This is an optimization exercise on Yosys and OpenROAD, whose aim is small area, a short achievable clock period and few clock cycles per item, not a production implementation. At most, simulation tests tie the RTL to the original design; equivalence was not proved. Some runs may be left out. An edit can pass the tests and still lose a function that they never use. For runs 1 to 7, only the layout was checked, not whether the RTL still works.

## run.sh

```bash
#!/bin/bash
# synth_recipe.tcl (not shown) runs the flow's synth.tcl, then flattens the netlist and writes it again
# the make line also repeats each setting of config.mk as NAME=value (left out here)
make -C /OpenROAD-flow-scripts/flow DESIGN_CONFIG=/design/flow/config.mk WORK_HOME=/design/flow/orfs CLKGATE_MAP_FILE= SYNTH_SCRIPT=/design/flow/synth_recipe.tcl finish
```

## config.mk

```make
export PLATFORM = sky130hd
export DESIGN_NAME = aes_top
export DESIGN_NICKNAME = aes_top
export VERILOG_FILES = /design/flow/design.v
export SDC_FILE = /design/flow/constraint.sdc
export NUM_CORES = 8
export LEC_CHECK = 0
export ABC_AREA = 0
export CAP_MARGIN = 20
export CORE_MARGIN = 2
export CORE_UTILIZATION = 40
export SLEW_MARGIN = 20
export SYNTH_HIERARCHICAL = 1
export SYNTH_MINIMUM_KEEP_SIZE = 0
```

## constraint.sdc

```tcl
create_clock -name core_clock -period 7.0 [get_ports {clk}]
set_input_delay 1.4000 -clock core_clock [delete_from_list [all_inputs] [get_ports {clk}]]
set_output_delay 1.4000 -clock core_clock [all_outputs]
set_load 0.01 [all_outputs]
```

## design.v

```verilog
module gf16_inv(input [3:0] a, output reg [8:0] y);
  always @(*) begin
    case (a)
      4'h0: y = 9'h000;
      4'h1: y = 9'h03c;
      4'h2: y = 9'h198;
      4'h3: y = 9'h1a4;
      4'h4: y = 9'h033;
      4'h5: y = 9'h0ca;
      4'h6: y = 9'h197;
      4'h7: y = 9'h0f6;
      4'h8: y = 9'h152;
      4'h9: y = 9'h15d;
      4'ha: y = 9'h0c5;
      4'hb: y = 9'h16e;
      4'hc: y = 9'h161;
      4'hd: y = 9'h0f9;
      4'he: y = 9'h1ab;
      4'hf: y = 9'h00f;
      default: y = 9'h000;
    endcase
  end
endmodule
module aes_sbox(
    input [7:0] a,
    output [7:0] y
);
  wire n1, n2, n3, n4, n5, n6, n7, n8, n9, n10, n11, n12, n13, n14, n15, n16;
  wire n17, n18, n19, n20, n21, n22, n23, n24, n25, n26, n27, n28, n29, n30, n31, n32;
  wire n33, n34, n35, n36, n37, n38, n39, n40, n41, n42, n43, n44, n45, n46, n47, n48;
  wire n49, n50, n51, n52, n53, n54, n55, n56, n57, n58, n59, n60, n61, n62, n63, n64;
  wire n65, n66, n67, n68, n69, n70, n71, n72, n73, n74, n75, n76, n77, n78, n79, n80;
  wire n81, n82, n83, n84, n85, n86, n87, n88, n89, n90, n91, n92, n93, n94, n95, n96;
  wire n97, n98, n99, n100, n101, n102, n103, n104, n105, n106, n107;
  g_xor2 un1 (.a(a[7]), .b(a[4]), .y(n1));
  g_xor2 un2 (.a(a[7]), .b(a[2]), .y(n2));
  g_xor2 un3 (.a(a[7]), .b(a[1]), .y(n3));
  g_xor2 un4 (.a(a[4]), .b(a[2]), .y(n4));
  g_xor2 un5 (.a(a[3]), .b(a[1]), .y(n5));
  g_xor2 un6 (.a(n1), .b(n5), .y(n6));
  g_xor2 un7 (.a(a[6]), .b(a[5]), .y(n7));
  g_xor2 un8 (.a(a[0]), .b(n6), .y(n8));
  g_xor2 un9 (.a(a[0]), .b(n7), .y(n9));
  g_xor2 un10 (.a(n6), .b(n7), .y(n10));
  g_xor2 un11 (.a(a[6]), .b(a[2]), .y(n11));
  g_xor2 un12 (.a(a[5]), .b(a[2]), .y(n12));
  g_xor2 un13 (.a(n3), .b(n4), .y(n13));
  g_xor2 un14 (.a(n6), .b(n11), .y(n14));
  g_xor2 un15 (.a(n5), .b(n11), .y(n15));
  g_xor2 un16 (.a(n5), .b(n12), .y(n16));
  g_xor2 un17 (.a(n9), .b(n16), .y(n17));
  g_xor2 un18 (.a(a[4]), .b(a[0]), .y(n18));
  g_xor2 un19 (.a(n7), .b(n18), .y(n19));
  g_xor2 un20 (.a(n1), .b(n19), .y(n20));
  g_xor2 un21 (.a(a[1]), .b(a[0]), .y(n21));
  g_xor2 un22 (.a(n7), .b(n21), .y(n22));
  g_xor2 un23 (.a(n2), .b(n22), .y(n23));
  g_xor2 un24 (.a(n2), .b(n10), .y(n24));
  g_xor2 un25 (.a(n20), .b(n17), .y(n25));
  g_xor2 un26 (.a(n3), .b(n16), .y(n26));
  g_xor2 un27 (.a(n1), .b(n12), .y(n27));
  g_nand2 un28 (.a(n13), .b(n6), .y(n28));
  g_nand2 un29 (.a(n23), .b(n8), .y(n29));
  g_xnor2 un30 (.a(n14), .b(n28), .y(n30));
  g_nand2 un31 (.a(n19), .b(a[0]), .y(n31));
  g_xor2 un32 (.a(n31), .b(n28), .y(n32));
  g_nand2 un33 (.a(n3), .b(n16), .y(n33));
  g_nand2 un34 (.a(n22), .b(n9), .y(n34));
  g_xnor2 un35 (.a(n26), .b(n33), .y(n35));
  g_nand2 un36 (.a(n20), .b(n17), .y(n36));
  g_xor2 un37 (.a(n36), .b(n33), .y(n37));
  g_nand2 un38 (.a(n1), .b(n15), .y(n38));
  g_nand2 un39 (.a(n4), .b(n27), .y(n39));
  g_xor2 un40 (.a(n39), .b(n38), .y(n40));
  g_nand2 un41 (.a(n2), .b(n10), .y(n41));
  g_xor2 un42 (.a(n41), .b(n38), .y(n42));
  g_xnor2 un43 (.a(n30), .b(n29), .y(n43));
  g_xor2 un44 (.a(n32), .b(n24), .y(n44));
  g_xnor2 un45 (.a(n35), .b(n34), .y(n45));
  g_xor2 un46 (.a(n37), .b(n42), .y(n46));
  g_xor2 un47 (.a(n43), .b(n40), .y(n47));
  g_xor2 un48 (.a(n44), .b(n42), .y(n48));
  g_xor2 un49 (.a(n45), .b(n40), .y(n49));
  g_xor2 un50 (.a(n46), .b(n25), .y(n50));
  gf16_inv un51 (.a({n47, n48, n49, n50}), .y({n59, n58, n57, n56, n55, n54, n53, n52, n51}));
  g_nand2 un60 (.a(n58), .b(n6), .y(n60));
  g_nand2 un61 (.a(n54), .b(n8), .y(n61));
  g_nand2 un62 (.a(n53), .b(a[0]), .y(n62));
  g_nand2 un63 (.a(n57), .b(n16), .y(n63));
  g_nand2 un64 (.a(n52), .b(n9), .y(n64));
  g_nand2 un65 (.a(n51), .b(n17), .y(n65));
  g_nand2 un66 (.a(n56), .b(n15), .y(n66));
  g_nand2 un67 (.a(n59), .b(n27), .y(n67));
  g_nand2 un68 (.a(n55), .b(n10), .y(n68));
  g_nand2 un69 (.a(n58), .b(n13), .y(n69));
  g_nand2 un70 (.a(n54), .b(n23), .y(n70));
  g_nand2 un71 (.a(n53), .b(n19), .y(n71));
  g_nand2 un72 (.a(n57), .b(n3), .y(n72));
  g_nand2 un73 (.a(n52), .b(n22), .y(n73));
  g_nand2 un74 (.a(n51), .b(n20), .y(n74));
  g_nand2 un75 (.a(n56), .b(n1), .y(n75));
  g_nand2 un76 (.a(n59), .b(n4), .y(n76));
  g_nand2 un77 (.a(n55), .b(n2), .y(n77));
  g_xor2 un78 (.a(n75), .b(n76), .y(n78));
  g_xor2 un79 (.a(n64), .b(n70), .y(n79));
  g_xor2 un80 (.a(n60), .b(n62), .y(n80));
  g_xor2 un81 (.a(n61), .b(n69), .y(n81));
  g_xor2 un82 (.a(n68), .b(n72), .y(n82));
  g_xor2 un83 (.a(n63), .b(n75), .y(n83));
  g_xnor2 un84 (.a(n76), .b(n83), .y(n84));
  g_xnor2 un85 (.a(n60), .b(n81), .y(n85));
  g_xor2 un86 (.a(n65), .b(n73), .y(n86));
  g_xor2 un87 (.a(n66), .b(n67), .y(n87));
  g_xnor2 un88 (.a(n67), .b(n82), .y(n88));
  g_xnor2 un89 (.a(n74), .b(n80), .y(n89));
  g_xor2 un90 (.a(n62), .b(n65), .y(n90));
  g_xnor2 un91 (.a(n64), .b(n78), .y(n91));
  g_xor2 un92 (.a(n66), .b(n75), .y(n92));
  g_xnor2 un93 (.a(n69), .b(n79), .y(n93));
  g_xnor2 un94 (.a(n70), .b(n78), .y(n94));
  g_xnor2 un95 (.a(n71), .b(n79), .y(n95));
  g_xnor2 un96 (.a(n72), .b(n86), .y(n96));
  g_xnor2 un97 (.a(n77), .b(n82), .y(n97));
  g_xor2 un98 (.a(n78), .b(n79), .y(n98));
  g_xor2 un99 (.a(n79), .b(n85), .y(n99));
  g_xor2 un100 (.a(n81), .b(n90), .y(n100));
  g_xor2 un101 (.a(n96), .b(n80), .y(n101));
  g_xor2 un102 (.a(n93), .b(n87), .y(n102));
  g_xor2 un103 (.a(n84), .b(n88), .y(n103));
  g_xor2 un104 (.a(n85), .b(n87), .y(n104));
  g_xor2 un105 (.a(n86), .b(n88), .y(n105));
  g_xor2 un106 (.a(n89), .b(n92), .y(n106));
  g_xor2 un107 (.a(n89), .b(n95), .y(n107));
  g_xor2 un108 (.a(n84), .b(n102), .y(y[7]));
  g_xnor2 un109 (.a(n94), .b(n104), .y(y[6]));
  g_xnor2 un110 (.a(n97), .b(n106), .y(y[5]));
  g_xor2 un111 (.a(n84), .b(n99), .y(y[4]));
  g_xor2 un112 (.a(n98), .b(n100), .y(y[3]));
  g_xor2 un113 (.a(n103), .b(n107), .y(y[2]));
  g_xnor2 un114 (.a(n91), .b(n105), .y(y[1]));
  g_xnor2 un115 (.a(n84), .b(n101), .y(y[0]));
endmodule
module aes_sbox_n(
    input [7:0] a,
    output [7:0] y
);
  wire n1, n2, n3, n4, n5, n6, n7, n8, n9, n10, n11, n12, n13, n14, n15, n16;
  wire n17, n18, n19, n20, n21, n22, n23, n24, n25, n26, n27, n28, n29, n30, n31, n32;
  wire n33, n34, n35, n36, n37, n38, n39, n40, n41, n42, n43, n44, n45, n46, n47, n48;
  wire n49, n50, n51, n52, n53, n54, n55, n56, n57, n58, n59, n60, n61, n62, n63, n64;
  wire n65, n66, n67, n68, n69, n70, n71, n72, n73, n74, n75, n76, n77, n78, n79, n80;
  wire n81, n82, n83, n84, n85, n86, n87, n88, n89, n90, n91, n92, n93, n94, n95, n96;
  wire n97, n98, n99, n100, n101, n102, n103, n104, n105, n106, n107;
  g_xor2 un1 (.a(a[7]), .b(a[4]), .y(n1));
  g_xor2 un2 (.a(a[7]), .b(a[2]), .y(n2));
  g_xor2 un3 (.a(a[7]), .b(a[1]), .y(n3));
  g_xor2 un4 (.a(a[4]), .b(a[2]), .y(n4));
  g_xor2 un5 (.a(a[3]), .b(a[1]), .y(n5));
  g_xor2 un6 (.a(n1), .b(n5), .y(n6));
  g_xor2 un7 (.a(a[6]), .b(a[5]), .y(n7));
  g_xnor2 un8 (.a(a[0]), .b(n6), .y(n8));
  g_xnor2 un9 (.a(a[0]), .b(n7), .y(n9));
  g_xor2 un10 (.a(n6), .b(n7), .y(n10));
  g_xor2 un11 (.a(a[6]), .b(a[2]), .y(n11));
  g_xor2 un12 (.a(a[5]), .b(a[2]), .y(n12));
  g_xor2 un13 (.a(n3), .b(n4), .y(n13));
  g_xor2 un14 (.a(n6), .b(n11), .y(n14));
  g_xor2 un15 (.a(n5), .b(n11), .y(n15));
  g_xor2 un16 (.a(n5), .b(n12), .y(n16));
  g_xor2 un17 (.a(n9), .b(n16), .y(n17));
  g_xor2 un18 (.a(a[4]), .b(a[0]), .y(n18));
  g_xor2 un19 (.a(n7), .b(n18), .y(n19));
  g_xor2 un20 (.a(n1), .b(n19), .y(n20));
  g_xor2 un21 (.a(a[1]), .b(a[0]), .y(n21));
  g_xor2 un22 (.a(n7), .b(n21), .y(n22));
  g_xor2 un23 (.a(n2), .b(n22), .y(n23));
  g_xor2 un24 (.a(n2), .b(n10), .y(n24));
  g_xor2 un25 (.a(n20), .b(n17), .y(n25));
  g_xor2 un26 (.a(n3), .b(n16), .y(n26));
  g_xor2 un27 (.a(n1), .b(n12), .y(n27));
  g_nand2 un28 (.a(n13), .b(n6), .y(n28));
  g_nand2 un29 (.a(n23), .b(n8), .y(n29));
  g_xnor2 un30 (.a(n14), .b(n28), .y(n30));
  g_nand2b un31 (.a(n19), .b(a[0]), .y(n31));
  g_xor2 un32 (.a(n31), .b(n28), .y(n32));
  g_nand2 un33 (.a(n3), .b(n16), .y(n33));
  g_nand2 un34 (.a(n22), .b(n9), .y(n34));
  g_xnor2 un35 (.a(n26), .b(n33), .y(n35));
  g_nand2 un36 (.a(n20), .b(n17), .y(n36));
  g_xor2 un37 (.a(n36), .b(n33), .y(n37));
  g_nand2 un38 (.a(n1), .b(n15), .y(n38));
  g_nand2 un39 (.a(n4), .b(n27), .y(n39));
  g_xor2 un40 (.a(n39), .b(n38), .y(n40));
  g_nand2 un41 (.a(n2), .b(n10), .y(n41));
  g_xor2 un42 (.a(n41), .b(n38), .y(n42));
  g_xnor2 un43 (.a(n30), .b(n29), .y(n43));
  g_xor2 un44 (.a(n32), .b(n24), .y(n44));
  g_xnor2 un45 (.a(n35), .b(n34), .y(n45));
  g_xor2 un46 (.a(n37), .b(n42), .y(n46));
  g_xor2 un47 (.a(n43), .b(n40), .y(n47));
  g_xor2 un48 (.a(n44), .b(n42), .y(n48));
  g_xor2 un49 (.a(n45), .b(n40), .y(n49));
  g_xor2 un50 (.a(n46), .b(n25), .y(n50));
  gf16_inv un51 (.a({n47, n48, n49, n50}), .y({n59, n58, n57, n56, n55, n54, n53, n52, n51}));
  g_nand2 un60 (.a(n58), .b(n6), .y(n60));
  g_nand2 un61 (.a(n54), .b(n8), .y(n61));
  g_nand2b un62 (.a(n53), .b(a[0]), .y(n62));
  g_nand2 un63 (.a(n57), .b(n16), .y(n63));
  g_nand2 un64 (.a(n52), .b(n9), .y(n64));
  g_nand2 un65 (.a(n51), .b(n17), .y(n65));
  g_nand2 un66 (.a(n56), .b(n15), .y(n66));
  g_nand2 un67 (.a(n59), .b(n27), .y(n67));
  g_nand2 un68 (.a(n55), .b(n10), .y(n68));
  g_nand2 un69 (.a(n58), .b(n13), .y(n69));
  g_nand2 un70 (.a(n54), .b(n23), .y(n70));
  g_nand2 un71 (.a(n53), .b(n19), .y(n71));
  g_nand2 un72 (.a(n57), .b(n3), .y(n72));
  g_nand2 un73 (.a(n52), .b(n22), .y(n73));
  g_nand2 un74 (.a(n51), .b(n20), .y(n74));
  g_nand2 un75 (.a(n56), .b(n1), .y(n75));
  g_nand2 un76 (.a(n59), .b(n4), .y(n76));
  g_nand2 un77 (.a(n55), .b(n2), .y(n77));
  g_xor2 un78 (.a(n75), .b(n76), .y(n78));
  g_xor2 un79 (.a(n64), .b(n70), .y(n79));
  g_xor2 un80 (.a(n60), .b(n62), .y(n80));
  g_xor2 un81 (.a(n61), .b(n69), .y(n81));
  g_xor2 un82 (.a(n68), .b(n72), .y(n82));
  g_xor2 un83 (.a(n63), .b(n75), .y(n83));
  g_xnor2 un84 (.a(n76), .b(n83), .y(n84));
  g_xnor2 un85 (.a(n60), .b(n81), .y(n85));
  g_xor2 un86 (.a(n65), .b(n73), .y(n86));
  g_xor2 un87 (.a(n66), .b(n67), .y(n87));
  g_xnor2 un88 (.a(n67), .b(n82), .y(n88));
  g_xnor2 un89 (.a(n74), .b(n80), .y(n89));
  g_xor2 un90 (.a(n62), .b(n65), .y(n90));
  g_xnor2 un91 (.a(n64), .b(n78), .y(n91));
  g_xor2 un92 (.a(n66), .b(n75), .y(n92));
  g_xnor2 un93 (.a(n69), .b(n79), .y(n93));
  g_xnor2 un94 (.a(n70), .b(n78), .y(n94));
  g_xnor2 un95 (.a(n71), .b(n79), .y(n95));
  g_xnor2 un96 (.a(n72), .b(n86), .y(n96));
  g_xnor2 un97 (.a(n77), .b(n82), .y(n97));
  g_xor2 un98 (.a(n78), .b(n79), .y(n98));
  g_xor2 un99 (.a(n79), .b(n85), .y(n99));
  g_xor2 un100 (.a(n81), .b(n90), .y(n100));
  g_xor2 un101 (.a(n96), .b(n80), .y(n101));
  g_xor2 un102 (.a(n93), .b(n87), .y(n102));
  g_xor2 un103 (.a(n84), .b(n88), .y(n103));
  g_xor2 un104 (.a(n85), .b(n87), .y(n104));
  g_xor2 un105 (.a(n86), .b(n88), .y(n105));
  g_xor2 un106 (.a(n89), .b(n92), .y(n106));
  g_xor2 un107 (.a(n89), .b(n95), .y(n107));
  g_xor2 un108 (.a(n84), .b(n102), .y(y[7]));
  g_xnor2 un109 (.a(n94), .b(n104), .y(y[6]));
  g_xnor2 un110 (.a(n97), .b(n106), .y(y[5]));
  g_xor2 un111 (.a(n84), .b(n99), .y(y[4]));
  g_xor2 un112 (.a(n98), .b(n100), .y(y[3]));
  g_xor2 un113 (.a(n103), .b(n107), .y(y[2]));
  g_xnor2 un114 (.a(n91), .b(n105), .y(y[1]));
  g_xnor2 un115 (.a(n84), .b(n101), .y(y[0]));
endmodule
module subbytes(input [127:0] in_state, output [127:0] out_state);
  aes_sbox s0 (.a(in_state[127:120]), .y(out_state[127:120]));
  aes_sbox s1 (.a(in_state[119:112]), .y(out_state[119:112]));
  aes_sbox s2 (.a(in_state[111:104]), .y(out_state[111:104]));
  aes_sbox s3 (.a(in_state[103:96]), .y(out_state[103:96]));
  aes_sbox s4 (.a(in_state[95:88]), .y(out_state[95:88]));
  aes_sbox s5 (.a(in_state[87:80]), .y(out_state[87:80]));
  aes_sbox s6 (.a(in_state[79:72]), .y(out_state[79:72]));
  aes_sbox s7 (.a(in_state[71:64]), .y(out_state[71:64]));
  aes_sbox s8 (.a(in_state[63:56]), .y(out_state[63:56]));
  aes_sbox s9 (.a(in_state[55:48]), .y(out_state[55:48]));
  aes_sbox s10 (.a(in_state[47:40]), .y(out_state[47:40]));
  aes_sbox s11 (.a(in_state[39:32]), .y(out_state[39:32]));
  aes_sbox s12 (.a(in_state[31:24]), .y(out_state[31:24]));
  aes_sbox s13 (.a(in_state[23:16]), .y(out_state[23:16]));
  aes_sbox s14 (.a(in_state[15:8]), .y(out_state[15:8]));
  aes_sbox s15 (.a(in_state[7:0]), .y(out_state[7:0]));
endmodule
module shiftrows_addkey(
    input [127:0] r,
    input [127:0] k,
    output [127:0] y
);
  g_xor2 uf1 (.a(r[120]), .b(k[120]), .y(y[120]));
  g_xor2 uf2 (.a(r[121]), .b(k[121]), .y(y[121]));
  g_xor2 uf3 (.a(r[122]), .b(k[122]), .y(y[122]));
  g_xor2 uf4 (.a(r[123]), .b(k[123]), .y(y[123]));
  g_xor2 uf5 (.a(r[124]), .b(k[124]), .y(y[124]));
  g_xor2 uf6 (.a(r[125]), .b(k[125]), .y(y[125]));
  g_xor2 uf7 (.a(r[126]), .b(k[126]), .y(y[126]));
  g_xor2 uf8 (.a(r[127]), .b(k[127]), .y(y[127]));
  g_xor2 uf9 (.a(r[80]), .b(k[112]), .y(y[112]));
  g_xor2 uf10 (.a(r[81]), .b(k[113]), .y(y[113]));
  g_xor2 uf11 (.a(r[82]), .b(k[114]), .y(y[114]));
  g_xor2 uf12 (.a(r[83]), .b(k[115]), .y(y[115]));
  g_xor2 uf13 (.a(r[84]), .b(k[116]), .y(y[116]));
  g_xor2 uf14 (.a(r[85]), .b(k[117]), .y(y[117]));
  g_xor2 uf15 (.a(r[86]), .b(k[118]), .y(y[118]));
  g_xor2 uf16 (.a(r[87]), .b(k[119]), .y(y[119]));
  g_xor2 uf17 (.a(r[40]), .b(k[104]), .y(y[104]));
  g_xor2 uf18 (.a(r[41]), .b(k[105]), .y(y[105]));
  g_xor2 uf19 (.a(r[42]), .b(k[106]), .y(y[106]));
  g_xor2 uf20 (.a(r[43]), .b(k[107]), .y(y[107]));
  g_xor2 uf21 (.a(r[44]), .b(k[108]), .y(y[108]));
  g_xor2 uf22 (.a(r[45]), .b(k[109]), .y(y[109]));
  g_xor2 uf23 (.a(r[46]), .b(k[110]), .y(y[110]));
  g_xor2 uf24 (.a(r[47]), .b(k[111]), .y(y[111]));
  g_xor2 uf25 (.a(r[0]), .b(k[96]), .y(y[96]));
  g_xor2 uf26 (.a(r[1]), .b(k[97]), .y(y[97]));
  g_xor2 uf27 (.a(r[2]), .b(k[98]), .y(y[98]));
  g_xor2 uf28 (.a(r[3]), .b(k[99]), .y(y[99]));
  g_xor2 uf29 (.a(r[4]), .b(k[100]), .y(y[100]));
  g_xor2 uf30 (.a(r[5]), .b(k[101]), .y(y[101]));
  g_xor2 uf31 (.a(r[6]), .b(k[102]), .y(y[102]));
  g_xor2 uf32 (.a(r[7]), .b(k[103]), .y(y[103]));
  g_xor2 uf33 (.a(r[88]), .b(k[88]), .y(y[88]));
  g_xor2 uf34 (.a(r[89]), .b(k[89]), .y(y[89]));
  g_xor2 uf35 (.a(r[90]), .b(k[90]), .y(y[90]));
  g_xor2 uf36 (.a(r[91]), .b(k[91]), .y(y[91]));
  g_xor2 uf37 (.a(r[92]), .b(k[92]), .y(y[92]));
  g_xor2 uf38 (.a(r[93]), .b(k[93]), .y(y[93]));
  g_xor2 uf39 (.a(r[94]), .b(k[94]), .y(y[94]));
  g_xor2 uf40 (.a(r[95]), .b(k[95]), .y(y[95]));
  g_xor2 uf41 (.a(r[48]), .b(k[80]), .y(y[80]));
  g_xor2 uf42 (.a(r[49]), .b(k[81]), .y(y[81]));
  g_xor2 uf43 (.a(r[50]), .b(k[82]), .y(y[82]));
  g_xor2 uf44 (.a(r[51]), .b(k[83]), .y(y[83]));
  g_xor2 uf45 (.a(r[52]), .b(k[84]), .y(y[84]));
  g_xor2 uf46 (.a(r[53]), .b(k[85]), .y(y[85]));
  g_xor2 uf47 (.a(r[54]), .b(k[86]), .y(y[86]));
  g_xor2 uf48 (.a(r[55]), .b(k[87]), .y(y[87]));
  g_xor2 uf49 (.a(r[8]), .b(k[72]), .y(y[72]));
  g_xor2 uf50 (.a(r[9]), .b(k[73]), .y(y[73]));
  g_xor2 uf51 (.a(r[10]), .b(k[74]), .y(y[74]));
  g_xor2 uf52 (.a(r[11]), .b(k[75]), .y(y[75]));
  g_xor2 uf53 (.a(r[12]), .b(k[76]), .y(y[76]));
  g_xor2 uf54 (.a(r[13]), .b(k[77]), .y(y[77]));
  g_xor2 uf55 (.a(r[14]), .b(k[78]), .y(y[78]));
  g_xor2 uf56 (.a(r[15]), .b(k[79]), .y(y[79]));
  g_xor2 uf57 (.a(r[96]), .b(k[64]), .y(y[64]));
  g_xor2 uf58 (.a(r[97]), .b(k[65]), .y(y[65]));
  g_xor2 uf59 (.a(r[98]), .b(k[66]), .y(y[66]));
  g_xor2 uf60 (.a(r[99]), .b(k[67]), .y(y[67]));
  g_xor2 uf61 (.a(r[100]), .b(k[68]), .y(y[68]));
  g_xor2 uf62 (.a(r[101]), .b(k[69]), .y(y[69]));
  g_xor2 uf63 (.a(r[102]), .b(k[70]), .y(y[70]));
  g_xor2 uf64 (.a(r[103]), .b(k[71]), .y(y[71]));
  g_xor2 uf65 (.a(r[56]), .b(k[56]), .y(y[56]));
  g_xor2 uf66 (.a(r[57]), .b(k[57]), .y(y[57]));
  g_xor2 uf67 (.a(r[58]), .b(k[58]), .y(y[58]));
  g_xor2 uf68 (.a(r[59]), .b(k[59]), .y(y[59]));
  g_xor2 uf69 (.a(r[60]), .b(k[60]), .y(y[60]));
  g_xor2 uf70 (.a(r[61]), .b(k[61]), .y(y[61]));
  g_xor2 uf71 (.a(r[62]), .b(k[62]), .y(y[62]));
  g_xor2 uf72 (.a(r[63]), .b(k[63]), .y(y[63]));
  g_xor2 uf73 (.a(r[16]), .b(k[48]), .y(y[48]));
  g_xor2 uf74 (.a(r[17]), .b(k[49]), .y(y[49]));
  g_xor2 uf75 (.a(r[18]), .b(k[50]), .y(y[50]));
  g_xor2 uf76 (.a(r[19]), .b(k[51]), .y(y[51]));
  g_xor2 uf77 (.a(r[20]), .b(k[52]), .y(y[52]));
  g_xor2 uf78 (.a(r[21]), .b(k[53]), .y(y[53]));
  g_xor2 uf79 (.a(r[22]), .b(k[54]), .y(y[54]));
  g_xor2 uf80 (.a(r[23]), .b(k[55]), .y(y[55]));
  g_xor2 uf81 (.a(r[104]), .b(k[40]), .y(y[40]));
  g_xor2 uf82 (.a(r[105]), .b(k[41]), .y(y[41]));
  g_xor2 uf83 (.a(r[106]), .b(k[42]), .y(y[42]));
  g_xor2 uf84 (.a(r[107]), .b(k[43]), .y(y[43]));
  g_xor2 uf85 (.a(r[108]), .b(k[44]), .y(y[44]));
  g_xor2 uf86 (.a(r[109]), .b(k[45]), .y(y[45]));
  g_xor2 uf87 (.a(r[110]), .b(k[46]), .y(y[46]));
  g_xor2 uf88 (.a(r[111]), .b(k[47]), .y(y[47]));
  g_xor2 uf89 (.a(r[64]), .b(k[32]), .y(y[32]));
  g_xor2 uf90 (.a(r[65]), .b(k[33]), .y(y[33]));
  g_xor2 uf91 (.a(r[66]), .b(k[34]), .y(y[34]));
  g_xor2 uf92 (.a(r[67]), .b(k[35]), .y(y[35]));
  g_xor2 uf93 (.a(r[68]), .b(k[36]), .y(y[36]));
  g_xor2 uf94 (.a(r[69]), .b(k[37]), .y(y[37]));
  g_xor2 uf95 (.a(r[70]), .b(k[38]), .y(y[38]));
  g_xor2 uf96 (.a(r[71]), .b(k[39]), .y(y[39]));
  g_xor2 uf97 (.a(r[24]), .b(k[24]), .y(y[24]));
  g_xor2 uf98 (.a(r[25]), .b(k[25]), .y(y[25]));
  g_xor2 uf99 (.a(r[26]), .b(k[26]), .y(y[26]));
  g_xor2 uf100 (.a(r[27]), .b(k[27]), .y(y[27]));
  g_xor2 uf101 (.a(r[28]), .b(k[28]), .y(y[28]));
  g_xor2 uf102 (.a(r[29]), .b(k[29]), .y(y[29]));
  g_xor2 uf103 (.a(r[30]), .b(k[30]), .y(y[30]));
  g_xor2 uf104 (.a(r[31]), .b(k[31]), .y(y[31]));
  g_xor2 uf105 (.a(r[112]), .b(k[16]), .y(y[16]));
  g_xor2 uf106 (.a(r[113]), .b(k[17]), .y(y[17]));
  g_xor2 uf107 (.a(r[114]), .b(k[18]), .y(y[18]));
  g_xor2 uf108 (.a(r[115]), .b(k[19]), .y(y[19]));
  g_xor2 uf109 (.a(r[116]), .b(k[20]), .y(y[20]));
  g_xor2 uf110 (.a(r[117]), .b(k[21]), .y(y[21]));
  g_xor2 uf111 (.a(r[118]), .b(k[22]), .y(y[22]));
  g_xor2 uf112 (.a(r[119]), .b(k[23]), .y(y[23]));
  g_xor2 uf113 (.a(r[72]), .b(k[8]), .y(y[8]));
  g_xor2 uf114 (.a(r[73]), .b(k[9]), .y(y[9]));
  g_xor2 uf115 (.a(r[74]), .b(k[10]), .y(y[10]));
  g_xor2 uf116 (.a(r[75]), .b(k[11]), .y(y[11]));
  g_xor2 uf117 (.a(r[76]), .b(k[12]), .y(y[12]));
  g_xor2 uf118 (.a(r[77]), .b(k[13]), .y(y[13]));
  g_xor2 uf119 (.a(r[78]), .b(k[14]), .y(y[14]));
  g_xor2 uf120 (.a(r[79]), .b(k[15]), .y(y[15]));
  g_xor2 uf121 (.a(r[32]), .b(k[0]), .y(y[0]));
  g_xor2 uf122 (.a(r[33]), .b(k[1]), .y(y[1]));
  g_xor2 uf123 (.a(r[34]), .b(k[2]), .y(y[2]));
  g_xor2 uf124 (.a(r[35]), .b(k[3]), .y(y[3]));
  g_xor2 uf125 (.a(r[36]), .b(k[4]), .y(y[4]));
  g_xor2 uf126 (.a(r[37]), .b(k[5]), .y(y[5]));
  g_xor2 uf127 (.a(r[38]), .b(k[6]), .y(y[6]));
  g_xor2 uf128 (.a(r[39]), .b(k[7]), .y(y[7]));
endmodule
module mixcolumns(
    input [127:0] in_state,
    output [127:0] out_state
);
  wire m1, m2, m3, m4, m5, m6, m7, m8, m9, m10, m11, m12, m13, m14, m15, m16;
  wire m17, m18, m19, m20, m21, m22, m23, m24, m25, m26, m27, m28, m29, m30, m31, m32;
  wire m33, m34, m35, m36, m37, m38, m39, m40, m41, m42, m43, m52, m53, m54, m55, m56;
  wire m57, m58, m59, m60, m61, m62, m71, m72, m73, m74, m75, m76, m77, m78, m79, m80;
  wire m81, m90, m91, m92, m93, m94, m95, m96, m97, m98, m99, m100, m109, m110, m111, m112;
  wire m113, m114, m115, m116, m117, m118, m119, m120, m121, m122, m123, m124, m125, m126, m127, m128;
  wire m129, m130, m131, m132, m133, m134, m135, m136, m137, m138, m139, m140, m141, m142, m143, m144;
  wire m145, m146, m147, m148, m149, m150, m151, m160, m161, m162, m163, m164, m165, m166, m167, m168;
  wire m169, m170, m179, m180, m181, m182, m183, m184, m185, m186, m187, m188, m189, m198, m199, m200;
  wire m201, m202, m203, m204, m205, m206, m207, m208, m217, m218, m219, m220, m221, m222, m223, m224;
  wire m225, m226, m227, m228, m229, m230, m231, m232, m233, m234, m235, m236, m237, m238, m239, m240;
  wire m241, m242, m243, m244, m245, m246, m247, m248, m249, m250, m251, m252, m253, m254, m255, m256;
  wire m257, m258, m259, m268, m269, m270, m271, m272, m273, m274, m275, m276, m277, m278, m287, m288;
  wire m289, m290, m291, m292, m293, m294, m295, m296, m297, m306, m307, m308, m309, m310, m311, m312;
  wire m313, m314, m315, m316, m325, m326, m327, m328, m329, m330, m331, m332, m333, m334, m335, m336;
  wire m337, m338, m339, m340, m341, m342, m343, m344, m345, m346, m347, m348, m349, m350, m351, m352;
  wire m353, m354, m355, m356, m357, m358, m359, m360, m361, m362, m363, m364, m365, m366, m367, m376;
  wire m377, m378, m379, m380, m381, m382, m383, m384, m385, m386, m395, m396, m397, m398, m399, m400;
  wire m401, m402, m403, m404, m405, m414, m415, m416, m417, m418, m419, m420, m421, m422, m423, m424;
  g_xor2 um1 (.a(in_state[120]), .b(in_state[80]), .y(m1));
  g_xor2 um2 (.a(in_state[121]), .b(in_state[81]), .y(m2));
  g_xor2 um3 (.a(in_state[122]), .b(in_state[82]), .y(m3));
  g_xor2 um4 (.a(in_state[123]), .b(in_state[83]), .y(m4));
  g_xor2 um5 (.a(in_state[124]), .b(in_state[84]), .y(m5));
  g_xor2 um6 (.a(in_state[125]), .b(in_state[85]), .y(m6));
  g_xor2 um7 (.a(in_state[126]), .b(in_state[86]), .y(m7));
  g_xor2 um8 (.a(in_state[127]), .b(in_state[87]), .y(m8));
  g_xor2 um9 (.a(in_state[80]), .b(in_state[40]), .y(m9));
  g_xor2 um10 (.a(in_state[81]), .b(in_state[41]), .y(m10));
  g_xor2 um11 (.a(in_state[82]), .b(in_state[42]), .y(m11));
  g_xor2 um12 (.a(in_state[83]), .b(in_state[43]), .y(m12));
  g_xor2 um13 (.a(in_state[84]), .b(in_state[44]), .y(m13));
  g_xor2 um14 (.a(in_state[85]), .b(in_state[45]), .y(m14));
  g_xor2 um15 (.a(in_state[86]), .b(in_state[46]), .y(m15));
  g_xor2 um16 (.a(in_state[87]), .b(in_state[47]), .y(m16));
  g_xor2 um17 (.a(in_state[40]), .b(in_state[0]), .y(m17));
  g_xor2 um18 (.a(in_state[41]), .b(in_state[1]), .y(m18));
  g_xor2 um19 (.a(in_state[42]), .b(in_state[2]), .y(m19));
  g_xor2 um20 (.a(in_state[43]), .b(in_state[3]), .y(m20));
  g_xor2 um21 (.a(in_state[44]), .b(in_state[4]), .y(m21));
  g_xor2 um22 (.a(in_state[45]), .b(in_state[5]), .y(m22));
  g_xor2 um23 (.a(in_state[46]), .b(in_state[6]), .y(m23));
  g_xor2 um24 (.a(in_state[47]), .b(in_state[7]), .y(m24));
  g_xor2 um25 (.a(in_state[0]), .b(in_state[120]), .y(m25));
  g_xor2 um26 (.a(in_state[1]), .b(in_state[121]), .y(m26));
  g_xor2 um27 (.a(in_state[2]), .b(in_state[122]), .y(m27));
  g_xor2 um28 (.a(in_state[3]), .b(in_state[123]), .y(m28));
  g_xor2 um29 (.a(in_state[4]), .b(in_state[124]), .y(m29));
  g_xor2 um30 (.a(in_state[5]), .b(in_state[125]), .y(m30));
  g_xor2 um31 (.a(in_state[6]), .b(in_state[126]), .y(m31));
  g_xor2 um32 (.a(in_state[7]), .b(in_state[127]), .y(m32));
  g_xor2 um33 (.a(m1), .b(m8), .y(m33));
  g_xor2 um34 (.a(m3), .b(m8), .y(m34));
  g_xor2 um35 (.a(m4), .b(m8), .y(m35));
  g_xor2 um36 (.a(in_state[80]), .b(m17), .y(m36));
  g_xor2 um37 (.a(in_state[81]), .b(m18), .y(m37));
  g_xor2 um38 (.a(in_state[82]), .b(m19), .y(m38));
  g_xor2 um39 (.a(in_state[83]), .b(m20), .y(m39));
  g_xor2 um40 (.a(in_state[84]), .b(m21), .y(m40));
  g_xor2 um41 (.a(in_state[85]), .b(m22), .y(m41));
  g_xor2 um42 (.a(in_state[86]), .b(m23), .y(m42));
  g_xor2 um43 (.a(in_state[87]), .b(m24), .y(m43));
  g_xor2 um44 (.a(m8), .b(m36), .y(out_state[120]));
  g_xor2 um45 (.a(m33), .b(m37), .y(out_state[121]));
  g_xor2 um46 (.a(m2), .b(m38), .y(out_state[122]));
  g_xor2 um47 (.a(m34), .b(m39), .y(out_state[123]));
  g_xor2 um48 (.a(m35), .b(m40), .y(out_state[124]));
  g_xor2 um49 (.a(m5), .b(m41), .y(out_state[125]));
  g_xor2 um50 (.a(m6), .b(m42), .y(out_state[126]));
  g_xor2 um51 (.a(m7), .b(m43), .y(out_state[127]));
  g_xor2 um52 (.a(m9), .b(m16), .y(m52));
  g_xor2 um53 (.a(m11), .b(m16), .y(m53));
  g_xor2 um54 (.a(m12), .b(m16), .y(m54));
  g_xor2 um55 (.a(in_state[40]), .b(m25), .y(m55));
  g_xor2 um56 (.a(in_state[41]), .b(m26), .y(m56));
  g_xor2 um57 (.a(in_state[42]), .b(m27), .y(m57));
  g_xor2 um58 (.a(in_state[43]), .b(m28), .y(m58));
  g_xor2 um59 (.a(in_state[44]), .b(m29), .y(m59));
  g_xor2 um60 (.a(in_state[45]), .b(m30), .y(m60));
  g_xor2 um61 (.a(in_state[46]), .b(m31), .y(m61));
  g_xor2 um62 (.a(in_state[47]), .b(m32), .y(m62));
  g_xor2 um63 (.a(m16), .b(m55), .y(out_state[112]));
  g_xor2 um64 (.a(m52), .b(m56), .y(out_state[113]));
  g_xor2 um65 (.a(m10), .b(m57), .y(out_state[114]));
  g_xor2 um66 (.a(m53), .b(m58), .y(out_state[115]));
  g_xor2 um67 (.a(m54), .b(m59), .y(out_state[116]));
  g_xor2 um68 (.a(m13), .b(m60), .y(out_state[117]));
  g_xor2 um69 (.a(m14), .b(m61), .y(out_state[118]));
  g_xor2 um70 (.a(m15), .b(m62), .y(out_state[119]));
  g_xor2 um71 (.a(m17), .b(m24), .y(m71));
  g_xor2 um72 (.a(m19), .b(m24), .y(m72));
  g_xor2 um73 (.a(m20), .b(m24), .y(m73));
  g_xor2 um74 (.a(in_state[0]), .b(m1), .y(m74));
  g_xor2 um75 (.a(in_state[1]), .b(m2), .y(m75));
  g_xor2 um76 (.a(in_state[2]), .b(m3), .y(m76));
  g_xor2 um77 (.a(in_state[3]), .b(m4), .y(m77));
  g_xor2 um78 (.a(in_state[4]), .b(m5), .y(m78));
  g_xor2 um79 (.a(in_state[5]), .b(m6), .y(m79));
  g_xor2 um80 (.a(in_state[6]), .b(m7), .y(m80));
  g_xor2 um81 (.a(in_state[7]), .b(m8), .y(m81));
  g_xor2 um82 (.a(m24), .b(m74), .y(out_state[104]));
  g_xor2 um83 (.a(m71), .b(m75), .y(out_state[105]));
  g_xor2 um84 (.a(m18), .b(m76), .y(out_state[106]));
  g_xor2 um85 (.a(m72), .b(m77), .y(out_state[107]));
  g_xor2 um86 (.a(m73), .b(m78), .y(out_state[108]));
  g_xor2 um87 (.a(m21), .b(m79), .y(out_state[109]));
  g_xor2 um88 (.a(m22), .b(m80), .y(out_state[110]));
  g_xor2 um89 (.a(m23), .b(m81), .y(out_state[111]));
  g_xor2 um90 (.a(m25), .b(m32), .y(m90));
  g_xor2 um91 (.a(m27), .b(m32), .y(m91));
  g_xor2 um92 (.a(m28), .b(m32), .y(m92));
  g_xor2 um93 (.a(in_state[120]), .b(m9), .y(m93));
  g_xor2 um94 (.a(in_state[121]), .b(m10), .y(m94));
  g_xor2 um95 (.a(in_state[122]), .b(m11), .y(m95));
  g_xor2 um96 (.a(in_state[123]), .b(m12), .y(m96));
  g_xor2 um97 (.a(in_state[124]), .b(m13), .y(m97));
  g_xor2 um98 (.a(in_state[125]), .b(m14), .y(m98));
  g_xor2 um99 (.a(in_state[126]), .b(m15), .y(m99));
  g_xor2 um100 (.a(in_state[127]), .b(m16), .y(m100));
  g_xor2 um101 (.a(m32), .b(m93), .y(out_state[96]));
  g_xor2 um102 (.a(m90), .b(m94), .y(out_state[97]));
  g_xor2 um103 (.a(m26), .b(m95), .y(out_state[98]));
  g_xor2 um104 (.a(m91), .b(m96), .y(out_state[99]));
  g_xor2 um105 (.a(m92), .b(m97), .y(out_state[100]));
  g_xor2 um106 (.a(m29), .b(m98), .y(out_state[101]));
  g_xor2 um107 (.a(m30), .b(m99), .y(out_state[102]));
  g_xor2 um108 (.a(m31), .b(m100), .y(out_state[103]));
  g_xor2 um109 (.a(in_state[88]), .b(in_state[48]), .y(m109));
  g_xor2 um110 (.a(in_state[89]), .b(in_state[49]), .y(m110));
  g_xor2 um111 (.a(in_state[90]), .b(in_state[50]), .y(m111));
  g_xor2 um112 (.a(in_state[91]), .b(in_state[51]), .y(m112));
  g_xor2 um113 (.a(in_state[92]), .b(in_state[52]), .y(m113));
  g_xor2 um114 (.a(in_state[93]), .b(in_state[53]), .y(m114));
  g_xor2 um115 (.a(in_state[94]), .b(in_state[54]), .y(m115));
  g_xor2 um116 (.a(in_state[95]), .b(in_state[55]), .y(m116));
  g_xor2 um117 (.a(in_state[48]), .b(in_state[8]), .y(m117));
  g_xor2 um118 (.a(in_state[49]), .b(in_state[9]), .y(m118));
  g_xor2 um119 (.a(in_state[50]), .b(in_state[10]), .y(m119));
  g_xor2 um120 (.a(in_state[51]), .b(in_state[11]), .y(m120));
  g_xor2 um121 (.a(in_state[52]), .b(in_state[12]), .y(m121));
  g_xor2 um122 (.a(in_state[53]), .b(in_state[13]), .y(m122));
  g_xor2 um123 (.a(in_state[54]), .b(in_state[14]), .y(m123));
  g_xor2 um124 (.a(in_state[55]), .b(in_state[15]), .y(m124));
  g_xor2 um125 (.a(in_state[8]), .b(in_state[96]), .y(m125));
  g_xor2 um126 (.a(in_state[9]), .b(in_state[97]), .y(m126));
  g_xor2 um127 (.a(in_state[10]), .b(in_state[98]), .y(m127));
  g_xor2 um128 (.a(in_state[11]), .b(in_state[99]), .y(m128));
  g_xor2 um129 (.a(in_state[12]), .b(in_state[100]), .y(m129));
  g_xor2 um130 (.a(in_state[13]), .b(in_state[101]), .y(m130));
  g_xor2 um131 (.a(in_state[14]), .b(in_state[102]), .y(m131));
  g_xor2 um132 (.a(in_state[15]), .b(in_state[103]), .y(m132));
  g_xor2 um133 (.a(in_state[96]), .b(in_state[88]), .y(m133));
  g_xor2 um134 (.a(in_state[97]), .b(in_state[89]), .y(m134));
  g_xor2 um135 (.a(in_state[98]), .b(in_state[90]), .y(m135));
  g_xor2 um136 (.a(in_state[99]), .b(in_state[91]), .y(m136));
  g_xor2 um137 (.a(in_state[100]), .b(in_state[92]), .y(m137));
  g_xor2 um138 (.a(in_state[101]), .b(in_state[93]), .y(m138));
  g_xor2 um139 (.a(in_state[102]), .b(in_state[94]), .y(m139));
  g_xor2 um140 (.a(in_state[103]), .b(in_state[95]), .y(m140));
  g_xor2 um141 (.a(m109), .b(m116), .y(m141));
  g_xor2 um142 (.a(m111), .b(m116), .y(m142));
  g_xor2 um143 (.a(m112), .b(m116), .y(m143));
  g_xor2 um144 (.a(in_state[48]), .b(m125), .y(m144));
  g_xor2 um145 (.a(in_state[49]), .b(m126), .y(m145));
  g_xor2 um146 (.a(in_state[50]), .b(m127), .y(m146));
  g_xor2 um147 (.a(in_state[51]), .b(m128), .y(m147));
  g_xor2 um148 (.a(in_state[52]), .b(m129), .y(m148));
  g_xor2 um149 (.a(in_state[53]), .b(m130), .y(m149));
  g_xor2 um150 (.a(in_state[54]), .b(m131), .y(m150));
  g_xor2 um151 (.a(in_state[55]), .b(m132), .y(m151));
  g_xor2 um152 (.a(m116), .b(m144), .y(out_state[88]));
  g_xor2 um153 (.a(m141), .b(m145), .y(out_state[89]));
  g_xor2 um154 (.a(m110), .b(m146), .y(out_state[90]));
  g_xor2 um155 (.a(m142), .b(m147), .y(out_state[91]));
  g_xor2 um156 (.a(m143), .b(m148), .y(out_state[92]));
  g_xor2 um157 (.a(m113), .b(m149), .y(out_state[93]));
  g_xor2 um158 (.a(m114), .b(m150), .y(out_state[94]));
  g_xor2 um159 (.a(m115), .b(m151), .y(out_state[95]));
  g_xor2 um160 (.a(m117), .b(m124), .y(m160));
  g_xor2 um161 (.a(m119), .b(m124), .y(m161));
  g_xor2 um162 (.a(m120), .b(m124), .y(m162));
  g_xor2 um163 (.a(in_state[8]), .b(m133), .y(m163));
  g_xor2 um164 (.a(in_state[9]), .b(m134), .y(m164));
  g_xor2 um165 (.a(in_state[10]), .b(m135), .y(m165));
  g_xor2 um166 (.a(in_state[11]), .b(m136), .y(m166));
  g_xor2 um167 (.a(in_state[12]), .b(m137), .y(m167));
  g_xor2 um168 (.a(in_state[13]), .b(m138), .y(m168));
  g_xor2 um169 (.a(in_state[14]), .b(m139), .y(m169));
  g_xor2 um170 (.a(in_state[15]), .b(m140), .y(m170));
  g_xor2 um171 (.a(m124), .b(m163), .y(out_state[80]));
  g_xor2 um172 (.a(m160), .b(m164), .y(out_state[81]));
  g_xor2 um173 (.a(m118), .b(m165), .y(out_state[82]));
  g_xor2 um174 (.a(m161), .b(m166), .y(out_state[83]));
  g_xor2 um175 (.a(m162), .b(m167), .y(out_state[84]));
  g_xor2 um176 (.a(m121), .b(m168), .y(out_state[85]));
  g_xor2 um177 (.a(m122), .b(m169), .y(out_state[86]));
  g_xor2 um178 (.a(m123), .b(m170), .y(out_state[87]));
  g_xor2 um179 (.a(m125), .b(m132), .y(m179));
  g_xor2 um180 (.a(m127), .b(m132), .y(m180));
  g_xor2 um181 (.a(m128), .b(m132), .y(m181));
  g_xor2 um182 (.a(in_state[96]), .b(m109), .y(m182));
  g_xor2 um183 (.a(in_state[97]), .b(m110), .y(m183));
  g_xor2 um184 (.a(in_state[98]), .b(m111), .y(m184));
  g_xor2 um185 (.a(in_state[99]), .b(m112), .y(m185));
  g_xor2 um186 (.a(in_state[100]), .b(m113), .y(m186));
  g_xor2 um187 (.a(in_state[101]), .b(m114), .y(m187));
  g_xor2 um188 (.a(in_state[102]), .b(m115), .y(m188));
  g_xor2 um189 (.a(in_state[103]), .b(m116), .y(m189));
  g_xor2 um190 (.a(m132), .b(m182), .y(out_state[72]));
  g_xor2 um191 (.a(m179), .b(m183), .y(out_state[73]));
  g_xor2 um192 (.a(m126), .b(m184), .y(out_state[74]));
  g_xor2 um193 (.a(m180), .b(m185), .y(out_state[75]));
  g_xor2 um194 (.a(m181), .b(m186), .y(out_state[76]));
  g_xor2 um195 (.a(m129), .b(m187), .y(out_state[77]));
  g_xor2 um196 (.a(m130), .b(m188), .y(out_state[78]));
  g_xor2 um197 (.a(m131), .b(m189), .y(out_state[79]));
  g_xor2 um198 (.a(m133), .b(m140), .y(m198));
  g_xor2 um199 (.a(m135), .b(m140), .y(m199));
  g_xor2 um200 (.a(m136), .b(m140), .y(m200));
  g_xor2 um201 (.a(in_state[88]), .b(m117), .y(m201));
  g_xor2 um202 (.a(in_state[89]), .b(m118), .y(m202));
  g_xor2 um203 (.a(in_state[90]), .b(m119), .y(m203));
  g_xor2 um204 (.a(in_state[91]), .b(m120), .y(m204));
  g_xor2 um205 (.a(in_state[92]), .b(m121), .y(m205));
  g_xor2 um206 (.a(in_state[93]), .b(m122), .y(m206));
  g_xor2 um207 (.a(in_state[94]), .b(m123), .y(m207));
  g_xor2 um208 (.a(in_state[95]), .b(m124), .y(m208));
  g_xor2 um209 (.a(m140), .b(m201), .y(out_state[64]));
  g_xor2 um210 (.a(m198), .b(m202), .y(out_state[65]));
  g_xor2 um211 (.a(m134), .b(m203), .y(out_state[66]));
  g_xor2 um212 (.a(m199), .b(m204), .y(out_state[67]));
  g_xor2 um213 (.a(m200), .b(m205), .y(out_state[68]));
  g_xor2 um214 (.a(m137), .b(m206), .y(out_state[69]));
  g_xor2 um215 (.a(m138), .b(m207), .y(out_state[70]));
  g_xor2 um216 (.a(m139), .b(m208), .y(out_state[71]));
  g_xor2 um217 (.a(in_state[56]), .b(in_state[16]), .y(m217));
  g_xor2 um218 (.a(in_state[57]), .b(in_state[17]), .y(m218));
  g_xor2 um219 (.a(in_state[58]), .b(in_state[18]), .y(m219));
  g_xor2 um220 (.a(in_state[59]), .b(in_state[19]), .y(m220));
  g_xor2 um221 (.a(in_state[60]), .b(in_state[20]), .y(m221));
  g_xor2 um222 (.a(in_state[61]), .b(in_state[21]), .y(m222));
  g_xor2 um223 (.a(in_state[62]), .b(in_state[22]), .y(m223));
  g_xor2 um224 (.a(in_state[63]), .b(in_state[23]), .y(m224));
  g_xor2 um225 (.a(in_state[16]), .b(in_state[104]), .y(m225));
  g_xor2 um226 (.a(in_state[17]), .b(in_state[105]), .y(m226));
  g_xor2 um227 (.a(in_state[18]), .b(in_state[106]), .y(m227));
  g_xor2 um228 (.a(in_state[19]), .b(in_state[107]), .y(m228));
  g_xor2 um229 (.a(in_state[20]), .b(in_state[108]), .y(m229));
  g_xor2 um230 (.a(in_state[21]), .b(in_state[109]), .y(m230));
  g_xor2 um231 (.a(in_state[22]), .b(in_state[110]), .y(m231));
  g_xor2 um232 (.a(in_state[23]), .b(in_state[111]), .y(m232));
  g_xor2 um233 (.a(in_state[104]), .b(in_state[64]), .y(m233));
  g_xor2 um234 (.a(in_state[105]), .b(in_state[65]), .y(m234));
  g_xor2 um235 (.a(in_state[106]), .b(in_state[66]), .y(m235));
  g_xor2 um236 (.a(in_state[107]), .b(in_state[67]), .y(m236));
  g_xor2 um237 (.a(in_state[108]), .b(in_state[68]), .y(m237));
  g_xor2 um238 (.a(in_state[109]), .b(in_state[69]), .y(m238));
  g_xor2 um239 (.a(in_state[110]), .b(in_state[70]), .y(m239));
  g_xor2 um240 (.a(in_state[111]), .b(in_state[71]), .y(m240));
  g_xor2 um241 (.a(in_state[64]), .b(in_state[56]), .y(m241));
  g_xor2 um242 (.a(in_state[65]), .b(in_state[57]), .y(m242));
  g_xor2 um243 (.a(in_state[66]), .b(in_state[58]), .y(m243));
  g_xor2 um244 (.a(in_state[67]), .b(in_state[59]), .y(m244));
  g_xor2 um245 (.a(in_state[68]), .b(in_state[60]), .y(m245));
  g_xor2 um246 (.a(in_state[69]), .b(in_state[61]), .y(m246));
  g_xor2 um247 (.a(in_state[70]), .b(in_state[62]), .y(m247));
  g_xor2 um248 (.a(in_state[71]), .b(in_state[63]), .y(m248));
  g_xor2 um249 (.a(m217), .b(m224), .y(m249));
  g_xor2 um250 (.a(m219), .b(m224), .y(m250));
  g_xor2 um251 (.a(m220), .b(m224), .y(m251));
  g_xor2 um252 (.a(in_state[16]), .b(m233), .y(m252));
  g_xor2 um253 (.a(in_state[17]), .b(m234), .y(m253));
  g_xor2 um254 (.a(in_state[18]), .b(m235), .y(m254));
  g_xor2 um255 (.a(in_state[19]), .b(m236), .y(m255));
  g_xor2 um256 (.a(in_state[20]), .b(m237), .y(m256));
  g_xor2 um257 (.a(in_state[21]), .b(m238), .y(m257));
  g_xor2 um258 (.a(in_state[22]), .b(m239), .y(m258));
  g_xor2 um259 (.a(in_state[23]), .b(m240), .y(m259));
  g_xor2 um260 (.a(m224), .b(m252), .y(out_state[56]));
  g_xor2 um261 (.a(m249), .b(m253), .y(out_state[57]));
  g_xor2 um262 (.a(m218), .b(m254), .y(out_state[58]));
  g_xor2 um263 (.a(m250), .b(m255), .y(out_state[59]));
  g_xor2 um264 (.a(m251), .b(m256), .y(out_state[60]));
  g_xor2 um265 (.a(m221), .b(m257), .y(out_state[61]));
  g_xor2 um266 (.a(m222), .b(m258), .y(out_state[62]));
  g_xor2 um267 (.a(m223), .b(m259), .y(out_state[63]));
  g_xor2 um268 (.a(m225), .b(m232), .y(m268));
  g_xor2 um269 (.a(m227), .b(m232), .y(m269));
  g_xor2 um270 (.a(m228), .b(m232), .y(m270));
  g_xor2 um271 (.a(in_state[104]), .b(m241), .y(m271));
  g_xor2 um272 (.a(in_state[105]), .b(m242), .y(m272));
  g_xor2 um273 (.a(in_state[106]), .b(m243), .y(m273));
  g_xor2 um274 (.a(in_state[107]), .b(m244), .y(m274));
  g_xor2 um275 (.a(in_state[108]), .b(m245), .y(m275));
  g_xor2 um276 (.a(in_state[109]), .b(m246), .y(m276));
  g_xor2 um277 (.a(in_state[110]), .b(m247), .y(m277));
  g_xor2 um278 (.a(in_state[111]), .b(m248), .y(m278));
  g_xor2 um279 (.a(m232), .b(m271), .y(out_state[48]));
  g_xor2 um280 (.a(m268), .b(m272), .y(out_state[49]));
  g_xor2 um281 (.a(m226), .b(m273), .y(out_state[50]));
  g_xor2 um282 (.a(m269), .b(m274), .y(out_state[51]));
  g_xor2 um283 (.a(m270), .b(m275), .y(out_state[52]));
  g_xor2 um284 (.a(m229), .b(m276), .y(out_state[53]));
  g_xor2 um285 (.a(m230), .b(m277), .y(out_state[54]));
  g_xor2 um286 (.a(m231), .b(m278), .y(out_state[55]));
  g_xor2 um287 (.a(m233), .b(m240), .y(m287));
  g_xor2 um288 (.a(m235), .b(m240), .y(m288));
  g_xor2 um289 (.a(m236), .b(m240), .y(m289));
  g_xor2 um290 (.a(in_state[64]), .b(m217), .y(m290));
  g_xor2 um291 (.a(in_state[65]), .b(m218), .y(m291));
  g_xor2 um292 (.a(in_state[66]), .b(m219), .y(m292));
  g_xor2 um293 (.a(in_state[67]), .b(m220), .y(m293));
  g_xor2 um294 (.a(in_state[68]), .b(m221), .y(m294));
  g_xor2 um295 (.a(in_state[69]), .b(m222), .y(m295));
  g_xor2 um296 (.a(in_state[70]), .b(m223), .y(m296));
  g_xor2 um297 (.a(in_state[71]), .b(m224), .y(m297));
  g_xor2 um298 (.a(m240), .b(m290), .y(out_state[40]));
  g_xor2 um299 (.a(m287), .b(m291), .y(out_state[41]));
  g_xor2 um300 (.a(m234), .b(m292), .y(out_state[42]));
  g_xor2 um301 (.a(m288), .b(m293), .y(out_state[43]));
  g_xor2 um302 (.a(m289), .b(m294), .y(out_state[44]));
  g_xor2 um303 (.a(m237), .b(m295), .y(out_state[45]));
  g_xor2 um304 (.a(m238), .b(m296), .y(out_state[46]));
  g_xor2 um305 (.a(m239), .b(m297), .y(out_state[47]));
  g_xor2 um306 (.a(m241), .b(m248), .y(m306));
  g_xor2 um307 (.a(m243), .b(m248), .y(m307));
  g_xor2 um308 (.a(m244), .b(m248), .y(m308));
  g_xor2 um309 (.a(in_state[56]), .b(m225), .y(m309));
  g_xor2 um310 (.a(in_state[57]), .b(m226), .y(m310));
  g_xor2 um311 (.a(in_state[58]), .b(m227), .y(m311));
  g_xor2 um312 (.a(in_state[59]), .b(m228), .y(m312));
  g_xor2 um313 (.a(in_state[60]), .b(m229), .y(m313));
  g_xor2 um314 (.a(in_state[61]), .b(m230), .y(m314));
  g_xor2 um315 (.a(in_state[62]), .b(m231), .y(m315));
  g_xor2 um316 (.a(in_state[63]), .b(m232), .y(m316));
  g_xor2 um317 (.a(m248), .b(m309), .y(out_state[32]));
  g_xor2 um318 (.a(m306), .b(m310), .y(out_state[33]));
  g_xor2 um319 (.a(m242), .b(m311), .y(out_state[34]));
  g_xor2 um320 (.a(m307), .b(m312), .y(out_state[35]));
  g_xor2 um321 (.a(m308), .b(m313), .y(out_state[36]));
  g_xor2 um322 (.a(m245), .b(m314), .y(out_state[37]));
  g_xor2 um323 (.a(m246), .b(m315), .y(out_state[38]));
  g_xor2 um324 (.a(m247), .b(m316), .y(out_state[39]));
  g_xor2 um325 (.a(in_state[24]), .b(in_state[112]), .y(m325));
  g_xor2 um326 (.a(in_state[25]), .b(in_state[113]), .y(m326));
  g_xor2 um327 (.a(in_state[26]), .b(in_state[114]), .y(m327));
  g_xor2 um328 (.a(in_state[27]), .b(in_state[115]), .y(m328));
  g_xor2 um329 (.a(in_state[28]), .b(in_state[116]), .y(m329));
  g_xor2 um330 (.a(in_state[29]), .b(in_state[117]), .y(m330));
  g_xor2 um331 (.a(in_state[30]), .b(in_state[118]), .y(m331));
  g_xor2 um332 (.a(in_state[31]), .b(in_state[119]), .y(m332));
  g_xor2 um333 (.a(in_state[112]), .b(in_state[72]), .y(m333));
  g_xor2 um334 (.a(in_state[113]), .b(in_state[73]), .y(m334));
  g_xor2 um335 (.a(in_state[114]), .b(in_state[74]), .y(m335));
  g_xor2 um336 (.a(in_state[115]), .b(in_state[75]), .y(m336));
  g_xor2 um337 (.a(in_state[116]), .b(in_state[76]), .y(m337));
  g_xor2 um338 (.a(in_state[117]), .b(in_state[77]), .y(m338));
  g_xor2 um339 (.a(in_state[118]), .b(in_state[78]), .y(m339));
  g_xor2 um340 (.a(in_state[119]), .b(in_state[79]), .y(m340));
  g_xor2 um341 (.a(in_state[72]), .b(in_state[32]), .y(m341));
  g_xor2 um342 (.a(in_state[73]), .b(in_state[33]), .y(m342));
  g_xor2 um343 (.a(in_state[74]), .b(in_state[34]), .y(m343));
  g_xor2 um344 (.a(in_state[75]), .b(in_state[35]), .y(m344));
  g_xor2 um345 (.a(in_state[76]), .b(in_state[36]), .y(m345));
  g_xor2 um346 (.a(in_state[77]), .b(in_state[37]), .y(m346));
  g_xor2 um347 (.a(in_state[78]), .b(in_state[38]), .y(m347));
  g_xor2 um348 (.a(in_state[79]), .b(in_state[39]), .y(m348));
  g_xor2 um349 (.a(in_state[32]), .b(in_state[24]), .y(m349));
  g_xor2 um350 (.a(in_state[33]), .b(in_state[25]), .y(m350));
  g_xor2 um351 (.a(in_state[34]), .b(in_state[26]), .y(m351));
  g_xor2 um352 (.a(in_state[35]), .b(in_state[27]), .y(m352));
  g_xor2 um353 (.a(in_state[36]), .b(in_state[28]), .y(m353));
  g_xor2 um354 (.a(in_state[37]), .b(in_state[29]), .y(m354));
  g_xor2 um355 (.a(in_state[38]), .b(in_state[30]), .y(m355));
  g_xor2 um356 (.a(in_state[39]), .b(in_state[31]), .y(m356));
  g_xor2 um357 (.a(m325), .b(m332), .y(m357));
  g_xor2 um358 (.a(m327), .b(m332), .y(m358));
  g_xor2 um359 (.a(m328), .b(m332), .y(m359));
  g_xor2 um360 (.a(in_state[112]), .b(m341), .y(m360));
  g_xor2 um361 (.a(in_state[113]), .b(m342), .y(m361));
  g_xor2 um362 (.a(in_state[114]), .b(m343), .y(m362));
  g_xor2 um363 (.a(in_state[115]), .b(m344), .y(m363));
  g_xor2 um364 (.a(in_state[116]), .b(m345), .y(m364));
  g_xor2 um365 (.a(in_state[117]), .b(m346), .y(m365));
  g_xor2 um366 (.a(in_state[118]), .b(m347), .y(m366));
  g_xor2 um367 (.a(in_state[119]), .b(m348), .y(m367));
  g_xor2 um368 (.a(m332), .b(m360), .y(out_state[24]));
  g_xor2 um369 (.a(m357), .b(m361), .y(out_state[25]));
  g_xor2 um370 (.a(m326), .b(m362), .y(out_state[26]));
  g_xor2 um371 (.a(m358), .b(m363), .y(out_state[27]));
  g_xor2 um372 (.a(m359), .b(m364), .y(out_state[28]));
  g_xor2 um373 (.a(m329), .b(m365), .y(out_state[29]));
  g_xor2 um374 (.a(m330), .b(m366), .y(out_state[30]));
  g_xor2 um375 (.a(m331), .b(m367), .y(out_state[31]));
  g_xor2 um376 (.a(m333), .b(m340), .y(m376));
  g_xor2 um377 (.a(m335), .b(m340), .y(m377));
  g_xor2 um378 (.a(m336), .b(m340), .y(m378));
  g_xor2 um379 (.a(in_state[72]), .b(m349), .y(m379));
  g_xor2 um380 (.a(in_state[73]), .b(m350), .y(m380));
  g_xor2 um381 (.a(in_state[74]), .b(m351), .y(m381));
  g_xor2 um382 (.a(in_state[75]), .b(m352), .y(m382));
  g_xor2 um383 (.a(in_state[76]), .b(m353), .y(m383));
  g_xor2 um384 (.a(in_state[77]), .b(m354), .y(m384));
  g_xor2 um385 (.a(in_state[78]), .b(m355), .y(m385));
  g_xor2 um386 (.a(in_state[79]), .b(m356), .y(m386));
  g_xor2 um387 (.a(m340), .b(m379), .y(out_state[16]));
  g_xor2 um388 (.a(m376), .b(m380), .y(out_state[17]));
  g_xor2 um389 (.a(m334), .b(m381), .y(out_state[18]));
  g_xor2 um390 (.a(m377), .b(m382), .y(out_state[19]));
  g_xor2 um391 (.a(m378), .b(m383), .y(out_state[20]));
  g_xor2 um392 (.a(m337), .b(m384), .y(out_state[21]));
  g_xor2 um393 (.a(m338), .b(m385), .y(out_state[22]));
  g_xor2 um394 (.a(m339), .b(m386), .y(out_state[23]));
  g_xor2 um395 (.a(m341), .b(m348), .y(m395));
  g_xor2 um396 (.a(m343), .b(m348), .y(m396));
  g_xor2 um397 (.a(m344), .b(m348), .y(m397));
  g_xor2 um398 (.a(in_state[32]), .b(m325), .y(m398));
  g_xor2 um399 (.a(in_state[33]), .b(m326), .y(m399));
  g_xor2 um400 (.a(in_state[34]), .b(m327), .y(m400));
  g_xor2 um401 (.a(in_state[35]), .b(m328), .y(m401));
  g_xor2 um402 (.a(in_state[36]), .b(m329), .y(m402));
  g_xor2 um403 (.a(in_state[37]), .b(m330), .y(m403));
  g_xor2 um404 (.a(in_state[38]), .b(m331), .y(m404));
  g_xor2 um405 (.a(in_state[39]), .b(m332), .y(m405));
  g_xor2 um406 (.a(m348), .b(m398), .y(out_state[8]));
  g_xor2 um407 (.a(m395), .b(m399), .y(out_state[9]));
  g_xor2 um408 (.a(m342), .b(m400), .y(out_state[10]));
  g_xor2 um409 (.a(m396), .b(m401), .y(out_state[11]));
  g_xor2 um410 (.a(m397), .b(m402), .y(out_state[12]));
  g_xor2 um411 (.a(m345), .b(m403), .y(out_state[13]));
  g_xor2 um412 (.a(m346), .b(m404), .y(out_state[14]));
  g_xor2 um413 (.a(m347), .b(m405), .y(out_state[15]));
  g_xor2 um414 (.a(m349), .b(m356), .y(m414));
  g_xor2 um415 (.a(m351), .b(m356), .y(m415));
  g_xor2 um416 (.a(m352), .b(m356), .y(m416));
  g_xor2 um417 (.a(in_state[24]), .b(m333), .y(m417));
  g_xor2 um418 (.a(in_state[25]), .b(m334), .y(m418));
  g_xor2 um419 (.a(in_state[26]), .b(m335), .y(m419));
  g_xor2 um420 (.a(in_state[27]), .b(m336), .y(m420));
  g_xor2 um421 (.a(in_state[28]), .b(m337), .y(m421));
  g_xor2 um422 (.a(in_state[29]), .b(m338), .y(m422));
  g_xor2 um423 (.a(in_state[30]), .b(m339), .y(m423));
  g_xor2 um424 (.a(in_state[31]), .b(m340), .y(m424));
  g_xor2 um425 (.a(m356), .b(m417), .y(out_state[0]));
  g_xor2 um426 (.a(m414), .b(m418), .y(out_state[1]));
  g_xor2 um427 (.a(m350), .b(m419), .y(out_state[2]));
  g_xor2 um428 (.a(m415), .b(m420), .y(out_state[3]));
  g_xor2 um429 (.a(m416), .b(m421), .y(out_state[4]));
  g_xor2 um430 (.a(m353), .b(m422), .y(out_state[5]));
  g_xor2 um431 (.a(m354), .b(m423), .y(out_state[6]));
  g_xor2 um432 (.a(m355), .b(m424), .y(out_state[7]));
endmodule
module g_xor2  (input a, input b, output y); assign y = a ^ b;     endmodule
module g_xnor2 (input a, input b, output y); assign y = ~(a ^ b);  endmodule
module g_nand2 (input a, input b, output y); assign y = ~(a & b);  endmodule
module g_nor2  (input a, input b, output y); assign y = ~(a | b);  endmodule
module g_nand2b(input a, input b, output y); assign y = ~(a & ~b); endmodule
module g_mux2i (input a, input b, input s, output y); assign y = ~(s ? b : a); endmodule
module mux128_n(
    input s,
    input [127:0] a,
    input [127:0] b,
    output [127:0] y_n
);
  g_mux2i uq1 (.a(a[0]), .b(b[0]), .s(s), .y(y_n[0]));
  g_mux2i uq2 (.a(a[1]), .b(b[1]), .s(s), .y(y_n[1]));
  g_mux2i uq3 (.a(a[2]), .b(b[2]), .s(s), .y(y_n[2]));
  g_mux2i uq4 (.a(a[3]), .b(b[3]), .s(s), .y(y_n[3]));
  g_mux2i uq5 (.a(a[4]), .b(b[4]), .s(s), .y(y_n[4]));
  g_mux2i uq6 (.a(a[5]), .b(b[5]), .s(s), .y(y_n[5]));
  g_mux2i uq7 (.a(a[6]), .b(b[6]), .s(s), .y(y_n[6]));
  g_mux2i uq8 (.a(a[7]), .b(b[7]), .s(s), .y(y_n[7]));
  g_mux2i uq9 (.a(a[8]), .b(b[8]), .s(s), .y(y_n[8]));
  g_mux2i uq10 (.a(a[9]), .b(b[9]), .s(s), .y(y_n[9]));
  g_mux2i uq11 (.a(a[10]), .b(b[10]), .s(s), .y(y_n[10]));
  g_mux2i uq12 (.a(a[11]), .b(b[11]), .s(s), .y(y_n[11]));
  g_mux2i uq13 (.a(a[12]), .b(b[12]), .s(s), .y(y_n[12]));
  g_mux2i uq14 (.a(a[13]), .b(b[13]), .s(s), .y(y_n[13]));
  g_mux2i uq15 (.a(a[14]), .b(b[14]), .s(s), .y(y_n[14]));
  g_mux2i uq16 (.a(a[15]), .b(b[15]), .s(s), .y(y_n[15]));
  g_mux2i uq17 (.a(a[16]), .b(b[16]), .s(s), .y(y_n[16]));
  g_mux2i uq18 (.a(a[17]), .b(b[17]), .s(s), .y(y_n[17]));
  g_mux2i uq19 (.a(a[18]), .b(b[18]), .s(s), .y(y_n[18]));
  g_mux2i uq20 (.a(a[19]), .b(b[19]), .s(s), .y(y_n[19]));
  g_mux2i uq21 (.a(a[20]), .b(b[20]), .s(s), .y(y_n[20]));
  g_mux2i uq22 (.a(a[21]), .b(b[21]), .s(s), .y(y_n[21]));
  g_mux2i uq23 (.a(a[22]), .b(b[22]), .s(s), .y(y_n[22]));
  g_mux2i uq24 (.a(a[23]), .b(b[23]), .s(s), .y(y_n[23]));
  g_mux2i uq25 (.a(a[24]), .b(b[24]), .s(s), .y(y_n[24]));
  g_mux2i uq26 (.a(a[25]), .b(b[25]), .s(s), .y(y_n[25]));
  g_mux2i uq27 (.a(a[26]), .b(b[26]), .s(s), .y(y_n[26]));
  g_mux2i uq28 (.a(a[27]), .b(b[27]), .s(s), .y(y_n[27]));
  g_mux2i uq29 (.a(a[28]), .b(b[28]), .s(s), .y(y_n[28]));
  g_mux2i uq30 (.a(a[29]), .b(b[29]), .s(s), .y(y_n[29]));
  g_mux2i uq31 (.a(a[30]), .b(b[30]), .s(s), .y(y_n[30]));
  g_mux2i uq32 (.a(a[31]), .b(b[31]), .s(s), .y(y_n[31]));
  g_mux2i uq33 (.a(a[32]), .b(b[32]), .s(s), .y(y_n[32]));
  g_mux2i uq34 (.a(a[33]), .b(b[33]), .s(s), .y(y_n[33]));
  g_mux2i uq35 (.a(a[34]), .b(b[34]), .s(s), .y(y_n[34]));
  g_mux2i uq36 (.a(a[35]), .b(b[35]), .s(s), .y(y_n[35]));
  g_mux2i uq37 (.a(a[36]), .b(b[36]), .s(s), .y(y_n[36]));
  g_mux2i uq38 (.a(a[37]), .b(b[37]), .s(s), .y(y_n[37]));
  g_mux2i uq39 (.a(a[38]), .b(b[38]), .s(s), .y(y_n[38]));
  g_mux2i uq40 (.a(a[39]), .b(b[39]), .s(s), .y(y_n[39]));
  g_mux2i uq41 (.a(a[40]), .b(b[40]), .s(s), .y(y_n[40]));
  g_mux2i uq42 (.a(a[41]), .b(b[41]), .s(s), .y(y_n[41]));
  g_mux2i uq43 (.a(a[42]), .b(b[42]), .s(s), .y(y_n[42]));
  g_mux2i uq44 (.a(a[43]), .b(b[43]), .s(s), .y(y_n[43]));
  g_mux2i uq45 (.a(a[44]), .b(b[44]), .s(s), .y(y_n[44]));
  g_mux2i uq46 (.a(a[45]), .b(b[45]), .s(s), .y(y_n[45]));
  g_mux2i uq47 (.a(a[46]), .b(b[46]), .s(s), .y(y_n[46]));
  g_mux2i uq48 (.a(a[47]), .b(b[47]), .s(s), .y(y_n[47]));
  g_mux2i uq49 (.a(a[48]), .b(b[48]), .s(s), .y(y_n[48]));
  g_mux2i uq50 (.a(a[49]), .b(b[49]), .s(s), .y(y_n[49]));
  g_mux2i uq51 (.a(a[50]), .b(b[50]), .s(s), .y(y_n[50]));
  g_mux2i uq52 (.a(a[51]), .b(b[51]), .s(s), .y(y_n[51]));
  g_mux2i uq53 (.a(a[52]), .b(b[52]), .s(s), .y(y_n[52]));
  g_mux2i uq54 (.a(a[53]), .b(b[53]), .s(s), .y(y_n[53]));
  g_mux2i uq55 (.a(a[54]), .b(b[54]), .s(s), .y(y_n[54]));
  g_mux2i uq56 (.a(a[55]), .b(b[55]), .s(s), .y(y_n[55]));
  g_mux2i uq57 (.a(a[56]), .b(b[56]), .s(s), .y(y_n[56]));
  g_mux2i uq58 (.a(a[57]), .b(b[57]), .s(s), .y(y_n[57]));
  g_mux2i uq59 (.a(a[58]), .b(b[58]), .s(s), .y(y_n[58]));
  g_mux2i uq60 (.a(a[59]), .b(b[59]), .s(s), .y(y_n[59]));
  g_mux2i uq61 (.a(a[60]), .b(b[60]), .s(s), .y(y_n[60]));
  g_mux2i uq62 (.a(a[61]), .b(b[61]), .s(s), .y(y_n[61]));
  g_mux2i uq63 (.a(a[62]), .b(b[62]), .s(s), .y(y_n[62]));
  g_mux2i uq64 (.a(a[63]), .b(b[63]), .s(s), .y(y_n[63]));
  g_mux2i uq65 (.a(a[64]), .b(b[64]), .s(s), .y(y_n[64]));
  g_mux2i uq66 (.a(a[65]), .b(b[65]), .s(s), .y(y_n[65]));
  g_mux2i uq67 (.a(a[66]), .b(b[66]), .s(s), .y(y_n[66]));
  g_mux2i uq68 (.a(a[67]), .b(b[67]), .s(s), .y(y_n[67]));
  g_mux2i uq69 (.a(a[68]), .b(b[68]), .s(s), .y(y_n[68]));
  g_mux2i uq70 (.a(a[69]), .b(b[69]), .s(s), .y(y_n[69]));
  g_mux2i uq71 (.a(a[70]), .b(b[70]), .s(s), .y(y_n[70]));
  g_mux2i uq72 (.a(a[71]), .b(b[71]), .s(s), .y(y_n[71]));
  g_mux2i uq73 (.a(a[72]), .b(b[72]), .s(s), .y(y_n[72]));
  g_mux2i uq74 (.a(a[73]), .b(b[73]), .s(s), .y(y_n[73]));
  g_mux2i uq75 (.a(a[74]), .b(b[74]), .s(s), .y(y_n[74]));
  g_mux2i uq76 (.a(a[75]), .b(b[75]), .s(s), .y(y_n[75]));
  g_mux2i uq77 (.a(a[76]), .b(b[76]), .s(s), .y(y_n[76]));
  g_mux2i uq78 (.a(a[77]), .b(b[77]), .s(s), .y(y_n[77]));
  g_mux2i uq79 (.a(a[78]), .b(b[78]), .s(s), .y(y_n[78]));
  g_mux2i uq80 (.a(a[79]), .b(b[79]), .s(s), .y(y_n[79]));
  g_mux2i uq81 (.a(a[80]), .b(b[80]), .s(s), .y(y_n[80]));
  g_mux2i uq82 (.a(a[81]), .b(b[81]), .s(s), .y(y_n[81]));
  g_mux2i uq83 (.a(a[82]), .b(b[82]), .s(s), .y(y_n[82]));
  g_mux2i uq84 (.a(a[83]), .b(b[83]), .s(s), .y(y_n[83]));
  g_mux2i uq85 (.a(a[84]), .b(b[84]), .s(s), .y(y_n[84]));
  g_mux2i uq86 (.a(a[85]), .b(b[85]), .s(s), .y(y_n[85]));
  g_mux2i uq87 (.a(a[86]), .b(b[86]), .s(s), .y(y_n[86]));
  g_mux2i uq88 (.a(a[87]), .b(b[87]), .s(s), .y(y_n[87]));
  g_mux2i uq89 (.a(a[88]), .b(b[88]), .s(s), .y(y_n[88]));
  g_mux2i uq90 (.a(a[89]), .b(b[89]), .s(s), .y(y_n[89]));
  g_mux2i uq91 (.a(a[90]), .b(b[90]), .s(s), .y(y_n[90]));
  g_mux2i uq92 (.a(a[91]), .b(b[91]), .s(s), .y(y_n[91]));
  g_mux2i uq93 (.a(a[92]), .b(b[92]), .s(s), .y(y_n[92]));
  g_mux2i uq94 (.a(a[93]), .b(b[93]), .s(s), .y(y_n[93]));
  g_mux2i uq95 (.a(a[94]), .b(b[94]), .s(s), .y(y_n[94]));
  g_mux2i uq96 (.a(a[95]), .b(b[95]), .s(s), .y(y_n[95]));
  g_mux2i uq97 (.a(a[96]), .b(b[96]), .s(s), .y(y_n[96]));
  g_mux2i uq98 (.a(a[97]), .b(b[97]), .s(s), .y(y_n[97]));
  g_mux2i uq99 (.a(a[98]), .b(b[98]), .s(s), .y(y_n[98]));
  g_mux2i uq100 (.a(a[99]), .b(b[99]), .s(s), .y(y_n[99]));
  g_mux2i uq101 (.a(a[100]), .b(b[100]), .s(s), .y(y_n[100]));
  g_mux2i uq102 (.a(a[101]), .b(b[101]), .s(s), .y(y_n[101]));
  g_mux2i uq103 (.a(a[102]), .b(b[102]), .s(s), .y(y_n[102]));
  g_mux2i uq104 (.a(a[103]), .b(b[103]), .s(s), .y(y_n[103]));
  g_mux2i uq105 (.a(a[104]), .b(b[104]), .s(s), .y(y_n[104]));
  g_mux2i uq106 (.a(a[105]), .b(b[105]), .s(s), .y(y_n[105]));
  g_mux2i uq107 (.a(a[106]), .b(b[106]), .s(s), .y(y_n[106]));
  g_mux2i uq108 (.a(a[107]), .b(b[107]), .s(s), .y(y_n[107]));
  g_mux2i uq109 (.a(a[108]), .b(b[108]), .s(s), .y(y_n[108]));
  g_mux2i uq110 (.a(a[109]), .b(b[109]), .s(s), .y(y_n[109]));
  g_mux2i uq111 (.a(a[110]), .b(b[110]), .s(s), .y(y_n[110]));
  g_mux2i uq112 (.a(a[111]), .b(b[111]), .s(s), .y(y_n[111]));
  g_mux2i uq113 (.a(a[112]), .b(b[112]), .s(s), .y(y_n[112]));
  g_mux2i uq114 (.a(a[113]), .b(b[113]), .s(s), .y(y_n[113]));
  g_mux2i uq115 (.a(a[114]), .b(b[114]), .s(s), .y(y_n[114]));
  g_mux2i uq116 (.a(a[115]), .b(b[115]), .s(s), .y(y_n[115]));
  g_mux2i uq117 (.a(a[116]), .b(b[116]), .s(s), .y(y_n[116]));
  g_mux2i uq118 (.a(a[117]), .b(b[117]), .s(s), .y(y_n[117]));
  g_mux2i uq119 (.a(a[118]), .b(b[118]), .s(s), .y(y_n[118]));
  g_mux2i uq120 (.a(a[119]), .b(b[119]), .s(s), .y(y_n[119]));
  g_mux2i uq121 (.a(a[120]), .b(b[120]), .s(s), .y(y_n[120]));
  g_mux2i uq122 (.a(a[121]), .b(b[121]), .s(s), .y(y_n[121]));
  g_mux2i uq123 (.a(a[122]), .b(b[122]), .s(s), .y(y_n[122]));
  g_mux2i uq124 (.a(a[123]), .b(b[123]), .s(s), .y(y_n[123]));
  g_mux2i uq125 (.a(a[124]), .b(b[124]), .s(s), .y(y_n[124]));
  g_mux2i uq126 (.a(a[125]), .b(b[125]), .s(s), .y(y_n[125]));
  g_mux2i uq127 (.a(a[126]), .b(b[126]), .s(s), .y(y_n[126]));
  g_mux2i uq128 (.a(a[127]), .b(b[127]), .s(s), .y(y_n[127]));
endmodule
module aes_addkey(
    input idle,
    input [127:0] mc,
    input [127:0] plaintext,
    input [127:0] kp_n,
    output [127:0] x
);
  wire d1, d3, d5, d7, d9, d11, d13, d15, d17, d19, d21, d23, d25, d27, d29, d31;
  wire d33, d35, d37, d39, d41, d43, d45, d47, d49, d51, d53, d55, d57, d59, d61, d63;
  wire d65, d67, d69, d71, d73, d75, d77, d79, d81, d83, d85, d87, d89, d91, d93, d95;
  wire d97, d99, d101, d103, d105, d107, d109, d111, d113, d115, d117, d119, d121, d123, d125, d127;
  wire d129, d131, d133, d135, d137, d139, d141, d143, d145, d147, d149, d151, d153, d155, d157, d159;
  wire d161, d163, d165, d167, d169, d171, d173, d175, d177, d179, d181, d183, d185, d187, d189, d191;
  wire d193, d195, d197, d199, d201, d203, d205, d207, d209, d211, d213, d215, d217, d219, d221, d223;
  wire d225, d227, d229, d231, d233, d235, d237, d239, d241, d243, d245, d247, d249, d251, d253, d255;
  g_mux2i ud1 (.a(mc[0]), .b(plaintext[0]), .s(idle), .y(d1));
  g_xor2 ud2 (.a(d1), .b(kp_n[0]), .y(x[0]));
  g_mux2i ud3 (.a(mc[1]), .b(plaintext[1]), .s(idle), .y(d3));
  g_xor2 ud4 (.a(d3), .b(kp_n[1]), .y(x[1]));
  g_mux2i ud5 (.a(mc[2]), .b(plaintext[2]), .s(idle), .y(d5));
  g_xor2 ud6 (.a(d5), .b(kp_n[2]), .y(x[2]));
  g_mux2i ud7 (.a(mc[3]), .b(plaintext[3]), .s(idle), .y(d7));
  g_xor2 ud8 (.a(d7), .b(kp_n[3]), .y(x[3]));
  g_mux2i ud9 (.a(mc[4]), .b(plaintext[4]), .s(idle), .y(d9));
  g_xor2 ud10 (.a(d9), .b(kp_n[4]), .y(x[4]));
  g_mux2i ud11 (.a(mc[5]), .b(plaintext[5]), .s(idle), .y(d11));
  g_xor2 ud12 (.a(d11), .b(kp_n[5]), .y(x[5]));
  g_mux2i ud13 (.a(mc[6]), .b(plaintext[6]), .s(idle), .y(d13));
  g_xor2 ud14 (.a(d13), .b(kp_n[6]), .y(x[6]));
  g_mux2i ud15 (.a(mc[7]), .b(plaintext[7]), .s(idle), .y(d15));
  g_xor2 ud16 (.a(d15), .b(kp_n[7]), .y(x[7]));
  g_mux2i ud17 (.a(mc[8]), .b(plaintext[8]), .s(idle), .y(d17));
  g_xor2 ud18 (.a(d17), .b(kp_n[8]), .y(x[8]));
  g_mux2i ud19 (.a(mc[9]), .b(plaintext[9]), .s(idle), .y(d19));
  g_xor2 ud20 (.a(d19), .b(kp_n[9]), .y(x[9]));
  g_mux2i ud21 (.a(mc[10]), .b(plaintext[10]), .s(idle), .y(d21));
  g_xor2 ud22 (.a(d21), .b(kp_n[10]), .y(x[10]));
  g_mux2i ud23 (.a(mc[11]), .b(plaintext[11]), .s(idle), .y(d23));
  g_xor2 ud24 (.a(d23), .b(kp_n[11]), .y(x[11]));
  g_mux2i ud25 (.a(mc[12]), .b(plaintext[12]), .s(idle), .y(d25));
  g_xor2 ud26 (.a(d25), .b(kp_n[12]), .y(x[12]));
  g_mux2i ud27 (.a(mc[13]), .b(plaintext[13]), .s(idle), .y(d27));
  g_xor2 ud28 (.a(d27), .b(kp_n[13]), .y(x[13]));
  g_mux2i ud29 (.a(mc[14]), .b(plaintext[14]), .s(idle), .y(d29));
  g_xor2 ud30 (.a(d29), .b(kp_n[14]), .y(x[14]));
  g_mux2i ud31 (.a(mc[15]), .b(plaintext[15]), .s(idle), .y(d31));
  g_xor2 ud32 (.a(d31), .b(kp_n[15]), .y(x[15]));
  g_mux2i ud33 (.a(mc[16]), .b(plaintext[16]), .s(idle), .y(d33));
  g_xor2 ud34 (.a(d33), .b(kp_n[16]), .y(x[16]));
  g_mux2i ud35 (.a(mc[17]), .b(plaintext[17]), .s(idle), .y(d35));
  g_xor2 ud36 (.a(d35), .b(kp_n[17]), .y(x[17]));
  g_mux2i ud37 (.a(mc[18]), .b(plaintext[18]), .s(idle), .y(d37));
  g_xor2 ud38 (.a(d37), .b(kp_n[18]), .y(x[18]));
  g_mux2i ud39 (.a(mc[19]), .b(plaintext[19]), .s(idle), .y(d39));
  g_xor2 ud40 (.a(d39), .b(kp_n[19]), .y(x[19]));
  g_mux2i ud41 (.a(mc[20]), .b(plaintext[20]), .s(idle), .y(d41));
  g_xor2 ud42 (.a(d41), .b(kp_n[20]), .y(x[20]));
  g_mux2i ud43 (.a(mc[21]), .b(plaintext[21]), .s(idle), .y(d43));
  g_xor2 ud44 (.a(d43), .b(kp_n[21]), .y(x[21]));
  g_mux2i ud45 (.a(mc[22]), .b(plaintext[22]), .s(idle), .y(d45));
  g_xor2 ud46 (.a(d45), .b(kp_n[22]), .y(x[22]));
  g_mux2i ud47 (.a(mc[23]), .b(plaintext[23]), .s(idle), .y(d47));
  g_xor2 ud48 (.a(d47), .b(kp_n[23]), .y(x[23]));
  g_mux2i ud49 (.a(mc[24]), .b(plaintext[24]), .s(idle), .y(d49));
  g_xor2 ud50 (.a(d49), .b(kp_n[24]), .y(x[24]));
  g_mux2i ud51 (.a(mc[25]), .b(plaintext[25]), .s(idle), .y(d51));
  g_xor2 ud52 (.a(d51), .b(kp_n[25]), .y(x[25]));
  g_mux2i ud53 (.a(mc[26]), .b(plaintext[26]), .s(idle), .y(d53));
  g_xor2 ud54 (.a(d53), .b(kp_n[26]), .y(x[26]));
  g_mux2i ud55 (.a(mc[27]), .b(plaintext[27]), .s(idle), .y(d55));
  g_xor2 ud56 (.a(d55), .b(kp_n[27]), .y(x[27]));
  g_mux2i ud57 (.a(mc[28]), .b(plaintext[28]), .s(idle), .y(d57));
  g_xor2 ud58 (.a(d57), .b(kp_n[28]), .y(x[28]));
  g_mux2i ud59 (.a(mc[29]), .b(plaintext[29]), .s(idle), .y(d59));
  g_xor2 ud60 (.a(d59), .b(kp_n[29]), .y(x[29]));
  g_mux2i ud61 (.a(mc[30]), .b(plaintext[30]), .s(idle), .y(d61));
  g_xor2 ud62 (.a(d61), .b(kp_n[30]), .y(x[30]));
  g_mux2i ud63 (.a(mc[31]), .b(plaintext[31]), .s(idle), .y(d63));
  g_xor2 ud64 (.a(d63), .b(kp_n[31]), .y(x[31]));
  g_mux2i ud65 (.a(mc[32]), .b(plaintext[32]), .s(idle), .y(d65));
  g_xor2 ud66 (.a(d65), .b(kp_n[32]), .y(x[32]));
  g_mux2i ud67 (.a(mc[33]), .b(plaintext[33]), .s(idle), .y(d67));
  g_xor2 ud68 (.a(d67), .b(kp_n[33]), .y(x[33]));
  g_mux2i ud69 (.a(mc[34]), .b(plaintext[34]), .s(idle), .y(d69));
  g_xor2 ud70 (.a(d69), .b(kp_n[34]), .y(x[34]));
  g_mux2i ud71 (.a(mc[35]), .b(plaintext[35]), .s(idle), .y(d71));
  g_xor2 ud72 (.a(d71), .b(kp_n[35]), .y(x[35]));
  g_mux2i ud73 (.a(mc[36]), .b(plaintext[36]), .s(idle), .y(d73));
  g_xor2 ud74 (.a(d73), .b(kp_n[36]), .y(x[36]));
  g_mux2i ud75 (.a(mc[37]), .b(plaintext[37]), .s(idle), .y(d75));
  g_xor2 ud76 (.a(d75), .b(kp_n[37]), .y(x[37]));
  g_mux2i ud77 (.a(mc[38]), .b(plaintext[38]), .s(idle), .y(d77));
  g_xor2 ud78 (.a(d77), .b(kp_n[38]), .y(x[38]));
  g_mux2i ud79 (.a(mc[39]), .b(plaintext[39]), .s(idle), .y(d79));
  g_xor2 ud80 (.a(d79), .b(kp_n[39]), .y(x[39]));
  g_mux2i ud81 (.a(mc[40]), .b(plaintext[40]), .s(idle), .y(d81));
  g_xor2 ud82 (.a(d81), .b(kp_n[40]), .y(x[40]));
  g_mux2i ud83 (.a(mc[41]), .b(plaintext[41]), .s(idle), .y(d83));
  g_xor2 ud84 (.a(d83), .b(kp_n[41]), .y(x[41]));
  g_mux2i ud85 (.a(mc[42]), .b(plaintext[42]), .s(idle), .y(d85));
  g_xor2 ud86 (.a(d85), .b(kp_n[42]), .y(x[42]));
  g_mux2i ud87 (.a(mc[43]), .b(plaintext[43]), .s(idle), .y(d87));
  g_xor2 ud88 (.a(d87), .b(kp_n[43]), .y(x[43]));
  g_mux2i ud89 (.a(mc[44]), .b(plaintext[44]), .s(idle), .y(d89));
  g_xor2 ud90 (.a(d89), .b(kp_n[44]), .y(x[44]));
  g_mux2i ud91 (.a(mc[45]), .b(plaintext[45]), .s(idle), .y(d91));
  g_xor2 ud92 (.a(d91), .b(kp_n[45]), .y(x[45]));
  g_mux2i ud93 (.a(mc[46]), .b(plaintext[46]), .s(idle), .y(d93));
  g_xor2 ud94 (.a(d93), .b(kp_n[46]), .y(x[46]));
  g_mux2i ud95 (.a(mc[47]), .b(plaintext[47]), .s(idle), .y(d95));
  g_xor2 ud96 (.a(d95), .b(kp_n[47]), .y(x[47]));
  g_mux2i ud97 (.a(mc[48]), .b(plaintext[48]), .s(idle), .y(d97));
  g_xor2 ud98 (.a(d97), .b(kp_n[48]), .y(x[48]));
  g_mux2i ud99 (.a(mc[49]), .b(plaintext[49]), .s(idle), .y(d99));
  g_xor2 ud100 (.a(d99), .b(kp_n[49]), .y(x[49]));
  g_mux2i ud101 (.a(mc[50]), .b(plaintext[50]), .s(idle), .y(d101));
  g_xor2 ud102 (.a(d101), .b(kp_n[50]), .y(x[50]));
  g_mux2i ud103 (.a(mc[51]), .b(plaintext[51]), .s(idle), .y(d103));
  g_xor2 ud104 (.a(d103), .b(kp_n[51]), .y(x[51]));
  g_mux2i ud105 (.a(mc[52]), .b(plaintext[52]), .s(idle), .y(d105));
  g_xor2 ud106 (.a(d105), .b(kp_n[52]), .y(x[52]));
  g_mux2i ud107 (.a(mc[53]), .b(plaintext[53]), .s(idle), .y(d107));
  g_xor2 ud108 (.a(d107), .b(kp_n[53]), .y(x[53]));
  g_mux2i ud109 (.a(mc[54]), .b(plaintext[54]), .s(idle), .y(d109));
  g_xor2 ud110 (.a(d109), .b(kp_n[54]), .y(x[54]));
  g_mux2i ud111 (.a(mc[55]), .b(plaintext[55]), .s(idle), .y(d111));
  g_xor2 ud112 (.a(d111), .b(kp_n[55]), .y(x[55]));
  g_mux2i ud113 (.a(mc[56]), .b(plaintext[56]), .s(idle), .y(d113));
  g_xor2 ud114 (.a(d113), .b(kp_n[56]), .y(x[56]));
  g_mux2i ud115 (.a(mc[57]), .b(plaintext[57]), .s(idle), .y(d115));
  g_xor2 ud116 (.a(d115), .b(kp_n[57]), .y(x[57]));
  g_mux2i ud117 (.a(mc[58]), .b(plaintext[58]), .s(idle), .y(d117));
  g_xor2 ud118 (.a(d117), .b(kp_n[58]), .y(x[58]));
  g_mux2i ud119 (.a(mc[59]), .b(plaintext[59]), .s(idle), .y(d119));
  g_xor2 ud120 (.a(d119), .b(kp_n[59]), .y(x[59]));
  g_mux2i ud121 (.a(mc[60]), .b(plaintext[60]), .s(idle), .y(d121));
  g_xor2 ud122 (.a(d121), .b(kp_n[60]), .y(x[60]));
  g_mux2i ud123 (.a(mc[61]), .b(plaintext[61]), .s(idle), .y(d123));
  g_xor2 ud124 (.a(d123), .b(kp_n[61]), .y(x[61]));
  g_mux2i ud125 (.a(mc[62]), .b(plaintext[62]), .s(idle), .y(d125));
  g_xor2 ud126 (.a(d125), .b(kp_n[62]), .y(x[62]));
  g_mux2i ud127 (.a(mc[63]), .b(plaintext[63]), .s(idle), .y(d127));
  g_xor2 ud128 (.a(d127), .b(kp_n[63]), .y(x[63]));
  g_mux2i ud129 (.a(mc[64]), .b(plaintext[64]), .s(idle), .y(d129));
  g_xor2 ud130 (.a(d129), .b(kp_n[64]), .y(x[64]));
  g_mux2i ud131 (.a(mc[65]), .b(plaintext[65]), .s(idle), .y(d131));
  g_xor2 ud132 (.a(d131), .b(kp_n[65]), .y(x[65]));
  g_mux2i ud133 (.a(mc[66]), .b(plaintext[66]), .s(idle), .y(d133));
  g_xor2 ud134 (.a(d133), .b(kp_n[66]), .y(x[66]));
  g_mux2i ud135 (.a(mc[67]), .b(plaintext[67]), .s(idle), .y(d135));
  g_xor2 ud136 (.a(d135), .b(kp_n[67]), .y(x[67]));
  g_mux2i ud137 (.a(mc[68]), .b(plaintext[68]), .s(idle), .y(d137));
  g_xor2 ud138 (.a(d137), .b(kp_n[68]), .y(x[68]));
  g_mux2i ud139 (.a(mc[69]), .b(plaintext[69]), .s(idle), .y(d139));
  g_xor2 ud140 (.a(d139), .b(kp_n[69]), .y(x[69]));
  g_mux2i ud141 (.a(mc[70]), .b(plaintext[70]), .s(idle), .y(d141));
  g_xor2 ud142 (.a(d141), .b(kp_n[70]), .y(x[70]));
  g_mux2i ud143 (.a(mc[71]), .b(plaintext[71]), .s(idle), .y(d143));
  g_xor2 ud144 (.a(d143), .b(kp_n[71]), .y(x[71]));
  g_mux2i ud145 (.a(mc[72]), .b(plaintext[72]), .s(idle), .y(d145));
  g_xor2 ud146 (.a(d145), .b(kp_n[72]), .y(x[72]));
  g_mux2i ud147 (.a(mc[73]), .b(plaintext[73]), .s(idle), .y(d147));
  g_xor2 ud148 (.a(d147), .b(kp_n[73]), .y(x[73]));
  g_mux2i ud149 (.a(mc[74]), .b(plaintext[74]), .s(idle), .y(d149));
  g_xor2 ud150 (.a(d149), .b(kp_n[74]), .y(x[74]));
  g_mux2i ud151 (.a(mc[75]), .b(plaintext[75]), .s(idle), .y(d151));
  g_xor2 ud152 (.a(d151), .b(kp_n[75]), .y(x[75]));
  g_mux2i ud153 (.a(mc[76]), .b(plaintext[76]), .s(idle), .y(d153));
  g_xor2 ud154 (.a(d153), .b(kp_n[76]), .y(x[76]));
  g_mux2i ud155 (.a(mc[77]), .b(plaintext[77]), .s(idle), .y(d155));
  g_xor2 ud156 (.a(d155), .b(kp_n[77]), .y(x[77]));
  g_mux2i ud157 (.a(mc[78]), .b(plaintext[78]), .s(idle), .y(d157));
  g_xor2 ud158 (.a(d157), .b(kp_n[78]), .y(x[78]));
  g_mux2i ud159 (.a(mc[79]), .b(plaintext[79]), .s(idle), .y(d159));
  g_xor2 ud160 (.a(d159), .b(kp_n[79]), .y(x[79]));
  g_mux2i ud161 (.a(mc[80]), .b(plaintext[80]), .s(idle), .y(d161));
  g_xor2 ud162 (.a(d161), .b(kp_n[80]), .y(x[80]));
  g_mux2i ud163 (.a(mc[81]), .b(plaintext[81]), .s(idle), .y(d163));
  g_xor2 ud164 (.a(d163), .b(kp_n[81]), .y(x[81]));
  g_mux2i ud165 (.a(mc[82]), .b(plaintext[82]), .s(idle), .y(d165));
  g_xor2 ud166 (.a(d165), .b(kp_n[82]), .y(x[82]));
  g_mux2i ud167 (.a(mc[83]), .b(plaintext[83]), .s(idle), .y(d167));
  g_xor2 ud168 (.a(d167), .b(kp_n[83]), .y(x[83]));
  g_mux2i ud169 (.a(mc[84]), .b(plaintext[84]), .s(idle), .y(d169));
  g_xor2 ud170 (.a(d169), .b(kp_n[84]), .y(x[84]));
  g_mux2i ud171 (.a(mc[85]), .b(plaintext[85]), .s(idle), .y(d171));
  g_xor2 ud172 (.a(d171), .b(kp_n[85]), .y(x[85]));
  g_mux2i ud173 (.a(mc[86]), .b(plaintext[86]), .s(idle), .y(d173));
  g_xor2 ud174 (.a(d173), .b(kp_n[86]), .y(x[86]));
  g_mux2i ud175 (.a(mc[87]), .b(plaintext[87]), .s(idle), .y(d175));
  g_xor2 ud176 (.a(d175), .b(kp_n[87]), .y(x[87]));
  g_mux2i ud177 (.a(mc[88]), .b(plaintext[88]), .s(idle), .y(d177));
  g_xor2 ud178 (.a(d177), .b(kp_n[88]), .y(x[88]));
  g_mux2i ud179 (.a(mc[89]), .b(plaintext[89]), .s(idle), .y(d179));
  g_xor2 ud180 (.a(d179), .b(kp_n[89]), .y(x[89]));
  g_mux2i ud181 (.a(mc[90]), .b(plaintext[90]), .s(idle), .y(d181));
  g_xor2 ud182 (.a(d181), .b(kp_n[90]), .y(x[90]));
  g_mux2i ud183 (.a(mc[91]), .b(plaintext[91]), .s(idle), .y(d183));
  g_xor2 ud184 (.a(d183), .b(kp_n[91]), .y(x[91]));
  g_mux2i ud185 (.a(mc[92]), .b(plaintext[92]), .s(idle), .y(d185));
  g_xor2 ud186 (.a(d185), .b(kp_n[92]), .y(x[92]));
  g_mux2i ud187 (.a(mc[93]), .b(plaintext[93]), .s(idle), .y(d187));
  g_xor2 ud188 (.a(d187), .b(kp_n[93]), .y(x[93]));
  g_mux2i ud189 (.a(mc[94]), .b(plaintext[94]), .s(idle), .y(d189));
  g_xor2 ud190 (.a(d189), .b(kp_n[94]), .y(x[94]));
  g_mux2i ud191 (.a(mc[95]), .b(plaintext[95]), .s(idle), .y(d191));
  g_xor2 ud192 (.a(d191), .b(kp_n[95]), .y(x[95]));
  g_mux2i ud193 (.a(mc[96]), .b(plaintext[96]), .s(idle), .y(d193));
  g_xor2 ud194 (.a(d193), .b(kp_n[96]), .y(x[96]));
  g_mux2i ud195 (.a(mc[97]), .b(plaintext[97]), .s(idle), .y(d195));
  g_xor2 ud196 (.a(d195), .b(kp_n[97]), .y(x[97]));
  g_mux2i ud197 (.a(mc[98]), .b(plaintext[98]), .s(idle), .y(d197));
  g_xor2 ud198 (.a(d197), .b(kp_n[98]), .y(x[98]));
  g_mux2i ud199 (.a(mc[99]), .b(plaintext[99]), .s(idle), .y(d199));
  g_xor2 ud200 (.a(d199), .b(kp_n[99]), .y(x[99]));
  g_mux2i ud201 (.a(mc[100]), .b(plaintext[100]), .s(idle), .y(d201));
  g_xor2 ud202 (.a(d201), .b(kp_n[100]), .y(x[100]));
  g_mux2i ud203 (.a(mc[101]), .b(plaintext[101]), .s(idle), .y(d203));
  g_xor2 ud204 (.a(d203), .b(kp_n[101]), .y(x[101]));
  g_mux2i ud205 (.a(mc[102]), .b(plaintext[102]), .s(idle), .y(d205));
  g_xor2 ud206 (.a(d205), .b(kp_n[102]), .y(x[102]));
  g_mux2i ud207 (.a(mc[103]), .b(plaintext[103]), .s(idle), .y(d207));
  g_xor2 ud208 (.a(d207), .b(kp_n[103]), .y(x[103]));
  g_mux2i ud209 (.a(mc[104]), .b(plaintext[104]), .s(idle), .y(d209));
  g_xor2 ud210 (.a(d209), .b(kp_n[104]), .y(x[104]));
  g_mux2i ud211 (.a(mc[105]), .b(plaintext[105]), .s(idle), .y(d211));
  g_xor2 ud212 (.a(d211), .b(kp_n[105]), .y(x[105]));
  g_mux2i ud213 (.a(mc[106]), .b(plaintext[106]), .s(idle), .y(d213));
  g_xor2 ud214 (.a(d213), .b(kp_n[106]), .y(x[106]));
  g_mux2i ud215 (.a(mc[107]), .b(plaintext[107]), .s(idle), .y(d215));
  g_xor2 ud216 (.a(d215), .b(kp_n[107]), .y(x[107]));
  g_mux2i ud217 (.a(mc[108]), .b(plaintext[108]), .s(idle), .y(d217));
  g_xor2 ud218 (.a(d217), .b(kp_n[108]), .y(x[108]));
  g_mux2i ud219 (.a(mc[109]), .b(plaintext[109]), .s(idle), .y(d219));
  g_xor2 ud220 (.a(d219), .b(kp_n[109]), .y(x[109]));
  g_mux2i ud221 (.a(mc[110]), .b(plaintext[110]), .s(idle), .y(d221));
  g_xor2 ud222 (.a(d221), .b(kp_n[110]), .y(x[110]));
  g_mux2i ud223 (.a(mc[111]), .b(plaintext[111]), .s(idle), .y(d223));
  g_xor2 ud224 (.a(d223), .b(kp_n[111]), .y(x[111]));
  g_mux2i ud225 (.a(mc[112]), .b(plaintext[112]), .s(idle), .y(d225));
  g_xor2 ud226 (.a(d225), .b(kp_n[112]), .y(x[112]));
  g_mux2i ud227 (.a(mc[113]), .b(plaintext[113]), .s(idle), .y(d227));
  g_xor2 ud228 (.a(d227), .b(kp_n[113]), .y(x[113]));
  g_mux2i ud229 (.a(mc[114]), .b(plaintext[114]), .s(idle), .y(d229));
  g_xor2 ud230 (.a(d229), .b(kp_n[114]), .y(x[114]));
  g_mux2i ud231 (.a(mc[115]), .b(plaintext[115]), .s(idle), .y(d231));
  g_xor2 ud232 (.a(d231), .b(kp_n[115]), .y(x[115]));
  g_mux2i ud233 (.a(mc[116]), .b(plaintext[116]), .s(idle), .y(d233));
  g_xor2 ud234 (.a(d233), .b(kp_n[116]), .y(x[116]));
  g_mux2i ud235 (.a(mc[117]), .b(plaintext[117]), .s(idle), .y(d235));
  g_xor2 ud236 (.a(d235), .b(kp_n[117]), .y(x[117]));
  g_mux2i ud237 (.a(mc[118]), .b(plaintext[118]), .s(idle), .y(d237));
  g_xor2 ud238 (.a(d237), .b(kp_n[118]), .y(x[118]));
  g_mux2i ud239 (.a(mc[119]), .b(plaintext[119]), .s(idle), .y(d239));
  g_xor2 ud240 (.a(d239), .b(kp_n[119]), .y(x[119]));
  g_mux2i ud241 (.a(mc[120]), .b(plaintext[120]), .s(idle), .y(d241));
  g_xor2 ud242 (.a(d241), .b(kp_n[120]), .y(x[120]));
  g_mux2i ud243 (.a(mc[121]), .b(plaintext[121]), .s(idle), .y(d243));
  g_xor2 ud244 (.a(d243), .b(kp_n[121]), .y(x[121]));
  g_mux2i ud245 (.a(mc[122]), .b(plaintext[122]), .s(idle), .y(d245));
  g_xor2 ud246 (.a(d245), .b(kp_n[122]), .y(x[122]));
  g_mux2i ud247 (.a(mc[123]), .b(plaintext[123]), .s(idle), .y(d247));
  g_xor2 ud248 (.a(d247), .b(kp_n[123]), .y(x[123]));
  g_mux2i ud249 (.a(mc[124]), .b(plaintext[124]), .s(idle), .y(d249));
  g_xor2 ud250 (.a(d249), .b(kp_n[124]), .y(x[124]));
  g_mux2i ud251 (.a(mc[125]), .b(plaintext[125]), .s(idle), .y(d251));
  g_xor2 ud252 (.a(d251), .b(kp_n[125]), .y(x[125]));
  g_mux2i ud253 (.a(mc[126]), .b(plaintext[126]), .s(idle), .y(d253));
  g_xor2 ud254 (.a(d253), .b(kp_n[126]), .y(x[126]));
  g_mux2i ud255 (.a(mc[127]), .b(plaintext[127]), .s(idle), .y(d255));
  g_xor2 ud256 (.a(d255), .b(kp_n[127]), .y(x[127]));
endmodule
module aes_datapath(
    input          idle,
    input  [127:0] r,
    input  [127:0] plaintext,
    input  [127:0] kp_n,
    output [127:0] x
);
    wire [127:0] mc;
    mixcolumns u_mc (.in_state(r), .out_state(mc));
    aes_addkey u_ak (.idle(idle), .mc(mc), .plaintext(plaintext), .kp_n(kp_n), .x(x));
endmodule
module key_expansion(
    input [127:0] k_n,
    input [31:0] s,
    input [7:0] rc,
    output [127:0] k_next
);
  wire k1, k2, k3, k4, k5, k6, k7, k8, k9, k10, k11, k12, k13, k14, k15, k16;
  wire k17, k18, k19, k20, k21, k22, k23, k24, k25, k26, k27, k28, k29, k30, k31, k32;
  wire k33, k34, k35, k36, k37, k38, k39, k40, k41, k42, k43, k44, k45, k46, k47, k48;
  wire k49, k50, k51, k52, k53, k54, k55, k56, k57, k58, k59, k60, k61, k62, k63, k64;
  wire k65, k66, k67, k68, k69, k70, k71, k72, k73, k74, k75, k76, k77, k78, k79, k80;
  wire k81, k82, k83, k84, k85, k86, k87, k88, k89, k90, k91, k92, k93, k94, k95, k96;
  wire k97, k98, k99, k100, k101, k102, k103, k104, k105, k106, k107, k108, k109, k110, k111, k112;
  wire k113, k114, k115, k116, k117, k118, k119, k120, k121, k122, k123, k124, k125, k126, k127, k128;
  wire k129, k130, k131, k132, k133, k134, k135, k136;
  g_xnor2 uk1 (.a(k_n[120]), .b(rc[0]), .y(k1));
  g_xnor2 uk2 (.a(k_n[121]), .b(rc[1]), .y(k2));
  g_xnor2 uk3 (.a(k_n[122]), .b(rc[2]), .y(k3));
  g_xnor2 uk4 (.a(k_n[123]), .b(rc[3]), .y(k4));
  g_xnor2 uk5 (.a(k_n[124]), .b(rc[4]), .y(k5));
  g_xnor2 uk6 (.a(k_n[125]), .b(rc[5]), .y(k6));
  g_xnor2 uk7 (.a(k_n[126]), .b(rc[6]), .y(k7));
  g_xnor2 uk8 (.a(k_n[127]), .b(rc[7]), .y(k8));
  g_xor2 uk9 (.a(k_n[96]), .b(k_n[64]), .y(k9));
  g_xor2 uk10 (.a(k_n[97]), .b(k_n[65]), .y(k10));
  g_xor2 uk11 (.a(k_n[98]), .b(k_n[66]), .y(k11));
  g_xor2 uk12 (.a(k_n[99]), .b(k_n[67]), .y(k12));
  g_xor2 uk13 (.a(k_n[100]), .b(k_n[68]), .y(k13));
  g_xor2 uk14 (.a(k_n[101]), .b(k_n[69]), .y(k14));
  g_xor2 uk15 (.a(k_n[102]), .b(k_n[70]), .y(k15));
  g_xor2 uk16 (.a(k_n[103]), .b(k_n[71]), .y(k16));
  g_xor2 uk17 (.a(k_n[104]), .b(k_n[72]), .y(k17));
  g_xor2 uk18 (.a(k_n[105]), .b(k_n[73]), .y(k18));
  g_xor2 uk19 (.a(k_n[106]), .b(k_n[74]), .y(k19));
  g_xor2 uk20 (.a(k_n[107]), .b(k_n[75]), .y(k20));
  g_xor2 uk21 (.a(k_n[108]), .b(k_n[76]), .y(k21));
  g_xor2 uk22 (.a(k_n[109]), .b(k_n[77]), .y(k22));
  g_xor2 uk23 (.a(k_n[110]), .b(k_n[78]), .y(k23));
  g_xor2 uk24 (.a(k_n[111]), .b(k_n[79]), .y(k24));
  g_xor2 uk25 (.a(k_n[112]), .b(k_n[80]), .y(k25));
  g_xor2 uk26 (.a(k_n[113]), .b(k_n[81]), .y(k26));
  g_xor2 uk27 (.a(k_n[114]), .b(k_n[82]), .y(k27));
  g_xor2 uk28 (.a(k_n[115]), .b(k_n[83]), .y(k28));
  g_xor2 uk29 (.a(k_n[116]), .b(k_n[84]), .y(k29));
  g_xor2 uk30 (.a(k_n[117]), .b(k_n[85]), .y(k30));
  g_xor2 uk31 (.a(k_n[118]), .b(k_n[86]), .y(k31));
  g_xor2 uk32 (.a(k_n[119]), .b(k_n[87]), .y(k32));
  g_xnor2 uk33 (.a(k1), .b(k_n[88]), .y(k33));
  g_xnor2 uk34 (.a(k2), .b(k_n[89]), .y(k34));
  g_xnor2 uk35 (.a(k3), .b(k_n[90]), .y(k35));
  g_xnor2 uk36 (.a(k4), .b(k_n[91]), .y(k36));
  g_xnor2 uk37 (.a(k5), .b(k_n[92]), .y(k37));
  g_xnor2 uk38 (.a(k6), .b(k_n[93]), .y(k38));
  g_xnor2 uk39 (.a(k7), .b(k_n[94]), .y(k39));
  g_xnor2 uk40 (.a(k8), .b(k_n[95]), .y(k40));
  g_xor2 uk41 (.a(k_n[32]), .b(k_n[0]), .y(k41));
  g_xor2 uk42 (.a(k_n[33]), .b(k_n[1]), .y(k42));
  g_xor2 uk43 (.a(k_n[34]), .b(k_n[2]), .y(k43));
  g_xor2 uk44 (.a(k_n[35]), .b(k_n[3]), .y(k44));
  g_xor2 uk45 (.a(k_n[36]), .b(k_n[4]), .y(k45));
  g_xor2 uk46 (.a(k_n[37]), .b(k_n[5]), .y(k46));
  g_xor2 uk47 (.a(k_n[38]), .b(k_n[6]), .y(k47));
  g_xor2 uk48 (.a(k_n[39]), .b(k_n[7]), .y(k48));
  g_xor2 uk49 (.a(k_n[40]), .b(k_n[8]), .y(k49));
  g_xor2 uk50 (.a(k_n[41]), .b(k_n[9]), .y(k50));
  g_xor2 uk51 (.a(k_n[42]), .b(k_n[10]), .y(k51));
  g_xor2 uk52 (.a(k_n[43]), .b(k_n[11]), .y(k52));
  g_xor2 uk53 (.a(k_n[44]), .b(k_n[12]), .y(k53));
  g_xor2 uk54 (.a(k_n[45]), .b(k_n[13]), .y(k54));
  g_xor2 uk55 (.a(k_n[46]), .b(k_n[14]), .y(k55));
  g_xor2 uk56 (.a(k_n[47]), .b(k_n[15]), .y(k56));
  g_xor2 uk57 (.a(k_n[48]), .b(k_n[16]), .y(k57));
  g_xor2 uk58 (.a(k_n[49]), .b(k_n[17]), .y(k58));
  g_xor2 uk59 (.a(k_n[50]), .b(k_n[18]), .y(k59));
  g_xor2 uk60 (.a(k_n[51]), .b(k_n[19]), .y(k60));
  g_xor2 uk61 (.a(k_n[52]), .b(k_n[20]), .y(k61));
  g_xor2 uk62 (.a(k_n[53]), .b(k_n[21]), .y(k62));
  g_xor2 uk63 (.a(k_n[54]), .b(k_n[22]), .y(k63));
  g_xor2 uk64 (.a(k_n[55]), .b(k_n[23]), .y(k64));
  g_xor2 uk65 (.a(k_n[56]), .b(k_n[24]), .y(k65));
  g_xor2 uk66 (.a(k_n[57]), .b(k_n[25]), .y(k66));
  g_xor2 uk67 (.a(k_n[58]), .b(k_n[26]), .y(k67));
  g_xor2 uk68 (.a(k_n[59]), .b(k_n[27]), .y(k68));
  g_xor2 uk69 (.a(k_n[60]), .b(k_n[28]), .y(k69));
  g_xor2 uk70 (.a(k_n[61]), .b(k_n[29]), .y(k70));
  g_xor2 uk71 (.a(k_n[62]), .b(k_n[30]), .y(k71));
  g_xor2 uk72 (.a(k_n[63]), .b(k_n[31]), .y(k72));
  g_xnor2 uk73 (.a(k_n[32]), .b(s[0]), .y(k73));
  g_xnor2 uk74 (.a(k_n[33]), .b(s[1]), .y(k74));
  g_xnor2 uk75 (.a(k_n[34]), .b(s[2]), .y(k75));
  g_xnor2 uk76 (.a(k_n[35]), .b(s[3]), .y(k76));
  g_xnor2 uk77 (.a(k_n[36]), .b(s[4]), .y(k77));
  g_xnor2 uk78 (.a(k_n[37]), .b(s[5]), .y(k78));
  g_xnor2 uk79 (.a(k_n[38]), .b(s[6]), .y(k79));
  g_xnor2 uk80 (.a(k_n[39]), .b(s[7]), .y(k80));
  g_xnor2 uk81 (.a(k_n[40]), .b(s[8]), .y(k81));
  g_xnor2 uk82 (.a(k_n[41]), .b(s[9]), .y(k82));
  g_xnor2 uk83 (.a(k_n[42]), .b(s[10]), .y(k83));
  g_xnor2 uk84 (.a(k_n[43]), .b(s[11]), .y(k84));
  g_xnor2 uk85 (.a(k_n[44]), .b(s[12]), .y(k85));
  g_xnor2 uk86 (.a(k_n[45]), .b(s[13]), .y(k86));
  g_xnor2 uk87 (.a(k_n[46]), .b(s[14]), .y(k87));
  g_xnor2 uk88 (.a(k_n[47]), .b(s[15]), .y(k88));
  g_xnor2 uk89 (.a(k_n[48]), .b(s[16]), .y(k89));
  g_xnor2 uk90 (.a(k_n[49]), .b(s[17]), .y(k90));
  g_xnor2 uk91 (.a(k_n[50]), .b(s[18]), .y(k91));
  g_xnor2 uk92 (.a(k_n[51]), .b(s[19]), .y(k92));
  g_xnor2 uk93 (.a(k_n[52]), .b(s[20]), .y(k93));
  g_xnor2 uk94 (.a(k_n[53]), .b(s[21]), .y(k94));
  g_xnor2 uk95 (.a(k_n[54]), .b(s[22]), .y(k95));
  g_xnor2 uk96 (.a(k_n[55]), .b(s[23]), .y(k96));
  g_xnor2 uk97 (.a(k_n[56]), .b(s[24]), .y(k97));
  g_xnor2 uk98 (.a(k_n[57]), .b(s[25]), .y(k98));
  g_xnor2 uk99 (.a(k_n[58]), .b(s[26]), .y(k99));
  g_xnor2 uk100 (.a(k_n[59]), .b(s[27]), .y(k100));
  g_xnor2 uk101 (.a(k_n[60]), .b(s[28]), .y(k101));
  g_xnor2 uk102 (.a(k_n[61]), .b(s[29]), .y(k102));
  g_xnor2 uk103 (.a(k_n[62]), .b(s[30]), .y(k103));
  g_xnor2 uk104 (.a(k_n[63]), .b(s[31]), .y(k104));
  g_xor2 uk105 (.a(k41), .b(s[0]), .y(k105));
  g_xor2 uk106 (.a(k42), .b(s[1]), .y(k106));
  g_xor2 uk107 (.a(k43), .b(s[2]), .y(k107));
  g_xor2 uk108 (.a(k44), .b(s[3]), .y(k108));
  g_xor2 uk109 (.a(k45), .b(s[4]), .y(k109));
  g_xor2 uk110 (.a(k46), .b(s[5]), .y(k110));
  g_xor2 uk111 (.a(k47), .b(s[6]), .y(k111));
  g_xor2 uk112 (.a(k48), .b(s[7]), .y(k112));
  g_xor2 uk113 (.a(k49), .b(s[8]), .y(k113));
  g_xor2 uk114 (.a(k50), .b(s[9]), .y(k114));
  g_xor2 uk115 (.a(k51), .b(s[10]), .y(k115));
  g_xor2 uk116 (.a(k52), .b(s[11]), .y(k116));
  g_xor2 uk117 (.a(k53), .b(s[12]), .y(k117));
  g_xor2 uk118 (.a(k54), .b(s[13]), .y(k118));
  g_xor2 uk119 (.a(k55), .b(s[14]), .y(k119));
  g_xor2 uk120 (.a(k56), .b(s[15]), .y(k120));
  g_xor2 uk121 (.a(k57), .b(s[16]), .y(k121));
  g_xor2 uk122 (.a(k58), .b(s[17]), .y(k122));
  g_xor2 uk123 (.a(k59), .b(s[18]), .y(k123));
  g_xor2 uk124 (.a(k60), .b(s[19]), .y(k124));
  g_xor2 uk125 (.a(k61), .b(s[20]), .y(k125));
  g_xor2 uk126 (.a(k62), .b(s[21]), .y(k126));
  g_xor2 uk127 (.a(k63), .b(s[22]), .y(k127));
  g_xor2 uk128 (.a(k64), .b(s[23]), .y(k128));
  g_xor2 uk129 (.a(k65), .b(s[24]), .y(k129));
  g_xor2 uk130 (.a(k66), .b(s[25]), .y(k130));
  g_xor2 uk131 (.a(k67), .b(s[26]), .y(k131));
  g_xor2 uk132 (.a(k68), .b(s[27]), .y(k132));
  g_xor2 uk133 (.a(k69), .b(s[28]), .y(k133));
  g_xor2 uk134 (.a(k70), .b(s[29]), .y(k134));
  g_xor2 uk135 (.a(k71), .b(s[30]), .y(k135));
  g_xor2 uk136 (.a(k72), .b(s[31]), .y(k136));
  g_xnor2 uk137 (.a(k_n[96]), .b(s[0]), .y(k_next[96]));
  g_xnor2 uk138 (.a(k_n[97]), .b(s[1]), .y(k_next[97]));
  g_xnor2 uk139 (.a(k_n[98]), .b(s[2]), .y(k_next[98]));
  g_xnor2 uk140 (.a(k_n[99]), .b(s[3]), .y(k_next[99]));
  g_xnor2 uk141 (.a(k_n[100]), .b(s[4]), .y(k_next[100]));
  g_xnor2 uk142 (.a(k_n[101]), .b(s[5]), .y(k_next[101]));
  g_xnor2 uk143 (.a(k_n[102]), .b(s[6]), .y(k_next[102]));
  g_xnor2 uk144 (.a(k_n[103]), .b(s[7]), .y(k_next[103]));
  g_xnor2 uk145 (.a(k_n[104]), .b(s[8]), .y(k_next[104]));
  g_xnor2 uk146 (.a(k_n[105]), .b(s[9]), .y(k_next[105]));
  g_xnor2 uk147 (.a(k_n[106]), .b(s[10]), .y(k_next[106]));
  g_xnor2 uk148 (.a(k_n[107]), .b(s[11]), .y(k_next[107]));
  g_xnor2 uk149 (.a(k_n[108]), .b(s[12]), .y(k_next[108]));
  g_xnor2 uk150 (.a(k_n[109]), .b(s[13]), .y(k_next[109]));
  g_xnor2 uk151 (.a(k_n[110]), .b(s[14]), .y(k_next[110]));
  g_xnor2 uk152 (.a(k_n[111]), .b(s[15]), .y(k_next[111]));
  g_xnor2 uk153 (.a(k_n[112]), .b(s[16]), .y(k_next[112]));
  g_xnor2 uk154 (.a(k_n[113]), .b(s[17]), .y(k_next[113]));
  g_xnor2 uk155 (.a(k_n[114]), .b(s[18]), .y(k_next[114]));
  g_xnor2 uk156 (.a(k_n[115]), .b(s[19]), .y(k_next[115]));
  g_xnor2 uk157 (.a(k_n[116]), .b(s[20]), .y(k_next[116]));
  g_xnor2 uk158 (.a(k_n[117]), .b(s[21]), .y(k_next[117]));
  g_xnor2 uk159 (.a(k_n[118]), .b(s[22]), .y(k_next[118]));
  g_xnor2 uk160 (.a(k_n[119]), .b(s[23]), .y(k_next[119]));
  g_xor2 uk161 (.a(k1), .b(s[24]), .y(k_next[120]));
  g_xor2 uk162 (.a(k2), .b(s[25]), .y(k_next[121]));
  g_xor2 uk163 (.a(k3), .b(s[26]), .y(k_next[122]));
  g_xor2 uk164 (.a(k4), .b(s[27]), .y(k_next[123]));
  g_xor2 uk165 (.a(k5), .b(s[28]), .y(k_next[124]));
  g_xor2 uk166 (.a(k6), .b(s[29]), .y(k_next[125]));
  g_xor2 uk167 (.a(k7), .b(s[30]), .y(k_next[126]));
  g_xor2 uk168 (.a(k8), .b(s[31]), .y(k_next[127]));
  g_xor2 uk169 (.a(k9), .b(s[0]), .y(k_next[64]));
  g_xor2 uk170 (.a(k10), .b(s[1]), .y(k_next[65]));
  g_xor2 uk171 (.a(k11), .b(s[2]), .y(k_next[66]));
  g_xor2 uk172 (.a(k12), .b(s[3]), .y(k_next[67]));
  g_xor2 uk173 (.a(k13), .b(s[4]), .y(k_next[68]));
  g_xor2 uk174 (.a(k14), .b(s[5]), .y(k_next[69]));
  g_xor2 uk175 (.a(k15), .b(s[6]), .y(k_next[70]));
  g_xor2 uk176 (.a(k16), .b(s[7]), .y(k_next[71]));
  g_xor2 uk177 (.a(k17), .b(s[8]), .y(k_next[72]));
  g_xor2 uk178 (.a(k18), .b(s[9]), .y(k_next[73]));
  g_xor2 uk179 (.a(k19), .b(s[10]), .y(k_next[74]));
  g_xor2 uk180 (.a(k20), .b(s[11]), .y(k_next[75]));
  g_xor2 uk181 (.a(k21), .b(s[12]), .y(k_next[76]));
  g_xor2 uk182 (.a(k22), .b(s[13]), .y(k_next[77]));
  g_xor2 uk183 (.a(k23), .b(s[14]), .y(k_next[78]));
  g_xor2 uk184 (.a(k24), .b(s[15]), .y(k_next[79]));
  g_xor2 uk185 (.a(k25), .b(s[16]), .y(k_next[80]));
  g_xor2 uk186 (.a(k26), .b(s[17]), .y(k_next[81]));
  g_xor2 uk187 (.a(k27), .b(s[18]), .y(k_next[82]));
  g_xor2 uk188 (.a(k28), .b(s[19]), .y(k_next[83]));
  g_xor2 uk189 (.a(k29), .b(s[20]), .y(k_next[84]));
  g_xor2 uk190 (.a(k30), .b(s[21]), .y(k_next[85]));
  g_xor2 uk191 (.a(k31), .b(s[22]), .y(k_next[86]));
  g_xor2 uk192 (.a(k32), .b(s[23]), .y(k_next[87]));
  g_xor2 uk193 (.a(k33), .b(s[24]), .y(k_next[88]));
  g_xor2 uk194 (.a(k34), .b(s[25]), .y(k_next[89]));
  g_xor2 uk195 (.a(k35), .b(s[26]), .y(k_next[90]));
  g_xor2 uk196 (.a(k36), .b(s[27]), .y(k_next[91]));
  g_xor2 uk197 (.a(k37), .b(s[28]), .y(k_next[92]));
  g_xor2 uk198 (.a(k38), .b(s[29]), .y(k_next[93]));
  g_xor2 uk199 (.a(k39), .b(s[30]), .y(k_next[94]));
  g_xor2 uk200 (.a(k40), .b(s[31]), .y(k_next[95]));
  g_xor2 uk201 (.a(k9), .b(k73), .y(k_next[32]));
  g_xor2 uk202 (.a(k10), .b(k74), .y(k_next[33]));
  g_xor2 uk203 (.a(k11), .b(k75), .y(k_next[34]));
  g_xor2 uk204 (.a(k12), .b(k76), .y(k_next[35]));
  g_xor2 uk205 (.a(k13), .b(k77), .y(k_next[36]));
  g_xor2 uk206 (.a(k14), .b(k78), .y(k_next[37]));
  g_xor2 uk207 (.a(k15), .b(k79), .y(k_next[38]));
  g_xor2 uk208 (.a(k16), .b(k80), .y(k_next[39]));
  g_xor2 uk209 (.a(k17), .b(k81), .y(k_next[40]));
  g_xor2 uk210 (.a(k18), .b(k82), .y(k_next[41]));
  g_xor2 uk211 (.a(k19), .b(k83), .y(k_next[42]));
  g_xor2 uk212 (.a(k20), .b(k84), .y(k_next[43]));
  g_xor2 uk213 (.a(k21), .b(k85), .y(k_next[44]));
  g_xor2 uk214 (.a(k22), .b(k86), .y(k_next[45]));
  g_xor2 uk215 (.a(k23), .b(k87), .y(k_next[46]));
  g_xor2 uk216 (.a(k24), .b(k88), .y(k_next[47]));
  g_xor2 uk217 (.a(k25), .b(k89), .y(k_next[48]));
  g_xor2 uk218 (.a(k26), .b(k90), .y(k_next[49]));
  g_xor2 uk219 (.a(k27), .b(k91), .y(k_next[50]));
  g_xor2 uk220 (.a(k28), .b(k92), .y(k_next[51]));
  g_xor2 uk221 (.a(k29), .b(k93), .y(k_next[52]));
  g_xor2 uk222 (.a(k30), .b(k94), .y(k_next[53]));
  g_xor2 uk223 (.a(k31), .b(k95), .y(k_next[54]));
  g_xor2 uk224 (.a(k32), .b(k96), .y(k_next[55]));
  g_xor2 uk225 (.a(k33), .b(k97), .y(k_next[56]));
  g_xor2 uk226 (.a(k34), .b(k98), .y(k_next[57]));
  g_xor2 uk227 (.a(k35), .b(k99), .y(k_next[58]));
  g_xor2 uk228 (.a(k36), .b(k100), .y(k_next[59]));
  g_xor2 uk229 (.a(k37), .b(k101), .y(k_next[60]));
  g_xor2 uk230 (.a(k38), .b(k102), .y(k_next[61]));
  g_xor2 uk231 (.a(k39), .b(k103), .y(k_next[62]));
  g_xor2 uk232 (.a(k40), .b(k104), .y(k_next[63]));
  g_xor2 uk233 (.a(k9), .b(k105), .y(k_next[0]));
  g_xor2 uk234 (.a(k10), .b(k106), .y(k_next[1]));
  g_xor2 uk235 (.a(k11), .b(k107), .y(k_next[2]));
  g_xor2 uk236 (.a(k12), .b(k108), .y(k_next[3]));
  g_xor2 uk237 (.a(k13), .b(k109), .y(k_next[4]));
  g_xor2 uk238 (.a(k14), .b(k110), .y(k_next[5]));
  g_xor2 uk239 (.a(k15), .b(k111), .y(k_next[6]));
  g_xor2 uk240 (.a(k16), .b(k112), .y(k_next[7]));
  g_xor2 uk241 (.a(k17), .b(k113), .y(k_next[8]));
  g_xor2 uk242 (.a(k18), .b(k114), .y(k_next[9]));
  g_xor2 uk243 (.a(k19), .b(k115), .y(k_next[10]));
  g_xor2 uk244 (.a(k20), .b(k116), .y(k_next[11]));
  g_xor2 uk245 (.a(k21), .b(k117), .y(k_next[12]));
  g_xor2 uk246 (.a(k22), .b(k118), .y(k_next[13]));
  g_xor2 uk247 (.a(k23), .b(k119), .y(k_next[14]));
  g_xor2 uk248 (.a(k24), .b(k120), .y(k_next[15]));
  g_xor2 uk249 (.a(k25), .b(k121), .y(k_next[16]));
  g_xor2 uk250 (.a(k26), .b(k122), .y(k_next[17]));
  g_xor2 uk251 (.a(k27), .b(k123), .y(k_next[18]));
  g_xor2 uk252 (.a(k28), .b(k124), .y(k_next[19]));
  g_xor2 uk253 (.a(k29), .b(k125), .y(k_next[20]));
  g_xor2 uk254 (.a(k30), .b(k126), .y(k_next[21]));
  g_xor2 uk255 (.a(k31), .b(k127), .y(k_next[22]));
  g_xor2 uk256 (.a(k32), .b(k128), .y(k_next[23]));
  g_xor2 uk257 (.a(k33), .b(k129), .y(k_next[24]));
  g_xor2 uk258 (.a(k34), .b(k130), .y(k_next[25]));
  g_xor2 uk259 (.a(k35), .b(k131), .y(k_next[26]));
  g_xor2 uk260 (.a(k36), .b(k132), .y(k_next[27]));
  g_xor2 uk261 (.a(k37), .b(k133), .y(k_next[28]));
  g_xor2 uk262 (.a(k38), .b(k134), .y(k_next[29]));
  g_xor2 uk263 (.a(k39), .b(k135), .y(k_next[30]));
  g_xor2 uk264 (.a(k40), .b(k136), .y(k_next[31]));
endmodule
module key_sbox(input [31:0] w_n, output [31:0] s);
    aes_sbox_n u0 (.a(w_n[23:16]), .y(s[31:24]));
    aes_sbox_n u1 (.a(w_n[15:8]),  .y(s[23:16]));
    aes_sbox_n u2 (.a(w_n[7:0]),   .y(s[15:8]));
    aes_sbox_n u3 (.a(w_n[31:24]), .y(s[7:0]));
endmodule
module aes_controller(
    input        idle,
    input        done,
    input        start,
    input  [7:0] rc,
    output       idle_next,
    output       done_next,
    output [7:0] rc_next
);
    assign idle_next = idle ? ~start : done;
    assign done_next = ~idle & (rc == 8'h1b);
    assign rc_next   = idle ? 8'h01 : {rc[6:0], 1'b0} ^ (rc[7] ? 8'h1b : 8'h00);
endmodule
module aes_top (
    input          clk,
    input          rst_n,
    input          start,
    input  [127:0] plaintext,
    input  [127:0] cipher_key,
    output [127:0] ciphertext,
    output         done
);
    reg          idle;      
    reg          done_q;    
    reg  [7:0]   rc;        
    reg  [127:0] r_q;       
    reg  [127:0] kn_q;      
    reg  [31:0]  s_q;       
    wire         idle_next, done_next;
    wire [7:0]   rc_next;
    wire [127:0] k_next, kp_n, x, sb;
    wire [31:0]  s_d;
    aes_controller u_ctrl (.idle(idle), .done(done_q), .start(start), .rc(rc),
                           .idle_next(idle_next), .done_next(done_next),
                           .rc_next(rc_next));
    assign done = done_q;
    key_expansion u_kx (.k_n(kn_q), .s(s_q), .rc(rc), .k_next(k_next));
    mux128_n      u_km (.s(idle), .a(k_next), .b(cipher_key), .y_n(kp_n));
    key_sbox      u_ks (.w_n(kp_n[31:0]), .s(s_d));
    aes_datapath  u_dp (.idle(idle), .r(r_q), .plaintext(plaintext), .kp_n(kp_n), .x(x));
    subbytes      u_sb (.in_state(x), .out_state(sb));
    shiftrows_addkey u_ct (.r(r_q), .k(k_next), .y(ciphertext));
    always @(posedge clk) begin
        r_q  <= sb;
        kn_q <= kp_n;
        s_q  <= s_d;
        rc   <= rc_next;
    end
    always @(posedge clk or negedge rst_n) begin
        if (!rst_n) begin
            idle   <= 1'b1;
            done_q <= 1'b0;
        end else begin
            idle   <= idle_next;
            done_q <= done_next;
        end
    end
endmodule
```

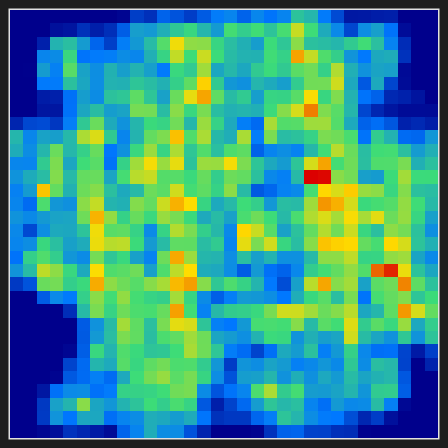
Fig. 1. Wiring heat map (run 1).
The die is cut into 32 by 32 equal tiles; dark blue is low, red is high, scaled to the fullest tile. Values are wire area over tile area, all layers added.
fullest tile: 0.61
mean over tiles: 0.24
nearly empty tiles: 9.5%
tiles over half the peak: 30%
routed length per placed instance: 23.9 µm
global router's overall resource usage: 0.287
vias after detailed routing: 30292

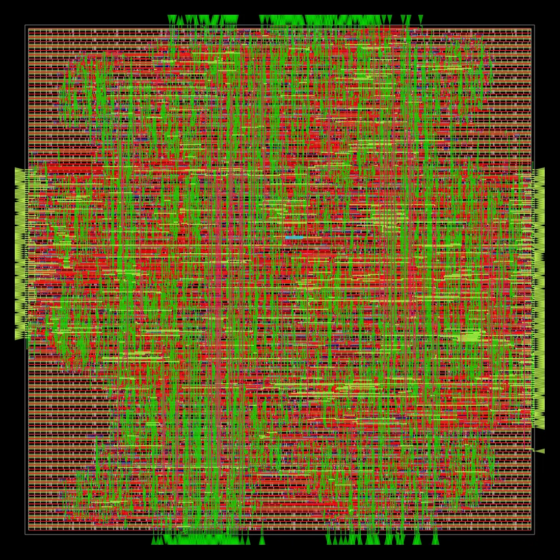
Fig. 2. Signal routing as the flow saved it (run 1).
highest layer used for signal routing: met5
aggregate routed wire length: 148 mm
met1 wire length: 67.6 mm
Detail Route met3 WL: 7.20 mm

==> run summary, run 1 <==
reg2reg end=r_q[68]; overall overflow remaining after global route=0; crit share post-route=0.905; First-pass DRT Iterations=5; initial antenna violation count=4; vias in the first global route=31045; number of buffers created by CTS=41; H-tree lvl count=2; via density per instance=4.89; quantity of I/O buffers inserted on ports=387; number of synthesis warnings=8; register-to-register setup slack=0.66 ns; source-to-sink clock delay at the later pin of the worst-skew pair=0.60 ns; arrival time at the worst endpoint=6.84 ns; fraction of layout instances using a drive strength above 1=0.175; Fmax achieved=158 MHz; placed inst area=49200 µm²; total negative slack for setup checks=0 ns; Finish-stage setup viols=0; routability congestion estimate=0.984; synthesized area=39400 µm²; horizontal die dimension=318 µm; quantity of hold-fixing buffers added after cts=0; CTS tree=done; share of the synthesized area in the top cell type=0.465; post-route cell area=50600 µm²; die area=101000 µm²; count of flip-flops with a built-in enable after synthesis=0; starting density of the core=0.402; ranking of synthesized cells by instance count=sky130_fd_sc_hd__xor2_1, sky130_fd_sc_hd__nand2_1, sky130_fd_sc_hd__xnor2_1; Detailed Place HPWL=128 mm; number of nets at the end of the flow=5276; maximum clock path buffer count=3; number of library cell types mapped by synthesis=24; DRC violation count after routing=0; overall die height=318 µm; clock transition at the registers of the reported paths=0.06 ns; ranking of synthesized cells by area=sky130_fd_sc_hd__xor2_1, sky130_fd_sc_hd__dfxtp_1, sky130_fd_sc_hd__xnor2_1, sky130_fd_sc_hd__mux2i_1, sky130_fd_sc_hd__nand2_1; main flop type after synthesis=sky130_fd_sc_hd__dfxtp_1; kind of end point of the critical path=flip-flop; hold path startpoint=done_q; cell type with the highest aggregate area in the netlist=sky130_fd_sc_hd__xor2_1; leading cell type by number of instances after synthesis=sky130_fd_sc_hd__xor2_1; critical-path maximum fanout=6; wire length of the first global-routing pass=212 mm; number of cells on the worst hold path=2; post-placement setup slack=0.412 ns; Worst Path Required=7.50 ns; Synth Register Bits=298; number of inserted diodes=0; average footprint of a synthesized cell=9.28 µm²; kind of critical path=reg -> reg; Seq/Total Area, Yosys=0.152; growth of design area from synthesis to finish=28.4%; status=no timing/DRC/antenna violations; max cap viols=0; minimum period implied by the final worst setup slack=6.34 ns; relative slew slack=0.310; area of the multi-input gates=35200 µm²; buffer cell driving the clock tree root=sky130_fd_sc_hd__clkbuf_16; final hold violation count=0; setup repair after global routing missed its margin=no; count of final max-slew check failures=0; startpoint kind of the worst setup timing path=flip-flop; worst r2r src=r_q[103]; top-level I/O count=388; number of violations reported at the end of detailed-routing iteration 0=2288; transition at the pin with the smallest max-transition slack=1.03 ns; Routed Antenna Nets=0; proportion of register bits with asynchronous set or reset after synthesis=0.00671; Worst Hold Path EP=idle; area inside the core boundary=98000 µm²; number of cell instances on the worst register-to-register path=21; largest net degree at the start of global routing=56; final worst setup slack=0.663 ns; number of instances resized during post-cts repair=0; # rows=115; number of clock sinks=298; post-CTS setup-driven buffer insertion count=0; Filler Cell Count=9161; post-route clock skew=0.0291 ns; synthesized instance count=4243; classification of the worst-slack hold path=reg -> reg
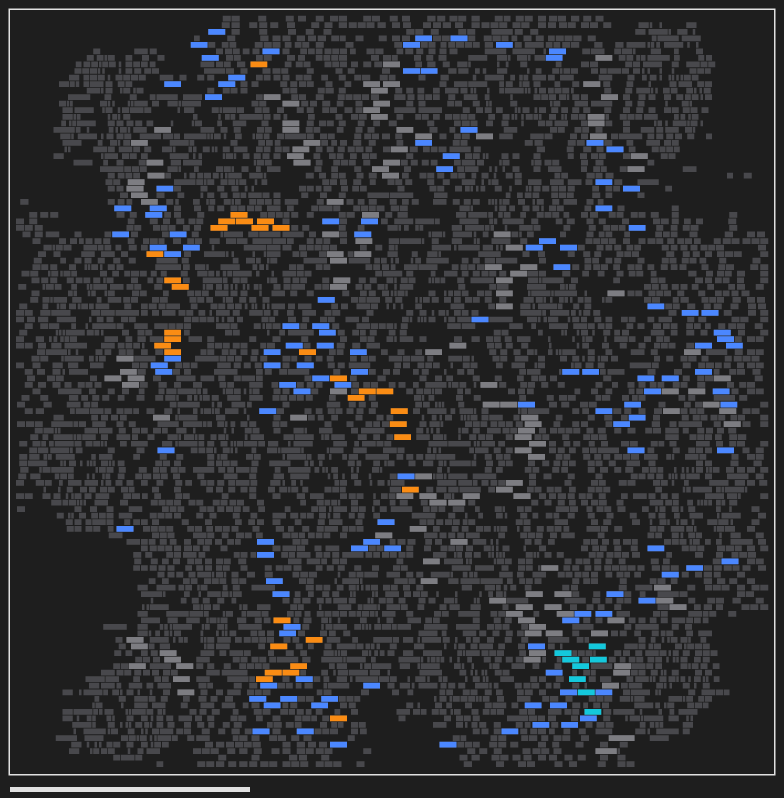
Fig. 3. Where the registers sit (run 1).
The bar under the picture is 100 µm long. Other sequential cells in the stronger gray, the rest of the logic in the fainter gray.
legend:
  `rc`:
    color: cyan
    sequential_cells: 8
    where: south-east
  `kn_q`:
    color: blue
    sequential_cells: 128
    where: spread over the die
  `s_q`:
    color: orange
    sequential_cells: 32
not colored: 130
register area: 5980 µm²
Finished Core Util: 0.516
share of cell area taken by flip-flops and latches: 0.118

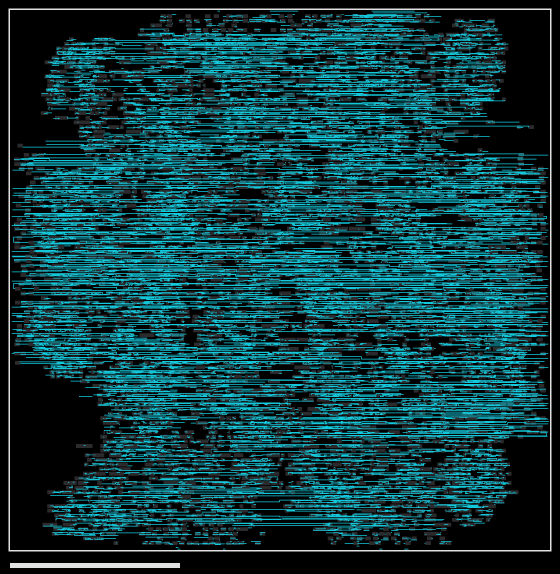
Fig. 4. Metal 1 (run 1).
The bar under the picture is 100 µm long.
share of all routed wire: 46%
nets with wire on the layer: 4874
GR Util met1: 0.395

run 1: per-module statistics from Yosys, one instance, submodules excluded, excerpt:
module	times used	flip-flops and latches
g_xnor2	440	0
g_xor2	2092	0
g_mux2i	256	0
g_nand2b	8	0
gf16_inv	20	0
aes_controller	1	0
aes_top	1	298
g_nand2	532	0
run 1: metrics by stage:
step	cells	hold slack (ns)
5_1_grt	6197	0.505
3_5_place_dp	6121	0.475
3_3_place_gp	6121	0.471
6_report	6197	0.479
2_1_floorplan	4243	0.469
4_1_cts	6197	0.484
run 1: worst max-delay path by stage:
stage / startpoint / endpoint / slack (ns) / cells past startpoint
3_3_place_gp: plaintext[66] / r_q[68] / 0.40 / 18
5_1_grt: r_q[71] / r_q[34] / 0.26 / 20
3_5_place_dp: plaintext[66] / r_q[68] / 0.41 / 18
2_1_floorplan: idle / r_q[10] / -0.39 / 18
6_report: r_q[103] / r_q[68] / 0.66 / 21
4_1_cts: r_q[103] / r_q[68] / 0.67 / 21
run 1: flip-flops by register name, indices dropped and copies added (netlist names):
| name | flops |
|---|---|
| done_q | 1 |
| idle | 1 |
| kn_q | 128 |
| r_q | 128 |
| rc | 8 |
| s_q | 32 |
run 1: worst max-delay path: stages, from the launching register on:
cell                      delay (ns)
sky130_fd_sc_hd__dfxtp_1        0.65
sky130_fd_sc_hd__xor2_1         0.18
sky130_fd_sc_hd__buf_4          0.18
sky130_fd_sc_hd__xor2_1         0.17
sky130_fd_sc_hd__xor2_1         0.55
sky130_fd_sc_hd__mux2i_1        0.18
sky130_fd_sc_hd__xor2_1         0.45
sky130_fd_sc_hd__xor2_2         0.31
sky130_fd_sc_hd__xor2_1         0.41
sky130_fd_sc_hd__xor2_1         0.32
sky130_fd_sc_hd__nand2_1        0.11
sky130_fd_sc_hd__xor2_1         0.18
sky130_fd_sc_hd__xor2_1         0.24
sky130_fd_sc_hd__xor2_2         0.33
sky130_fd_sc_hd__inv_2          0.12
sky130_fd_sc_hd__ha_4           0.28
sky130_fd_sc_hd__mux4_2         0.52
sky130_fd_sc_hd__nand2_2        0.14
sky130_fd_sc_hd__xor2_2         0.21
sky130_fd_sc_hd__xnor2_1        0.22
sky130_fd_sc_hd__xor2_1         0.23
sky130_fd_sc_hd__xor2_1         0.25
run 1: logic make-up after synthesis:
kind of cell    after synthesis  synth area share
flops                       298             0.152
xor+xnor                   2535             0.564
mux                         377             0.138
fa+ha+maj                   140            0.0445
compound gates              100            0.0153
buf+inv                     202            0.0282
simple gates                591            0.0587
run 1: layout by cell type (no fill, tap or decap), types with 84 or more instances in the layout:
master	instances
sky130_fd_sc_hd__mux2i_1	257
sky130_fd_sc_hd__nand2_2	84
sky130_fd_sc_hd__xor2_1	1864
sky130_fd_sc_hd__mux4_2	100
sky130_fd_sc_hd__dfxtp_1	296
sky130_fd_sc_hd__xnor2_1	387
sky130_fd_sc_hd__inv_1	121
sky130_fd_sc_hd__buf_4	241
sky130_fd_sc_hd__xor2_2	204
sky130_fd_sc_hd__ha_1	120
sky130_fd_sc_hd__clkdlybuf4s50_1	387
sky130_fd_sc_hd__nand2_1	456
run 1: layout make-up:
class                   count  share of cell area
clock inverters            27             0.00566
multi-input cells        3743               0.695
inverters                 161              0.0129
repair buffers            632               0.114
clock buffers              49              0.0221
flip-flops and latches    298               0.118
well taps                1287              0.0318
run 1: routing by layer:
metal | up-vias | wire (µm) | GRT usage
met3 | 182 | 7200 | 0.0334
met5 | - | 9 | 0
met4 | 2 | 7420 | 0.125
met2 | 884 | 65600 | 0.453
met1 | 14693 | 67600 | 0.395
li1 | 14531 | - | -
Fig. 5: run 1, met3 routing
The bar under the picture is 100 µm long.
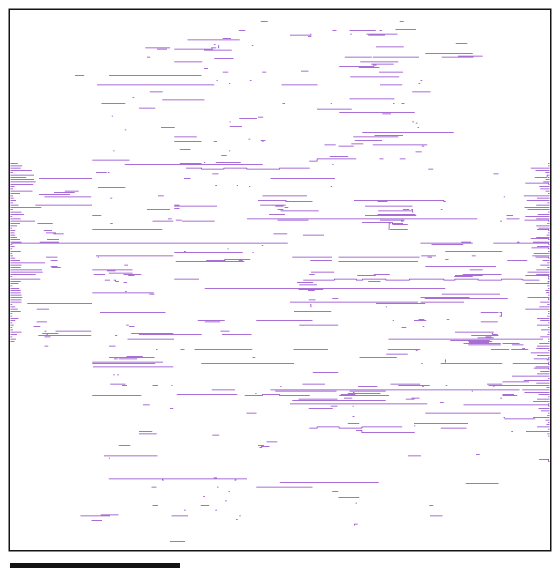

==> run 2: too many edits to list; what changed since run 1 <==
design.v: 1637 -> 1657 lines; modules unchanged: 11
  subbytes: edited, 18 -> 18 lines
  mixcolumns_addkey: new, 593 lines
  aes_inmux: new, 272 lines
  aes_datapath: edited, 11 -> 12 lines
  key_expansion: edited, 280 -> 280 lines
  aes_controller: edited, 13 -> 14 lines
  aes_top: edited, 45 -> 45 lines
  removed: aes_sbox, mixcolumns, aes_addkey
==> module subbytes as of run 2 <==
module subbytes(input [127:0] x_n, output [127:0] y);
  aes_sbox_n s0 (.a(x_n[127:120]), .y(y[127:120]));
  aes_sbox_n s1 (.a(x_n[119:112]), .y(y[119:112]));
  aes_sbox_n s2 (.a(x_n[111:104]), .y(y[111:104]));
  aes_sbox_n s3 (.a(x_n[103:96]), .y(y[103:96]));
  aes_sbox_n s4 (.a(x_n[95:88]), .y(y[95:88]));
  aes_sbox_n s5 (.a(x_n[87:80]), .y(y[87:80]));
  aes_sbox_n s6 (.a(x_n[79:72]), .y(y[79:72]));
  aes_sbox_n s7 (.a(x_n[71:64]), .y(y[71:64]));
  aes_sbox_n s8 (.a(x_n[63:56]), .y(y[63:56]));
  aes_sbox_n s9 (.a(x_n[55:48]), .y(y[55:48]));
  aes_sbox_n s10 (.a(x_n[47:40]), .y(y[47:40]));
  aes_sbox_n s11 (.a(x_n[39:32]), .y(y[39:32]));
  aes_sbox_n s12 (.a(x_n[31:24]), .y(y[31:24]));
  aes_sbox_n s13 (.a(x_n[23:16]), .y(y[23:16]));
  aes_sbox_n s14 (.a(x_n[15:8]), .y(y[15:8]));
  aes_sbox_n s15 (.a(x_n[7:0]), .y(y[7:0]));
endmodule
==> module aes_top as of run 2 <==
module aes_top (
    input          clk,
    input          rst_n,
    input          start,
    input  [127:0] plaintext,
    input  [127:0] cipher_key,
    output [127:0] ciphertext,
    output         done
);
    reg          idle;      
    reg          done_q;    
    reg  [7:0]   rc;        
    reg  [127:0] r_q;       
    reg  [127:0] k_q;       
    wire         idle_next, done_next;
    wire [7:0]   rc_next;
    wire [127:0] kin_n, k_next, x_n, sb;
    wire [31:0]  s;
    aes_controller u_ctrl (.idle(idle), .done(done_q), .start(start), .rc(rc),
                           .idle_next(idle_next), .done_next(done_next),
                           .rc_next(rc_next));
    assign done = done_q;
    mux128_n      u_km (.s(idle), .a(k_q), .b(cipher_key), .y_n(kin_n));
    key_sbox      u_ks (.w_n(kin_n[31:0]), .s(s));
    key_expansion u_kx (.kin_n(kin_n), .s(s), .rc(rc), .k_next(k_next));
    aes_datapath  u_dp (.idle(idle), .r(r_q), .k(k_q), .plaintext(plaintext),
                        .cipher_key(cipher_key), .x_n(x_n));
    subbytes      u_sb (.x_n(x_n), .y(sb));
    shiftrows_addkey u_ct (.r(r_q), .k(k_q), .y(ciphertext));
    always @(posedge clk) begin
        r_q <= sb;
        k_q <= k_next;
    end
    always @(posedge clk or negedge rst_n) begin
        if (!rst_n) begin
            idle   <= 1'b1;
            done_q <= 1'b0;
            rc     <= 8'h01;
        end else begin
            idle   <= idle_next;
            done_q <= done_next;
            rc     <= rc_next;
        end
    end
endmodule
==> module aes_datapath as of run 2 <==
module aes_datapath(
    input          idle,
    input  [127:0] r,
    input  [127:0] k,
    input  [127:0] plaintext,
    input  [127:0] cipher_key,
    output [127:0] x_n
);
    wire [127:0] mck;
    mixcolumns_addkey u_mc (.r(r), .k(k), .y(mck));
    aes_inmux u_mx (.idle(idle), .mck(mck), .plaintext(plaintext), .cipher_key(cipher_key), .x_n(x_n));
endmodule
==> module aes_controller as of run 2 <==
module aes_controller(
    input        idle,
    input        done,
    input        start,
    input  [7:0] rc,
    output       idle_next,
    output       done_next,
    output [7:0] rc_next
);
    assign idle_next = idle ? ~start : done;
    assign done_next = ~idle & (rc == 8'h36);
    assign rc_next   = ((idle & ~start) | done) ? 8'h01
                     : {rc[6:0], 1'b0} ^ (rc[7] ? 8'h1b : 8'h00);
endmodule
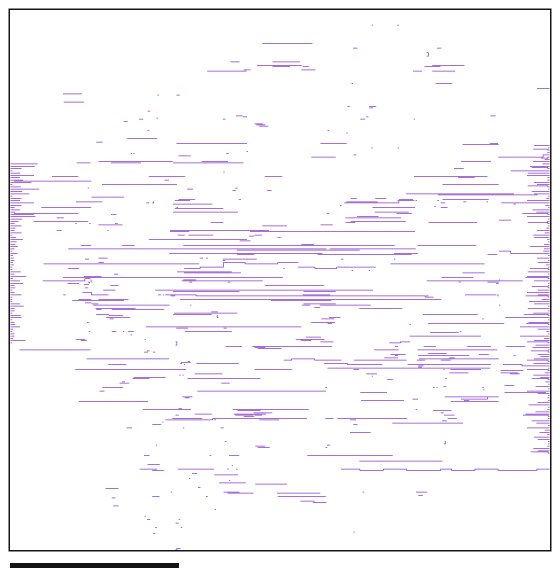
Fig. 6. Met3 routing (run 2).
The bar under the picture is 100 µm long.
wire length on this layer: 7970 µm
nets with wire on the layer: 524
share of all routed wire: 5.3%
vias after detailed routing: 31292
aggregate routed wire length: 150 mm
met3 Usage GRT: 0.0360

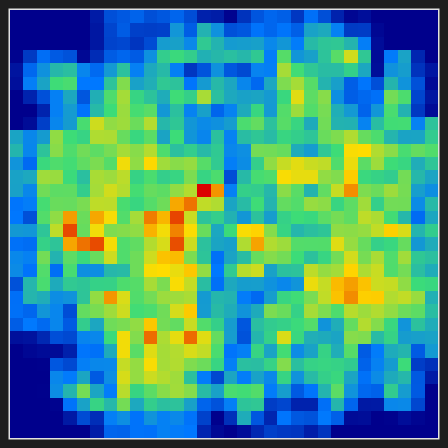
Fig. 7. Wiring heat map (run 2).
The die is cut into 32 by 32 equal tiles; dark blue is low, red is high, scaled to the fullest tile. Values are wire area over tile area, all layers added.
fullest tile: 0.59
mean over tiles: 0.23
nearly empty tiles: 8.1%
tiles over half the peak: 36%
global router's overall resource usage: 0.285
routed length per placed instance: 23.6 µm

==> run summary, run 2 <==
DRC violation count after routing=0 (unchanged); die area=102000 µm² (+1.5%); critical-path maximum fanout=32 (+26); area inside the core boundary=98700 µm² (+0.73%); final worst setup slack=0.592 ns (-0.0712 ns); quantity of hold-fixing buffers added after cts=0 (unchanged); number of clock sinks=266 (-11%); register-to-register setup slack=0.59 ns (-0.07 ns); clock transition at the registers of the reported paths=0.06 ns (about the same); via density per instance=4.94 (+1.1%); quantity of I/O buffers inserted on ports=387 (unchanged); initial antenna violation count=1 (-3); number of inserted diodes=0 (unchanged); count of flip-flops with a built-in enable after synthesis=0 (unchanged); leading cell type by number of instances after synthesis=sky130_fd_sc_hd__xor2_1; kind of end point of the critical path=flip-flop; number of violations reported at the end of detailed-routing iteration 0=2298 (+0.44%); wire length of the first global-routing pass=215 mm (+1.1%); cell type with the highest aggregate area in the netlist=sky130_fd_sc_hd__xor2_1; Simple-Gate Fraction of Synth Area=0.0605 (+0.00180); crit-path max cell delay=1.04 ns (+0.39 ns); main flop type after synthesis=sky130_fd_sc_hd__dfxtp_1; source-to-sink clock delay at the later pin of the worst-skew pair=0.58 ns (-0.02 ns); post-route clock skew=0.0271 ns (-0.00200 ns); post-placement setup slack=0.236 ns (-0.176 ns); vias in the first global route=32031 (+3.2%); buffer cell driving the clock tree root=sky130_fd_sc_hd__clkbuf_16; placed inst area=49800 µm² (+1.3%); ranking of synthesized cells by instance count=sky130_fd_sc_hd__xor2_1, sky130_fd_sc_hd__nand2_1, sky130_fd_sc_hd__xnor2_1; Placed Instances=6265 (+2.4%); count of final max-slew check failures=0 (unchanged); number of nets at the end of the flow=5417 (+2.7%); largest net degree at the start of global routing=37 (-34%); post-route cell area=51300 µm² (+1.3%); CTS tree=done; overall overflow remaining after global route=0 (unchanged); minimum period implied by the final worst setup slack=6.41 ns (+0.0712 ns); number of buffers created by CTS=38 (-7.3%); setup repair after global routing missed its margin=no; synthesized instance count=4341 (+2.3%); largest registers=k_q (128), r_q (128), rc (8); startpoint kind of the worst setup timing path=flip-flop; Routed Antenna Nets=0 (unchanged); Synth Register Bits=266 (-11%); # rows=115 (unchanged); synthesized-area fraction occupied by ao, oa, aoi and oai cells=0.0152 (-0.0000356); most common cell after layout, fill and taps aside=sky130_fd_sc_hd__xor2_1; mux cell area share after synthesis=0.137 (-0.000391); ranking of synthesized cells by area=sky130_fd_sc_hd__xor2_1, sky130_fd_sc_hd__dfxtp_1, sky130_fd_sc_hd__xnor2_1, sky130_fd_sc_hd__mux2i_1, sky130_fd_sc_hd__nand2_1; Seq/Total Area, Yosys=0.135 (-0.0172); max cap viols=0 (unchanged); Detailed Place HPWL=130 mm (+1.4%); fraction of layout instances using a drive strength above 1=0.156 (-0.0191); growth of design area from synthesis to finish=28.2%; maximum clock path buffer count=3 (unchanged); Fmax achieved=156 MHz (-1.1%); Post-Route Hold Slack=0.582 ns (+0.102 ns); slowest CP cell=sky130_fd_sc_hd__dfstp_4; routability congestion estimate=0.975 (-0.88%); share of the synthesized area in the top cell type=0.479 (+0.0142); dominant combinational cell family by area after synthesis=XOR/XNOR gates; relative slew slack=0.184 (-0.127); crit share post-route=0.915 (+0.0102); average footprint of a synthesized cell=9.21 µm² (-0.80%); status=no timing/DRC/antenna violations; transition at the pin with the smallest max-transition slack=1.22 ns (+0.190 ns); starting density of the core=0.405 (+0.00300); number of synthesis warnings=8 (unchanged); First-pass DRT Iterations=5 (unchanged); cell mode on critical path=sky130_fd_sc_hd__xor2_1; H-tree lvl count=2 (unchanged); non-filler cells, final=6335 (+2.2%); post-CTS setup-driven buffer insertion count=0 (unchanged); Synth Area in XOR/XNOR=0.584 (+0.0198); proportion of register bits with asynchronous set or reset after synthesis=0.0376 (+0.0309); top-level I/O count=388 (unchanged); arrival time at the worst endpoint=6.90 ns (+0.06 ns); Worst Path Required=7.49 ns (about the same); final hold violation count=0 (unchanged); kind of critical path=reg -> reg; highest-count cells in the layout ignoring fill and taps=sky130_fd_sc_hd__xor2_1, sky130_fd_sc_hd__nand2_1, sky130_fd_sc_hd__xnor2_1, sky130_fd_sc_hd__clkdlybuf4s50_1, sky130_fd_sc_hd__buf_4; Cell Chain, Critical Path=buf_12 > buf_4 > mux2i_1 > xor2_1 > xor2_1 > xor2_1 > nand2_1 > xor2_1 > xor2_1 > xor2_2 > inv_2 > ha_4 > inv_1 > mux4_2 > nand2_2 > xor2_1 > xor2_1 > xor2_1; Filler Cell Count=9230 (+0.75%); synthesized area=40000 µm² (+1.5%); Finish-stage setup viols=0 (unchanged); classification of the worst-slack hold path=reg -> reg; number of library cell types mapped by synthesis=27 (+13%); adder and majority gate portion of the synthesized area=0.0438 (-0.000652); overall die height=320 µm (+0.73%); number of instances resized during post-cts repair=0 (unchanged); horizontal die dimension=320 µm (+0.73%)
run 2: changes by cell type in the layout (fill, tap and decap cells not counted), moves of 5 or more:
cell / delta
sky130_fd_sc_hd__dfrtp_1: +7
sky130_fd_sc_hd__bufinv_16: +5
sky130_fd_sc_hd__buf_4: +48
sky130_fd_sc_hd__xnor2_1: +31
sky130_fd_sc_hd__nand2_4: -7
sky130_fd_sc_hd__clkinvlp_4: -5
sky130_fd_sc_hd__xor2_2: -41
sky130_fd_sc_hd__mux4_1: +39
sky130_fd_sc_hd__nand2b_1: +32
sky130_fd_sc_hd__xor2_1: +141
sky130_fd_sc_hd__mux4_2: -39
sky130_fd_sc_hd__nand2_2: -23
sky130_fd_sc_hd__dfxtp_1: -40
sky130_fd_sc_hd__nor3b_1: +5
run 2: final timing paths:
check	to	cells after the start	start
max	r_q[107]	18	idle
min	rc[5]	1	rc[4]
max reg2reg	r_q[107]	18	idle
min reg2reg	rc[5]	1	rc[4]
max in group asynchronous	idle	1	rst_n
min in group asynchronous	rc[1]	1	rst_n
run 2: cell type report:
cell class | count | area [µm²] | area share
tap | 1287 | 1610 | 0.0314
multi-input combinational | 3872 | 36100 | 0.703
inverter | 161 | 654 | 0.0128
timing repair buffer | 679 | 6100 | 0.119
sequential | 266 | 5380 | 0.105
clock inverter | 18 | 333 | 0.00649
clock buffer | 52 | 1110 | 0.0218
run 2: cell families after synthesis:
group,count (synthesis)
AOI/OAI and AO/OA,101
xor gates and xnor gates,2663
adders and majority gates,140
buffers and inverters,203
DFF,266
muxes,376
and+or+nand+nor,592
run 2: metrics by stage:
stage                     TNS, ns  utilization
after floorplan            -52.06            -
after global placement          0        0.505
after detailed placement        0        0.505
after CTS                       0        0.519
after global routing            0        0.519
final                           0        0.519
run 2: per-module statistics from Yosys (local to each module, per instance), excerpt:
module / cell area [µm²] / cells inside / flops+latches / copies in the design
gf16_inv: 323 / 30 / 0 / 20
g_xor2: 8.76 / 1 / 0 / 2188
aes_top: 5380 / 266 / 266 / 1
g_mux2i: 10.0 / 1 / 0 / 256
g_nand2b: 6.26 / 1 / 0 / 40
aes_controller: 145 / 19 / 0 / 1
g_xnor2: 8.76 / 1 / 0 / 472
g_nand2: 3.75 / 1 / 0 / 500
run 2: metal layers:
layer / vias to the layer above / wire, µm / GRT usage
li1: 15016 / - / -
met1: 15150 / 67100 / 0.383
met2: 938 / 68600 / 0.467
met3: 186 / 7970 / 0.0360
met4: 2 / 5900 / 0.103
met5: - / 18 / 0
run 2: critical path, delay by kind of cell, from the launching register on:
kind	cells	cell delay, ns
XOR/XNOR	9	3.01
flip-flops	1	1.04
multiplexers	2	1.00
buffers and inverters	4	0.67
adder cells (fa/ha/maj)	1	0.32
AND/OR/NAND/NOR	2	0.26
--- run 3 (diff from run 2) ---
--- a/design.v
+++ b/design.v
@@ -1,24 +1 @@
-module gf16_inv(input [3:0] a, output reg [8:0] y);
-  always @(*) begin
-    case (a)
-      4'h0: y = 9'h000;
-      4'h1: y = 9'h03c;
-      4'h2: y = 9'h198;
-      4'h3: y = 9'h1a4;
-      4'h4: y = 9'h033;
-      4'h5: y = 9'h0ca;
-      4'h6: y = 9'h197;
-      4'h7: y = 9'h0f6;
-      4'h8: y = 9'h152;
-      4'h9: y = 9'h15d;
-      4'ha: y = 9'h0c5;
-      4'hb: y = 9'h16e;
-      4'hc: y = 9'h161;
-      4'hd: y = 9'h0f9;
-      4'he: y = 9'h1ab;
-      4'hf: y = 9'h00f;
-      default: y = 9'h000;
-    endcase
-  end
-endmodule
 module aes_sbox_n(
@@ -33,3 +10,4 @@
   wire n81, n82, n83, n84, n85, n86, n87, n88, n89, n90, n91, n92, n93, n94, n95, n96;
-  wire n97, n98, n99, n100, n101, n102, n103, n104, n105, n106, n107;
+  wire n97, n98, n99, n100, n101, n102, n103, n104, n105, n106, n107, n108, n109, n110, n111, n112;
+  wire n113, n114, n115, n116, n117, n118, n119, n120;
   g_xor2 un1 (.a(a[7]), .b(a[4]), .y(n1));
@@ -84,59 +62,80 @@
   g_xor2 un50 (.a(n46), .b(n25), .y(n50));
-  gf16_inv un51 (.a({n47, n48, n49, n50}), .y({n59, n58, n57, n56, n55, n54, n53, n52, n51}));
-  g_nand2 un60 (.a(n58), .b(n6), .y(n60));
-  g_nand2 un61 (.a(n54), .b(n8), .y(n61));
-  g_nand2b un62 (.a(n53), .b(a[0]), .y(n62));
-  g_nand2 un63 (.a(n57), .b(n16), .y(n63));
-  g_nand2 un64 (.a(n52), .b(n9), .y(n64));
-  g_nand2 un65 (.a(n51), .b(n17), .y(n65));
-  g_nand2 un66 (.a(n56), .b(n15), .y(n66));
-  g_nand2 un67 (.a(n59), .b(n27), .y(n67));
-  g_nand2 un68 (.a(n55), .b(n10), .y(n68));
-  g_nand2 un69 (.a(n58), .b(n13), .y(n69));
-  g_nand2 un70 (.a(n54), .b(n23), .y(n70));
-  g_nand2 un71 (.a(n53), .b(n19), .y(n71));
-  g_nand2 un72 (.a(n57), .b(n3), .y(n72));
-  g_nand2 un73 (.a(n52), .b(n22), .y(n73));
-  g_nand2 un74 (.a(n51), .b(n20), .y(n74));
-  g_nand2 un75 (.a(n56), .b(n1), .y(n75));
-  g_nand2 un76 (.a(n59), .b(n4), .y(n76));
-  g_nand2 un77 (.a(n55), .b(n2), .y(n77));
-  g_xor2 un78 (.a(n75), .b(n76), .y(n78));
-  g_xor2 un79 (.a(n64), .b(n70), .y(n79));
-  g_xor2 un80 (.a(n60), .b(n62), .y(n80));
-  g_xor2 un81 (.a(n61), .b(n69), .y(n81));
-  g_xor2 un82 (.a(n68), .b(n72), .y(n82));
-  g_xor2 un83 (.a(n63), .b(n75), .y(n83));
-  g_xnor2 un84 (.a(n76), .b(n83), .y(n84));
-  g_xnor2 un85 (.a(n60), .b(n81), .y(n85));
-  g_xor2 un86 (.a(n65), .b(n73), .y(n86));
-  g_xor2 un87 (.a(n66), .b(n67), .y(n87));
-  g_xnor2 un88 (.a(n67), .b(n82), .y(n88));
-  g_xnor2 un89 (.a(n74), .b(n80), .y(n89));
-  g_xor2 un90 (.a(n62), .b(n65), .y(n90));
-  g_xnor2 un91 (.a(n64), .b(n78), .y(n91));
-  g_xor2 un92 (.a(n66), .b(n75), .y(n92));
-  g_xnor2 un93 (.a(n69), .b(n79), .y(n93));
-  g_xnor2 un94 (.a(n70), .b(n78), .y(n94));
-  g_xnor2 un95 (.a(n71), .b(n79), .y(n95));
-  g_xnor2 un96 (.a(n72), .b(n86), .y(n96));
-  g_xnor2 un97 (.a(n77), .b(n82), .y(n97));
-  g_xor2 un98 (.a(n78), .b(n79), .y(n98));
-  g_xor2 un99 (.a(n79), .b(n85), .y(n99));
-  g_xor2 un100 (.a(n81), .b(n90), .y(n100));
-  g_xor2 un101 (.a(n96), .b(n80), .y(n101));
-  g_xor2 un102 (.a(n93), .b(n87), .y(n102));
-  g_xor2 un103 (.a(n84), .b(n88), .y(n103));
-  g_xor2 un104 (.a(n85), .b(n87), .y(n104));
-  g_xor2 un105 (.a(n86), .b(n88), .y(n105));
-  g_xor2 un106 (.a(n89), .b(n92), .y(n106));
-  g_xor2 un107 (.a(n89), .b(n95), .y(n107));
-  g_xor2 un108 (.a(n84), .b(n102), .y(y[7]));
-  g_xnor2 un109 (.a(n94), .b(n104), .y(y[6]));
-  g_xnor2 un110 (.a(n97), .b(n106), .y(y[5]));
-  g_xor2 un111 (.a(n84), .b(n99), .y(y[4]));
-  g_xor2 un112 (.a(n98), .b(n100), .y(y[3]));
-  g_xor2 un113 (.a(n103), .b(n107), .y(y[2]));
-  g_xnor2 un114 (.a(n91), .b(n105), .y(y[1]));
-  g_xnor2 un115 (.a(n84), .b(n101), .y(y[0]));
+  g_xor2 un51 (.a(n49), .b(n50), .y(n51));
+  g_nand2 un52 (.a(n49), .b(n47), .y(n52));
+  g_xnor2 un53 (.a(n48), .b(n52), .y(n53));
+  g_xor2 un54 (.a(n47), .b(n48), .y(n54));
+  g_xnor2 un55 (.a(n50), .b(n52), .y(n55));
+  g_nand2 un56 (.a(n55), .b(n54), .y(n56));
+  g_nand2 un57 (.a(n53), .b(n51), .y(n57));
+  g_nand2 un58 (.a(n47), .b(n50), .y(n58));
+  g_nand2b un59 (.a(n54), .b(n58), .y(n59));
+  g_xnor2 un60 (.a(n54), .b(n52), .y(n60));
+  g_nand2 un61 (.a(n48), .b(n49), .y(n61));
+  g_nand2b un62 (.a(n51), .b(n61), .y(n62));
+  g_xnor2 un63 (.a(n51), .b(n52), .y(n63));
+  g_xnor2 un64 (.a(n48), .b(n56), .y(n64));
+  g_xnor2 un65 (.a(n59), .b(n60), .y(n65));
+  g_xnor2 un66 (.a(n50), .b(n57), .y(n66));
+  g_xnor2 un67 (.a(n62), .b(n63), .y(n67));
+  g_xor2 un68 (.a(n65), .b(n67), .y(n68));
+  g_xor2 un69 (.a(n64), .b(n66), .y(n69));
+  g_xor2 un70 (.a(n64), .b(n65), .y(n70));
+  g_xor2 un71 (.a(n66), .b(n67), .y(n71));
+  g_xor2 un72 (.a(n69), .b(n68), .y(n72));
+  g_nand2 un73 (.a(n71), .b(n6), .y(n73));
+  g_nand2 un74 (.a(n67), .b(n8), .y(n74));
+  g_nand2b un75 (.a(n66), .b(a[0]), .y(n75));
+  g_nand2 un76 (.a(n70), .b(n16), .y(n76));
+  g_nand2 un77 (.a(n65), .b(n9), .y(n77));
+  g_nand2 un78 (.a(n64), .b(n17), .y(n78));
+  g_nand2 un79 (.a(n69), .b(n15), .y(n79));
+  g_nand2 un80 (.a(n72), .b(n27), .y(n80));
+  g_nand2 un81 (.a(n68), .b(n10), .y(n81));
+  g_nand2 un82 (.a(n71), .b(n13), .y(n82));
+  g_nand2 un83 (.a(n67), .b(n23), .y(n83));
+  g_nand2 un84 (.a(n66), .b(n19), .y(n84));
+  g_nand2 un85 (.a(n70), .b(n3), .y(n85));
+  g_nand2 un86 (.a(n65), .b(n22), .y(n86));
+  g_nand2 un87 (.a(n64), .b(n20), .y(n87));
+  g_nand2 un88 (.a(n69), .b(n1), .y(n88));
+  g_nand2 un89 (.a(n72), .b(n4), .y(n89));
+  g_nand2 un90 (.a(n68), .b(n2), .y(n90));
+  g_xor2 un91 (.a(n88), .b(n89), .y(n91));
+  g_xor2 un92 (.a(n77), .b(n83), .y(n92));
+  g_xor2 un93 (.a(n73), .b(n75), .y(n93));
+  g_xor2 un94 (.a(n74), .b(n82), .y(n94));
+  g_xor2 un95 (.a(n81), .b(n85), .y(n95));
+  g_xor2 un96 (.a(n76), .b(n88), .y(n96));
+  g_xnor2 un97 (.a(n89), .b(n96), .y(n97));
+  g_xnor2 un98 (.a(n73), .b(n94), .y(n98));
+  g_xor2 un99 (.a(n78), .b(n86), .y(n99));
+  g_xor2 un100 (.a(n79), .b(n80), .y(n100));
+  g_xnor2 un101 (.a(n80), .b(n95), .y(n101));
+  g_xnor2 un102 (.a(n87), .b(n93), .y(n102));
+  g_xor2 un103 (.a(n75), .b(n78), .y(n103));
+  g_xnor2 un104 (.a(n77), .b(n91), .y(n104));
+  g_xor2 un105 (.a(n79), .b(n88), .y(n105));
+  g_xnor2 un106 (.a(n82), .b(n92), .y(n106));
+  g_xnor2 un107 (.a(n83), .b(n91), .y(n107));
+  g_xnor2 un108 (.a(n84), .b(n92), .y(n108));
+  g_xnor2 un109 (.a(n85), .b(n99), .y(n109));
+  g_xnor2 un110 (.a(n90), .b(n95), .y(n110));
+  g_xor2 un111 (.a(n91), .b(n92), .y(n111));
+  g_xor2 un112 (.a(n92), .b(n98), .y(n112));
+  g_xor2 un113 (.a(n94), .b(n103), .y(n113));
+  g_xor2 un114 (.a(n109), .b(n93), .y(n114));
+  g_xor2 un115 (.a(n106), .b(n100), .y(n115));
+  g_xor2 un116 (.a(n97), .b(n101), .y(n116));
+  g_xor2 un117 (.a(n98), .b(n100), .y(n117));
+  g_xor2 un118 (.a(n99), .b(n101), .y(n118));
+  g_xor2 un119 (.a(n102), .b(n105), .y(n119));
+  g_xor2 un120 (.a(n102), .b(n108), .y(n120));
+  g_xor2 un121 (.a(n97), .b(n115), .y(y[7]));
+  g_xnor2 un122 (.a(n107), .b(n117), .y(y[6]));
+  g_xnor2 un123 (.a(n110), .b(n119), .y(y[5]));
+  g_xor2 un124 (.a(n97), .b(n112), .y(y[4]));
+  g_xor2 un125 (.a(n111), .b(n113), .y(y[3]));
+  g_xor2 un126 (.a(n116), .b(n120), .y(y[2]));
+  g_xnor2 un127 (.a(n104), .b(n118), .y(y[1]));
+  g_xnor2 un128 (.a(n97), .b(n114), .y(y[0]));
 endmodule
==> run summary, run 3 <==
initial antenna violation count=2 (+1); global router's overall resource usage=0.282 (-0.00239); routed length per placed instance=22.2 µm (-6.0%); family with the most delay on the worst path=XOR/XNOR gates; post-CTS setup-driven buffer insertion count=0 (unchanged); synthesized instance count=4181 (-3.7%); Post-Route Hold Slack=0.572 ns (-0.00977 ns); setup repair after global routing missed its margin=no; count of buffer and inverter cells on the critical path=1 (-3); proportion of register bits with asynchronous set or reset after synthesis=0.0376 (unchanged); number of clock sinks=266 (unchanged); vias in the first global route=29893 (-6.7%); # rows=111 (-3.5%); arrival time at the worst endpoint=6.97 ns (+0.07 ns); clock transition at the registers of the reported paths=0.06 ns (about the same); routing layer with the top usage in global route=met2; H-tree lvl count=2 (unchanged); source-to-sink clock delay at the later pin of the worst-skew pair=0.57 ns (about the same); crit-path max cell delay=0.57 ns (-0.47 ns); critical-path maximum fanout=5 (-84%); via density per instance=4.75 (-3.8%); growth of design area from synthesis to finish=28.7%; reg2reg end=r_q[114]; number of buffers created by CTS=36 (-5.3%); ranking of synthesized cells by instance count=sky130_fd_sc_hd__xor2_1, sky130_fd_sc_hd__xnor2_1, sky130_fd_sc_hd__nand2_1; Worst Path Required=7.49 ns (about the same); DRC violation count after routing=0 (unchanged); routability congestion estimate=1.01 (+3.2%); quantity of I/O buffers inserted on ports=387 (unchanged); Placed Instances=6053 (-3.4%); met2 Use GR=0.476 (+0.00858); status=no timing/DRC/antenna violations; Routed Antenna Nets=0 (unchanged); First-pass DRT Iterations=5 (unchanged); Cell Chain, Critical Path=xor2_1 > xor2_1 > xor2_1 > mux2i_1 > buf_4 > xor2_1 > xor2_1 > xor2_1 > nand2_1 > xor2_1 > xor2_1 > xor2_2 > xor2_1 > nand2b_1 > xnor2_2 > xor2_1 > xor2_1 > nand2_1 > xnor2_2 > xor2_1 > xor2_1; Detailed Place HPWL=119 mm (-8.7%); number of synthesis warnings=7 (-1); main flop type after synthesis=sky130_fd_sc_hd__dfxtp_1; cell type with the highest aggregate area in the netlist=sky130_fd_sc_hd__xor2_1; number of inserted diodes=0 (unchanged); post-route cell area=47300 µm² (-7.7%); minimum period implied by the final worst setup slack=6.48 ns (+0.0719 ns); most common cell after layout, fill and taps aside=sky130_fd_sc_hd__xor2_1; number of cell instances on the worst register-to-register path=21 (+3); final hold violation count=0 (unchanged); buffer cell driving the clock tree root=sky130_fd_sc_hd__clkbuf_16; startpoint kind of the worst setup timing path=flip-flop; overall overflow remaining after global route=0 (unchanged); count of final max-slew check failures=0 (unchanged); wire length of the first global-routing pass=196 mm (-8.8%); count of flip-flops with a built-in enable after synthesis=0 (unchanged); placed inst area=46100 µm² (-7.5%); crit path launch=r_q[47]; CP Depth=21 (+3); share of the synthesized area in the top cell type=0.555 (+0.0751); quantity of hold-fixing buffers added after cts=0 (unchanged); kind of end point of the critical path=flip-flop; register-to-register setup slack=0.52 ns (-0.07 ns); number of nets at the end of the flow=5164 (-4.7%); starting density of the core=0.402 (-0.00261); number of violations reported at the end of detailed-routing iteration 0=1743 (-24%); Synth Register Bits=266 (unchanged); highest-count cells in the layout ignoring fill and taps=sky130_fd_sc_hd__xor2_1, sky130_fd_sc_hd__nand2_1, sky130_fd_sc_hd__xnor2_1, sky130_fd_sc_hd__clkdlybuf4s50_1, sky130_fd_sc_hd__buf_4
## run 3: final cells by class
cell class | count | share of cell area
multi-input cells | 3912 | 0.698
repair buffers | 688 | 0.131
flip-flops and latches | 266 | 0.114
well taps | 1186 | 0.0314
clock buffers | 48 | 0.0220
clock inverters | 15 | 0.00381
inverters | 1 | 0.0000794
## run 3: cell families (layout without fill, tap and decap cells)
logic type / Yosys count / in the layout / share of synthesized area
xor gates and xnor gates: 2963 / 2963 / 0.706
muxes: 256 / 256 / 0.0697
AOI/OAI and AO/OA: 1 / 1 / 0.000204
and+or+nand+nor: 692 / 692 / 0.0774
DFF: 266 / 266 / 0.146
buffers and inverters: 3 / 752 / 0.000510
## run 3: worst min path at each step
stage | start | endpoint | slack, ns | depth (start not counted)
floorplan | rc[4] | rc[5] | 0.54 | 1
global placement | rc[4] | rc[5] | 0.57 | 1
detailed placement | rc[4] | rc[5] | 0.57 | 1
CTS | rc[4] | rc[5] | 0.57 | 1
global route | rc[4] | rc[5] | 0.58 | 1
finish | rc[4] | rc[5] | 0.57 | 1
## run 3: worst reg2reg max path: cells and delay by family (launching register included)
family        cells  cell delay (ns)
flops             1             0.49
simple gates      3             0.43
buf+inv           1             0.19
mux               1             0.14
xor+xnor         16             5.16
## run 3: modules after synthesis (local to each module, per instance), a selection
module          cell area (µm²)  flops+latches  cells inside  times used
g_nand2                    3.75              0             1         600
aes_controller              145              0            19           1
g_xnor2                    8.76              0             1         632
g_xor2                     8.76              0             1        2328
aes_top                    5380            266           266           1
g_mux2i                    10.0              0             1         256
g_nand2b                   6.26              0             1          80
## run 3: per-layer routing
| layer | up-vias | part of all wire |
|---|---|---|
| li1 | 14270 | - |
| met1 | 13857 | 0.45 |
| met2 | 798 | 0.47 |
| met3 | 149 | 0.050 |
| met4 | 2 | 0.035 |
| met5 | - | 0.000096 |
## run 3: metrics by stage
stage	setup slack [ns]	utilization	TNS, ns
global route	0.0607	0.518	0
CTS	0.586	0.518	0
floorplan	-0.601	-	-55.08
finish	0.520	0.518	0
global placement	0.170	0.504	0
detailed placement	0.0860	0.504	0
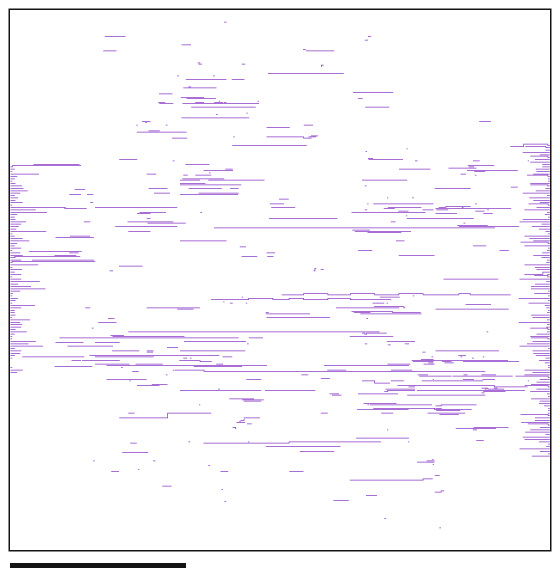
Fig. 8. Met3 routing (run 3).
The bar under the picture is 100 µm long.
nets with wire on the layer: 457
main direction: horizontal
longest straight run: 160 µm
share of all routed wire: 5.0%
wire length on this layer: 6770 µm
aggregate routed wire length: 136 mm
met3 Usage GRT: 0.0332
vias after detailed routing: 29076

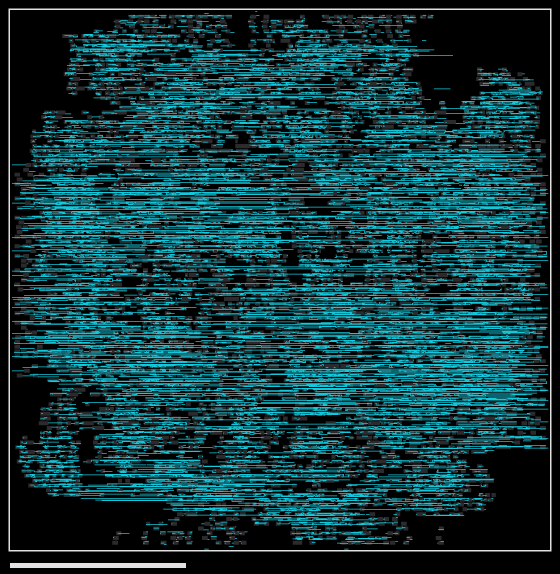
Fig. 9. Metal 1 (run 3).
The bar under the picture is 100 µm long.
wire length on this layer: 60.9 mm
longest straight run: 129 µm
nets with wire on the layer: 4809
main direction: horizontal
GR Util met1: 0.375

Fig. 10: run 3, signal routing as the flow saved it
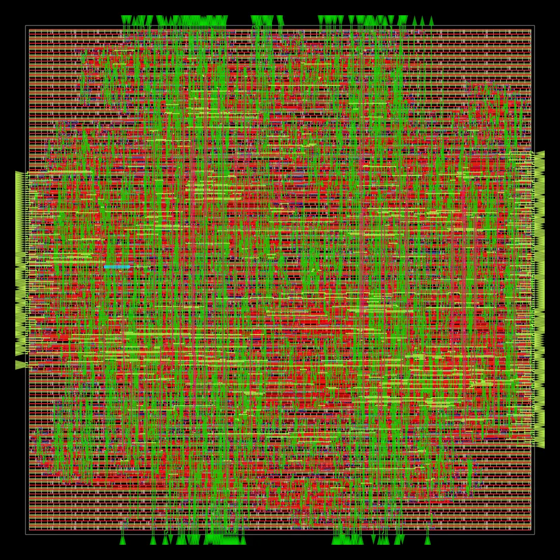

--- run 4 (diff from run 3) ---
--- a/config.mk
+++ b/config.mk
@@ -11,2 +11,3 @@
 export CORE_UTILIZATION = 40
+export SETUP_SLACK_MARGIN = 1.0
 export SLEW_MARGIN = 20
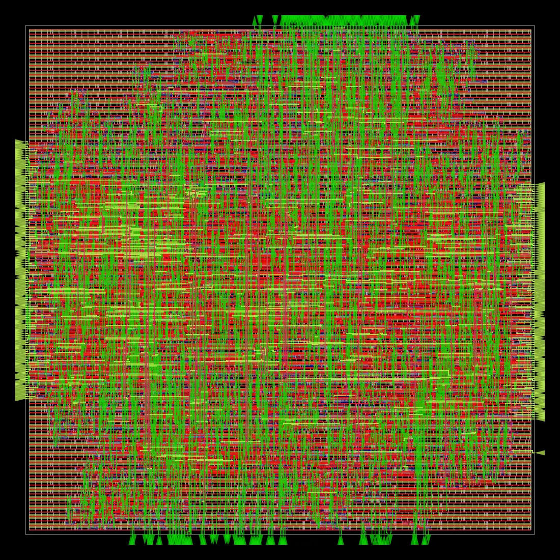
Fig. 11. Signal routing as the flow saved it (run 4).
Met2 Routed Length: 65.6 mm
met1 wire length: 61.9 mm

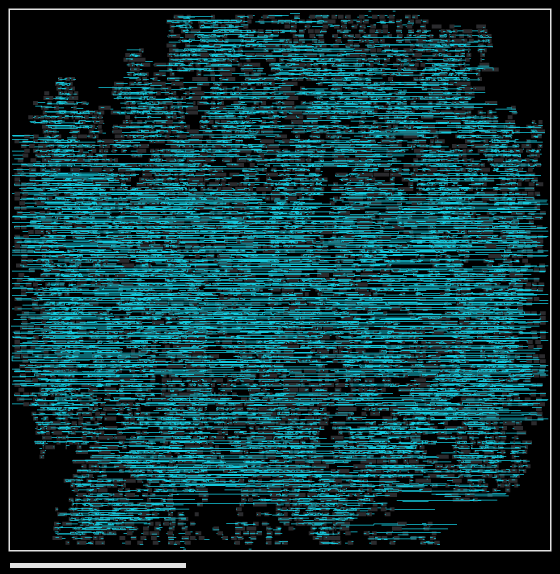
Fig. 12. Metal 1 (run 4).
The bar under the picture is 100 µm long.
GR Util met1: 0.385
aggregate routed wire length: 140 mm
vias after detailed routing: 30063

==> run summary, run 4 <==
via density per instance=4.79 (+0.86%); horizontal die dimension=307 µm; synthesized area=36800 µm²; Placed Instances=6056 (+0.050%); minimum period implied by the final worst setup slack=5.96 ns (-0.522 ns); area inside the core boundary=91400 µm²; arrival time at the worst endpoint=6.38 ns (-0.59 ns); largest net degree at the start of global routing=51; DRC violation count after routing=0 (unchanged); average footprint of a synthesized cell=8.79 µm²; final hold violation count=0 (unchanged); clock transition at the registers of the reported paths=0.06 ns (about the same); Cell Chain, Critical Path=clkdlybuf4s50_1 > mux2i_2 > xor2_1 > buf_4 > xor2_1 > buf_4 > xor2_1 > xnor2_1 > xnor2_1 > xor2_1 > buf_4 > nand2_2 > buf_4 > xnor2_1 > xnor2_1 > buf_4 > xor2_4 > xor2_4 > nand2_2 > xor2_4 > xor2_2 > xnor2_2 > xor2_1 > xor2_1; main flop type after synthesis=sky130_fd_sc_hd__dfxtp_1; Routed Antenna Nets=0 (unchanged); crit path launch=cipher_key[11]; slowest CP cell=sky130_fd_sc_hd__clkdlybuf4s50_1; Finish-stage setup viols=0; maximum clock path buffer count=3; quantity of I/O buffers inserted on ports=387 (unchanged); Synth Register Bits=266 (unchanged); cell mode on critical path=sky130_fd_sc_hd__xor2_1; number of nets at the end of the flow=5314 (+2.9%); startpoint kind of the worst setup timing path=input pin; number of buffers created by CTS=36 (unchanged); number of clock sinks=266 (unchanged); overall overflow remaining after global route=0 (unchanged); overall die height=307 µm; routability congestion estimate=1.01 (+0.37%); CP Depth=24 (+14%); CTS tree=done; number of library cell types mapped by synthesis=18; Seq/Total Area, Yosys=0.146; count of flip-flops with a built-in enable after synthesis=0 (unchanged); non-filler cells, final=6270; die area=94300 µm²; routed length per placed instance=22.4 µm (+0.75%); transition at the pin with the smallest max-transition slack=1.08 ns; First-pass DRT Iterations=5 (unchanged); family with the most delay on the worst path=XOR/XNOR gates; H-tree lvl count=2 (unchanged); count of final max-slew check failures=0 (unchanged); register area=5390 µm²; Fmax achieved=168 MHz; fraction of layout instances using a drive strength above 1=0.240; area of the multi-input gates=37300 µm²; Detailed Place HPWL=119 mm (about the same); hold path startpoint=rc[6]; crit-path max cell delay=0.50 ns (-0.07 ns); kind of end point of the critical path=flip-flop; critical-path maximum fanout=4 (-1); global router's overall resource usage=0.282 (-0.000395); proportion of register bits with asynchronous set or reset after synthesis=0.0376 (unchanged); share of the synthesized area in the top cell type=0.555 (unchanged); Worst Path Required=7.43 ns (-0.06 ns); highest-count cells in the layout ignoring fill and taps=sky130_fd_sc_hd__xor2_1, sky130_fd_sc_hd__nand2_1, sky130_fd_sc_hd__xnor2_1, sky130_fd_sc_hd__buf_4, sky130_fd_sc_hd__clkdlybuf4s50_1; ranking of synthesized cells by area=sky130_fd_sc_hd__xor2_1, sky130_fd_sc_hd__xnor2_1, sky130_fd_sc_hd__dfxtp_1, sky130_fd_sc_hd__mux2i_1, sky130_fd_sc_hd__nand2_1; vias in the first global route=30190 (+0.99%); register-to-register setup slack=1.22 ns (+0.70 ns); growth of design area from synthesis to finish=44.1%; ranking of synthesized cells by instance count=sky130_fd_sc_hd__xor2_1, sky130_fd_sc_hd__xnor2_1, sky130_fd_sc_hd__nand2_1; reg2reg end=k_q[22]; # rows=111 (unchanged); relative slew slack=0.275; number of cell instances on the worst register-to-register path=24 (+14%); crit share post-route=0.851; cell type with the highest aggregate area in the netlist=sky130_fd_sc_hd__xor2_1; number of synthesis warnings=7 (unchanged); synthesized instance count=4181 (unchanged); count of buffer and inverter cells on the critical path=6 (+5); worst r2r src=idle; classification of the worst-slack hold path=reg -> reg; Finished Core Util=0.580 (+0.0619); starting density of the core=0.402 (unchanged); setup repair after global routing missed its margin=yes; initial antenna violation count=1 (-1); buffer cell driving the clock tree root=sky130_fd_sc_hd__clkbuf_16; number of violations reported at the end of detailed-routing iteration 0=1837 (+5.4%); source-to-sink clock delay at the later pin of the worst-skew pair=0.57 ns (about the same); most common cell after layout, fill and taps aside=sky130_fd_sc_hd__xor2_1; Filler Cell Count=8102; post-route clock skew=0.0185 ns; top-level I/O count=388; status=no timing/DRC/antenna violations; max cap viols=0; largest registers=k_q (128), r_q (128), rc (8); wire length of the first global-routing pass=196 mm (about the same); kind of critical path=in -> reg; end point of the critical path=k_q[22]; leading cell type by number of instances after synthesis=sky130_fd_sc_hd__xor2_1
[run 4: cell counts after synthesis]
No cell type changed its count.
[run 4: timing repair]
item	CTS	global route
resized for setup	79	504
hold buffers	0	0
setup endpoints to repair	127	252
gates cloned	0	1
pin swaps	10	144
setup buffers	13	133
[run 4: layout make-up]
type,count,area share
inverter,1,0.0000709
clock inverter,24,0.00607
clock buffer,42,0.0186
tap,1186,0.0280
timing repair buffer,838,0.141
multi-input combinational,3912,0.704
antenna,1,0.0000473
sequential,266,0.102
[run 4: worst reg2reg max path: stages, from the launching register on]
cell,delay [ns]
sky130_fd_sc_hd__dfstp_4,0.69
sky130_fd_sc_hd__buf_16,0.31
sky130_fd_sc_hd__mux2i_2,0.39
sky130_fd_sc_hd__xor2_1,0.17
sky130_fd_sc_hd__buf_4,0.17
sky130_fd_sc_hd__xor2_1,0.19
sky130_fd_sc_hd__buf_4,0.17
sky130_fd_sc_hd__xor2_1,0.22
sky130_fd_sc_hd__xnor2_1,0.17
sky130_fd_sc_hd__xnor2_1,0.16
sky130_fd_sc_hd__xor2_1,0.24
sky130_fd_sc_hd__buf_4,0.16
sky130_fd_sc_hd__nand2_2,0.08
sky130_fd_sc_hd__buf_4,0.16
sky130_fd_sc_hd__xnor2_1,0.20
sky130_fd_sc_hd__xnor2_1,0.15
sky130_fd_sc_hd__buf_4,0.20
sky130_fd_sc_hd__xor2_4,0.25
sky130_fd_sc_hd__xor2_4,0.22
sky130_fd_sc_hd__nand2_2,0.14
sky130_fd_sc_hd__xor2_4,0.20
sky130_fd_sc_hd__xor2_2,0.20
sky130_fd_sc_hd__xnor2_2,0.26
sky130_fd_sc_hd__xor2_1,0.20
sky130_fd_sc_hd__xor2_1,0.35
[run 4: cells by family (layout without fill, tap and decap cells)]
| logic type | count (synthesis) | count (layout) | synth area share |
|---|---|---|---|
| DFF | 266 | 266 | 0.146 |
| xor gates and xnor gates | 2963 | 2963 | 0.706 |
| buffers and inverters | 3 | 905 | 0.000510 |
| muxes | 256 | 256 | 0.0697 |
| and+or+nand+nor | 692 | 692 | 0.0774 |
| AOI/OAI and AO/OA | 1 | 1 | 0.000204 |
| other | 0 | 1 | 0 |
[run 4: how the worst min path moves through the flow]
stage,to,cells after the start
CTS,rc[7],1
floorplan,rc[5],1
global placement,rc[7],1
finish,rc[7],1
global route,rc[7],1
detailed placement,rc[7],1
[run 4: stage by stage]
step	setup TNS [ns]	cell area [µm²]	setup slack (ns)	hold slack, ns
final	0	53000	1.04	0.575
after CTS	0	48300	0.942	0.574
after global placement	0	46400	0.268	0.559
after floorplan	-54.81	38700	-0.601	0.543
after global routing	0	53000	0.811	0.595
after detailed placement	0	46400	0.167	0.565
[run 4: metal layers]
metal	vias to the layer above	GRT usage	share of wire
met5	-	0	0
met4	0	0.0795	0.032
met3	189	0.0314	0.059
met2	962	0.468	0.47
met1	14592	0.385	0.44
li1	14320	-	-
[run 4: per-module statistics from Yosys (local to each module, per instance), a selection]
module / cells inside / times used / flops+latches
aes_top: 266 / 1 / 266
g_nand2: 1 / 600 / 0
aes_controller: 19 / 1 / 0
g_mux2i: 1 / 256 / 0
g_nand2b: 1 / 80 / 0
g_xnor2: 1 / 632 / 0
g_xor2: 1 / 2328 / 0
Fig. 13: run 4, wiring heat map
The die is cut into 31 by 31 equal tiles; dark blue is low, red is high, scaled to the fullest tile. Values are wire area over tile area, all layers added.
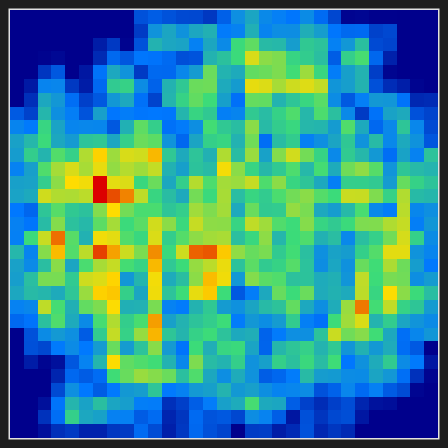

--- run 5 (diff from run 4) ---
--- a/config.mk
+++ b/config.mk
@@ -11,3 +11,3 @@
 export CORE_UTILIZATION = 40
-export SETUP_SLACK_MARGIN = 1.0
+export SETUP_SLACK_MARGIN = 0.5
 export SLEW_MARGIN = 20
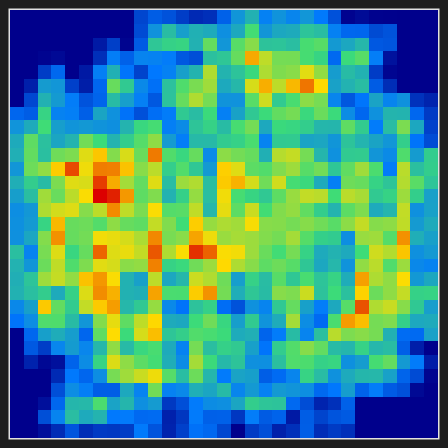
Fig. 14. Wiring heat map (run 5).
The die is cut into 31 by 31 equal tiles; dark blue is low, red is high, scaled to the fullest tile. Values are wire area over tile area, all layers added.
global router's overall resource usage: 0.281
vias after detailed routing: 29212

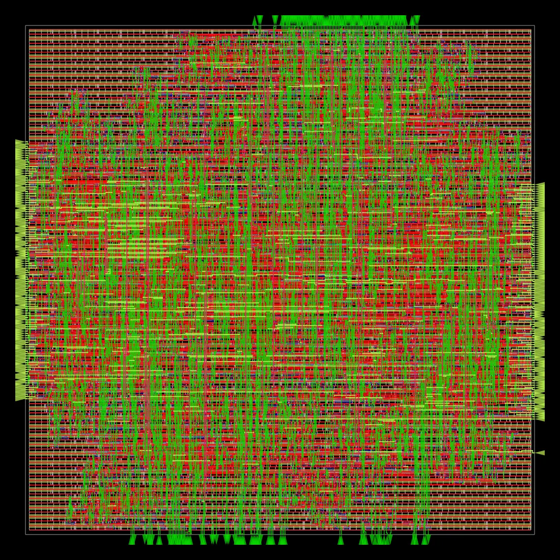
Fig. 15. Signal routing as the flow saved it (run 5).
routed length per placed instance: 22.2 µm
Detail Route met3 WL: 6.74 mm
Met2 Routed Length: 62.8 mm
highest layer used for signal routing: met4
met1 wire length: 62.7 mm

==> run summary, run 5 <==
Synth Area in XOR/XNOR=0.706 (unchanged); final hold violation count=0 (unchanged); horizontal die dimension=307 µm (unchanged); maximum clock path buffer count=3 (unchanged); Routed Antenna Nets=0 (unchanged); average footprint of a synthesized cell=8.79 µm² (unchanged); Detailed Place HPWL=119 mm (unchanged); number of synthesis warnings=7 (unchanged); quantity of hold-fixing buffers added after cts=0 (unchanged); leading cell type by number of instances after synthesis=sky130_fd_sc_hd__xor2_1; count of final max-slew check failures=0 (unchanged); placed inst area=46400 µm² (unchanged); area inside the core boundary=91400 µm² (unchanged); register-to-register setup slack=0.80 ns (-0.42 ns); minimum period implied by the final worst setup slack=6.27 ns (+0.312 ns); synthesized instance count=4181 (unchanged); largest registers=k_q (128), r_q (128), rc (8); DRC violation count after routing=0 (unchanged); via density per instance=4.77 (-0.53%); Filler Cell Count=8667 (+7.0%); hold path startpoint=rc[1]; routability congestion estimate=1.01 (unchanged); mux cell area share after synthesis=0.0697 (unchanged); main flop type after synthesis=sky130_fd_sc_hd__dfxtp_1; aggregate routed wire length=136 mm (-3.0%); # rows=111 (unchanged); number of violations reported at the end of detailed-routing iteration 0=1944 (+5.8%); relative slew slack=0.248 (-0.0267); number of nets at the end of the flow=5168 (-2.7%); synthesized area=36800 µm² (unchanged); top-level I/O count=388 (unchanged); Finish-stage setup viols=0 (unchanged); Seq/Total Area, Yosys=0.146 (unchanged); cell mode on critical path=sky130_fd_sc_hd__xor2_1; CTS tree=done; highest-count cells in the layout ignoring fill and taps=sky130_fd_sc_hd__xor2_1, sky130_fd_sc_hd__nand2_1, sky130_fd_sc_hd__xnor2_1, sky130_fd_sc_hd__clkdlybuf4s50_1, sky130_fd_sc_hd__buf_4; dominant combinational cell family by area after synthesis=XOR/XNOR gates; Simple-Gate Fraction of Synth Area=0.0774 (unchanged); vias in the first global route=30065 (-0.41%); starting density of the core=0.402 (unchanged); clock transition at the registers of the reported paths=0.06 ns (about the same); Fmax achieved=159 MHz (-5.0%); critical-path maximum fanout=4 (unchanged); startpoint kind of the worst setup timing path=input pin; worst r2r src=idle; proportion of register bits with asynchronous set or reset after synthesis=0.0376 (unchanged); number of cells on the worst hold path=1 (unchanged); die area=94300 µm² (unchanged); number of buffers created by CTS=36 (unchanged); kind of critical path=in -> reg; slowest CP cell=sky130_fd_sc_hd__clkdlybuf4s50_1; overall die height=307 µm (unchanged); total negative slack for setup checks=0 ns (unchanged); H-tree lvl count=2 (unchanged); quantity of I/O buffers inserted on ports=387 (unchanged); arrival time at the worst endpoint=6.72 ns (+0.34 ns); Cell Chain, Critical Path=clkdlybuf4s50_1 > mux2i_1 > buf_4 > xor2_1 > buf_4 > xor2_1 > xor2_1 > nand2_1 > xnor2_1 > xor2_1 > nand2_1 > xnor2_1 > nand2_1 > xnor2_1 > xor2_1 > xor2_1 > nand2_2 > xor2_2 > xor2_1 > xor2_2 > buf_4 > xor2_1 > xor2_1; post-route clock skew=0.0163 ns (-0.00218 ns); number of library cell types mapped by synthesis=18 (unchanged); Worst Hold Path EP=rc[2]; adder and majority gate portion of the synthesized area=0 (unchanged); transition at the pin with the smallest max-transition slack=1.12 ns (+0.0439 ns); initial antenna violation count=2 (+1); overall overflow remaining after global route=0 (unchanged); growth of design area from synthesis to finish=30.5%; cell type with the highest aggregate area in the netlist=sky130_fd_sc_hd__xor2_1; kind of end point of the critical path=flip-flop; source-to-sink clock delay at the later pin of the worst-skew pair=0.57 ns (about the same); count of flip-flops with a built-in enable after synthesis=0 (unchanged); ranking of synthesized cells by instance count=sky130_fd_sc_hd__xor2_1, sky130_fd_sc_hd__xnor2_1, sky130_fd_sc_hd__nand2_1; largest net degree at the start of global routing=51 (unchanged); classification of the worst-slack hold path=reg -> reg; synthesized-area fraction occupied by ao, oa, aoi and oai cells=0.000204 (unchanged); max cap viols=0 (unchanged); reg2reg end=k_q[103]; ranking of synthesized cells by area=sky130_fd_sc_hd__xor2_1, sky130_fd_sc_hd__xnor2_1, sky130_fd_sc_hd__dfxtp_1, sky130_fd_sc_hd__mux2i_1, sky130_fd_sc_hd__nand2_1; buffer cell driving the clock tree root=sky130_fd_sc_hd__clkbuf_16; Worst Path Required=7.45 ns (+0.02 ns); status=no timing/DRC/antenna violations; First-pass DRT Iterations=5 (unchanged); fraction of layout instances using a drive strength above 1=0.136 (-0.104); number of clock sinks=266 (unchanged); wire length of the first global-routing pass=195 mm (-0.25%); crit share post-route=0.896 (+0.0446); most common cell after layout, fill and taps aside=sky130_fd_sc_hd__xor2_1; setup repair after global routing missed its margin=yes; Synth Register Bits=266 (unchanged); share of the synthesized area in the top cell type=0.555 (unchanged); number of cell instances on the worst register-to-register path=21 (-13%); crit-path max cell delay=0.55 ns (+0.05 ns); post-route cell area=48000 µm² (-9.4%)
-- run 5: how the worst max path moves through the flow --
stage               slack (ns)  endpoint  cells past startpoint             from
detailed placement        0.17   k_q[11]                     20    cipher_key[2]
floorplan                -0.60   k_q[31]                     19             idle
global placement          0.27  r_q[106]                     19  cipher_key[105]
finish                    0.73   k_q[27]                     23   cipher_key[21]
global route              0.44   r_q[15]                     19         r_q[119]
CTS                       0.65  r_q[106]                     18             idle
-- run 5: cells by family (layout without fill, tap and decap cells) --
logic type / Yosys count / in the layout
flip-flops: 266 / 266
other: 0 / 2
buffers and inverters: 3 / 759
XOR/XNOR: 2963 / 2963
AO/OA/AOI/OAI: 1 / 1
multiplexers: 256 / 256
AND/OR/NAND/NOR: 692 / 692
-- run 5: Yosys stat by module, one instance, submodules excluded, a selection --
module,area [µm²],cells inside,times used,flip-flops and latches
aes_controller,145,19,1,0
aes_top,5380,266,1,266
g_mux2i,10.0,1,256,0
g_nand2,3.75,1,600,0
g_nand2b,6.26,1,80,0
g_xnor2,8.76,1,632,0
g_xor2,8.76,1,2328,0
-- run 5: what timing repair did --
item                       CTS  global route
setup endpoints to repair    0            62
resized for setup            0            39
buffers inserted             0             1
-- run 5: per-layer routing --
metal	share of wire	vias to the layer above	global-route usage	routed length, µm
li1	-	14233	-	-
met4	0.028	0	0.0761	3820
met2	0.46	772	0.467	62800
met5	0	-	0	0
met1	0.46	14057	0.385	62700
met3	0.050	150	0.0311	6740
-- run 5: critical path, delay by kind of cell --
family	cells	cell delay, ns
muxes	1	0.22
xor gates and xnor gates	14	3.45
and+or+nand+nor	4	0.58
buffers and inverters	4	1.05
-- run 5: per-stage QoR --
step	std cells	utilization	hold slack [ns]	setup WS (ns)
4_1_cts	6122	0.522	0.574	0.649
3_3_place_gp	6056	0.508	0.559	0.268
3_5_place_dp	6056	0.508	0.565	0.167
5_1_grt	6123	0.525	0.595	0.445
6_report	6125	0.525	0.575	0.730
2_1_floorplan	4181	-	0.543	-0.601
-- run 5: area by class of cell --
cell class                 instances  area [µm²]  share of cell area
sequential                       266        5380               0.112
antenna                            2        5.00            0.000104
timing repair buffer             692        6250               0.130
tap                             1186        1480              0.0309
multi-input combinational       3912       33500               0.699
inverter                           1        3.75           0.0000782
clock buffer                      42         985              0.0205
clock inverter                    24         322             0.00670
--- run 6 (diff from run 5) ---
--- a/config.mk
+++ b/config.mk
@@ -11,3 +11,3 @@
 export CORE_UTILIZATION = 40
-export SETUP_SLACK_MARGIN = 0.5
+export GPL_TIMING_DRIVEN = 0
 export SLEW_MARGIN = 20
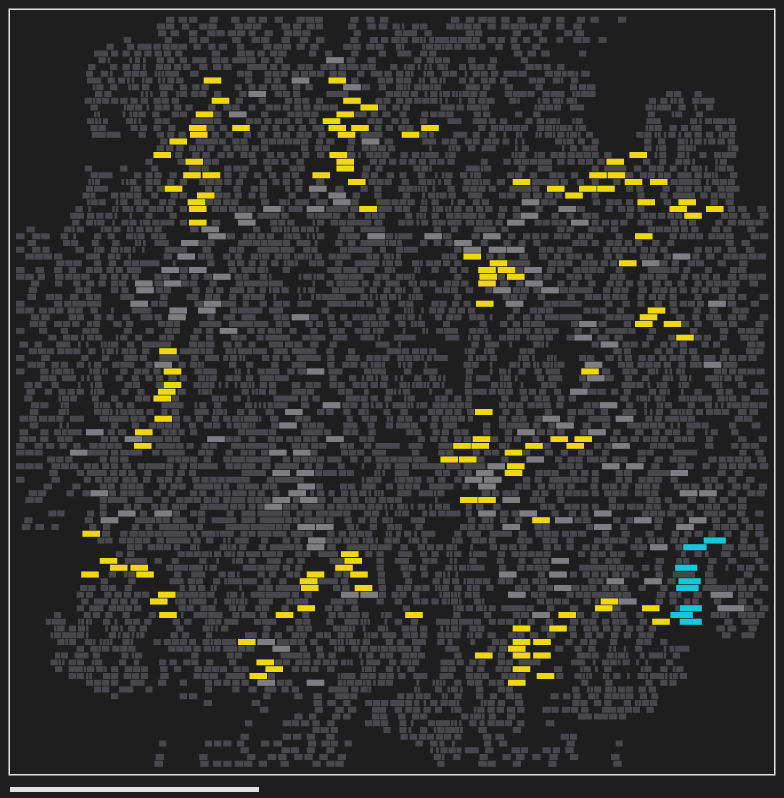
Fig. 16. Where the registers sit (run 6).
The bar under the picture is 100 µm long. Other sequential cells in the stronger gray, the rest of the logic in the fainter gray.
legend:
  `r_q`:
    color: yellow
    sequential_cells: 128
    where: spread over the die
  `rc`:
    color: cyan
    sequential_cells: 8
    where: south-east
Finished Core Util: 0.510
register area: 5380 µm²
share of cell area taken by flip-flops and latches: 0.116

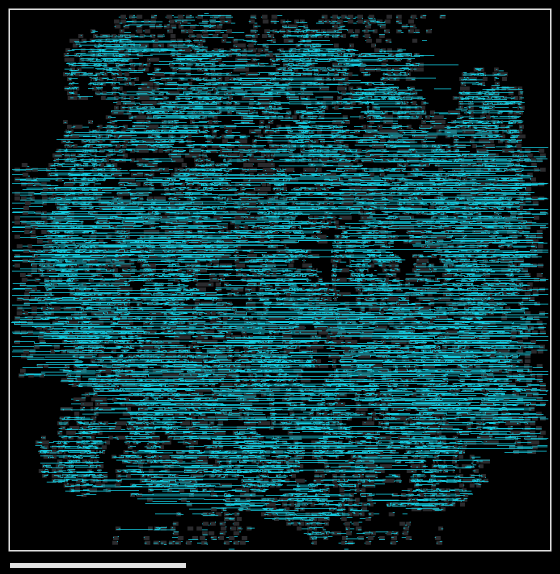
Fig. 17. Metal 1 (run 6).
The bar under the picture is 100 µm long.
share of all routed wire: 45%
wire length on this layer: 59.1 mm
longest straight run: 133 µm
nets with wire on the layer: 4590
main direction: horizontal
aggregate routed wire length: 133 mm
GR Util met1: 0.363

==> run summary, run 6 <==
status=no timing/DRC/antenna violations; top-level I/O count=388 (unchanged); family with the most delay on the worst path=XOR/XNOR gates; leading cell type by number of instances after synthesis=sky130_fd_sc_hd__xor2_1; maximum clock path buffer count=3 (unchanged); count of buffer and inverter cells on the critical path=3 (-1); Finish-stage setup viols=0 (unchanged); post-route clock skew=0.0305 ns (+0.0142 ns); count of final max-slew check failures=0 (unchanged); slowest CP cell=sky130_fd_sc_hd__dfstp_4; count of flip-flops with a built-in enable after synthesis=0 (unchanged); arrival time at the worst endpoint=7.22 ns (+0.50 ns); Filler Cell Count=8638 (-0.33%); ranking of synthesized cells by instance count=sky130_fd_sc_hd__xor2_1, sky130_fd_sc_hd__xnor2_1, sky130_fd_sc_hd__nand2_1; minimum period implied by the final worst setup slack=6.83 ns (+0.560 ns); horizontal die dimension=307 µm (unchanged); buffer cell driving the clock tree root=sky130_fd_sc_hd__clkbuf_16; Cell Chain, Critical Path=buf_16 > buf_16 > buf_16 > mux2i_4 > xor2_4 > xor2_4 > xor2_2 > nand2_1 > xor2_2 > xor2_1 > xor2_2 > xor2_1 > nand2b_1 > xnor2_2 > xor2_1 > xor2_1 > nand2_1 > xnor2_2 > xor2_2 > xnor2_4 > xnor2_1 > xor2_2; number of buffers created by CTS=34 (-5.6%); ranking of synthesized cells by area=sky130_fd_sc_hd__xor2_1, sky130_fd_sc_hd__xnor2_1, sky130_fd_sc_hd__dfxtp_1, sky130_fd_sc_hd__mux2i_1, sky130_fd_sc_hd__nand2_1; number of violations reported at the end of detailed-routing iteration 0=1690 (-13%); final worst setup slack=0.169 ns (-0.560 ns); classification of the worst-slack hold path=reg -> reg; proportion of register bits with asynchronous set or reset after synthesis=0.0376 (unchanged); fraction of layout instances using a drive strength above 1=0.0904 (-0.0457); Seq/Total Area, Yosys=0.146 (unchanged); relative slew slack=0.241 (-0.00748); highest-count cells in the layout ignoring fill and taps=sky130_fd_sc_hd__xor2_1, sky130_fd_sc_hd__nand2_1, sky130_fd_sc_hd__xnor2_1, sky130_fd_sc_hd__clkdlybuf4s50_1, sky130_fd_sc_hd__dfxtp_1; setup repair after global routing missed its margin=yes; kind of critical path=reg -> reg; Fmax achieved=146 MHz (-8.2%); wire length of the first global-routing pass=189 mm (-3.1%); crit-path max cell delay=0.64 ns (+0.09 ns); Detailed Place HPWL=114 mm (-4.2%); post-route cell area=46600 µm² (-2.9%); critical-path maximum fanout=25 (+21); number of clock sinks=266 (unchanged); transition at the pin with the smallest max-transition slack=1.13 ns (+0.00691 ns); H-tree lvl count=2 (unchanged); Worst Path Required=7.38 ns (-0.07 ns); placed inst area=43900 µm² (-5.4%); Synth Register Bits=266 (unchanged); number of nets at the end of the flow=4914 (-4.9%); kind of end point of the critical path=flip-flop; global router's overall resource usage=0.273 (-0.00763); area inside the core boundary=91400 µm² (unchanged); most common cell after layout, fill and taps aside=sky130_fd_sc_hd__xor2_1; clock transition at the registers of the reported paths=0.07 ns (about the same); CTS tree=done; average footprint of a synthesized cell=8.79 µm² (unchanged); die area=94300 µm² (unchanged); final hold violation count=0 (unchanged); largest net degree at the start of global routing=49 (-3.9%); total negative slack for setup checks=0 ns (unchanged); crit share post-route=0.976 (+0.0800); largest registers=k_q (128), r_q (128), rc (8); cell mode on critical path=sky130_fd_sc_hd__xor2_2; First-pass DRT Iterations=5 (unchanged); post-placement setup slack=-1.47 ns (-1.63 ns); startpoint kind of the worst setup timing path=flip-flop; Routed Antenna Nets=0 (unchanged); DRC violation count after routing=0 (unchanged); routability congestion estimate=0.983 (-2.7%); max cap viols=0 (unchanged); routed length per placed instance=22.7 µm (+2.0%); quantity of hold-fixing buffers added after cts=0 (unchanged); number of synthesis warnings=7 (unchanged); via density per instance=4.79 (+0.47%); quantity of I/O buffers inserted on ports=387 (unchanged); synthesized instance count=4181 (unchanged); growth of design area from synthesis to finish=26.7%; number of library cell types mapped by synthesis=18 (unchanged); vias after detailed routing=28107 (-3.8%); cell type with the highest aggregate area in the netlist=sky130_fd_sc_hd__xor2_1; starting density of the core=0.402 (unchanged); Post-Route Hold Slack=0.599 ns (+0.0246 ns); source-to-sink clock delay at the later pin of the worst-skew pair=0.56 ns (about the same); main flop type after synthesis=sky130_fd_sc_hd__dfxtp_1; synthesized area=36800 µm² (unchanged); vias in the first global route=28570 (-5.0%); initial antenna violation count=1 (-1); # rows=111 (unchanged); overall die height=307 µm (unchanged); overall overflow remaining after global route=0 (unchanged); share of the synthesized area in the top cell type=0.555 (unchanged)
## run 6: cell counts after synthesis
Identical to the previous run, type by type.
## run 6: Yosys stat by module, one instance, submodules excluded, a selection
module	cells inside	flip-flops and latches	times used
aes_top	266	266	1
g_nand2b	1	0	80
g_xnor2	1	0	632
g_nand2	1	0	600
g_xor2	1	0	2328
aes_controller	19	0	1
g_mux2i	1	0	256
## run 6: worst paths after layout
path	from	to	slack [ns]	cells after the start
min	rc[1]	rc[2]	0.60	1
min in group asynchronous	rst_n	rc[1]	1.16	1
max reg2reg	idle	k_q[41]	0.17	22
max	idle	k_q[41]	0.17	22
min reg2reg	rc[1]	rc[2]	0.60	1
max in group asynchronous	rst_n	rc[0]	5.49	1
## run 6: per-layer routing
| layer | wire length [µm] | share of wire | up-vias | global-route usage |
|---|---|---|---|---|
| li1 | - | - | 13742 | - |
| met1 | 59100 | 0.44 | 13436 | 0.363 |
| met2 | 62200 | 0.47 | 796 | 0.459 |
| met3 | 6790 | 0.051 | 133 | 0.0325 |
| met4 | 4750 | 0.036 | 0 | 0.0929 |
| met5 | 0 | 0 | - | 0 |
## run 6: what timing repair did
| action | in CTS | in global routing |
|---|---|---|
| pin swaps | 10 | 16 |
| cloned | 3 | 1 |
| setup endpoints to repair | 129 | 95 |
| setup buffers | 16 | 26 |
| resized for setup | 61 | 80 |
## run 6: area by class of cell
| type | instances | area (µm²) | share of cell area |
|---|---|---|---|
| Multi-Input combinational cell | 3912 | 34100 | 0.732 |
| Sequential cell | 266 | 5380 | 0.116 |
| Timing Repair Buffer | 438 | 4480 | 0.0962 |
| Tap cell | 1186 | 1480 | 0.0319 |
| Clock buffer | 45 | 996 | 0.0214 |
| Clock inverter | 15 | 128 | 0.00274 |
| Buffer | 2 | 15.0 | 0.000322 |
| Inverter | 1 | 3.75 | 0.0000806 |
| Antenna cell | 1 | 2.50 | 0.0000537 |
## run 6: cells by family (layout without fill, tap and decap cells)
kind of cell / count (synthesis) / after routing / share of synthesized area
AOI/OAI and AO/OA: 1 / 1 / 0.000204
and+or+nand+nor: 692 / 692 / 0.0774
DFF: 266 / 266 / 0.146
xor gates and xnor gates: 2963 / 2963 / 0.706
other: 0 / 1 / 0
buffers and inverters: 3 / 501 / 0.000510
muxes: 256 / 256 / 0.0697
## run 6: worst register-to-register path: cells and delay by family, from the launching register on
kind,cells,cell delay [ns]
multiplexers,1,0.44
XOR/XNOR,15,4.30
flip-flops,1,0.64
buffers and inverters,3,0.80
AND/OR/NAND/NOR,3,0.46
## run 6: metrics by stage
stage,utilization,std cells
after floorplan,-,4181
after global placement,0.479,5754
after detailed placement,0.480,5759
after CTS,0.500,5838
after global routing,0.510,5865
final,0.510,5866
Fig. 18: run 6, signal routing as the flow saved it
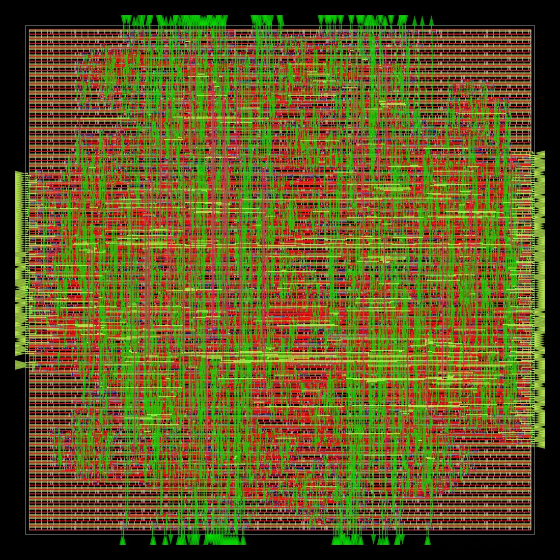

--- run 7 (diff from run 6) ---
==> flow/run.sh (new file) <==
#!/bin/bash
# The standard layout (standard.sh), with smaller port buffers: every input
# and output port still gets its own buffer, but a buf_1 instead of the
# default clkdlybuf4s50_1.
set -euo pipefail
bash standard.sh "BUFFER_PORTS_ARGS=-buffer_cell sky130_fd_sc_hd__buf_1" finish > layout.log 2>&1
==> standard.sh (new file) <==
#!/bin/bash
# synth_recipe.tcl (not shown) runs the flow's synth.tcl, then flattens the netlist and writes it again
# the make line also repeats each setting of config.mk as NAME=value (left out here)
make -C /OpenROAD-flow-scripts/flow DESIGN_CONFIG=/design/flow/config.mk WORK_HOME=/design/flow/orfs CLKGATE_MAP_FILE= SYNTH_SCRIPT=/design/flow/synth_recipe.tcl "${@:-finish}"
--- a/config.mk
+++ b/config.mk
@@ -11,3 +11,3 @@
 export CORE_UTILIZATION = 40
-export GPL_TIMING_DRIVEN = 0
+export SETUP_SLACK_MARGIN = 0.5
 export SLEW_MARGIN = 20
removed: run.sh
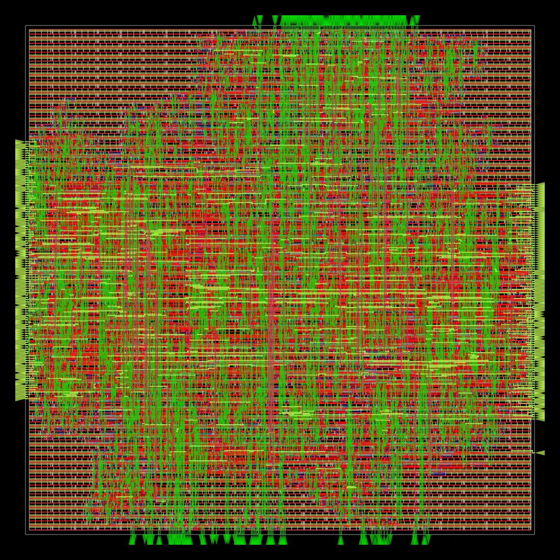
Fig. 19. Signal routing as the flow saved it (run 7).
vias after detailed routing: 28792
Detail Route met3 WL: 8.24 mm
routed length per placed instance: 22.7 µm

==> run summary, run 7 <==
status=no timing/DRC/antenna violations; First-pass DRT Iterations=5 (unchanged); critical-path maximum fanout=45 (+80%); buffer cell driving the clock tree root=sky130_fd_sc_hd__clkbuf_16; routability congestion estimate=1.02 (+4.0%); kind of critical path=reg -> reg; Finish-stage setup viols=0 (unchanged); source-to-sink clock delay at the later pin of the worst-skew pair=0.57 ns (about the same); relative slew slack=0.267 (+0.0264); placed inst area=43000 µm² (-2.1%); setup repair after global routing missed its margin=yes; overall die height=307 µm (unchanged); final hold violation count=0 (unchanged); startpoint kind of the worst setup timing path=flip-flop; wire length of the first global-routing pass=195 mm (+2.7%); synthesized area=36800 µm² (unchanged); vias in the first global route=29280 (+2.5%); max cap viols=0 (unchanged); number of cells on the worst hold path=1 (unchanged); synthesized instance count=4181 (unchanged); crit share post-route=0.892 (-0.0842); classification of the worst-slack hold path=reg -> reg; average footprint of a synthesized cell=8.79 µm² (unchanged); clock transition at the registers of the reported paths=0.07 ns (about the same); minimum period implied by the final worst setup slack=6.24 ns (-0.589 ns); final worst setup slack=0.759 ns (+0.589 ns); top-level I/O count=388 (unchanged); leading cell type by number of instances after synthesis=sky130_fd_sc_hd__xor2_1; starting density of the core=0.402 (unchanged); initial antenna violation count=1 (unchanged); via density per instance=4.80 (+0.22%); highest-count cells in the layout ignoring fill and taps=sky130_fd_sc_hd__xor2_1, sky130_fd_sc_hd__nand2_1, sky130_fd_sc_hd__xnor2_1, sky130_fd_sc_hd__buf_1, sky130_fd_sc_hd__dfxtp_1; routing layer with the top usage in global route=met2; H-tree lvl count=2 (unchanged); transition at the pin with the smallest max-transition slack=1.09 ns (-0.0393 ns); Routed Antenna Nets=0 (unchanged); largest net degree at the start of global routing=46 (-6.1%); main flop type after synthesis=sky130_fd_sc_hd__dfxtp_1; # rows=111 (unchanged); overall overflow remaining after global route=0 (unchanged); DRC violation count after routing=0 (unchanged); maximum clock path buffer count=3 (unchanged); growth of design area from synthesis to finish=21.8%; number of library cell types mapped by synthesis=18 (unchanged); ranking of synthesized cells by area=sky130_fd_sc_hd__xor2_1, sky130_fd_sc_hd__xnor2_1, sky130_fd_sc_hd__dfxtp_1, sky130_fd_sc_hd__mux2i_1, sky130_fd_sc_hd__nand2_1; Fmax achieved=160 MHz (+9.4%); Filler Cell Count=8959 (+3.7%); number of violations reported at the end of detailed-routing iteration 0=2049 (+21%); horizontal die dimension=307 µm (unchanged); count of final max-slew check failures=0 (unchanged); CTS tree=done; Seq/Total Area, Yosys=0.146 (unchanged); area inside the core boundary=91400 µm² (unchanged); cell type with the highest aggregate area in the netlist=sky130_fd_sc_hd__xor2_1; proportion of register bits with asynchronous set or reset after synthesis=0.0376 (unchanged); Synth Register Bits=266 (unchanged); post-route clock skew=0.0147 ns (-0.0157 ns); largest registers=k_q (128), r_q (128), rc (8); number of buffers created by CTS=35 (+2.9%)
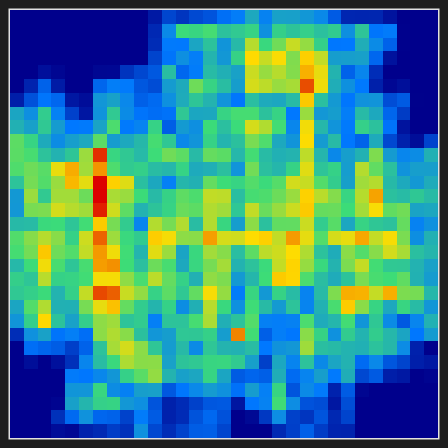
Fig. 20. Wiring heat map (run 7).
The die is cut into 31 by 31 equal tiles; dark blue is low, red is high, scaled to the fullest tile. Values are wire area over tile area, all layers added.
mean over tiles: 0.23
densest ninth of the die: west
nearly empty tiles: 13%
tiles over half the peak: 28%
fullest tile: 0.63
aggregate routed wire length: 136 mm
global router's overall resource usage: 0.282

run 7: final cells by class:
type | instances | area (µm²) | share of cell area
repair buffers | 569 | 2890 | 0.0646
clock buffers | 42 | 985 | 0.0220
flip-flops and latches | 266 | 5390 | 0.120
well taps | 1186 | 1480 | 0.0331
multi-input cells | 3912 | 33800 | 0.754
inverters | 1 | 3.75 | 0.0000838
clock inverters | 20 | 282 | 0.00628
run 7: worst paths after layout:
path | slack [ns] | startpoint | end
max in group asynchronous | 5.80 | rst_n | rc[5]
hold / removal | 0.59 | rc[5] | rc[6]
setup / recovery | 0.76 | idle | k_q[121]
hold reg to reg | 0.59 | rc[5] | rc[6]
min in group asynchronous | 0.81 | rst_n | rc[6]
setup reg to reg | 0.76 | idle | k_q[121]
run 7: cells by family (layout without fill, tap and decap cells):
kind of cell | Yosys count | after routing | share of synthesized area
xor gates and xnor gates | 2963 | 2963 | 0.706
buffers and inverters | 3 | 632 | 0.000510
and+or+nand+nor | 692 | 692 | 0.0774
DFF | 266 | 266 | 0.146
muxes | 256 | 256 | 0.0697
AOI/OAI and AO/OA | 1 | 1 | 0.000204
run 7: routing by layer:
layer  wire length (µm)  vias up
met5                  0        -
met4               4660        0
met3               8240      166
met2              61300      914
met1              61600    13748
li1                   -    13964
run 7: metrics by stage:
step	std cells	util	hold slack, ns	setup TNS, ns
finish	5996	0.490	0.591	0
global route	5996	0.490	0.604	0
CTS	5987	0.484	0.594	0
detailed placement	5925	0.470	0.579	0
global placement	5925	0.470	0.566	0
floorplan	4181	-	0.543	-54.81
run 7: what timing repair did:
action / in CTS / in global routing
hold endpoints to repair: 0 / 0
setup buffers: 0 / 9
resized for setup: 2 / 77
setup endpoints to repair: 17 / 162
pin swaps: 0 / 1
run 7: critical path, stage by stage (launching register included):
cell	delay, ns
sky130_fd_sc_hd__dfstp_4	0.81
sky130_fd_sc_hd__buf_16	0.31
sky130_fd_sc_hd__mux2i_2	0.38
sky130_fd_sc_hd__buf_4	0.25
sky130_fd_sc_hd__xor2_1	0.26
sky130_fd_sc_hd__xor2_1	0.18
sky130_fd_sc_hd__buf_4	0.17
sky130_fd_sc_hd__xor2_1	0.17
sky130_fd_sc_hd__xnor2_1	0.15
sky130_fd_sc_hd__xnor2_1	0.15
sky130_fd_sc_hd__xor2_1	0.30
sky130_fd_sc_hd__nand2_1	0.22
sky130_fd_sc_hd__xnor2_1	0.20
sky130_fd_sc_hd__nand2_1	0.08
sky130_fd_sc_hd__xnor2_1	0.19
sky130_fd_sc_hd__buf_4	0.16
sky130_fd_sc_hd__xor2_1	0.30
sky130_fd_sc_hd__nand2_1	0.14
sky130_fd_sc_hd__xor2_1	0.18
sky130_fd_sc_hd__buf_4	0.15
sky130_fd_sc_hd__xnor2_2	0.23
sky130_fd_sc_hd__xor2_1	0.25
sky130_fd_sc_hd__xnor2_2	0.13
sky130_fd_sc_hd__buf_4	0.17
sky130_fd_sc_hd__buf_4	0.15
sky130_fd_sc_hd__xor2_1	0.34
run 7: modules after synthesis (local to each module, per instance), excerpt:
module          area (µm²)  flip-flops and latches  cells
aes_top               5380                     266    266
g_nand2               3.75                       0      1
g_xor2                8.76                       0      1
aes_controller         145                       0     19
g_nand2b              6.26                       0      1
g_xnor2               8.76                       0      1
g_mux2i               10.0                       0      1
## Run 8: large edit since run 7, in outline
design.v: 1656 -> 1622 lines; modules unchanged: 16
  key_expansion: edited, 280 -> 246 lines
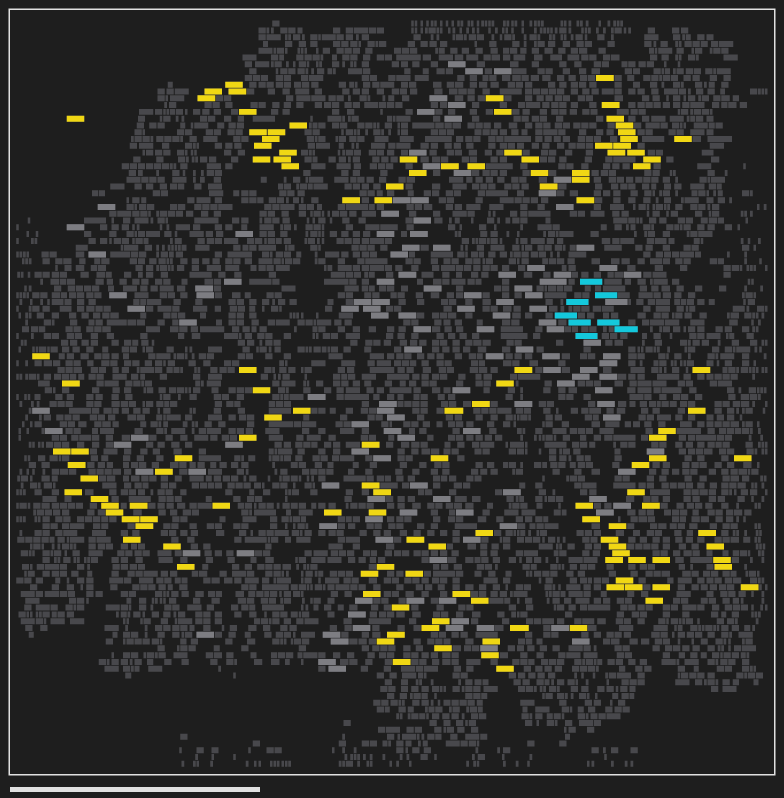
Fig. 21. Where the registers sit (run 8).
The bar under the picture is 100 µm long. Other sequential cells in the stronger gray, the rest of the logic in the fainter gray.
register area: 5380 µm²
share of cell area taken by flip-flops and latches: 0.120
Finished Core Util: 0.496

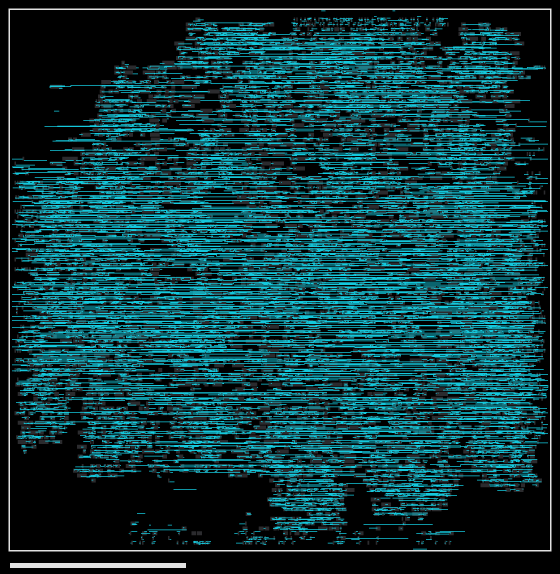
Fig. 22. Metal 1 (run 8).
The bar under the picture is 100 µm long.
GR Util met1: 0.400
vias after detailed routing: 29118
aggregate routed wire length: 139 mm

==> run summary, run 8 <==
status=no timing/DRC/antenna violations; initial antenna violation count=3 (+2); number of violations reported at the end of detailed-routing iteration 0=2212 (+8.0%); wire length of the first global-routing pass=197 mm (+1.3%); Detailed Place HPWL=120 mm; # rows=110 (-0.90%); highest-count cells in the layout ignoring fill and taps=sky130_fd_sc_hd__xor2_1, sky130_fd_sc_hd__nand2_1, sky130_fd_sc_hd__xnor2_1, sky130_fd_sc_hd__buf_1, sky130_fd_sc_hd__dfxtp_1; kind of critical path=reg -> reg; proportion of register bits with asynchronous set or reset after synthesis=0.0376 (unchanged); vias in the first global route=29379 (+0.34%); routed length per placed instance=23.1 µm (+1.9%); Post-Route Hold Slack=0.579 ns (-0.0118 ns); total negative slack for setup checks=0 ns (unchanged); synthesized area=36500 µm² (-0.76%); Fmax achieved=160 MHz (-0.21%); area inside the core boundary=90100 µm² (-1.4%); post-route clock skew=0.0329 ns (+0.0181 ns); via density per instance=4.85 (+1.0%); Worst Path Required=7.51 ns; final worst setup slack=0.746 ns (-0.0130 ns); average footprint of a synthesized cell=8.79 µm² (about the same); global router's overall resource usage=0.287 (+0.00528); source-to-sink clock delay at the later pin of the worst-skew pair=0.58 ns (about the same); DRC violation count after routing=0 (unchanged); routability congestion estimate=1.01 (-1.2%); cell type with the highest aggregate area in the netlist=sky130_fd_sc_hd__xor2_1; buffer cell driving the clock tree root=sky130_fd_sc_hd__clkbuf_16; Finish-stage setup viols=0 (unchanged); CTS tree=done; startpoint kind of the worst setup timing path=flip-flop; leading cell type by number of instances after synthesis=sky130_fd_sc_hd__xor2_1; growth of design area from synthesis to finish=22.6%; quantity of I/O buffers inserted on ports=387; ranking of synthesized cells by area=sky130_fd_sc_hd__xor2_1, sky130_fd_sc_hd__xnor2_1, sky130_fd_sc_hd__dfxtp_1, sky130_fd_sc_hd__mux2i_1, sky130_fd_sc_hd__nand2_1; relative slew slack=0.316 (+0.0489); clock transition at the registers of the reported paths=0.06 ns (about the same); met1 wire length=63.1 mm (+2.3%); First-pass DRT Iterations=5 (unchanged); classification of the worst-slack hold path=reg -> reg; Synth Register Bits=266 (unchanged); number of buffers created by CTS=36 (+2.9%); horizontal die dimension=306 µm (-0.38%); synthesized instance count=4149 (-0.77%); H-tree lvl count=2 (unchanged); critical-path maximum fanout=39 (-13%); overall overflow remaining after global route=0 (unchanged); starting density of the core=0.405 (+0.00241); count of flip-flops with a built-in enable after synthesis=0; Routed Antenna Nets=0 (unchanged); largest net degree at the start of global routing=40 (-13%); max cap viols=0 (unchanged); Met2 Routed Length=61.2 mm (-0.12%); Detail Route met3 WL=9.23 mm (+12%); minimum period implied by the final worst setup slack=6.25 ns (+0.0130 ns); final hold violation count=0 (unchanged); top-level I/O count=388 (unchanged); maximum clock path buffer count=3 (unchanged); transition at the pin with the smallest max-transition slack=0.998 ns (-0.0940 ns); Seq/Total Area, Yosys=0.147 (+0.00112); Filler Cell Count=8727 (-2.6%); arrival time at the worst endpoint=6.76 ns; count of final max-slew check failures=0 (unchanged); overall die height=306 µm (-0.38%); highest layer used for signal routing=met4; setup repair after global routing missed its margin=yes; crit share post-route=0.893 (+0.00185); largest registers=k_q (128), r_q (128), rc (8); main flop type after synthesis=sky130_fd_sc_hd__dfxtp_1; number of library cell types mapped by synthesis=18 (unchanged)
Testbench counts for the RTL of run 8, summed over its fixed seeds: cycles 5,632, blocks 512.
run 8: routing by layer:
metal  vias up  GRT usage
met5         -          0
met4         0     0.0921
met3       162     0.0370
met2      1001      0.458
met1     13977      0.400
li1      13978          -
run 8: critical path: stages (launching register included):
cell	delay [ns]
sky130_fd_sc_hd__dfstp_4	0.82
sky130_fd_sc_hd__buf_4	0.23
sky130_fd_sc_hd__buf_12	0.30
sky130_fd_sc_hd__mux2i_4	0.44
sky130_fd_sc_hd__xor2_4	0.28
sky130_fd_sc_hd__xor2_2	0.36
sky130_fd_sc_hd__xor2_1	0.33
sky130_fd_sc_hd__xor2_1	0.20
sky130_fd_sc_hd__xor2_1	0.24
sky130_fd_sc_hd__xor2_1	0.43
sky130_fd_sc_hd__xor2_1	0.30
sky130_fd_sc_hd__xnor2_1	0.12
sky130_fd_sc_hd__xnor2_1	0.47
sky130_fd_sc_hd__xor2_1	0.31
sky130_fd_sc_hd__xor2_1	0.26
sky130_fd_sc_hd__nand2_2	0.14
sky130_fd_sc_hd__xnor2_2	0.38
sky130_fd_sc_hd__xor2_1	0.32
sky130_fd_sc_hd__buf_4	0.20
run 8: final timing paths:
kind | start | to | slack, ns | cells after the start
setup / recovery | idle | r_q[76] | 0.75 | 18
hold / removal | rc[4] | rc[5] | 0.58 | 1
setup reg to reg | idle | r_q[76] | 0.75 | 18
hold reg to reg | rc[4] | rc[5] | 0.58 | 1
max in group asynchronous | rst_n | rc[5] | 5.80 | 1
min in group asynchronous | rst_n | rc[7] | 0.81 | 1
run 8: through the flow:
step,std cells,instance area (µm²)
after floorplan,4149,38300
after global placement,5923,42900
after detailed placement,5923,42900
after CTS,5986,44200
after global routing,5996,44700
final,6004,44700
run 8: cells by family after synthesis:
| family | count (synthesis) | share of synthesized area |
|---|---|---|
| mux | 256 | 0.0702 |
| flops | 266 | 0.147 |
| xor+xnor | 2931 | 0.704 |
| simple gates | 692 | 0.0780 |
| buf+inv | 3 | 0.000514 |
| compound gates | 1 | 0.000206 |
run 8: repair_timing:
item,in CTS,in global routing
pin swaps,0,6
endpoints found under the hold margin,0,0
gates resized for setup,6,65
buffers inserted,0,10
setup endpoints to repair,37,197
hold buffers,0,0
run 8: layout make-up:
| type | count | area (µm²) | share of cell area |
|---|---|---|---|
| Timing Repair Buffer | 610 | 3190 | 0.0713 |
| Antenna cell | 8 | 20.0 | 0.000448 |
| Inverter | 1 | 3.75 | 0.0000839 |
| Clock inverter | 15 | 235 | 0.00526 |
| Tap cell | 1176 | 1470 | 0.0329 |
| Sequential cell | 266 | 5380 | 0.120 |
| Multi-Input combinational cell | 3880 | 33400 | 0.747 |
| Clock buffer | 48 | 1010 | 0.0225 |
run 8: modules after synthesis, one instance, submodules excluded, excerpt:
module,cells inside,copies in the design,flip-flops and latches,area (µm²)
g_xor2,1,2264,0,8.76
g_mux2i,1,256,0,10.0
aes_controller,19,1,0,145
aes_top,266,1,266,5380
g_xnor2,1,664,0,8.76
g_nand2b,1,80,0,6.26
--- run 9 (diff from run 8) ---
==> flow/run.sh (replaced) <==
#!/bin/bash
# The standard layout (standard.sh) with two changes:
#  - every input and output port gets a buf_1 as its port buffer instead of
#    the default clkdlybuf4s50_1;
#  - no timing repair at floorplan (REMOVE_ABC_BUFFERS=1): its wire-load
#    estimates are pessimistic; timing is repaired after placement instead.
set -euo pipefail
bash standard.sh "BUFFER_PORTS_ARGS=-buffer_cell sky130_fd_sc_hd__buf_1" \
  REMOVE_ABC_BUFFERS=1 finish > layout.log 2>&1
--- a/config.mk
+++ b/config.mk
@@ -11,3 +11,3 @@
 export CORE_UTILIZATION = 40
-export SETUP_SLACK_MARGIN = 0.5
+export SETUP_SLACK_MARGIN = 1.0
 export SLEW_MARGIN = 20
==> run summary, run 9 <==
source-to-sink clock delay at the later pin of the worst-skew pair=0.58 ns (about the same); startpoint kind of the worst setup timing path=flip-flop; area of the multi-input gates=34100 µm² (+2.1%); quantity of hold-fixing buffers added after cts=0 (unchanged); post-route cell area=46000 µm² (+2.8%); growth of design area from synthesis to finish=26.0%; CTS tree=done; wire length of the first global-routing pass=192 mm (-2.7%); First-pass DRT Iterations=7 (+2); placed inst area=41100 µm² (-4.2%); die area=93600 µm²; buffer cell driving the clock tree root=sky130_fd_sc_hd__clkbuf_16; setup repair after global routing missed its margin=yes; status=no timing/DRC/antenna violations; overall die height=306 µm (unchanged); # rows=110 (unchanged); Routed Antenna Nets=0 (unchanged); clock transition at the registers of the reported paths=0.06 ns (about the same); Placed Instances=5931 (+0.14%); kind of critical path=reg -> reg; routing layer with the top usage in global route=met2; register-to-register setup slack=1.17 ns (+0.42 ns); number of nets at the end of the flow=5112; Synth Register Bits=266 (unchanged); share of the synthesized area in the top cell type=0.544; minimum period implied by the final worst setup slack=5.83 ns (-0.422 ns); worst r2r src=idle; critical-path maximum fanout=12 (-69%); register area=5410 µm² (+0.53%); kind of end point of the critical path=flip-flop; largest net degree at the start of global routing=53 (+33%); quantity of I/O buffers inserted on ports=387 (unchanged); ranking of synthesized cells by instance count=sky130_fd_sc_hd__xor2_1, sky130_fd_sc_hd__xnor2_1, sky130_fd_sc_hd__nand2_1; number of buffers created by CTS=36 (unchanged); number of clock sinks=266; leading cell type by number of instances after synthesis=sky130_fd_sc_hd__xor2_1; largest registers=k_q (128), r_q (128), rc (8); Finish-stage setup viols=0 (unchanged); crit share post-route=0.833 (-0.0603); ranking of synthesized cells by area=sky130_fd_sc_hd__xor2_1, sky130_fd_sc_hd__xnor2_1, sky130_fd_sc_hd__dfxtp_1, sky130_fd_sc_hd__mux2i_1, sky130_fd_sc_hd__nand2_1; count of flip-flops with a built-in enable after synthesis=0 (unchanged); Filler Cell Count=8563 (-1.9%); area inside the core boundary=90100 µm² (unchanged); hold path startpoint=rc[1]; Worst Hold Path EP=rc[2]; starting density of the core=0.405 (unchanged); final hold violation count=0 (unchanged); Detailed Place HPWL=117 mm (-3.0%); Fmax achieved=171 MHz (+7.2%); post-route clock skew=0.0339 ns (+0.00104 ns); synthesized area=36500 µm² (unchanged); horizontal die dimension=306 µm (unchanged); maximum clock path buffer count=3 (unchanged); DRC violation count after routing=0 (unchanged); max cap viols=0 (unchanged); transition at the pin with the smallest max-transition slack=1.05 ns (+0.0525 ns); non-filler cells, final=6058 (+0.90%); arrival time at the worst endpoint=6.24 ns (-0.52 ns); vias in the first global route=29356 (-0.078%); reg2reg end=k_q[70]; Seq/Total Area, Yosys=0.147 (unchanged); number of cell instances on the worst register-to-register path=23 (+5); main flop type after synthesis=sky130_fd_sc_hd__dfxtp_1; relative slew slack=0.295 (-0.0210); overall overflow remaining after global route=0 (unchanged); highest layer used for signal routing=met4; classification of the worst-slack hold path=reg -> reg; number of cells on the worst hold path=1 (unchanged); met3 Usage GRT=0.0311 (-0.00588); number of synthesis warnings=7; average footprint of a synthesized cell=8.79 µm² (unchanged); number of violations reported at the end of detailed-routing iteration 0=2226 (+0.63%); initial antenna violation count=1 (-2); number of library cell types mapped by synthesis=18 (unchanged); met2 Use GR=0.456 (-0.00190); Worst Path Required=7.41 ns (-0.10 ns); top-level I/O count=388 (unchanged); highest-count cells in the layout ignoring fill and taps=sky130_fd_sc_hd__xor2_1, sky130_fd_sc_hd__nand2_1, sky130_fd_sc_hd__xnor2_1, sky130_fd_sc_hd__buf_1, sky130_fd_sc_hd__buf_4; cell type with the highest aggregate area in the netlist=sky130_fd_sc_hd__xor2_1; fraction of layout instances using a drive strength above 1=0.150; synthesized instance count=4149 (unchanged); GR Util met1=0.374 (-0.0256); count of final max-slew check failures=0 (unchanged); H-tree lvl count=2 (unchanged); via density per instance=4.91 (+1.3%); routability congestion estimate=1.00 (-0.85%); most common cell after layout, fill and taps aside=sky130_fd_sc_hd__xor2_1; proportion of register bits with asynchronous set or reset after synthesis=0.0376 (unchanged)
run 9: cell count changes in the layout (fill, tap and decap cells not counted), moves of 7 or more:
cell	delta
sky130_fd_sc_hd__buf_4	+47
sky130_fd_sc_hd__dfxtp_1	-23
sky130_fd_sc_hd__dfxtp_2	+23
sky130_fd_sc_hd__diode_2	-7
sky130_fd_sc_hd__mux2i_1	-56
sky130_fd_sc_hd__mux2i_2	+27
sky130_fd_sc_hd__mux2i_4	+29
sky130_fd_sc_hd__nand2_1	+17
sky130_fd_sc_hd__nand2_2	-17
sky130_fd_sc_hd__xnor2_1	+31
sky130_fd_sc_hd__xnor2_2	-33
sky130_fd_sc_hd__xor2_1	-40
sky130_fd_sc_hd__xor2_2	+24
sky130_fd_sc_hd__xor2_4	+16
run 9: how the worst max path moves through the flow:
stage | to | slack, ns | startpoint
after floorplan | k_q[106] | -3.27 | idle
after global placement | r_q[90] | 0.23 | cipher_key[92]
after detailed placement | r_q[90] | 0.21 | cipher_key[92]
after CTS | r_q[106] | 1.0 | r_q[7]
after global routing | k_q[83] | 0.89 | idle
final | k_q[70] | 1.17 | idle
run 9: layout make-up:
cell class              count  share of cell area
multi-input cells        3880               0.742
clock buffers              46              0.0222
flip-flops and latches    266               0.118
well taps                1176              0.0320
repair buffers            668              0.0819
diodes                      1           0.0000545
clock inverters            20             0.00400
inverters                   1           0.0000817
run 9: critical path: stages, from the launching register on:
cell and delay (ns):
sky130_fd_sc_hd__dfstp_4 0.64, sky130_fd_sc_hd__buf_16 0.21, sky130_fd_sc_hd__clkbuf_16 0.25, sky130_fd_sc_hd__mux2i_4 0.35, sky130_fd_sc_hd__buf_4 0.17, sky130_fd_sc_hd__xor2_1 0.31
sky130_fd_sc_hd__xor2_1 0.30, sky130_fd_sc_hd__nand2_1 0.15, sky130_fd_sc_hd__xnor2_1 0.20, sky130_fd_sc_hd__xnor2_1 0.17, sky130_fd_sc_hd__xor2_1 0.28, sky130_fd_sc_hd__nand2_1 0.22
sky130_fd_sc_hd__xnor2_1 0.20, sky130_fd_sc_hd__nand2_1 0.08, sky130_fd_sc_hd__xnor2_1 0.25, sky130_fd_sc_hd__buf_4 0.17, sky130_fd_sc_hd__xor2_1 0.17, sky130_fd_sc_hd__nand2_1 0.12
sky130_fd_sc_hd__xor2_1 0.22, sky130_fd_sc_hd__xnor2_1 0.29, sky130_fd_sc_hd__xor2_1 0.32, sky130_fd_sc_hd__xnor2_2 0.18, sky130_fd_sc_hd__buf_4 0.20, sky130_fd_sc_hd__xor2_1 0.16
run 9: cells by family after synthesis:
| logic type | after synthesis | share of synthesized area |
|---|---|---|
| buffers and inverters | 3 | 0.000514 |
| multiplexers | 256 | 0.0702 |
| AO/OA/AOI/OAI | 1 | 0.000206 |
| AND/OR/NAND/NOR | 692 | 0.0780 |
| XOR/XNOR | 2931 | 0.704 |
| flip-flops | 266 | 0.147 |
run 9: Yosys stat by module, one instance, submodules excluded, excerpt:
| module | flops+latches | times used | cell area [µm²] | cells inside |
|---|---|---|---|---|
| g_nand2 | 0 | 600 | 3.75 | 1 |
| g_xor2 | 0 | 2264 | 8.76 | 1 |
| g_mux2i | 0 | 256 | 10.0 | 1 |
| g_nand2b | 0 | 80 | 6.26 | 1 |
| g_xnor2 | 0 | 664 | 8.76 | 1 |
| aes_top | 266 | 1 | 5380 | 266 |
run 9: what timing repair did:
item,in CTS,in global routing
endpoints found under the setup margin,159,251
gates resized for setup,87,375
buffers inserted,5,51
pin swaps,4,55
cloned,0,4
run 9: per-stage QoR:
| stage | hold slack [ns] | setup slack, ns | TNS (ns) | utilization |
|---|---|---|---|---|
| 6_report | 0.587 | 1.17 | 0 | 0.510 |
| 5_1_grt | 0.599 | 0.890 | 0 | 0.510 |
| 4_1_cts | 0.587 | 0.998 | 0 | 0.476 |
| 3_5_place_dp | 0.581 | 0.207 | 0 | 0.456 |
| 3_3_place_gp | 0.574 | 0.231 | 0 | 0.456 |
| 2_1_floorplan | 0.546 | -3.27 | -724.29 | - |
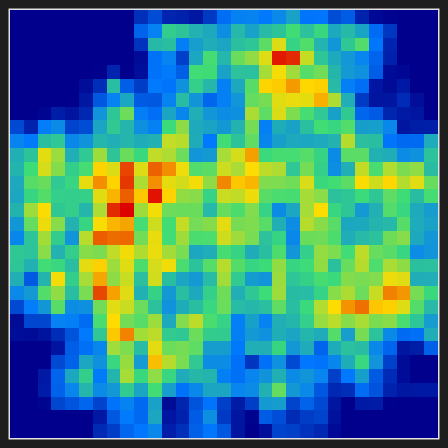
Fig. 23. Wiring heat map (run 9).
The die is cut into 31 by 31 equal tiles; dark blue is low, red is high, scaled to the fullest tile. Values are wire area over tile area, all layers added.
nearly empty tiles: 13%
emptiest ninth of the die: north-west
mean over tiles: 0.24
fullest tile: 0.65
tiles over half the peak: 32%
global router's overall resource usage: 0.279
routed length per placed instance: 22.8 µm
aggregate routed wire length: 138 mm
vias after detailed routing: 29754

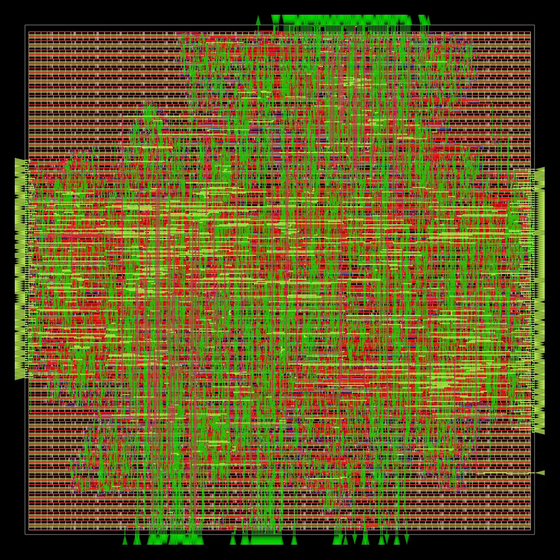
Fig. 24. Signal routing as the flow saved it (run 9).
met1 wire length: 59.1 mm
Met2 Routed Length: 63.3 mm
Detail Route met3 WL: 9.45 mm

--- run 10 (diff from run 9) ---
--- a/config.mk
+++ b/config.mk
@@ -11,3 +11,3 @@
 export CORE_UTILIZATION = 40
-export SETUP_SLACK_MARGIN = 1.0
+export SETUP_SLACK_MARGIN = 0.75
 export SLEW_MARGIN = 20
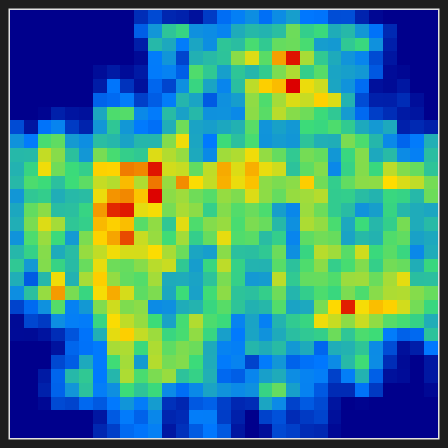
Fig. 25. Wiring heat map (run 10).
The die is cut into 31 by 31 equal tiles; dark blue is low, red is high, scaled to the fullest tile. Values are wire area over tile area, all layers added.
fullest tile: 0.64
mean over tiles: 0.23
emptiest ninth of the die: north-west
tiles over half the peak: 32%
nearly empty tiles: 14%
global router's overall resource usage: 0.278
aggregate routed wire length: 136 mm
routed length per placed instance: 22.6 µm
vias after detailed routing: 29421

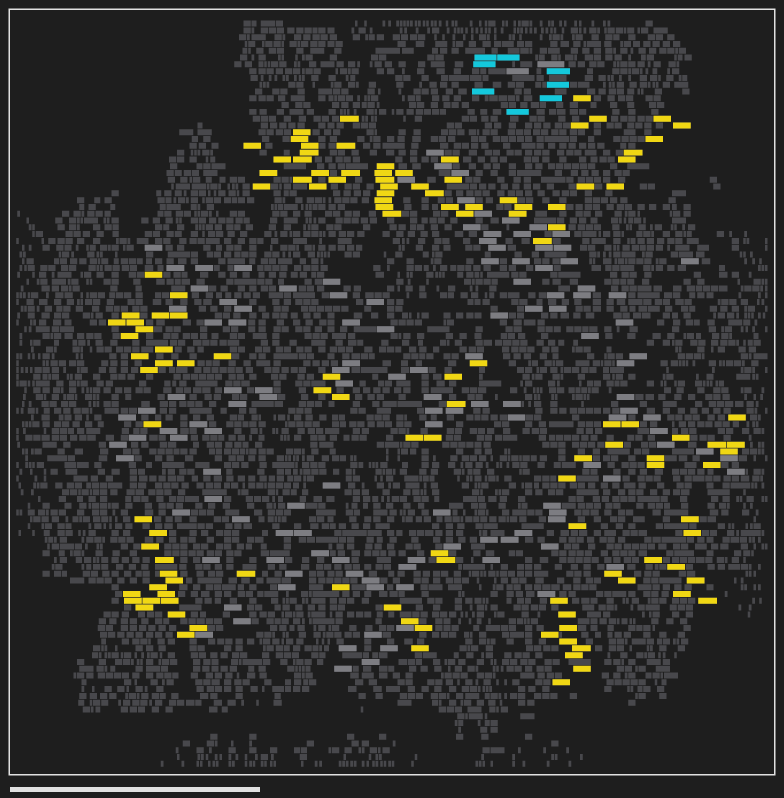
Fig. 26. Where the registers sit (run 10).
The bar under the picture is 100 µm long. Other sequential cells in the stronger gray, the rest of the logic in the fainter gray.
legend:
  `r_q`:
    color: yellow
    sequential_cells: 128
    where: spread over the die
  `rc`:
    color: cyan
    sequential_cells: 8
not colored: 130
Finished Core Util: 0.487
share of cell area taken by flip-flops and latches: 0.123
register area: 5400 µm²

==> run summary, run 10 <==
ranking of synthesized cells by instance count=sky130_fd_sc_hd__xor2_1, sky130_fd_sc_hd__xnor2_1, sky130_fd_sc_hd__nand2_1; die area=93600 µm² (unchanged); quantity of hold-fixing buffers added after cts=0 (unchanged); source-to-sink clock delay at the later pin of the worst-skew pair=0.57 ns (about the same); synthesized area=36500 µm² (unchanged); # rows=110 (unchanged); cell mode on critical path=sky130_fd_sc_hd__xor2_1; proportion of register bits with asynchronous set or reset after synthesis=0.0376 (unchanged); growth of design area from synthesis to finish=20.2%; H-tree lvl count=2 (unchanged); Filler Cell Count=8831 (+3.1%); routability congestion estimate=1.00 (unchanged); main flop type after synthesis=sky130_fd_sc_hd__dfxtp_1; relative slew slack=0.303 (+0.00811); overall overflow remaining after global route=0 (unchanged); cell type with the highest aggregate area in the netlist=sky130_fd_sc_hd__xor2_1; met1 wire length=59.3 mm (+0.32%); worst r2r src=idle; slowest CP cell=sky130_fd_sc_hd__dfstp_4; maximum clock path buffer count=3 (unchanged); startpoint kind of the worst setup timing path=flip-flop; clock transition at the registers of the reported paths=0.06 ns (about the same); area inside the core boundary=90100 µm² (unchanged); crit path launch=idle; Post-Route Hold Slack=0.591 ns (+0.00437 ns); minimum period implied by the final worst setup slack=6.02 ns (+0.189 ns); highest layer used for signal routing=met4; highest-count cells in the layout ignoring fill and taps=sky130_fd_sc_hd__xor2_1, sky130_fd_sc_hd__xnor2_1, sky130_fd_sc_hd__nand2_1, sky130_fd_sc_hd__buf_1, sky130_fd_sc_hd__dfxtp_1; reg2reg end=k_q[105]; vias in the first global route=29281 (-0.26%); register-to-register setup slack=0.98 ns (-0.19 ns); count of flip-flops with a built-in enable after synthesis=0 (unchanged); leading cell type by number of instances after synthesis=sky130_fd_sc_hd__xor2_1; Fmax achieved=166 MHz (-3.1%); starting density of the core=0.405 (unchanged); quantity of I/O buffers inserted on ports=387 (unchanged); crit share post-route=0.860 (+0.0270); Seq/Total Area, Yosys=0.147 (unchanged); Met2 Routed Length=61.8 mm (-2.4%); top-level I/O count=388 (unchanged); final worst setup slack=0.979 ns (-0.189 ns); DRC violation count after routing=0 (unchanged); classification of the worst-slack hold path=reg -> reg; setup repair after global routing missed its margin=yes; number of violations reported at the end of detailed-routing iteration 0=2296 (+3.1%); horizontal die dimension=306 µm (unchanged); Placed Instances=5931 (unchanged); number of synthesis warnings=7 (unchanged); Routed Antenna Nets=0 (unchanged); end point of the critical path=k_q[105]; count of final max-slew check failures=0 (unchanged); synthesized instance count=4149 (unchanged); crit-path max cell delay=0.63 ns (about the same); area of the multi-input gates=32400 µm² (-4.9%); number of clock sinks=266 (unchanged); non-filler cells, final=6011 (-0.78%); number of cell instances on the worst register-to-register path=23 (unchanged); Detail Route met3 WL=8.77 mm (-7.1%); kind of end point of the critical path=flip-flop; post-placement setup slack=0.207 ns (unchanged); fraction of layout instances using a drive strength above 1=0.102 (-0.0484); kind of critical path=reg -> reg; most common cell after layout, fill and taps aside=sky130_fd_sc_hd__xor2_1; buffer cell driving the clock tree root=sky130_fd_sc_hd__clkbuf_16; First-pass DRT Iterations=6 (-1); average footprint of a synthesized cell=8.79 µm² (unchanged); CTS tree=done; Cell Chain, Critical Path=buf_12 > buf_6 > mux2i_2 > xor2_2 > xor2_1 > xor2_1 > nand2_1 > xor2_1 > xor2_1 > xor2_1 > buf_4 > xnor2_1 > nand2_1 > xnor2_1 > buf_4 > xor2_1 > nand2_1 > xor2_2 > xnor2_2 > xor2_1 > xnor2_1 > buf_4 > xnor2_1; share of the synthesized area in the top cell type=0.544 (unchanged); critical-path maximum fanout=16 (+4); via density per instance=4.89 (-0.35%); total negative slack for setup checks=0 ns (unchanged); post-route clock skew=0.0326 ns (-0.00129 ns); number of library cell types mapped by synthesis=18 (unchanged); Synth Register Bits=266 (unchanged); number of nets at the end of the flow=5065 (-0.92%); Worst Path Required=7.42 ns (about the same); largest registers=k_q (128), r_q (128), rc (8); max cap viols=0 (unchanged); wire length of the first global-routing pass=191 mm (-0.19%); number of buffers created by CTS=36 (unchanged); final hold violation count=0 (unchanged); status=no timing/DRC/antenna violations; largest net degree at the start of global routing=53 (unchanged); overall die height=306 µm (unchanged); ranking of synthesized cells by area=sky130_fd_sc_hd__xor2_1, sky130_fd_sc_hd__xnor2_1, sky130_fd_sc_hd__dfxtp_1, sky130_fd_sc_hd__mux2i_1, sky130_fd_sc_hd__nand2_1; arrival time at the worst endpoint=6.44 ns (+0.20 ns); Finish-stage setup viols=0 (unchanged); initial antenna violation count=1 (unchanged); transition at the pin with the smallest max-transition slack=1.02 ns (-0.0337 ns); Detailed Place HPWL=117 mm (unchanged)
run 10: layer usage:
| layer | GRT usage | vias up |
|---|---|---|
| met1 | 0.374 | 14062 |
| met3 | 0.0283 | 197 |
| li1 | - | 14071 |
| met4 | 0.109 | 0 |
| met2 | 0.454 | 1091 |
| met5 | 0 | - |
run 10: logic make-up after synthesis:
kind of cell | share of synthesized area
AND/OR/NAND/NOR | 0.0780
buffers and inverters | 0.000514
flip-flops | 0.147
AO/OA/AOI/OAI | 0.000206
XOR/XNOR | 0.704
multiplexers | 0.0702
run 10: per-stage QoR:
stage	cell area [µm²]
floorplan	36500
global placement	41100
detailed placement	41100
CTS	42400
global route	43900
finish	43900
run 10: what timing repair did:
item,CTS,global route
cloned,0,2
endpoints found under the setup margin,33,232
setup buffers,0,11
gates resized for setup,20,198
pin swaps,0,8
run 10: how the worst min path moves through the flow:
stage	slack (ns)	start	cells past startpoint	to
global route	0.60	rc[4]	1	rc[5]
global placement	0.57	rc[1]	1	rc[2]
detailed placement	0.58	rc[1]	1	rc[2]
floorplan	0.55	rc[4]	1	rc[5]
finish	0.59	rc[5]	1	rc[6]
CTS	0.59	rc[1]	1	rc[2]
run 10: layout make-up:
| class | count | area share |
|---|---|---|
| antenna | 1 | 0.0000571 |
| clock buffer | 46 | 0.0233 |
| clock inverter | 20 | 0.00419 |
| inverter | 1 | 0.0000856 |
| multi-input combinational | 3880 | 0.740 |
| sequential | 266 | 0.123 |
| tap | 1176 | 0.0335 |
| timing repair buffer | 621 | 0.0759 |
run 10: worst max-delay path: cells and delay by family (launching register included):
family                 cells  cell delay [ns]
multiplexers               1             0.39
XOR/XNOR                  14             3.42
flip-flops                 1             0.63
buffers and inverters      5             1.01
AND/OR/NAND/NOR            3             0.38
run 10: Yosys stat by module, one instance, submodules excluded, a selection:
module,flops+latches,cells,area [µm²]
aes_top,266,266,5380
aes_controller,0,19,145
g_mux2i,0,1,10.0
g_xnor2,0,1,8.76
g_xor2,0,1,8.76
g_nand2b,0,1,6.26
g_nand2,0,1,3.75
--- run 11 (diff from run 10) ---
--- a/config.mk
+++ b/config.mk
@@ -11,3 +11,3 @@
 export CORE_UTILIZATION = 40
-export SETUP_SLACK_MARGIN = 0.75
+export SETUP_SLACK_MARGIN = 0.5
 export SLEW_MARGIN = 20
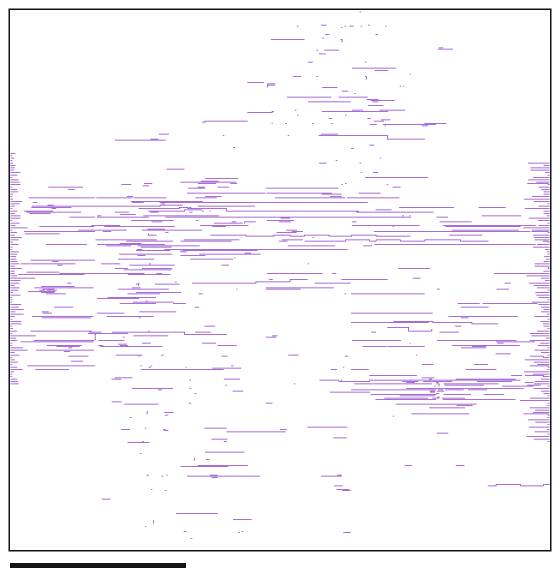
Fig. 27. Met3 routing (run 11).
The bar under the picture is 100 µm long.
wire length on this layer: 8080 µm
nets with wire on the layer: 546
met3 Usage GRT: 0.0281
aggregate routed wire length: 134 mm
vias after detailed routing: 29099

==> run summary, run 11 <==
number of nets at the end of the flow=5055 (-0.20%); total negative slack for setup checks=0 ns (unchanged); routed length per placed instance=22.4 µm (-0.76%); cell mode on critical path=sky130_fd_sc_hd__xor2_1; synthesized instance count=4149 (unchanged); number of buffers created by CTS=36 (unchanged); Worst Path Required=7.44 ns (+0.02 ns); wire length of the first global-routing pass=191 mm (about the same); routability congestion estimate=1.00 (unchanged); family with the most delay on the worst path=XOR/XNOR gates; startpoint kind of the worst setup timing path=flip-flop; status=no timing/DRC/antenna violations; register-to-register setup slack=0.80 ns (-0.18 ns); DRC violation count after routing=0 (unchanged); Cell Chain, Critical Path=buf_12 > buf_16 > buf_4 > mux2i_1 > buf_4 > xor2_1 > xor2_1 > xor2_1 > nand2_1 > xor2_1 > xor2_1 > xor2_1 > buf_4 > nand2_1 > nand2b_1 > xnor2_1 > xor2_1 > xor2_1 > nand2_1 > xor2_1 > xor2_1 > xor2_1 > buf_4 > xor2_1; starting density of the core=0.405 (unchanged); transition at the pin with the smallest max-transition slack=1.01 ns (-0.0113 ns); synthesized area=36500 µm² (unchanged); number of violations reported at the end of detailed-routing iteration 0=2219 (-3.4%); overall die height=306 µm (unchanged); setup repair after global routing missed its margin=yes; Synth Register Bits=266 (unchanged); number of synthesis warnings=7 (unchanged); largest net degree at the start of global routing=53 (unchanged); cell type with the highest aggregate area in the netlist=sky130_fd_sc_hd__xor2_1; count of final max-slew check failures=0 (unchanged); proportion of register bits with asynchronous set or reset after synthesis=0.0376 (unchanged); highest-count cells in the layout ignoring fill and taps=sky130_fd_sc_hd__xor2_1, sky130_fd_sc_hd__xnor2_1, sky130_fd_sc_hd__nand2_1, sky130_fd_sc_hd__buf_1, sky130_fd_sc_hd__dfxtp_1; arrival time at the worst endpoint=6.64 ns (+0.20 ns); number of library cell types mapped by synthesis=18 (unchanged); First-pass DRT Iterations=7 (+1); Detailed Place HPWL=117 mm (unchanged); count of flip-flops with a built-in enable after synthesis=0 (unchanged); classification of the worst-slack hold path=reg -> reg; Seq/Total Area, Yosys=0.147 (unchanged); quantity of I/O buffers inserted on ports=387 (unchanged); H-tree lvl count=2 (unchanged); Filler Cell Count=8949 (+1.3%); die area=93600 µm² (unchanged); most common cell after layout, fill and taps aside=sky130_fd_sc_hd__xor2_1; share of the synthesized area in the top cell type=0.544 (unchanged); non-filler cells, final=6001 (-0.17%); post-route clock skew=0.0356 ns (+0.00292 ns); main flop type after synthesis=sky130_fd_sc_hd__dfxtp_1; average footprint of a synthesized cell=8.79 µm² (unchanged); Fmax achieved=161 MHz (-2.9%); buffer cell driving the clock tree root=sky130_fd_sc_hd__clkbuf_16; clock transition at the registers of the reported paths=0.06 ns (about the same); number of clock sinks=266 (unchanged); via density per instance=4.85 (-0.93%); overall overflow remaining after global route=0 (unchanged); fraction of layout instances using a drive strength above 1=0.0792 (-0.0226); ranking of synthesized cells by area=sky130_fd_sc_hd__xor2_1, sky130_fd_sc_hd__xnor2_1, sky130_fd_sc_hd__dfxtp_1, sky130_fd_sc_hd__mux2i_1, sky130_fd_sc_hd__nand2_1; CTS tree=done; # rows=110 (unchanged); relative slew slack=0.311 (+0.00775); kind of critical path=reg -> reg; growth of design area from synthesis to finish=17.8%; crit share post-route=0.886 (+0.0255); vias in the first global route=29256 (-0.085%); Finish-stage setup viols=0 (unchanged); minimum period implied by the final worst setup slack=6.20 ns (+0.179 ns); area of the multi-input gates=31700 µm² (-2.4%); max cap viols=0 (unchanged); source-to-sink clock delay at the later pin of the worst-skew pair=0.58 ns (about the same); Placed Instances=5931 (unchanged); count of buffer and inverter cells on the critical path=6 (+1); register area=5390 µm² (-0.32%); Post-Route Hold Slack=0.588 ns (-0.00270 ns); crit-path max cell delay=0.63 ns (about the same); horizontal die dimension=306 µm (unchanged); slowest CP cell=sky130_fd_sc_hd__dfstp_4; initial antenna violation count=1 (unchanged); ranking of synthesized cells by instance count=sky130_fd_sc_hd__xor2_1, sky130_fd_sc_hd__xnor2_1, sky130_fd_sc_hd__nand2_1; maximum clock path buffer count=3 (unchanged); top-level I/O count=388 (unchanged); final hold violation count=0 (unchanged); Routed Antenna Nets=0 (unchanged); leading cell type by number of instances after synthesis=sky130_fd_sc_hd__xor2_1; global router's overall resource usage=0.278 (about the same); critical-path maximum fanout=39 (+23); area inside the core boundary=90100 µm² (unchanged); kind of end point of the critical path=flip-flop; largest registers=k_q (128), r_q (128), rc (8)
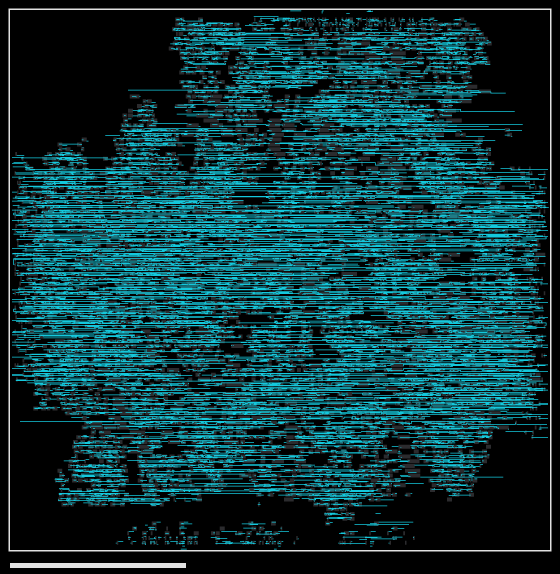
Fig. 28. Metal 1 (run 11).
The bar under the picture is 100 µm long.
GR Util met1: 0.374

-- run 11: cell type report --
class                      instances  share of cell area
multi-input combinational       3880               0.737
sequential                       266               0.125
timing repair buffer             611              0.0748
tap                             1176              0.0342
clock buffer                      46              0.0237
clock inverter                    20             0.00428
inverter                           1           0.0000874
antenna                            1           0.0000582
-- run 11: cells by family (layout without fill, tap and decap cells) --
logic type / count (synthesis) / in the layout / synth area share
AOI/OAI and AO/OA: 1 / 1 / 0.000206
xor gates and xnor gates: 2931 / 2931 / 0.704
and+or+nand+nor: 692 / 692 / 0.0780
buffers and inverters: 3 / 678 / 0.000514
other: 0 / 1 / 0
muxes: 256 / 256 / 0.0702
DFF: 266 / 266 / 0.147
-- run 11: timing repair --
| item | in CTS | in global routing |
|---|---|---|
| endpoints found under the setup margin | 0 | 149 |
| hold buffers | 0 | 0 |
| buffers inserted | 0 | 3 |
| resized for setup | 0 | 98 |
-- run 11: worst paths after layout --
check	startpoint	to	depth (start not counted)
setup reg to reg	idle	k_q[95]	24
hold / removal	rc[1]	rc[2]	1
min in group asynchronous	rst_n	rc[6]	1
setup / recovery	idle	k_q[95]	24
max in group asynchronous	rst_n	rc[1]	1
hold reg to reg	rc[1]	rc[2]	1
-- run 11: layer usage --
metal	track usage	routed length, µm	vias to the layer above
li1	-	-	14084
met1	0.374	59700	13836
met2	0.454	61000	997
met3	0.0281	8080	182
met4	0.109	5570	0
met5	0	0	-
-- run 11: Yosys stat by module, one instance, submodules excluded, a selection --
module | copies in the design | area, µm² | cells inside | flip-flops and latches
g_nand2b | 80 | 6.26 | 1 | 0
aes_top | 1 | 5380 | 266 | 266
g_nand2 | 600 | 3.75 | 1 | 0
g_xor2 | 2264 | 8.76 | 1 | 0
g_mux2i | 256 | 10.0 | 1 | 0
g_xnor2 | 664 | 8.76 | 1 | 0
aes_controller | 1 | 145 | 19 | 0
-- run 11: worst register-to-register path, cell delays in order, from the launching register on --
cell	delay, ns
sky130_fd_sc_hd__dfstp_4	0.63
sky130_fd_sc_hd__buf_12	0.18
sky130_fd_sc_hd__buf_16	0.32
sky130_fd_sc_hd__buf_4	0.31
sky130_fd_sc_hd__mux2i_1	0.20
sky130_fd_sc_hd__buf_4	0.22
sky130_fd_sc_hd__xor2_1	0.19
sky130_fd_sc_hd__xor2_1	0.34
sky130_fd_sc_hd__xor2_1	0.33
sky130_fd_sc_hd__nand2_1	0.11
sky130_fd_sc_hd__xor2_1	0.16
sky130_fd_sc_hd__xor2_1	0.18
sky130_fd_sc_hd__xor2_1	0.25
sky130_fd_sc_hd__buf_4	0.17
sky130_fd_sc_hd__nand2_1	0.04
sky130_fd_sc_hd__nand2b_1	0.15
sky130_fd_sc_hd__xnor2_1	0.37
sky130_fd_sc_hd__xor2_1	0.31
sky130_fd_sc_hd__xor2_1	0.22
sky130_fd_sc_hd__nand2_1	0.12
sky130_fd_sc_hd__xor2_1	0.29
sky130_fd_sc_hd__xor2_1	0.23
sky130_fd_sc_hd__xor2_1	0.24
sky130_fd_sc_hd__buf_4	0.22
sky130_fd_sc_hd__xor2_1	0.32
-- run 11: through the flow --
step           cell area (µm²)  worst slack [ns]  utilization
2_1_floorplan            36500             -3.27            -
3_3_place_gp             41100             0.231        0.456
3_5_place_dp             41100             0.207        0.456
4_1_cts                  42300             0.508        0.469
5_1_grt                  43000             0.396        0.477
6_report                 43000             0.800        0.477

==> notes/layouts.md <==
Pictures saved along the way, in no particular order.

Met3 routing.
The bar under the picture is 100 µm long.
image #1
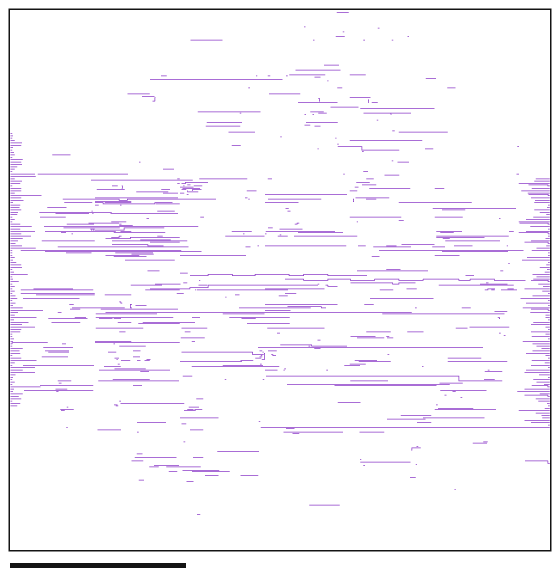
image #2
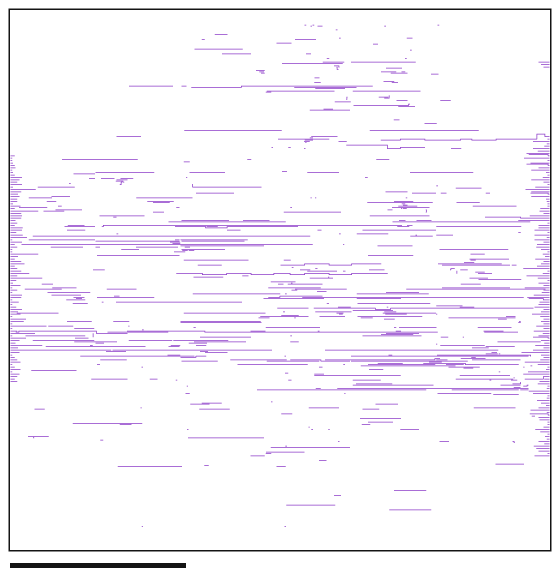
Image #1 comes from run 4.
Image #2 comes from run 8.

Key to image #2:
share of all routed wire: 6.7%
nets with wire on the layer: 561
wire length on this layer: 9230 µm
longest straight run: 169 µm

-- separate check: timing with driven ports --
In the flow no input, the clock included, has a driving cell. The finished layouts below were timed again as built, in two steps. Step 1 sets driving cells, clkbuf_16 on the clock port and buf_2 on the other inputs (assumed; they add their load-dependent delay and slew). Step 2, shift: input delay + t, output delay - t, t = (earliest + latest rising clock arrival at the registers) / 2. This alone moves slack from input paths to output paths. a / b / c = ideal ports / drivers / drivers and shift; a / b = the first two.
run	shift t [ns]	slack for setup (ns)	hold slack, ns	worst setup path after step 2	cell pins on the clock port's net
run 1	0.659	0.663 / 0.663 / 0.218	0.479 / 0.479 / 0.479	input to register	1
run 2	0.633	0.592 / 0.592 / 0.103	0.582 / 0.582 / 0.582	input to register	1
run 3	0.625	0.520 / 0.520 / -0.044	0.572 / 0.572 / 0.572	input to register	1
run 4	0.629	1.042 / 1.089 / 0.460	0.575 / 0.575 / 0.575	input to register	1
run 5	0.635	0.730 / 0.780 / 0.145	0.575 / 0.575 / 0.575	input to register	1
run 6	0.607	0.169 / 0.169 / -0.399	0.599 / 0.599 / 0.599	input to register	1
run 7	0.635	0.759 / 0.759 / 0.233	0.591 / 0.591 / 0.591	input to register	1
run 8	0.627	0.746 / 0.746 / 0.288	0.579 / 0.579 / 0.579	input to register	1
run 9	0.631	1.168 / 1.168 / 0.628	0.587 / 0.587 / 0.587	input to register	1
run 10	0.628	0.979 / 0.979 / 0.471	0.591 / 0.591 / 0.591	input to register	1
run 11	0.630	0.800 / 0.800 / 0.306	0.588 / 0.588 / 0.588	input to register	1
With both steps, setup timing fails in run 3 and run 6, where it was met with ideal ports. For run 5, which loses most, drivers alone change the setup slack by +0.050 ns; drivers and shift together by -0.585 ns.
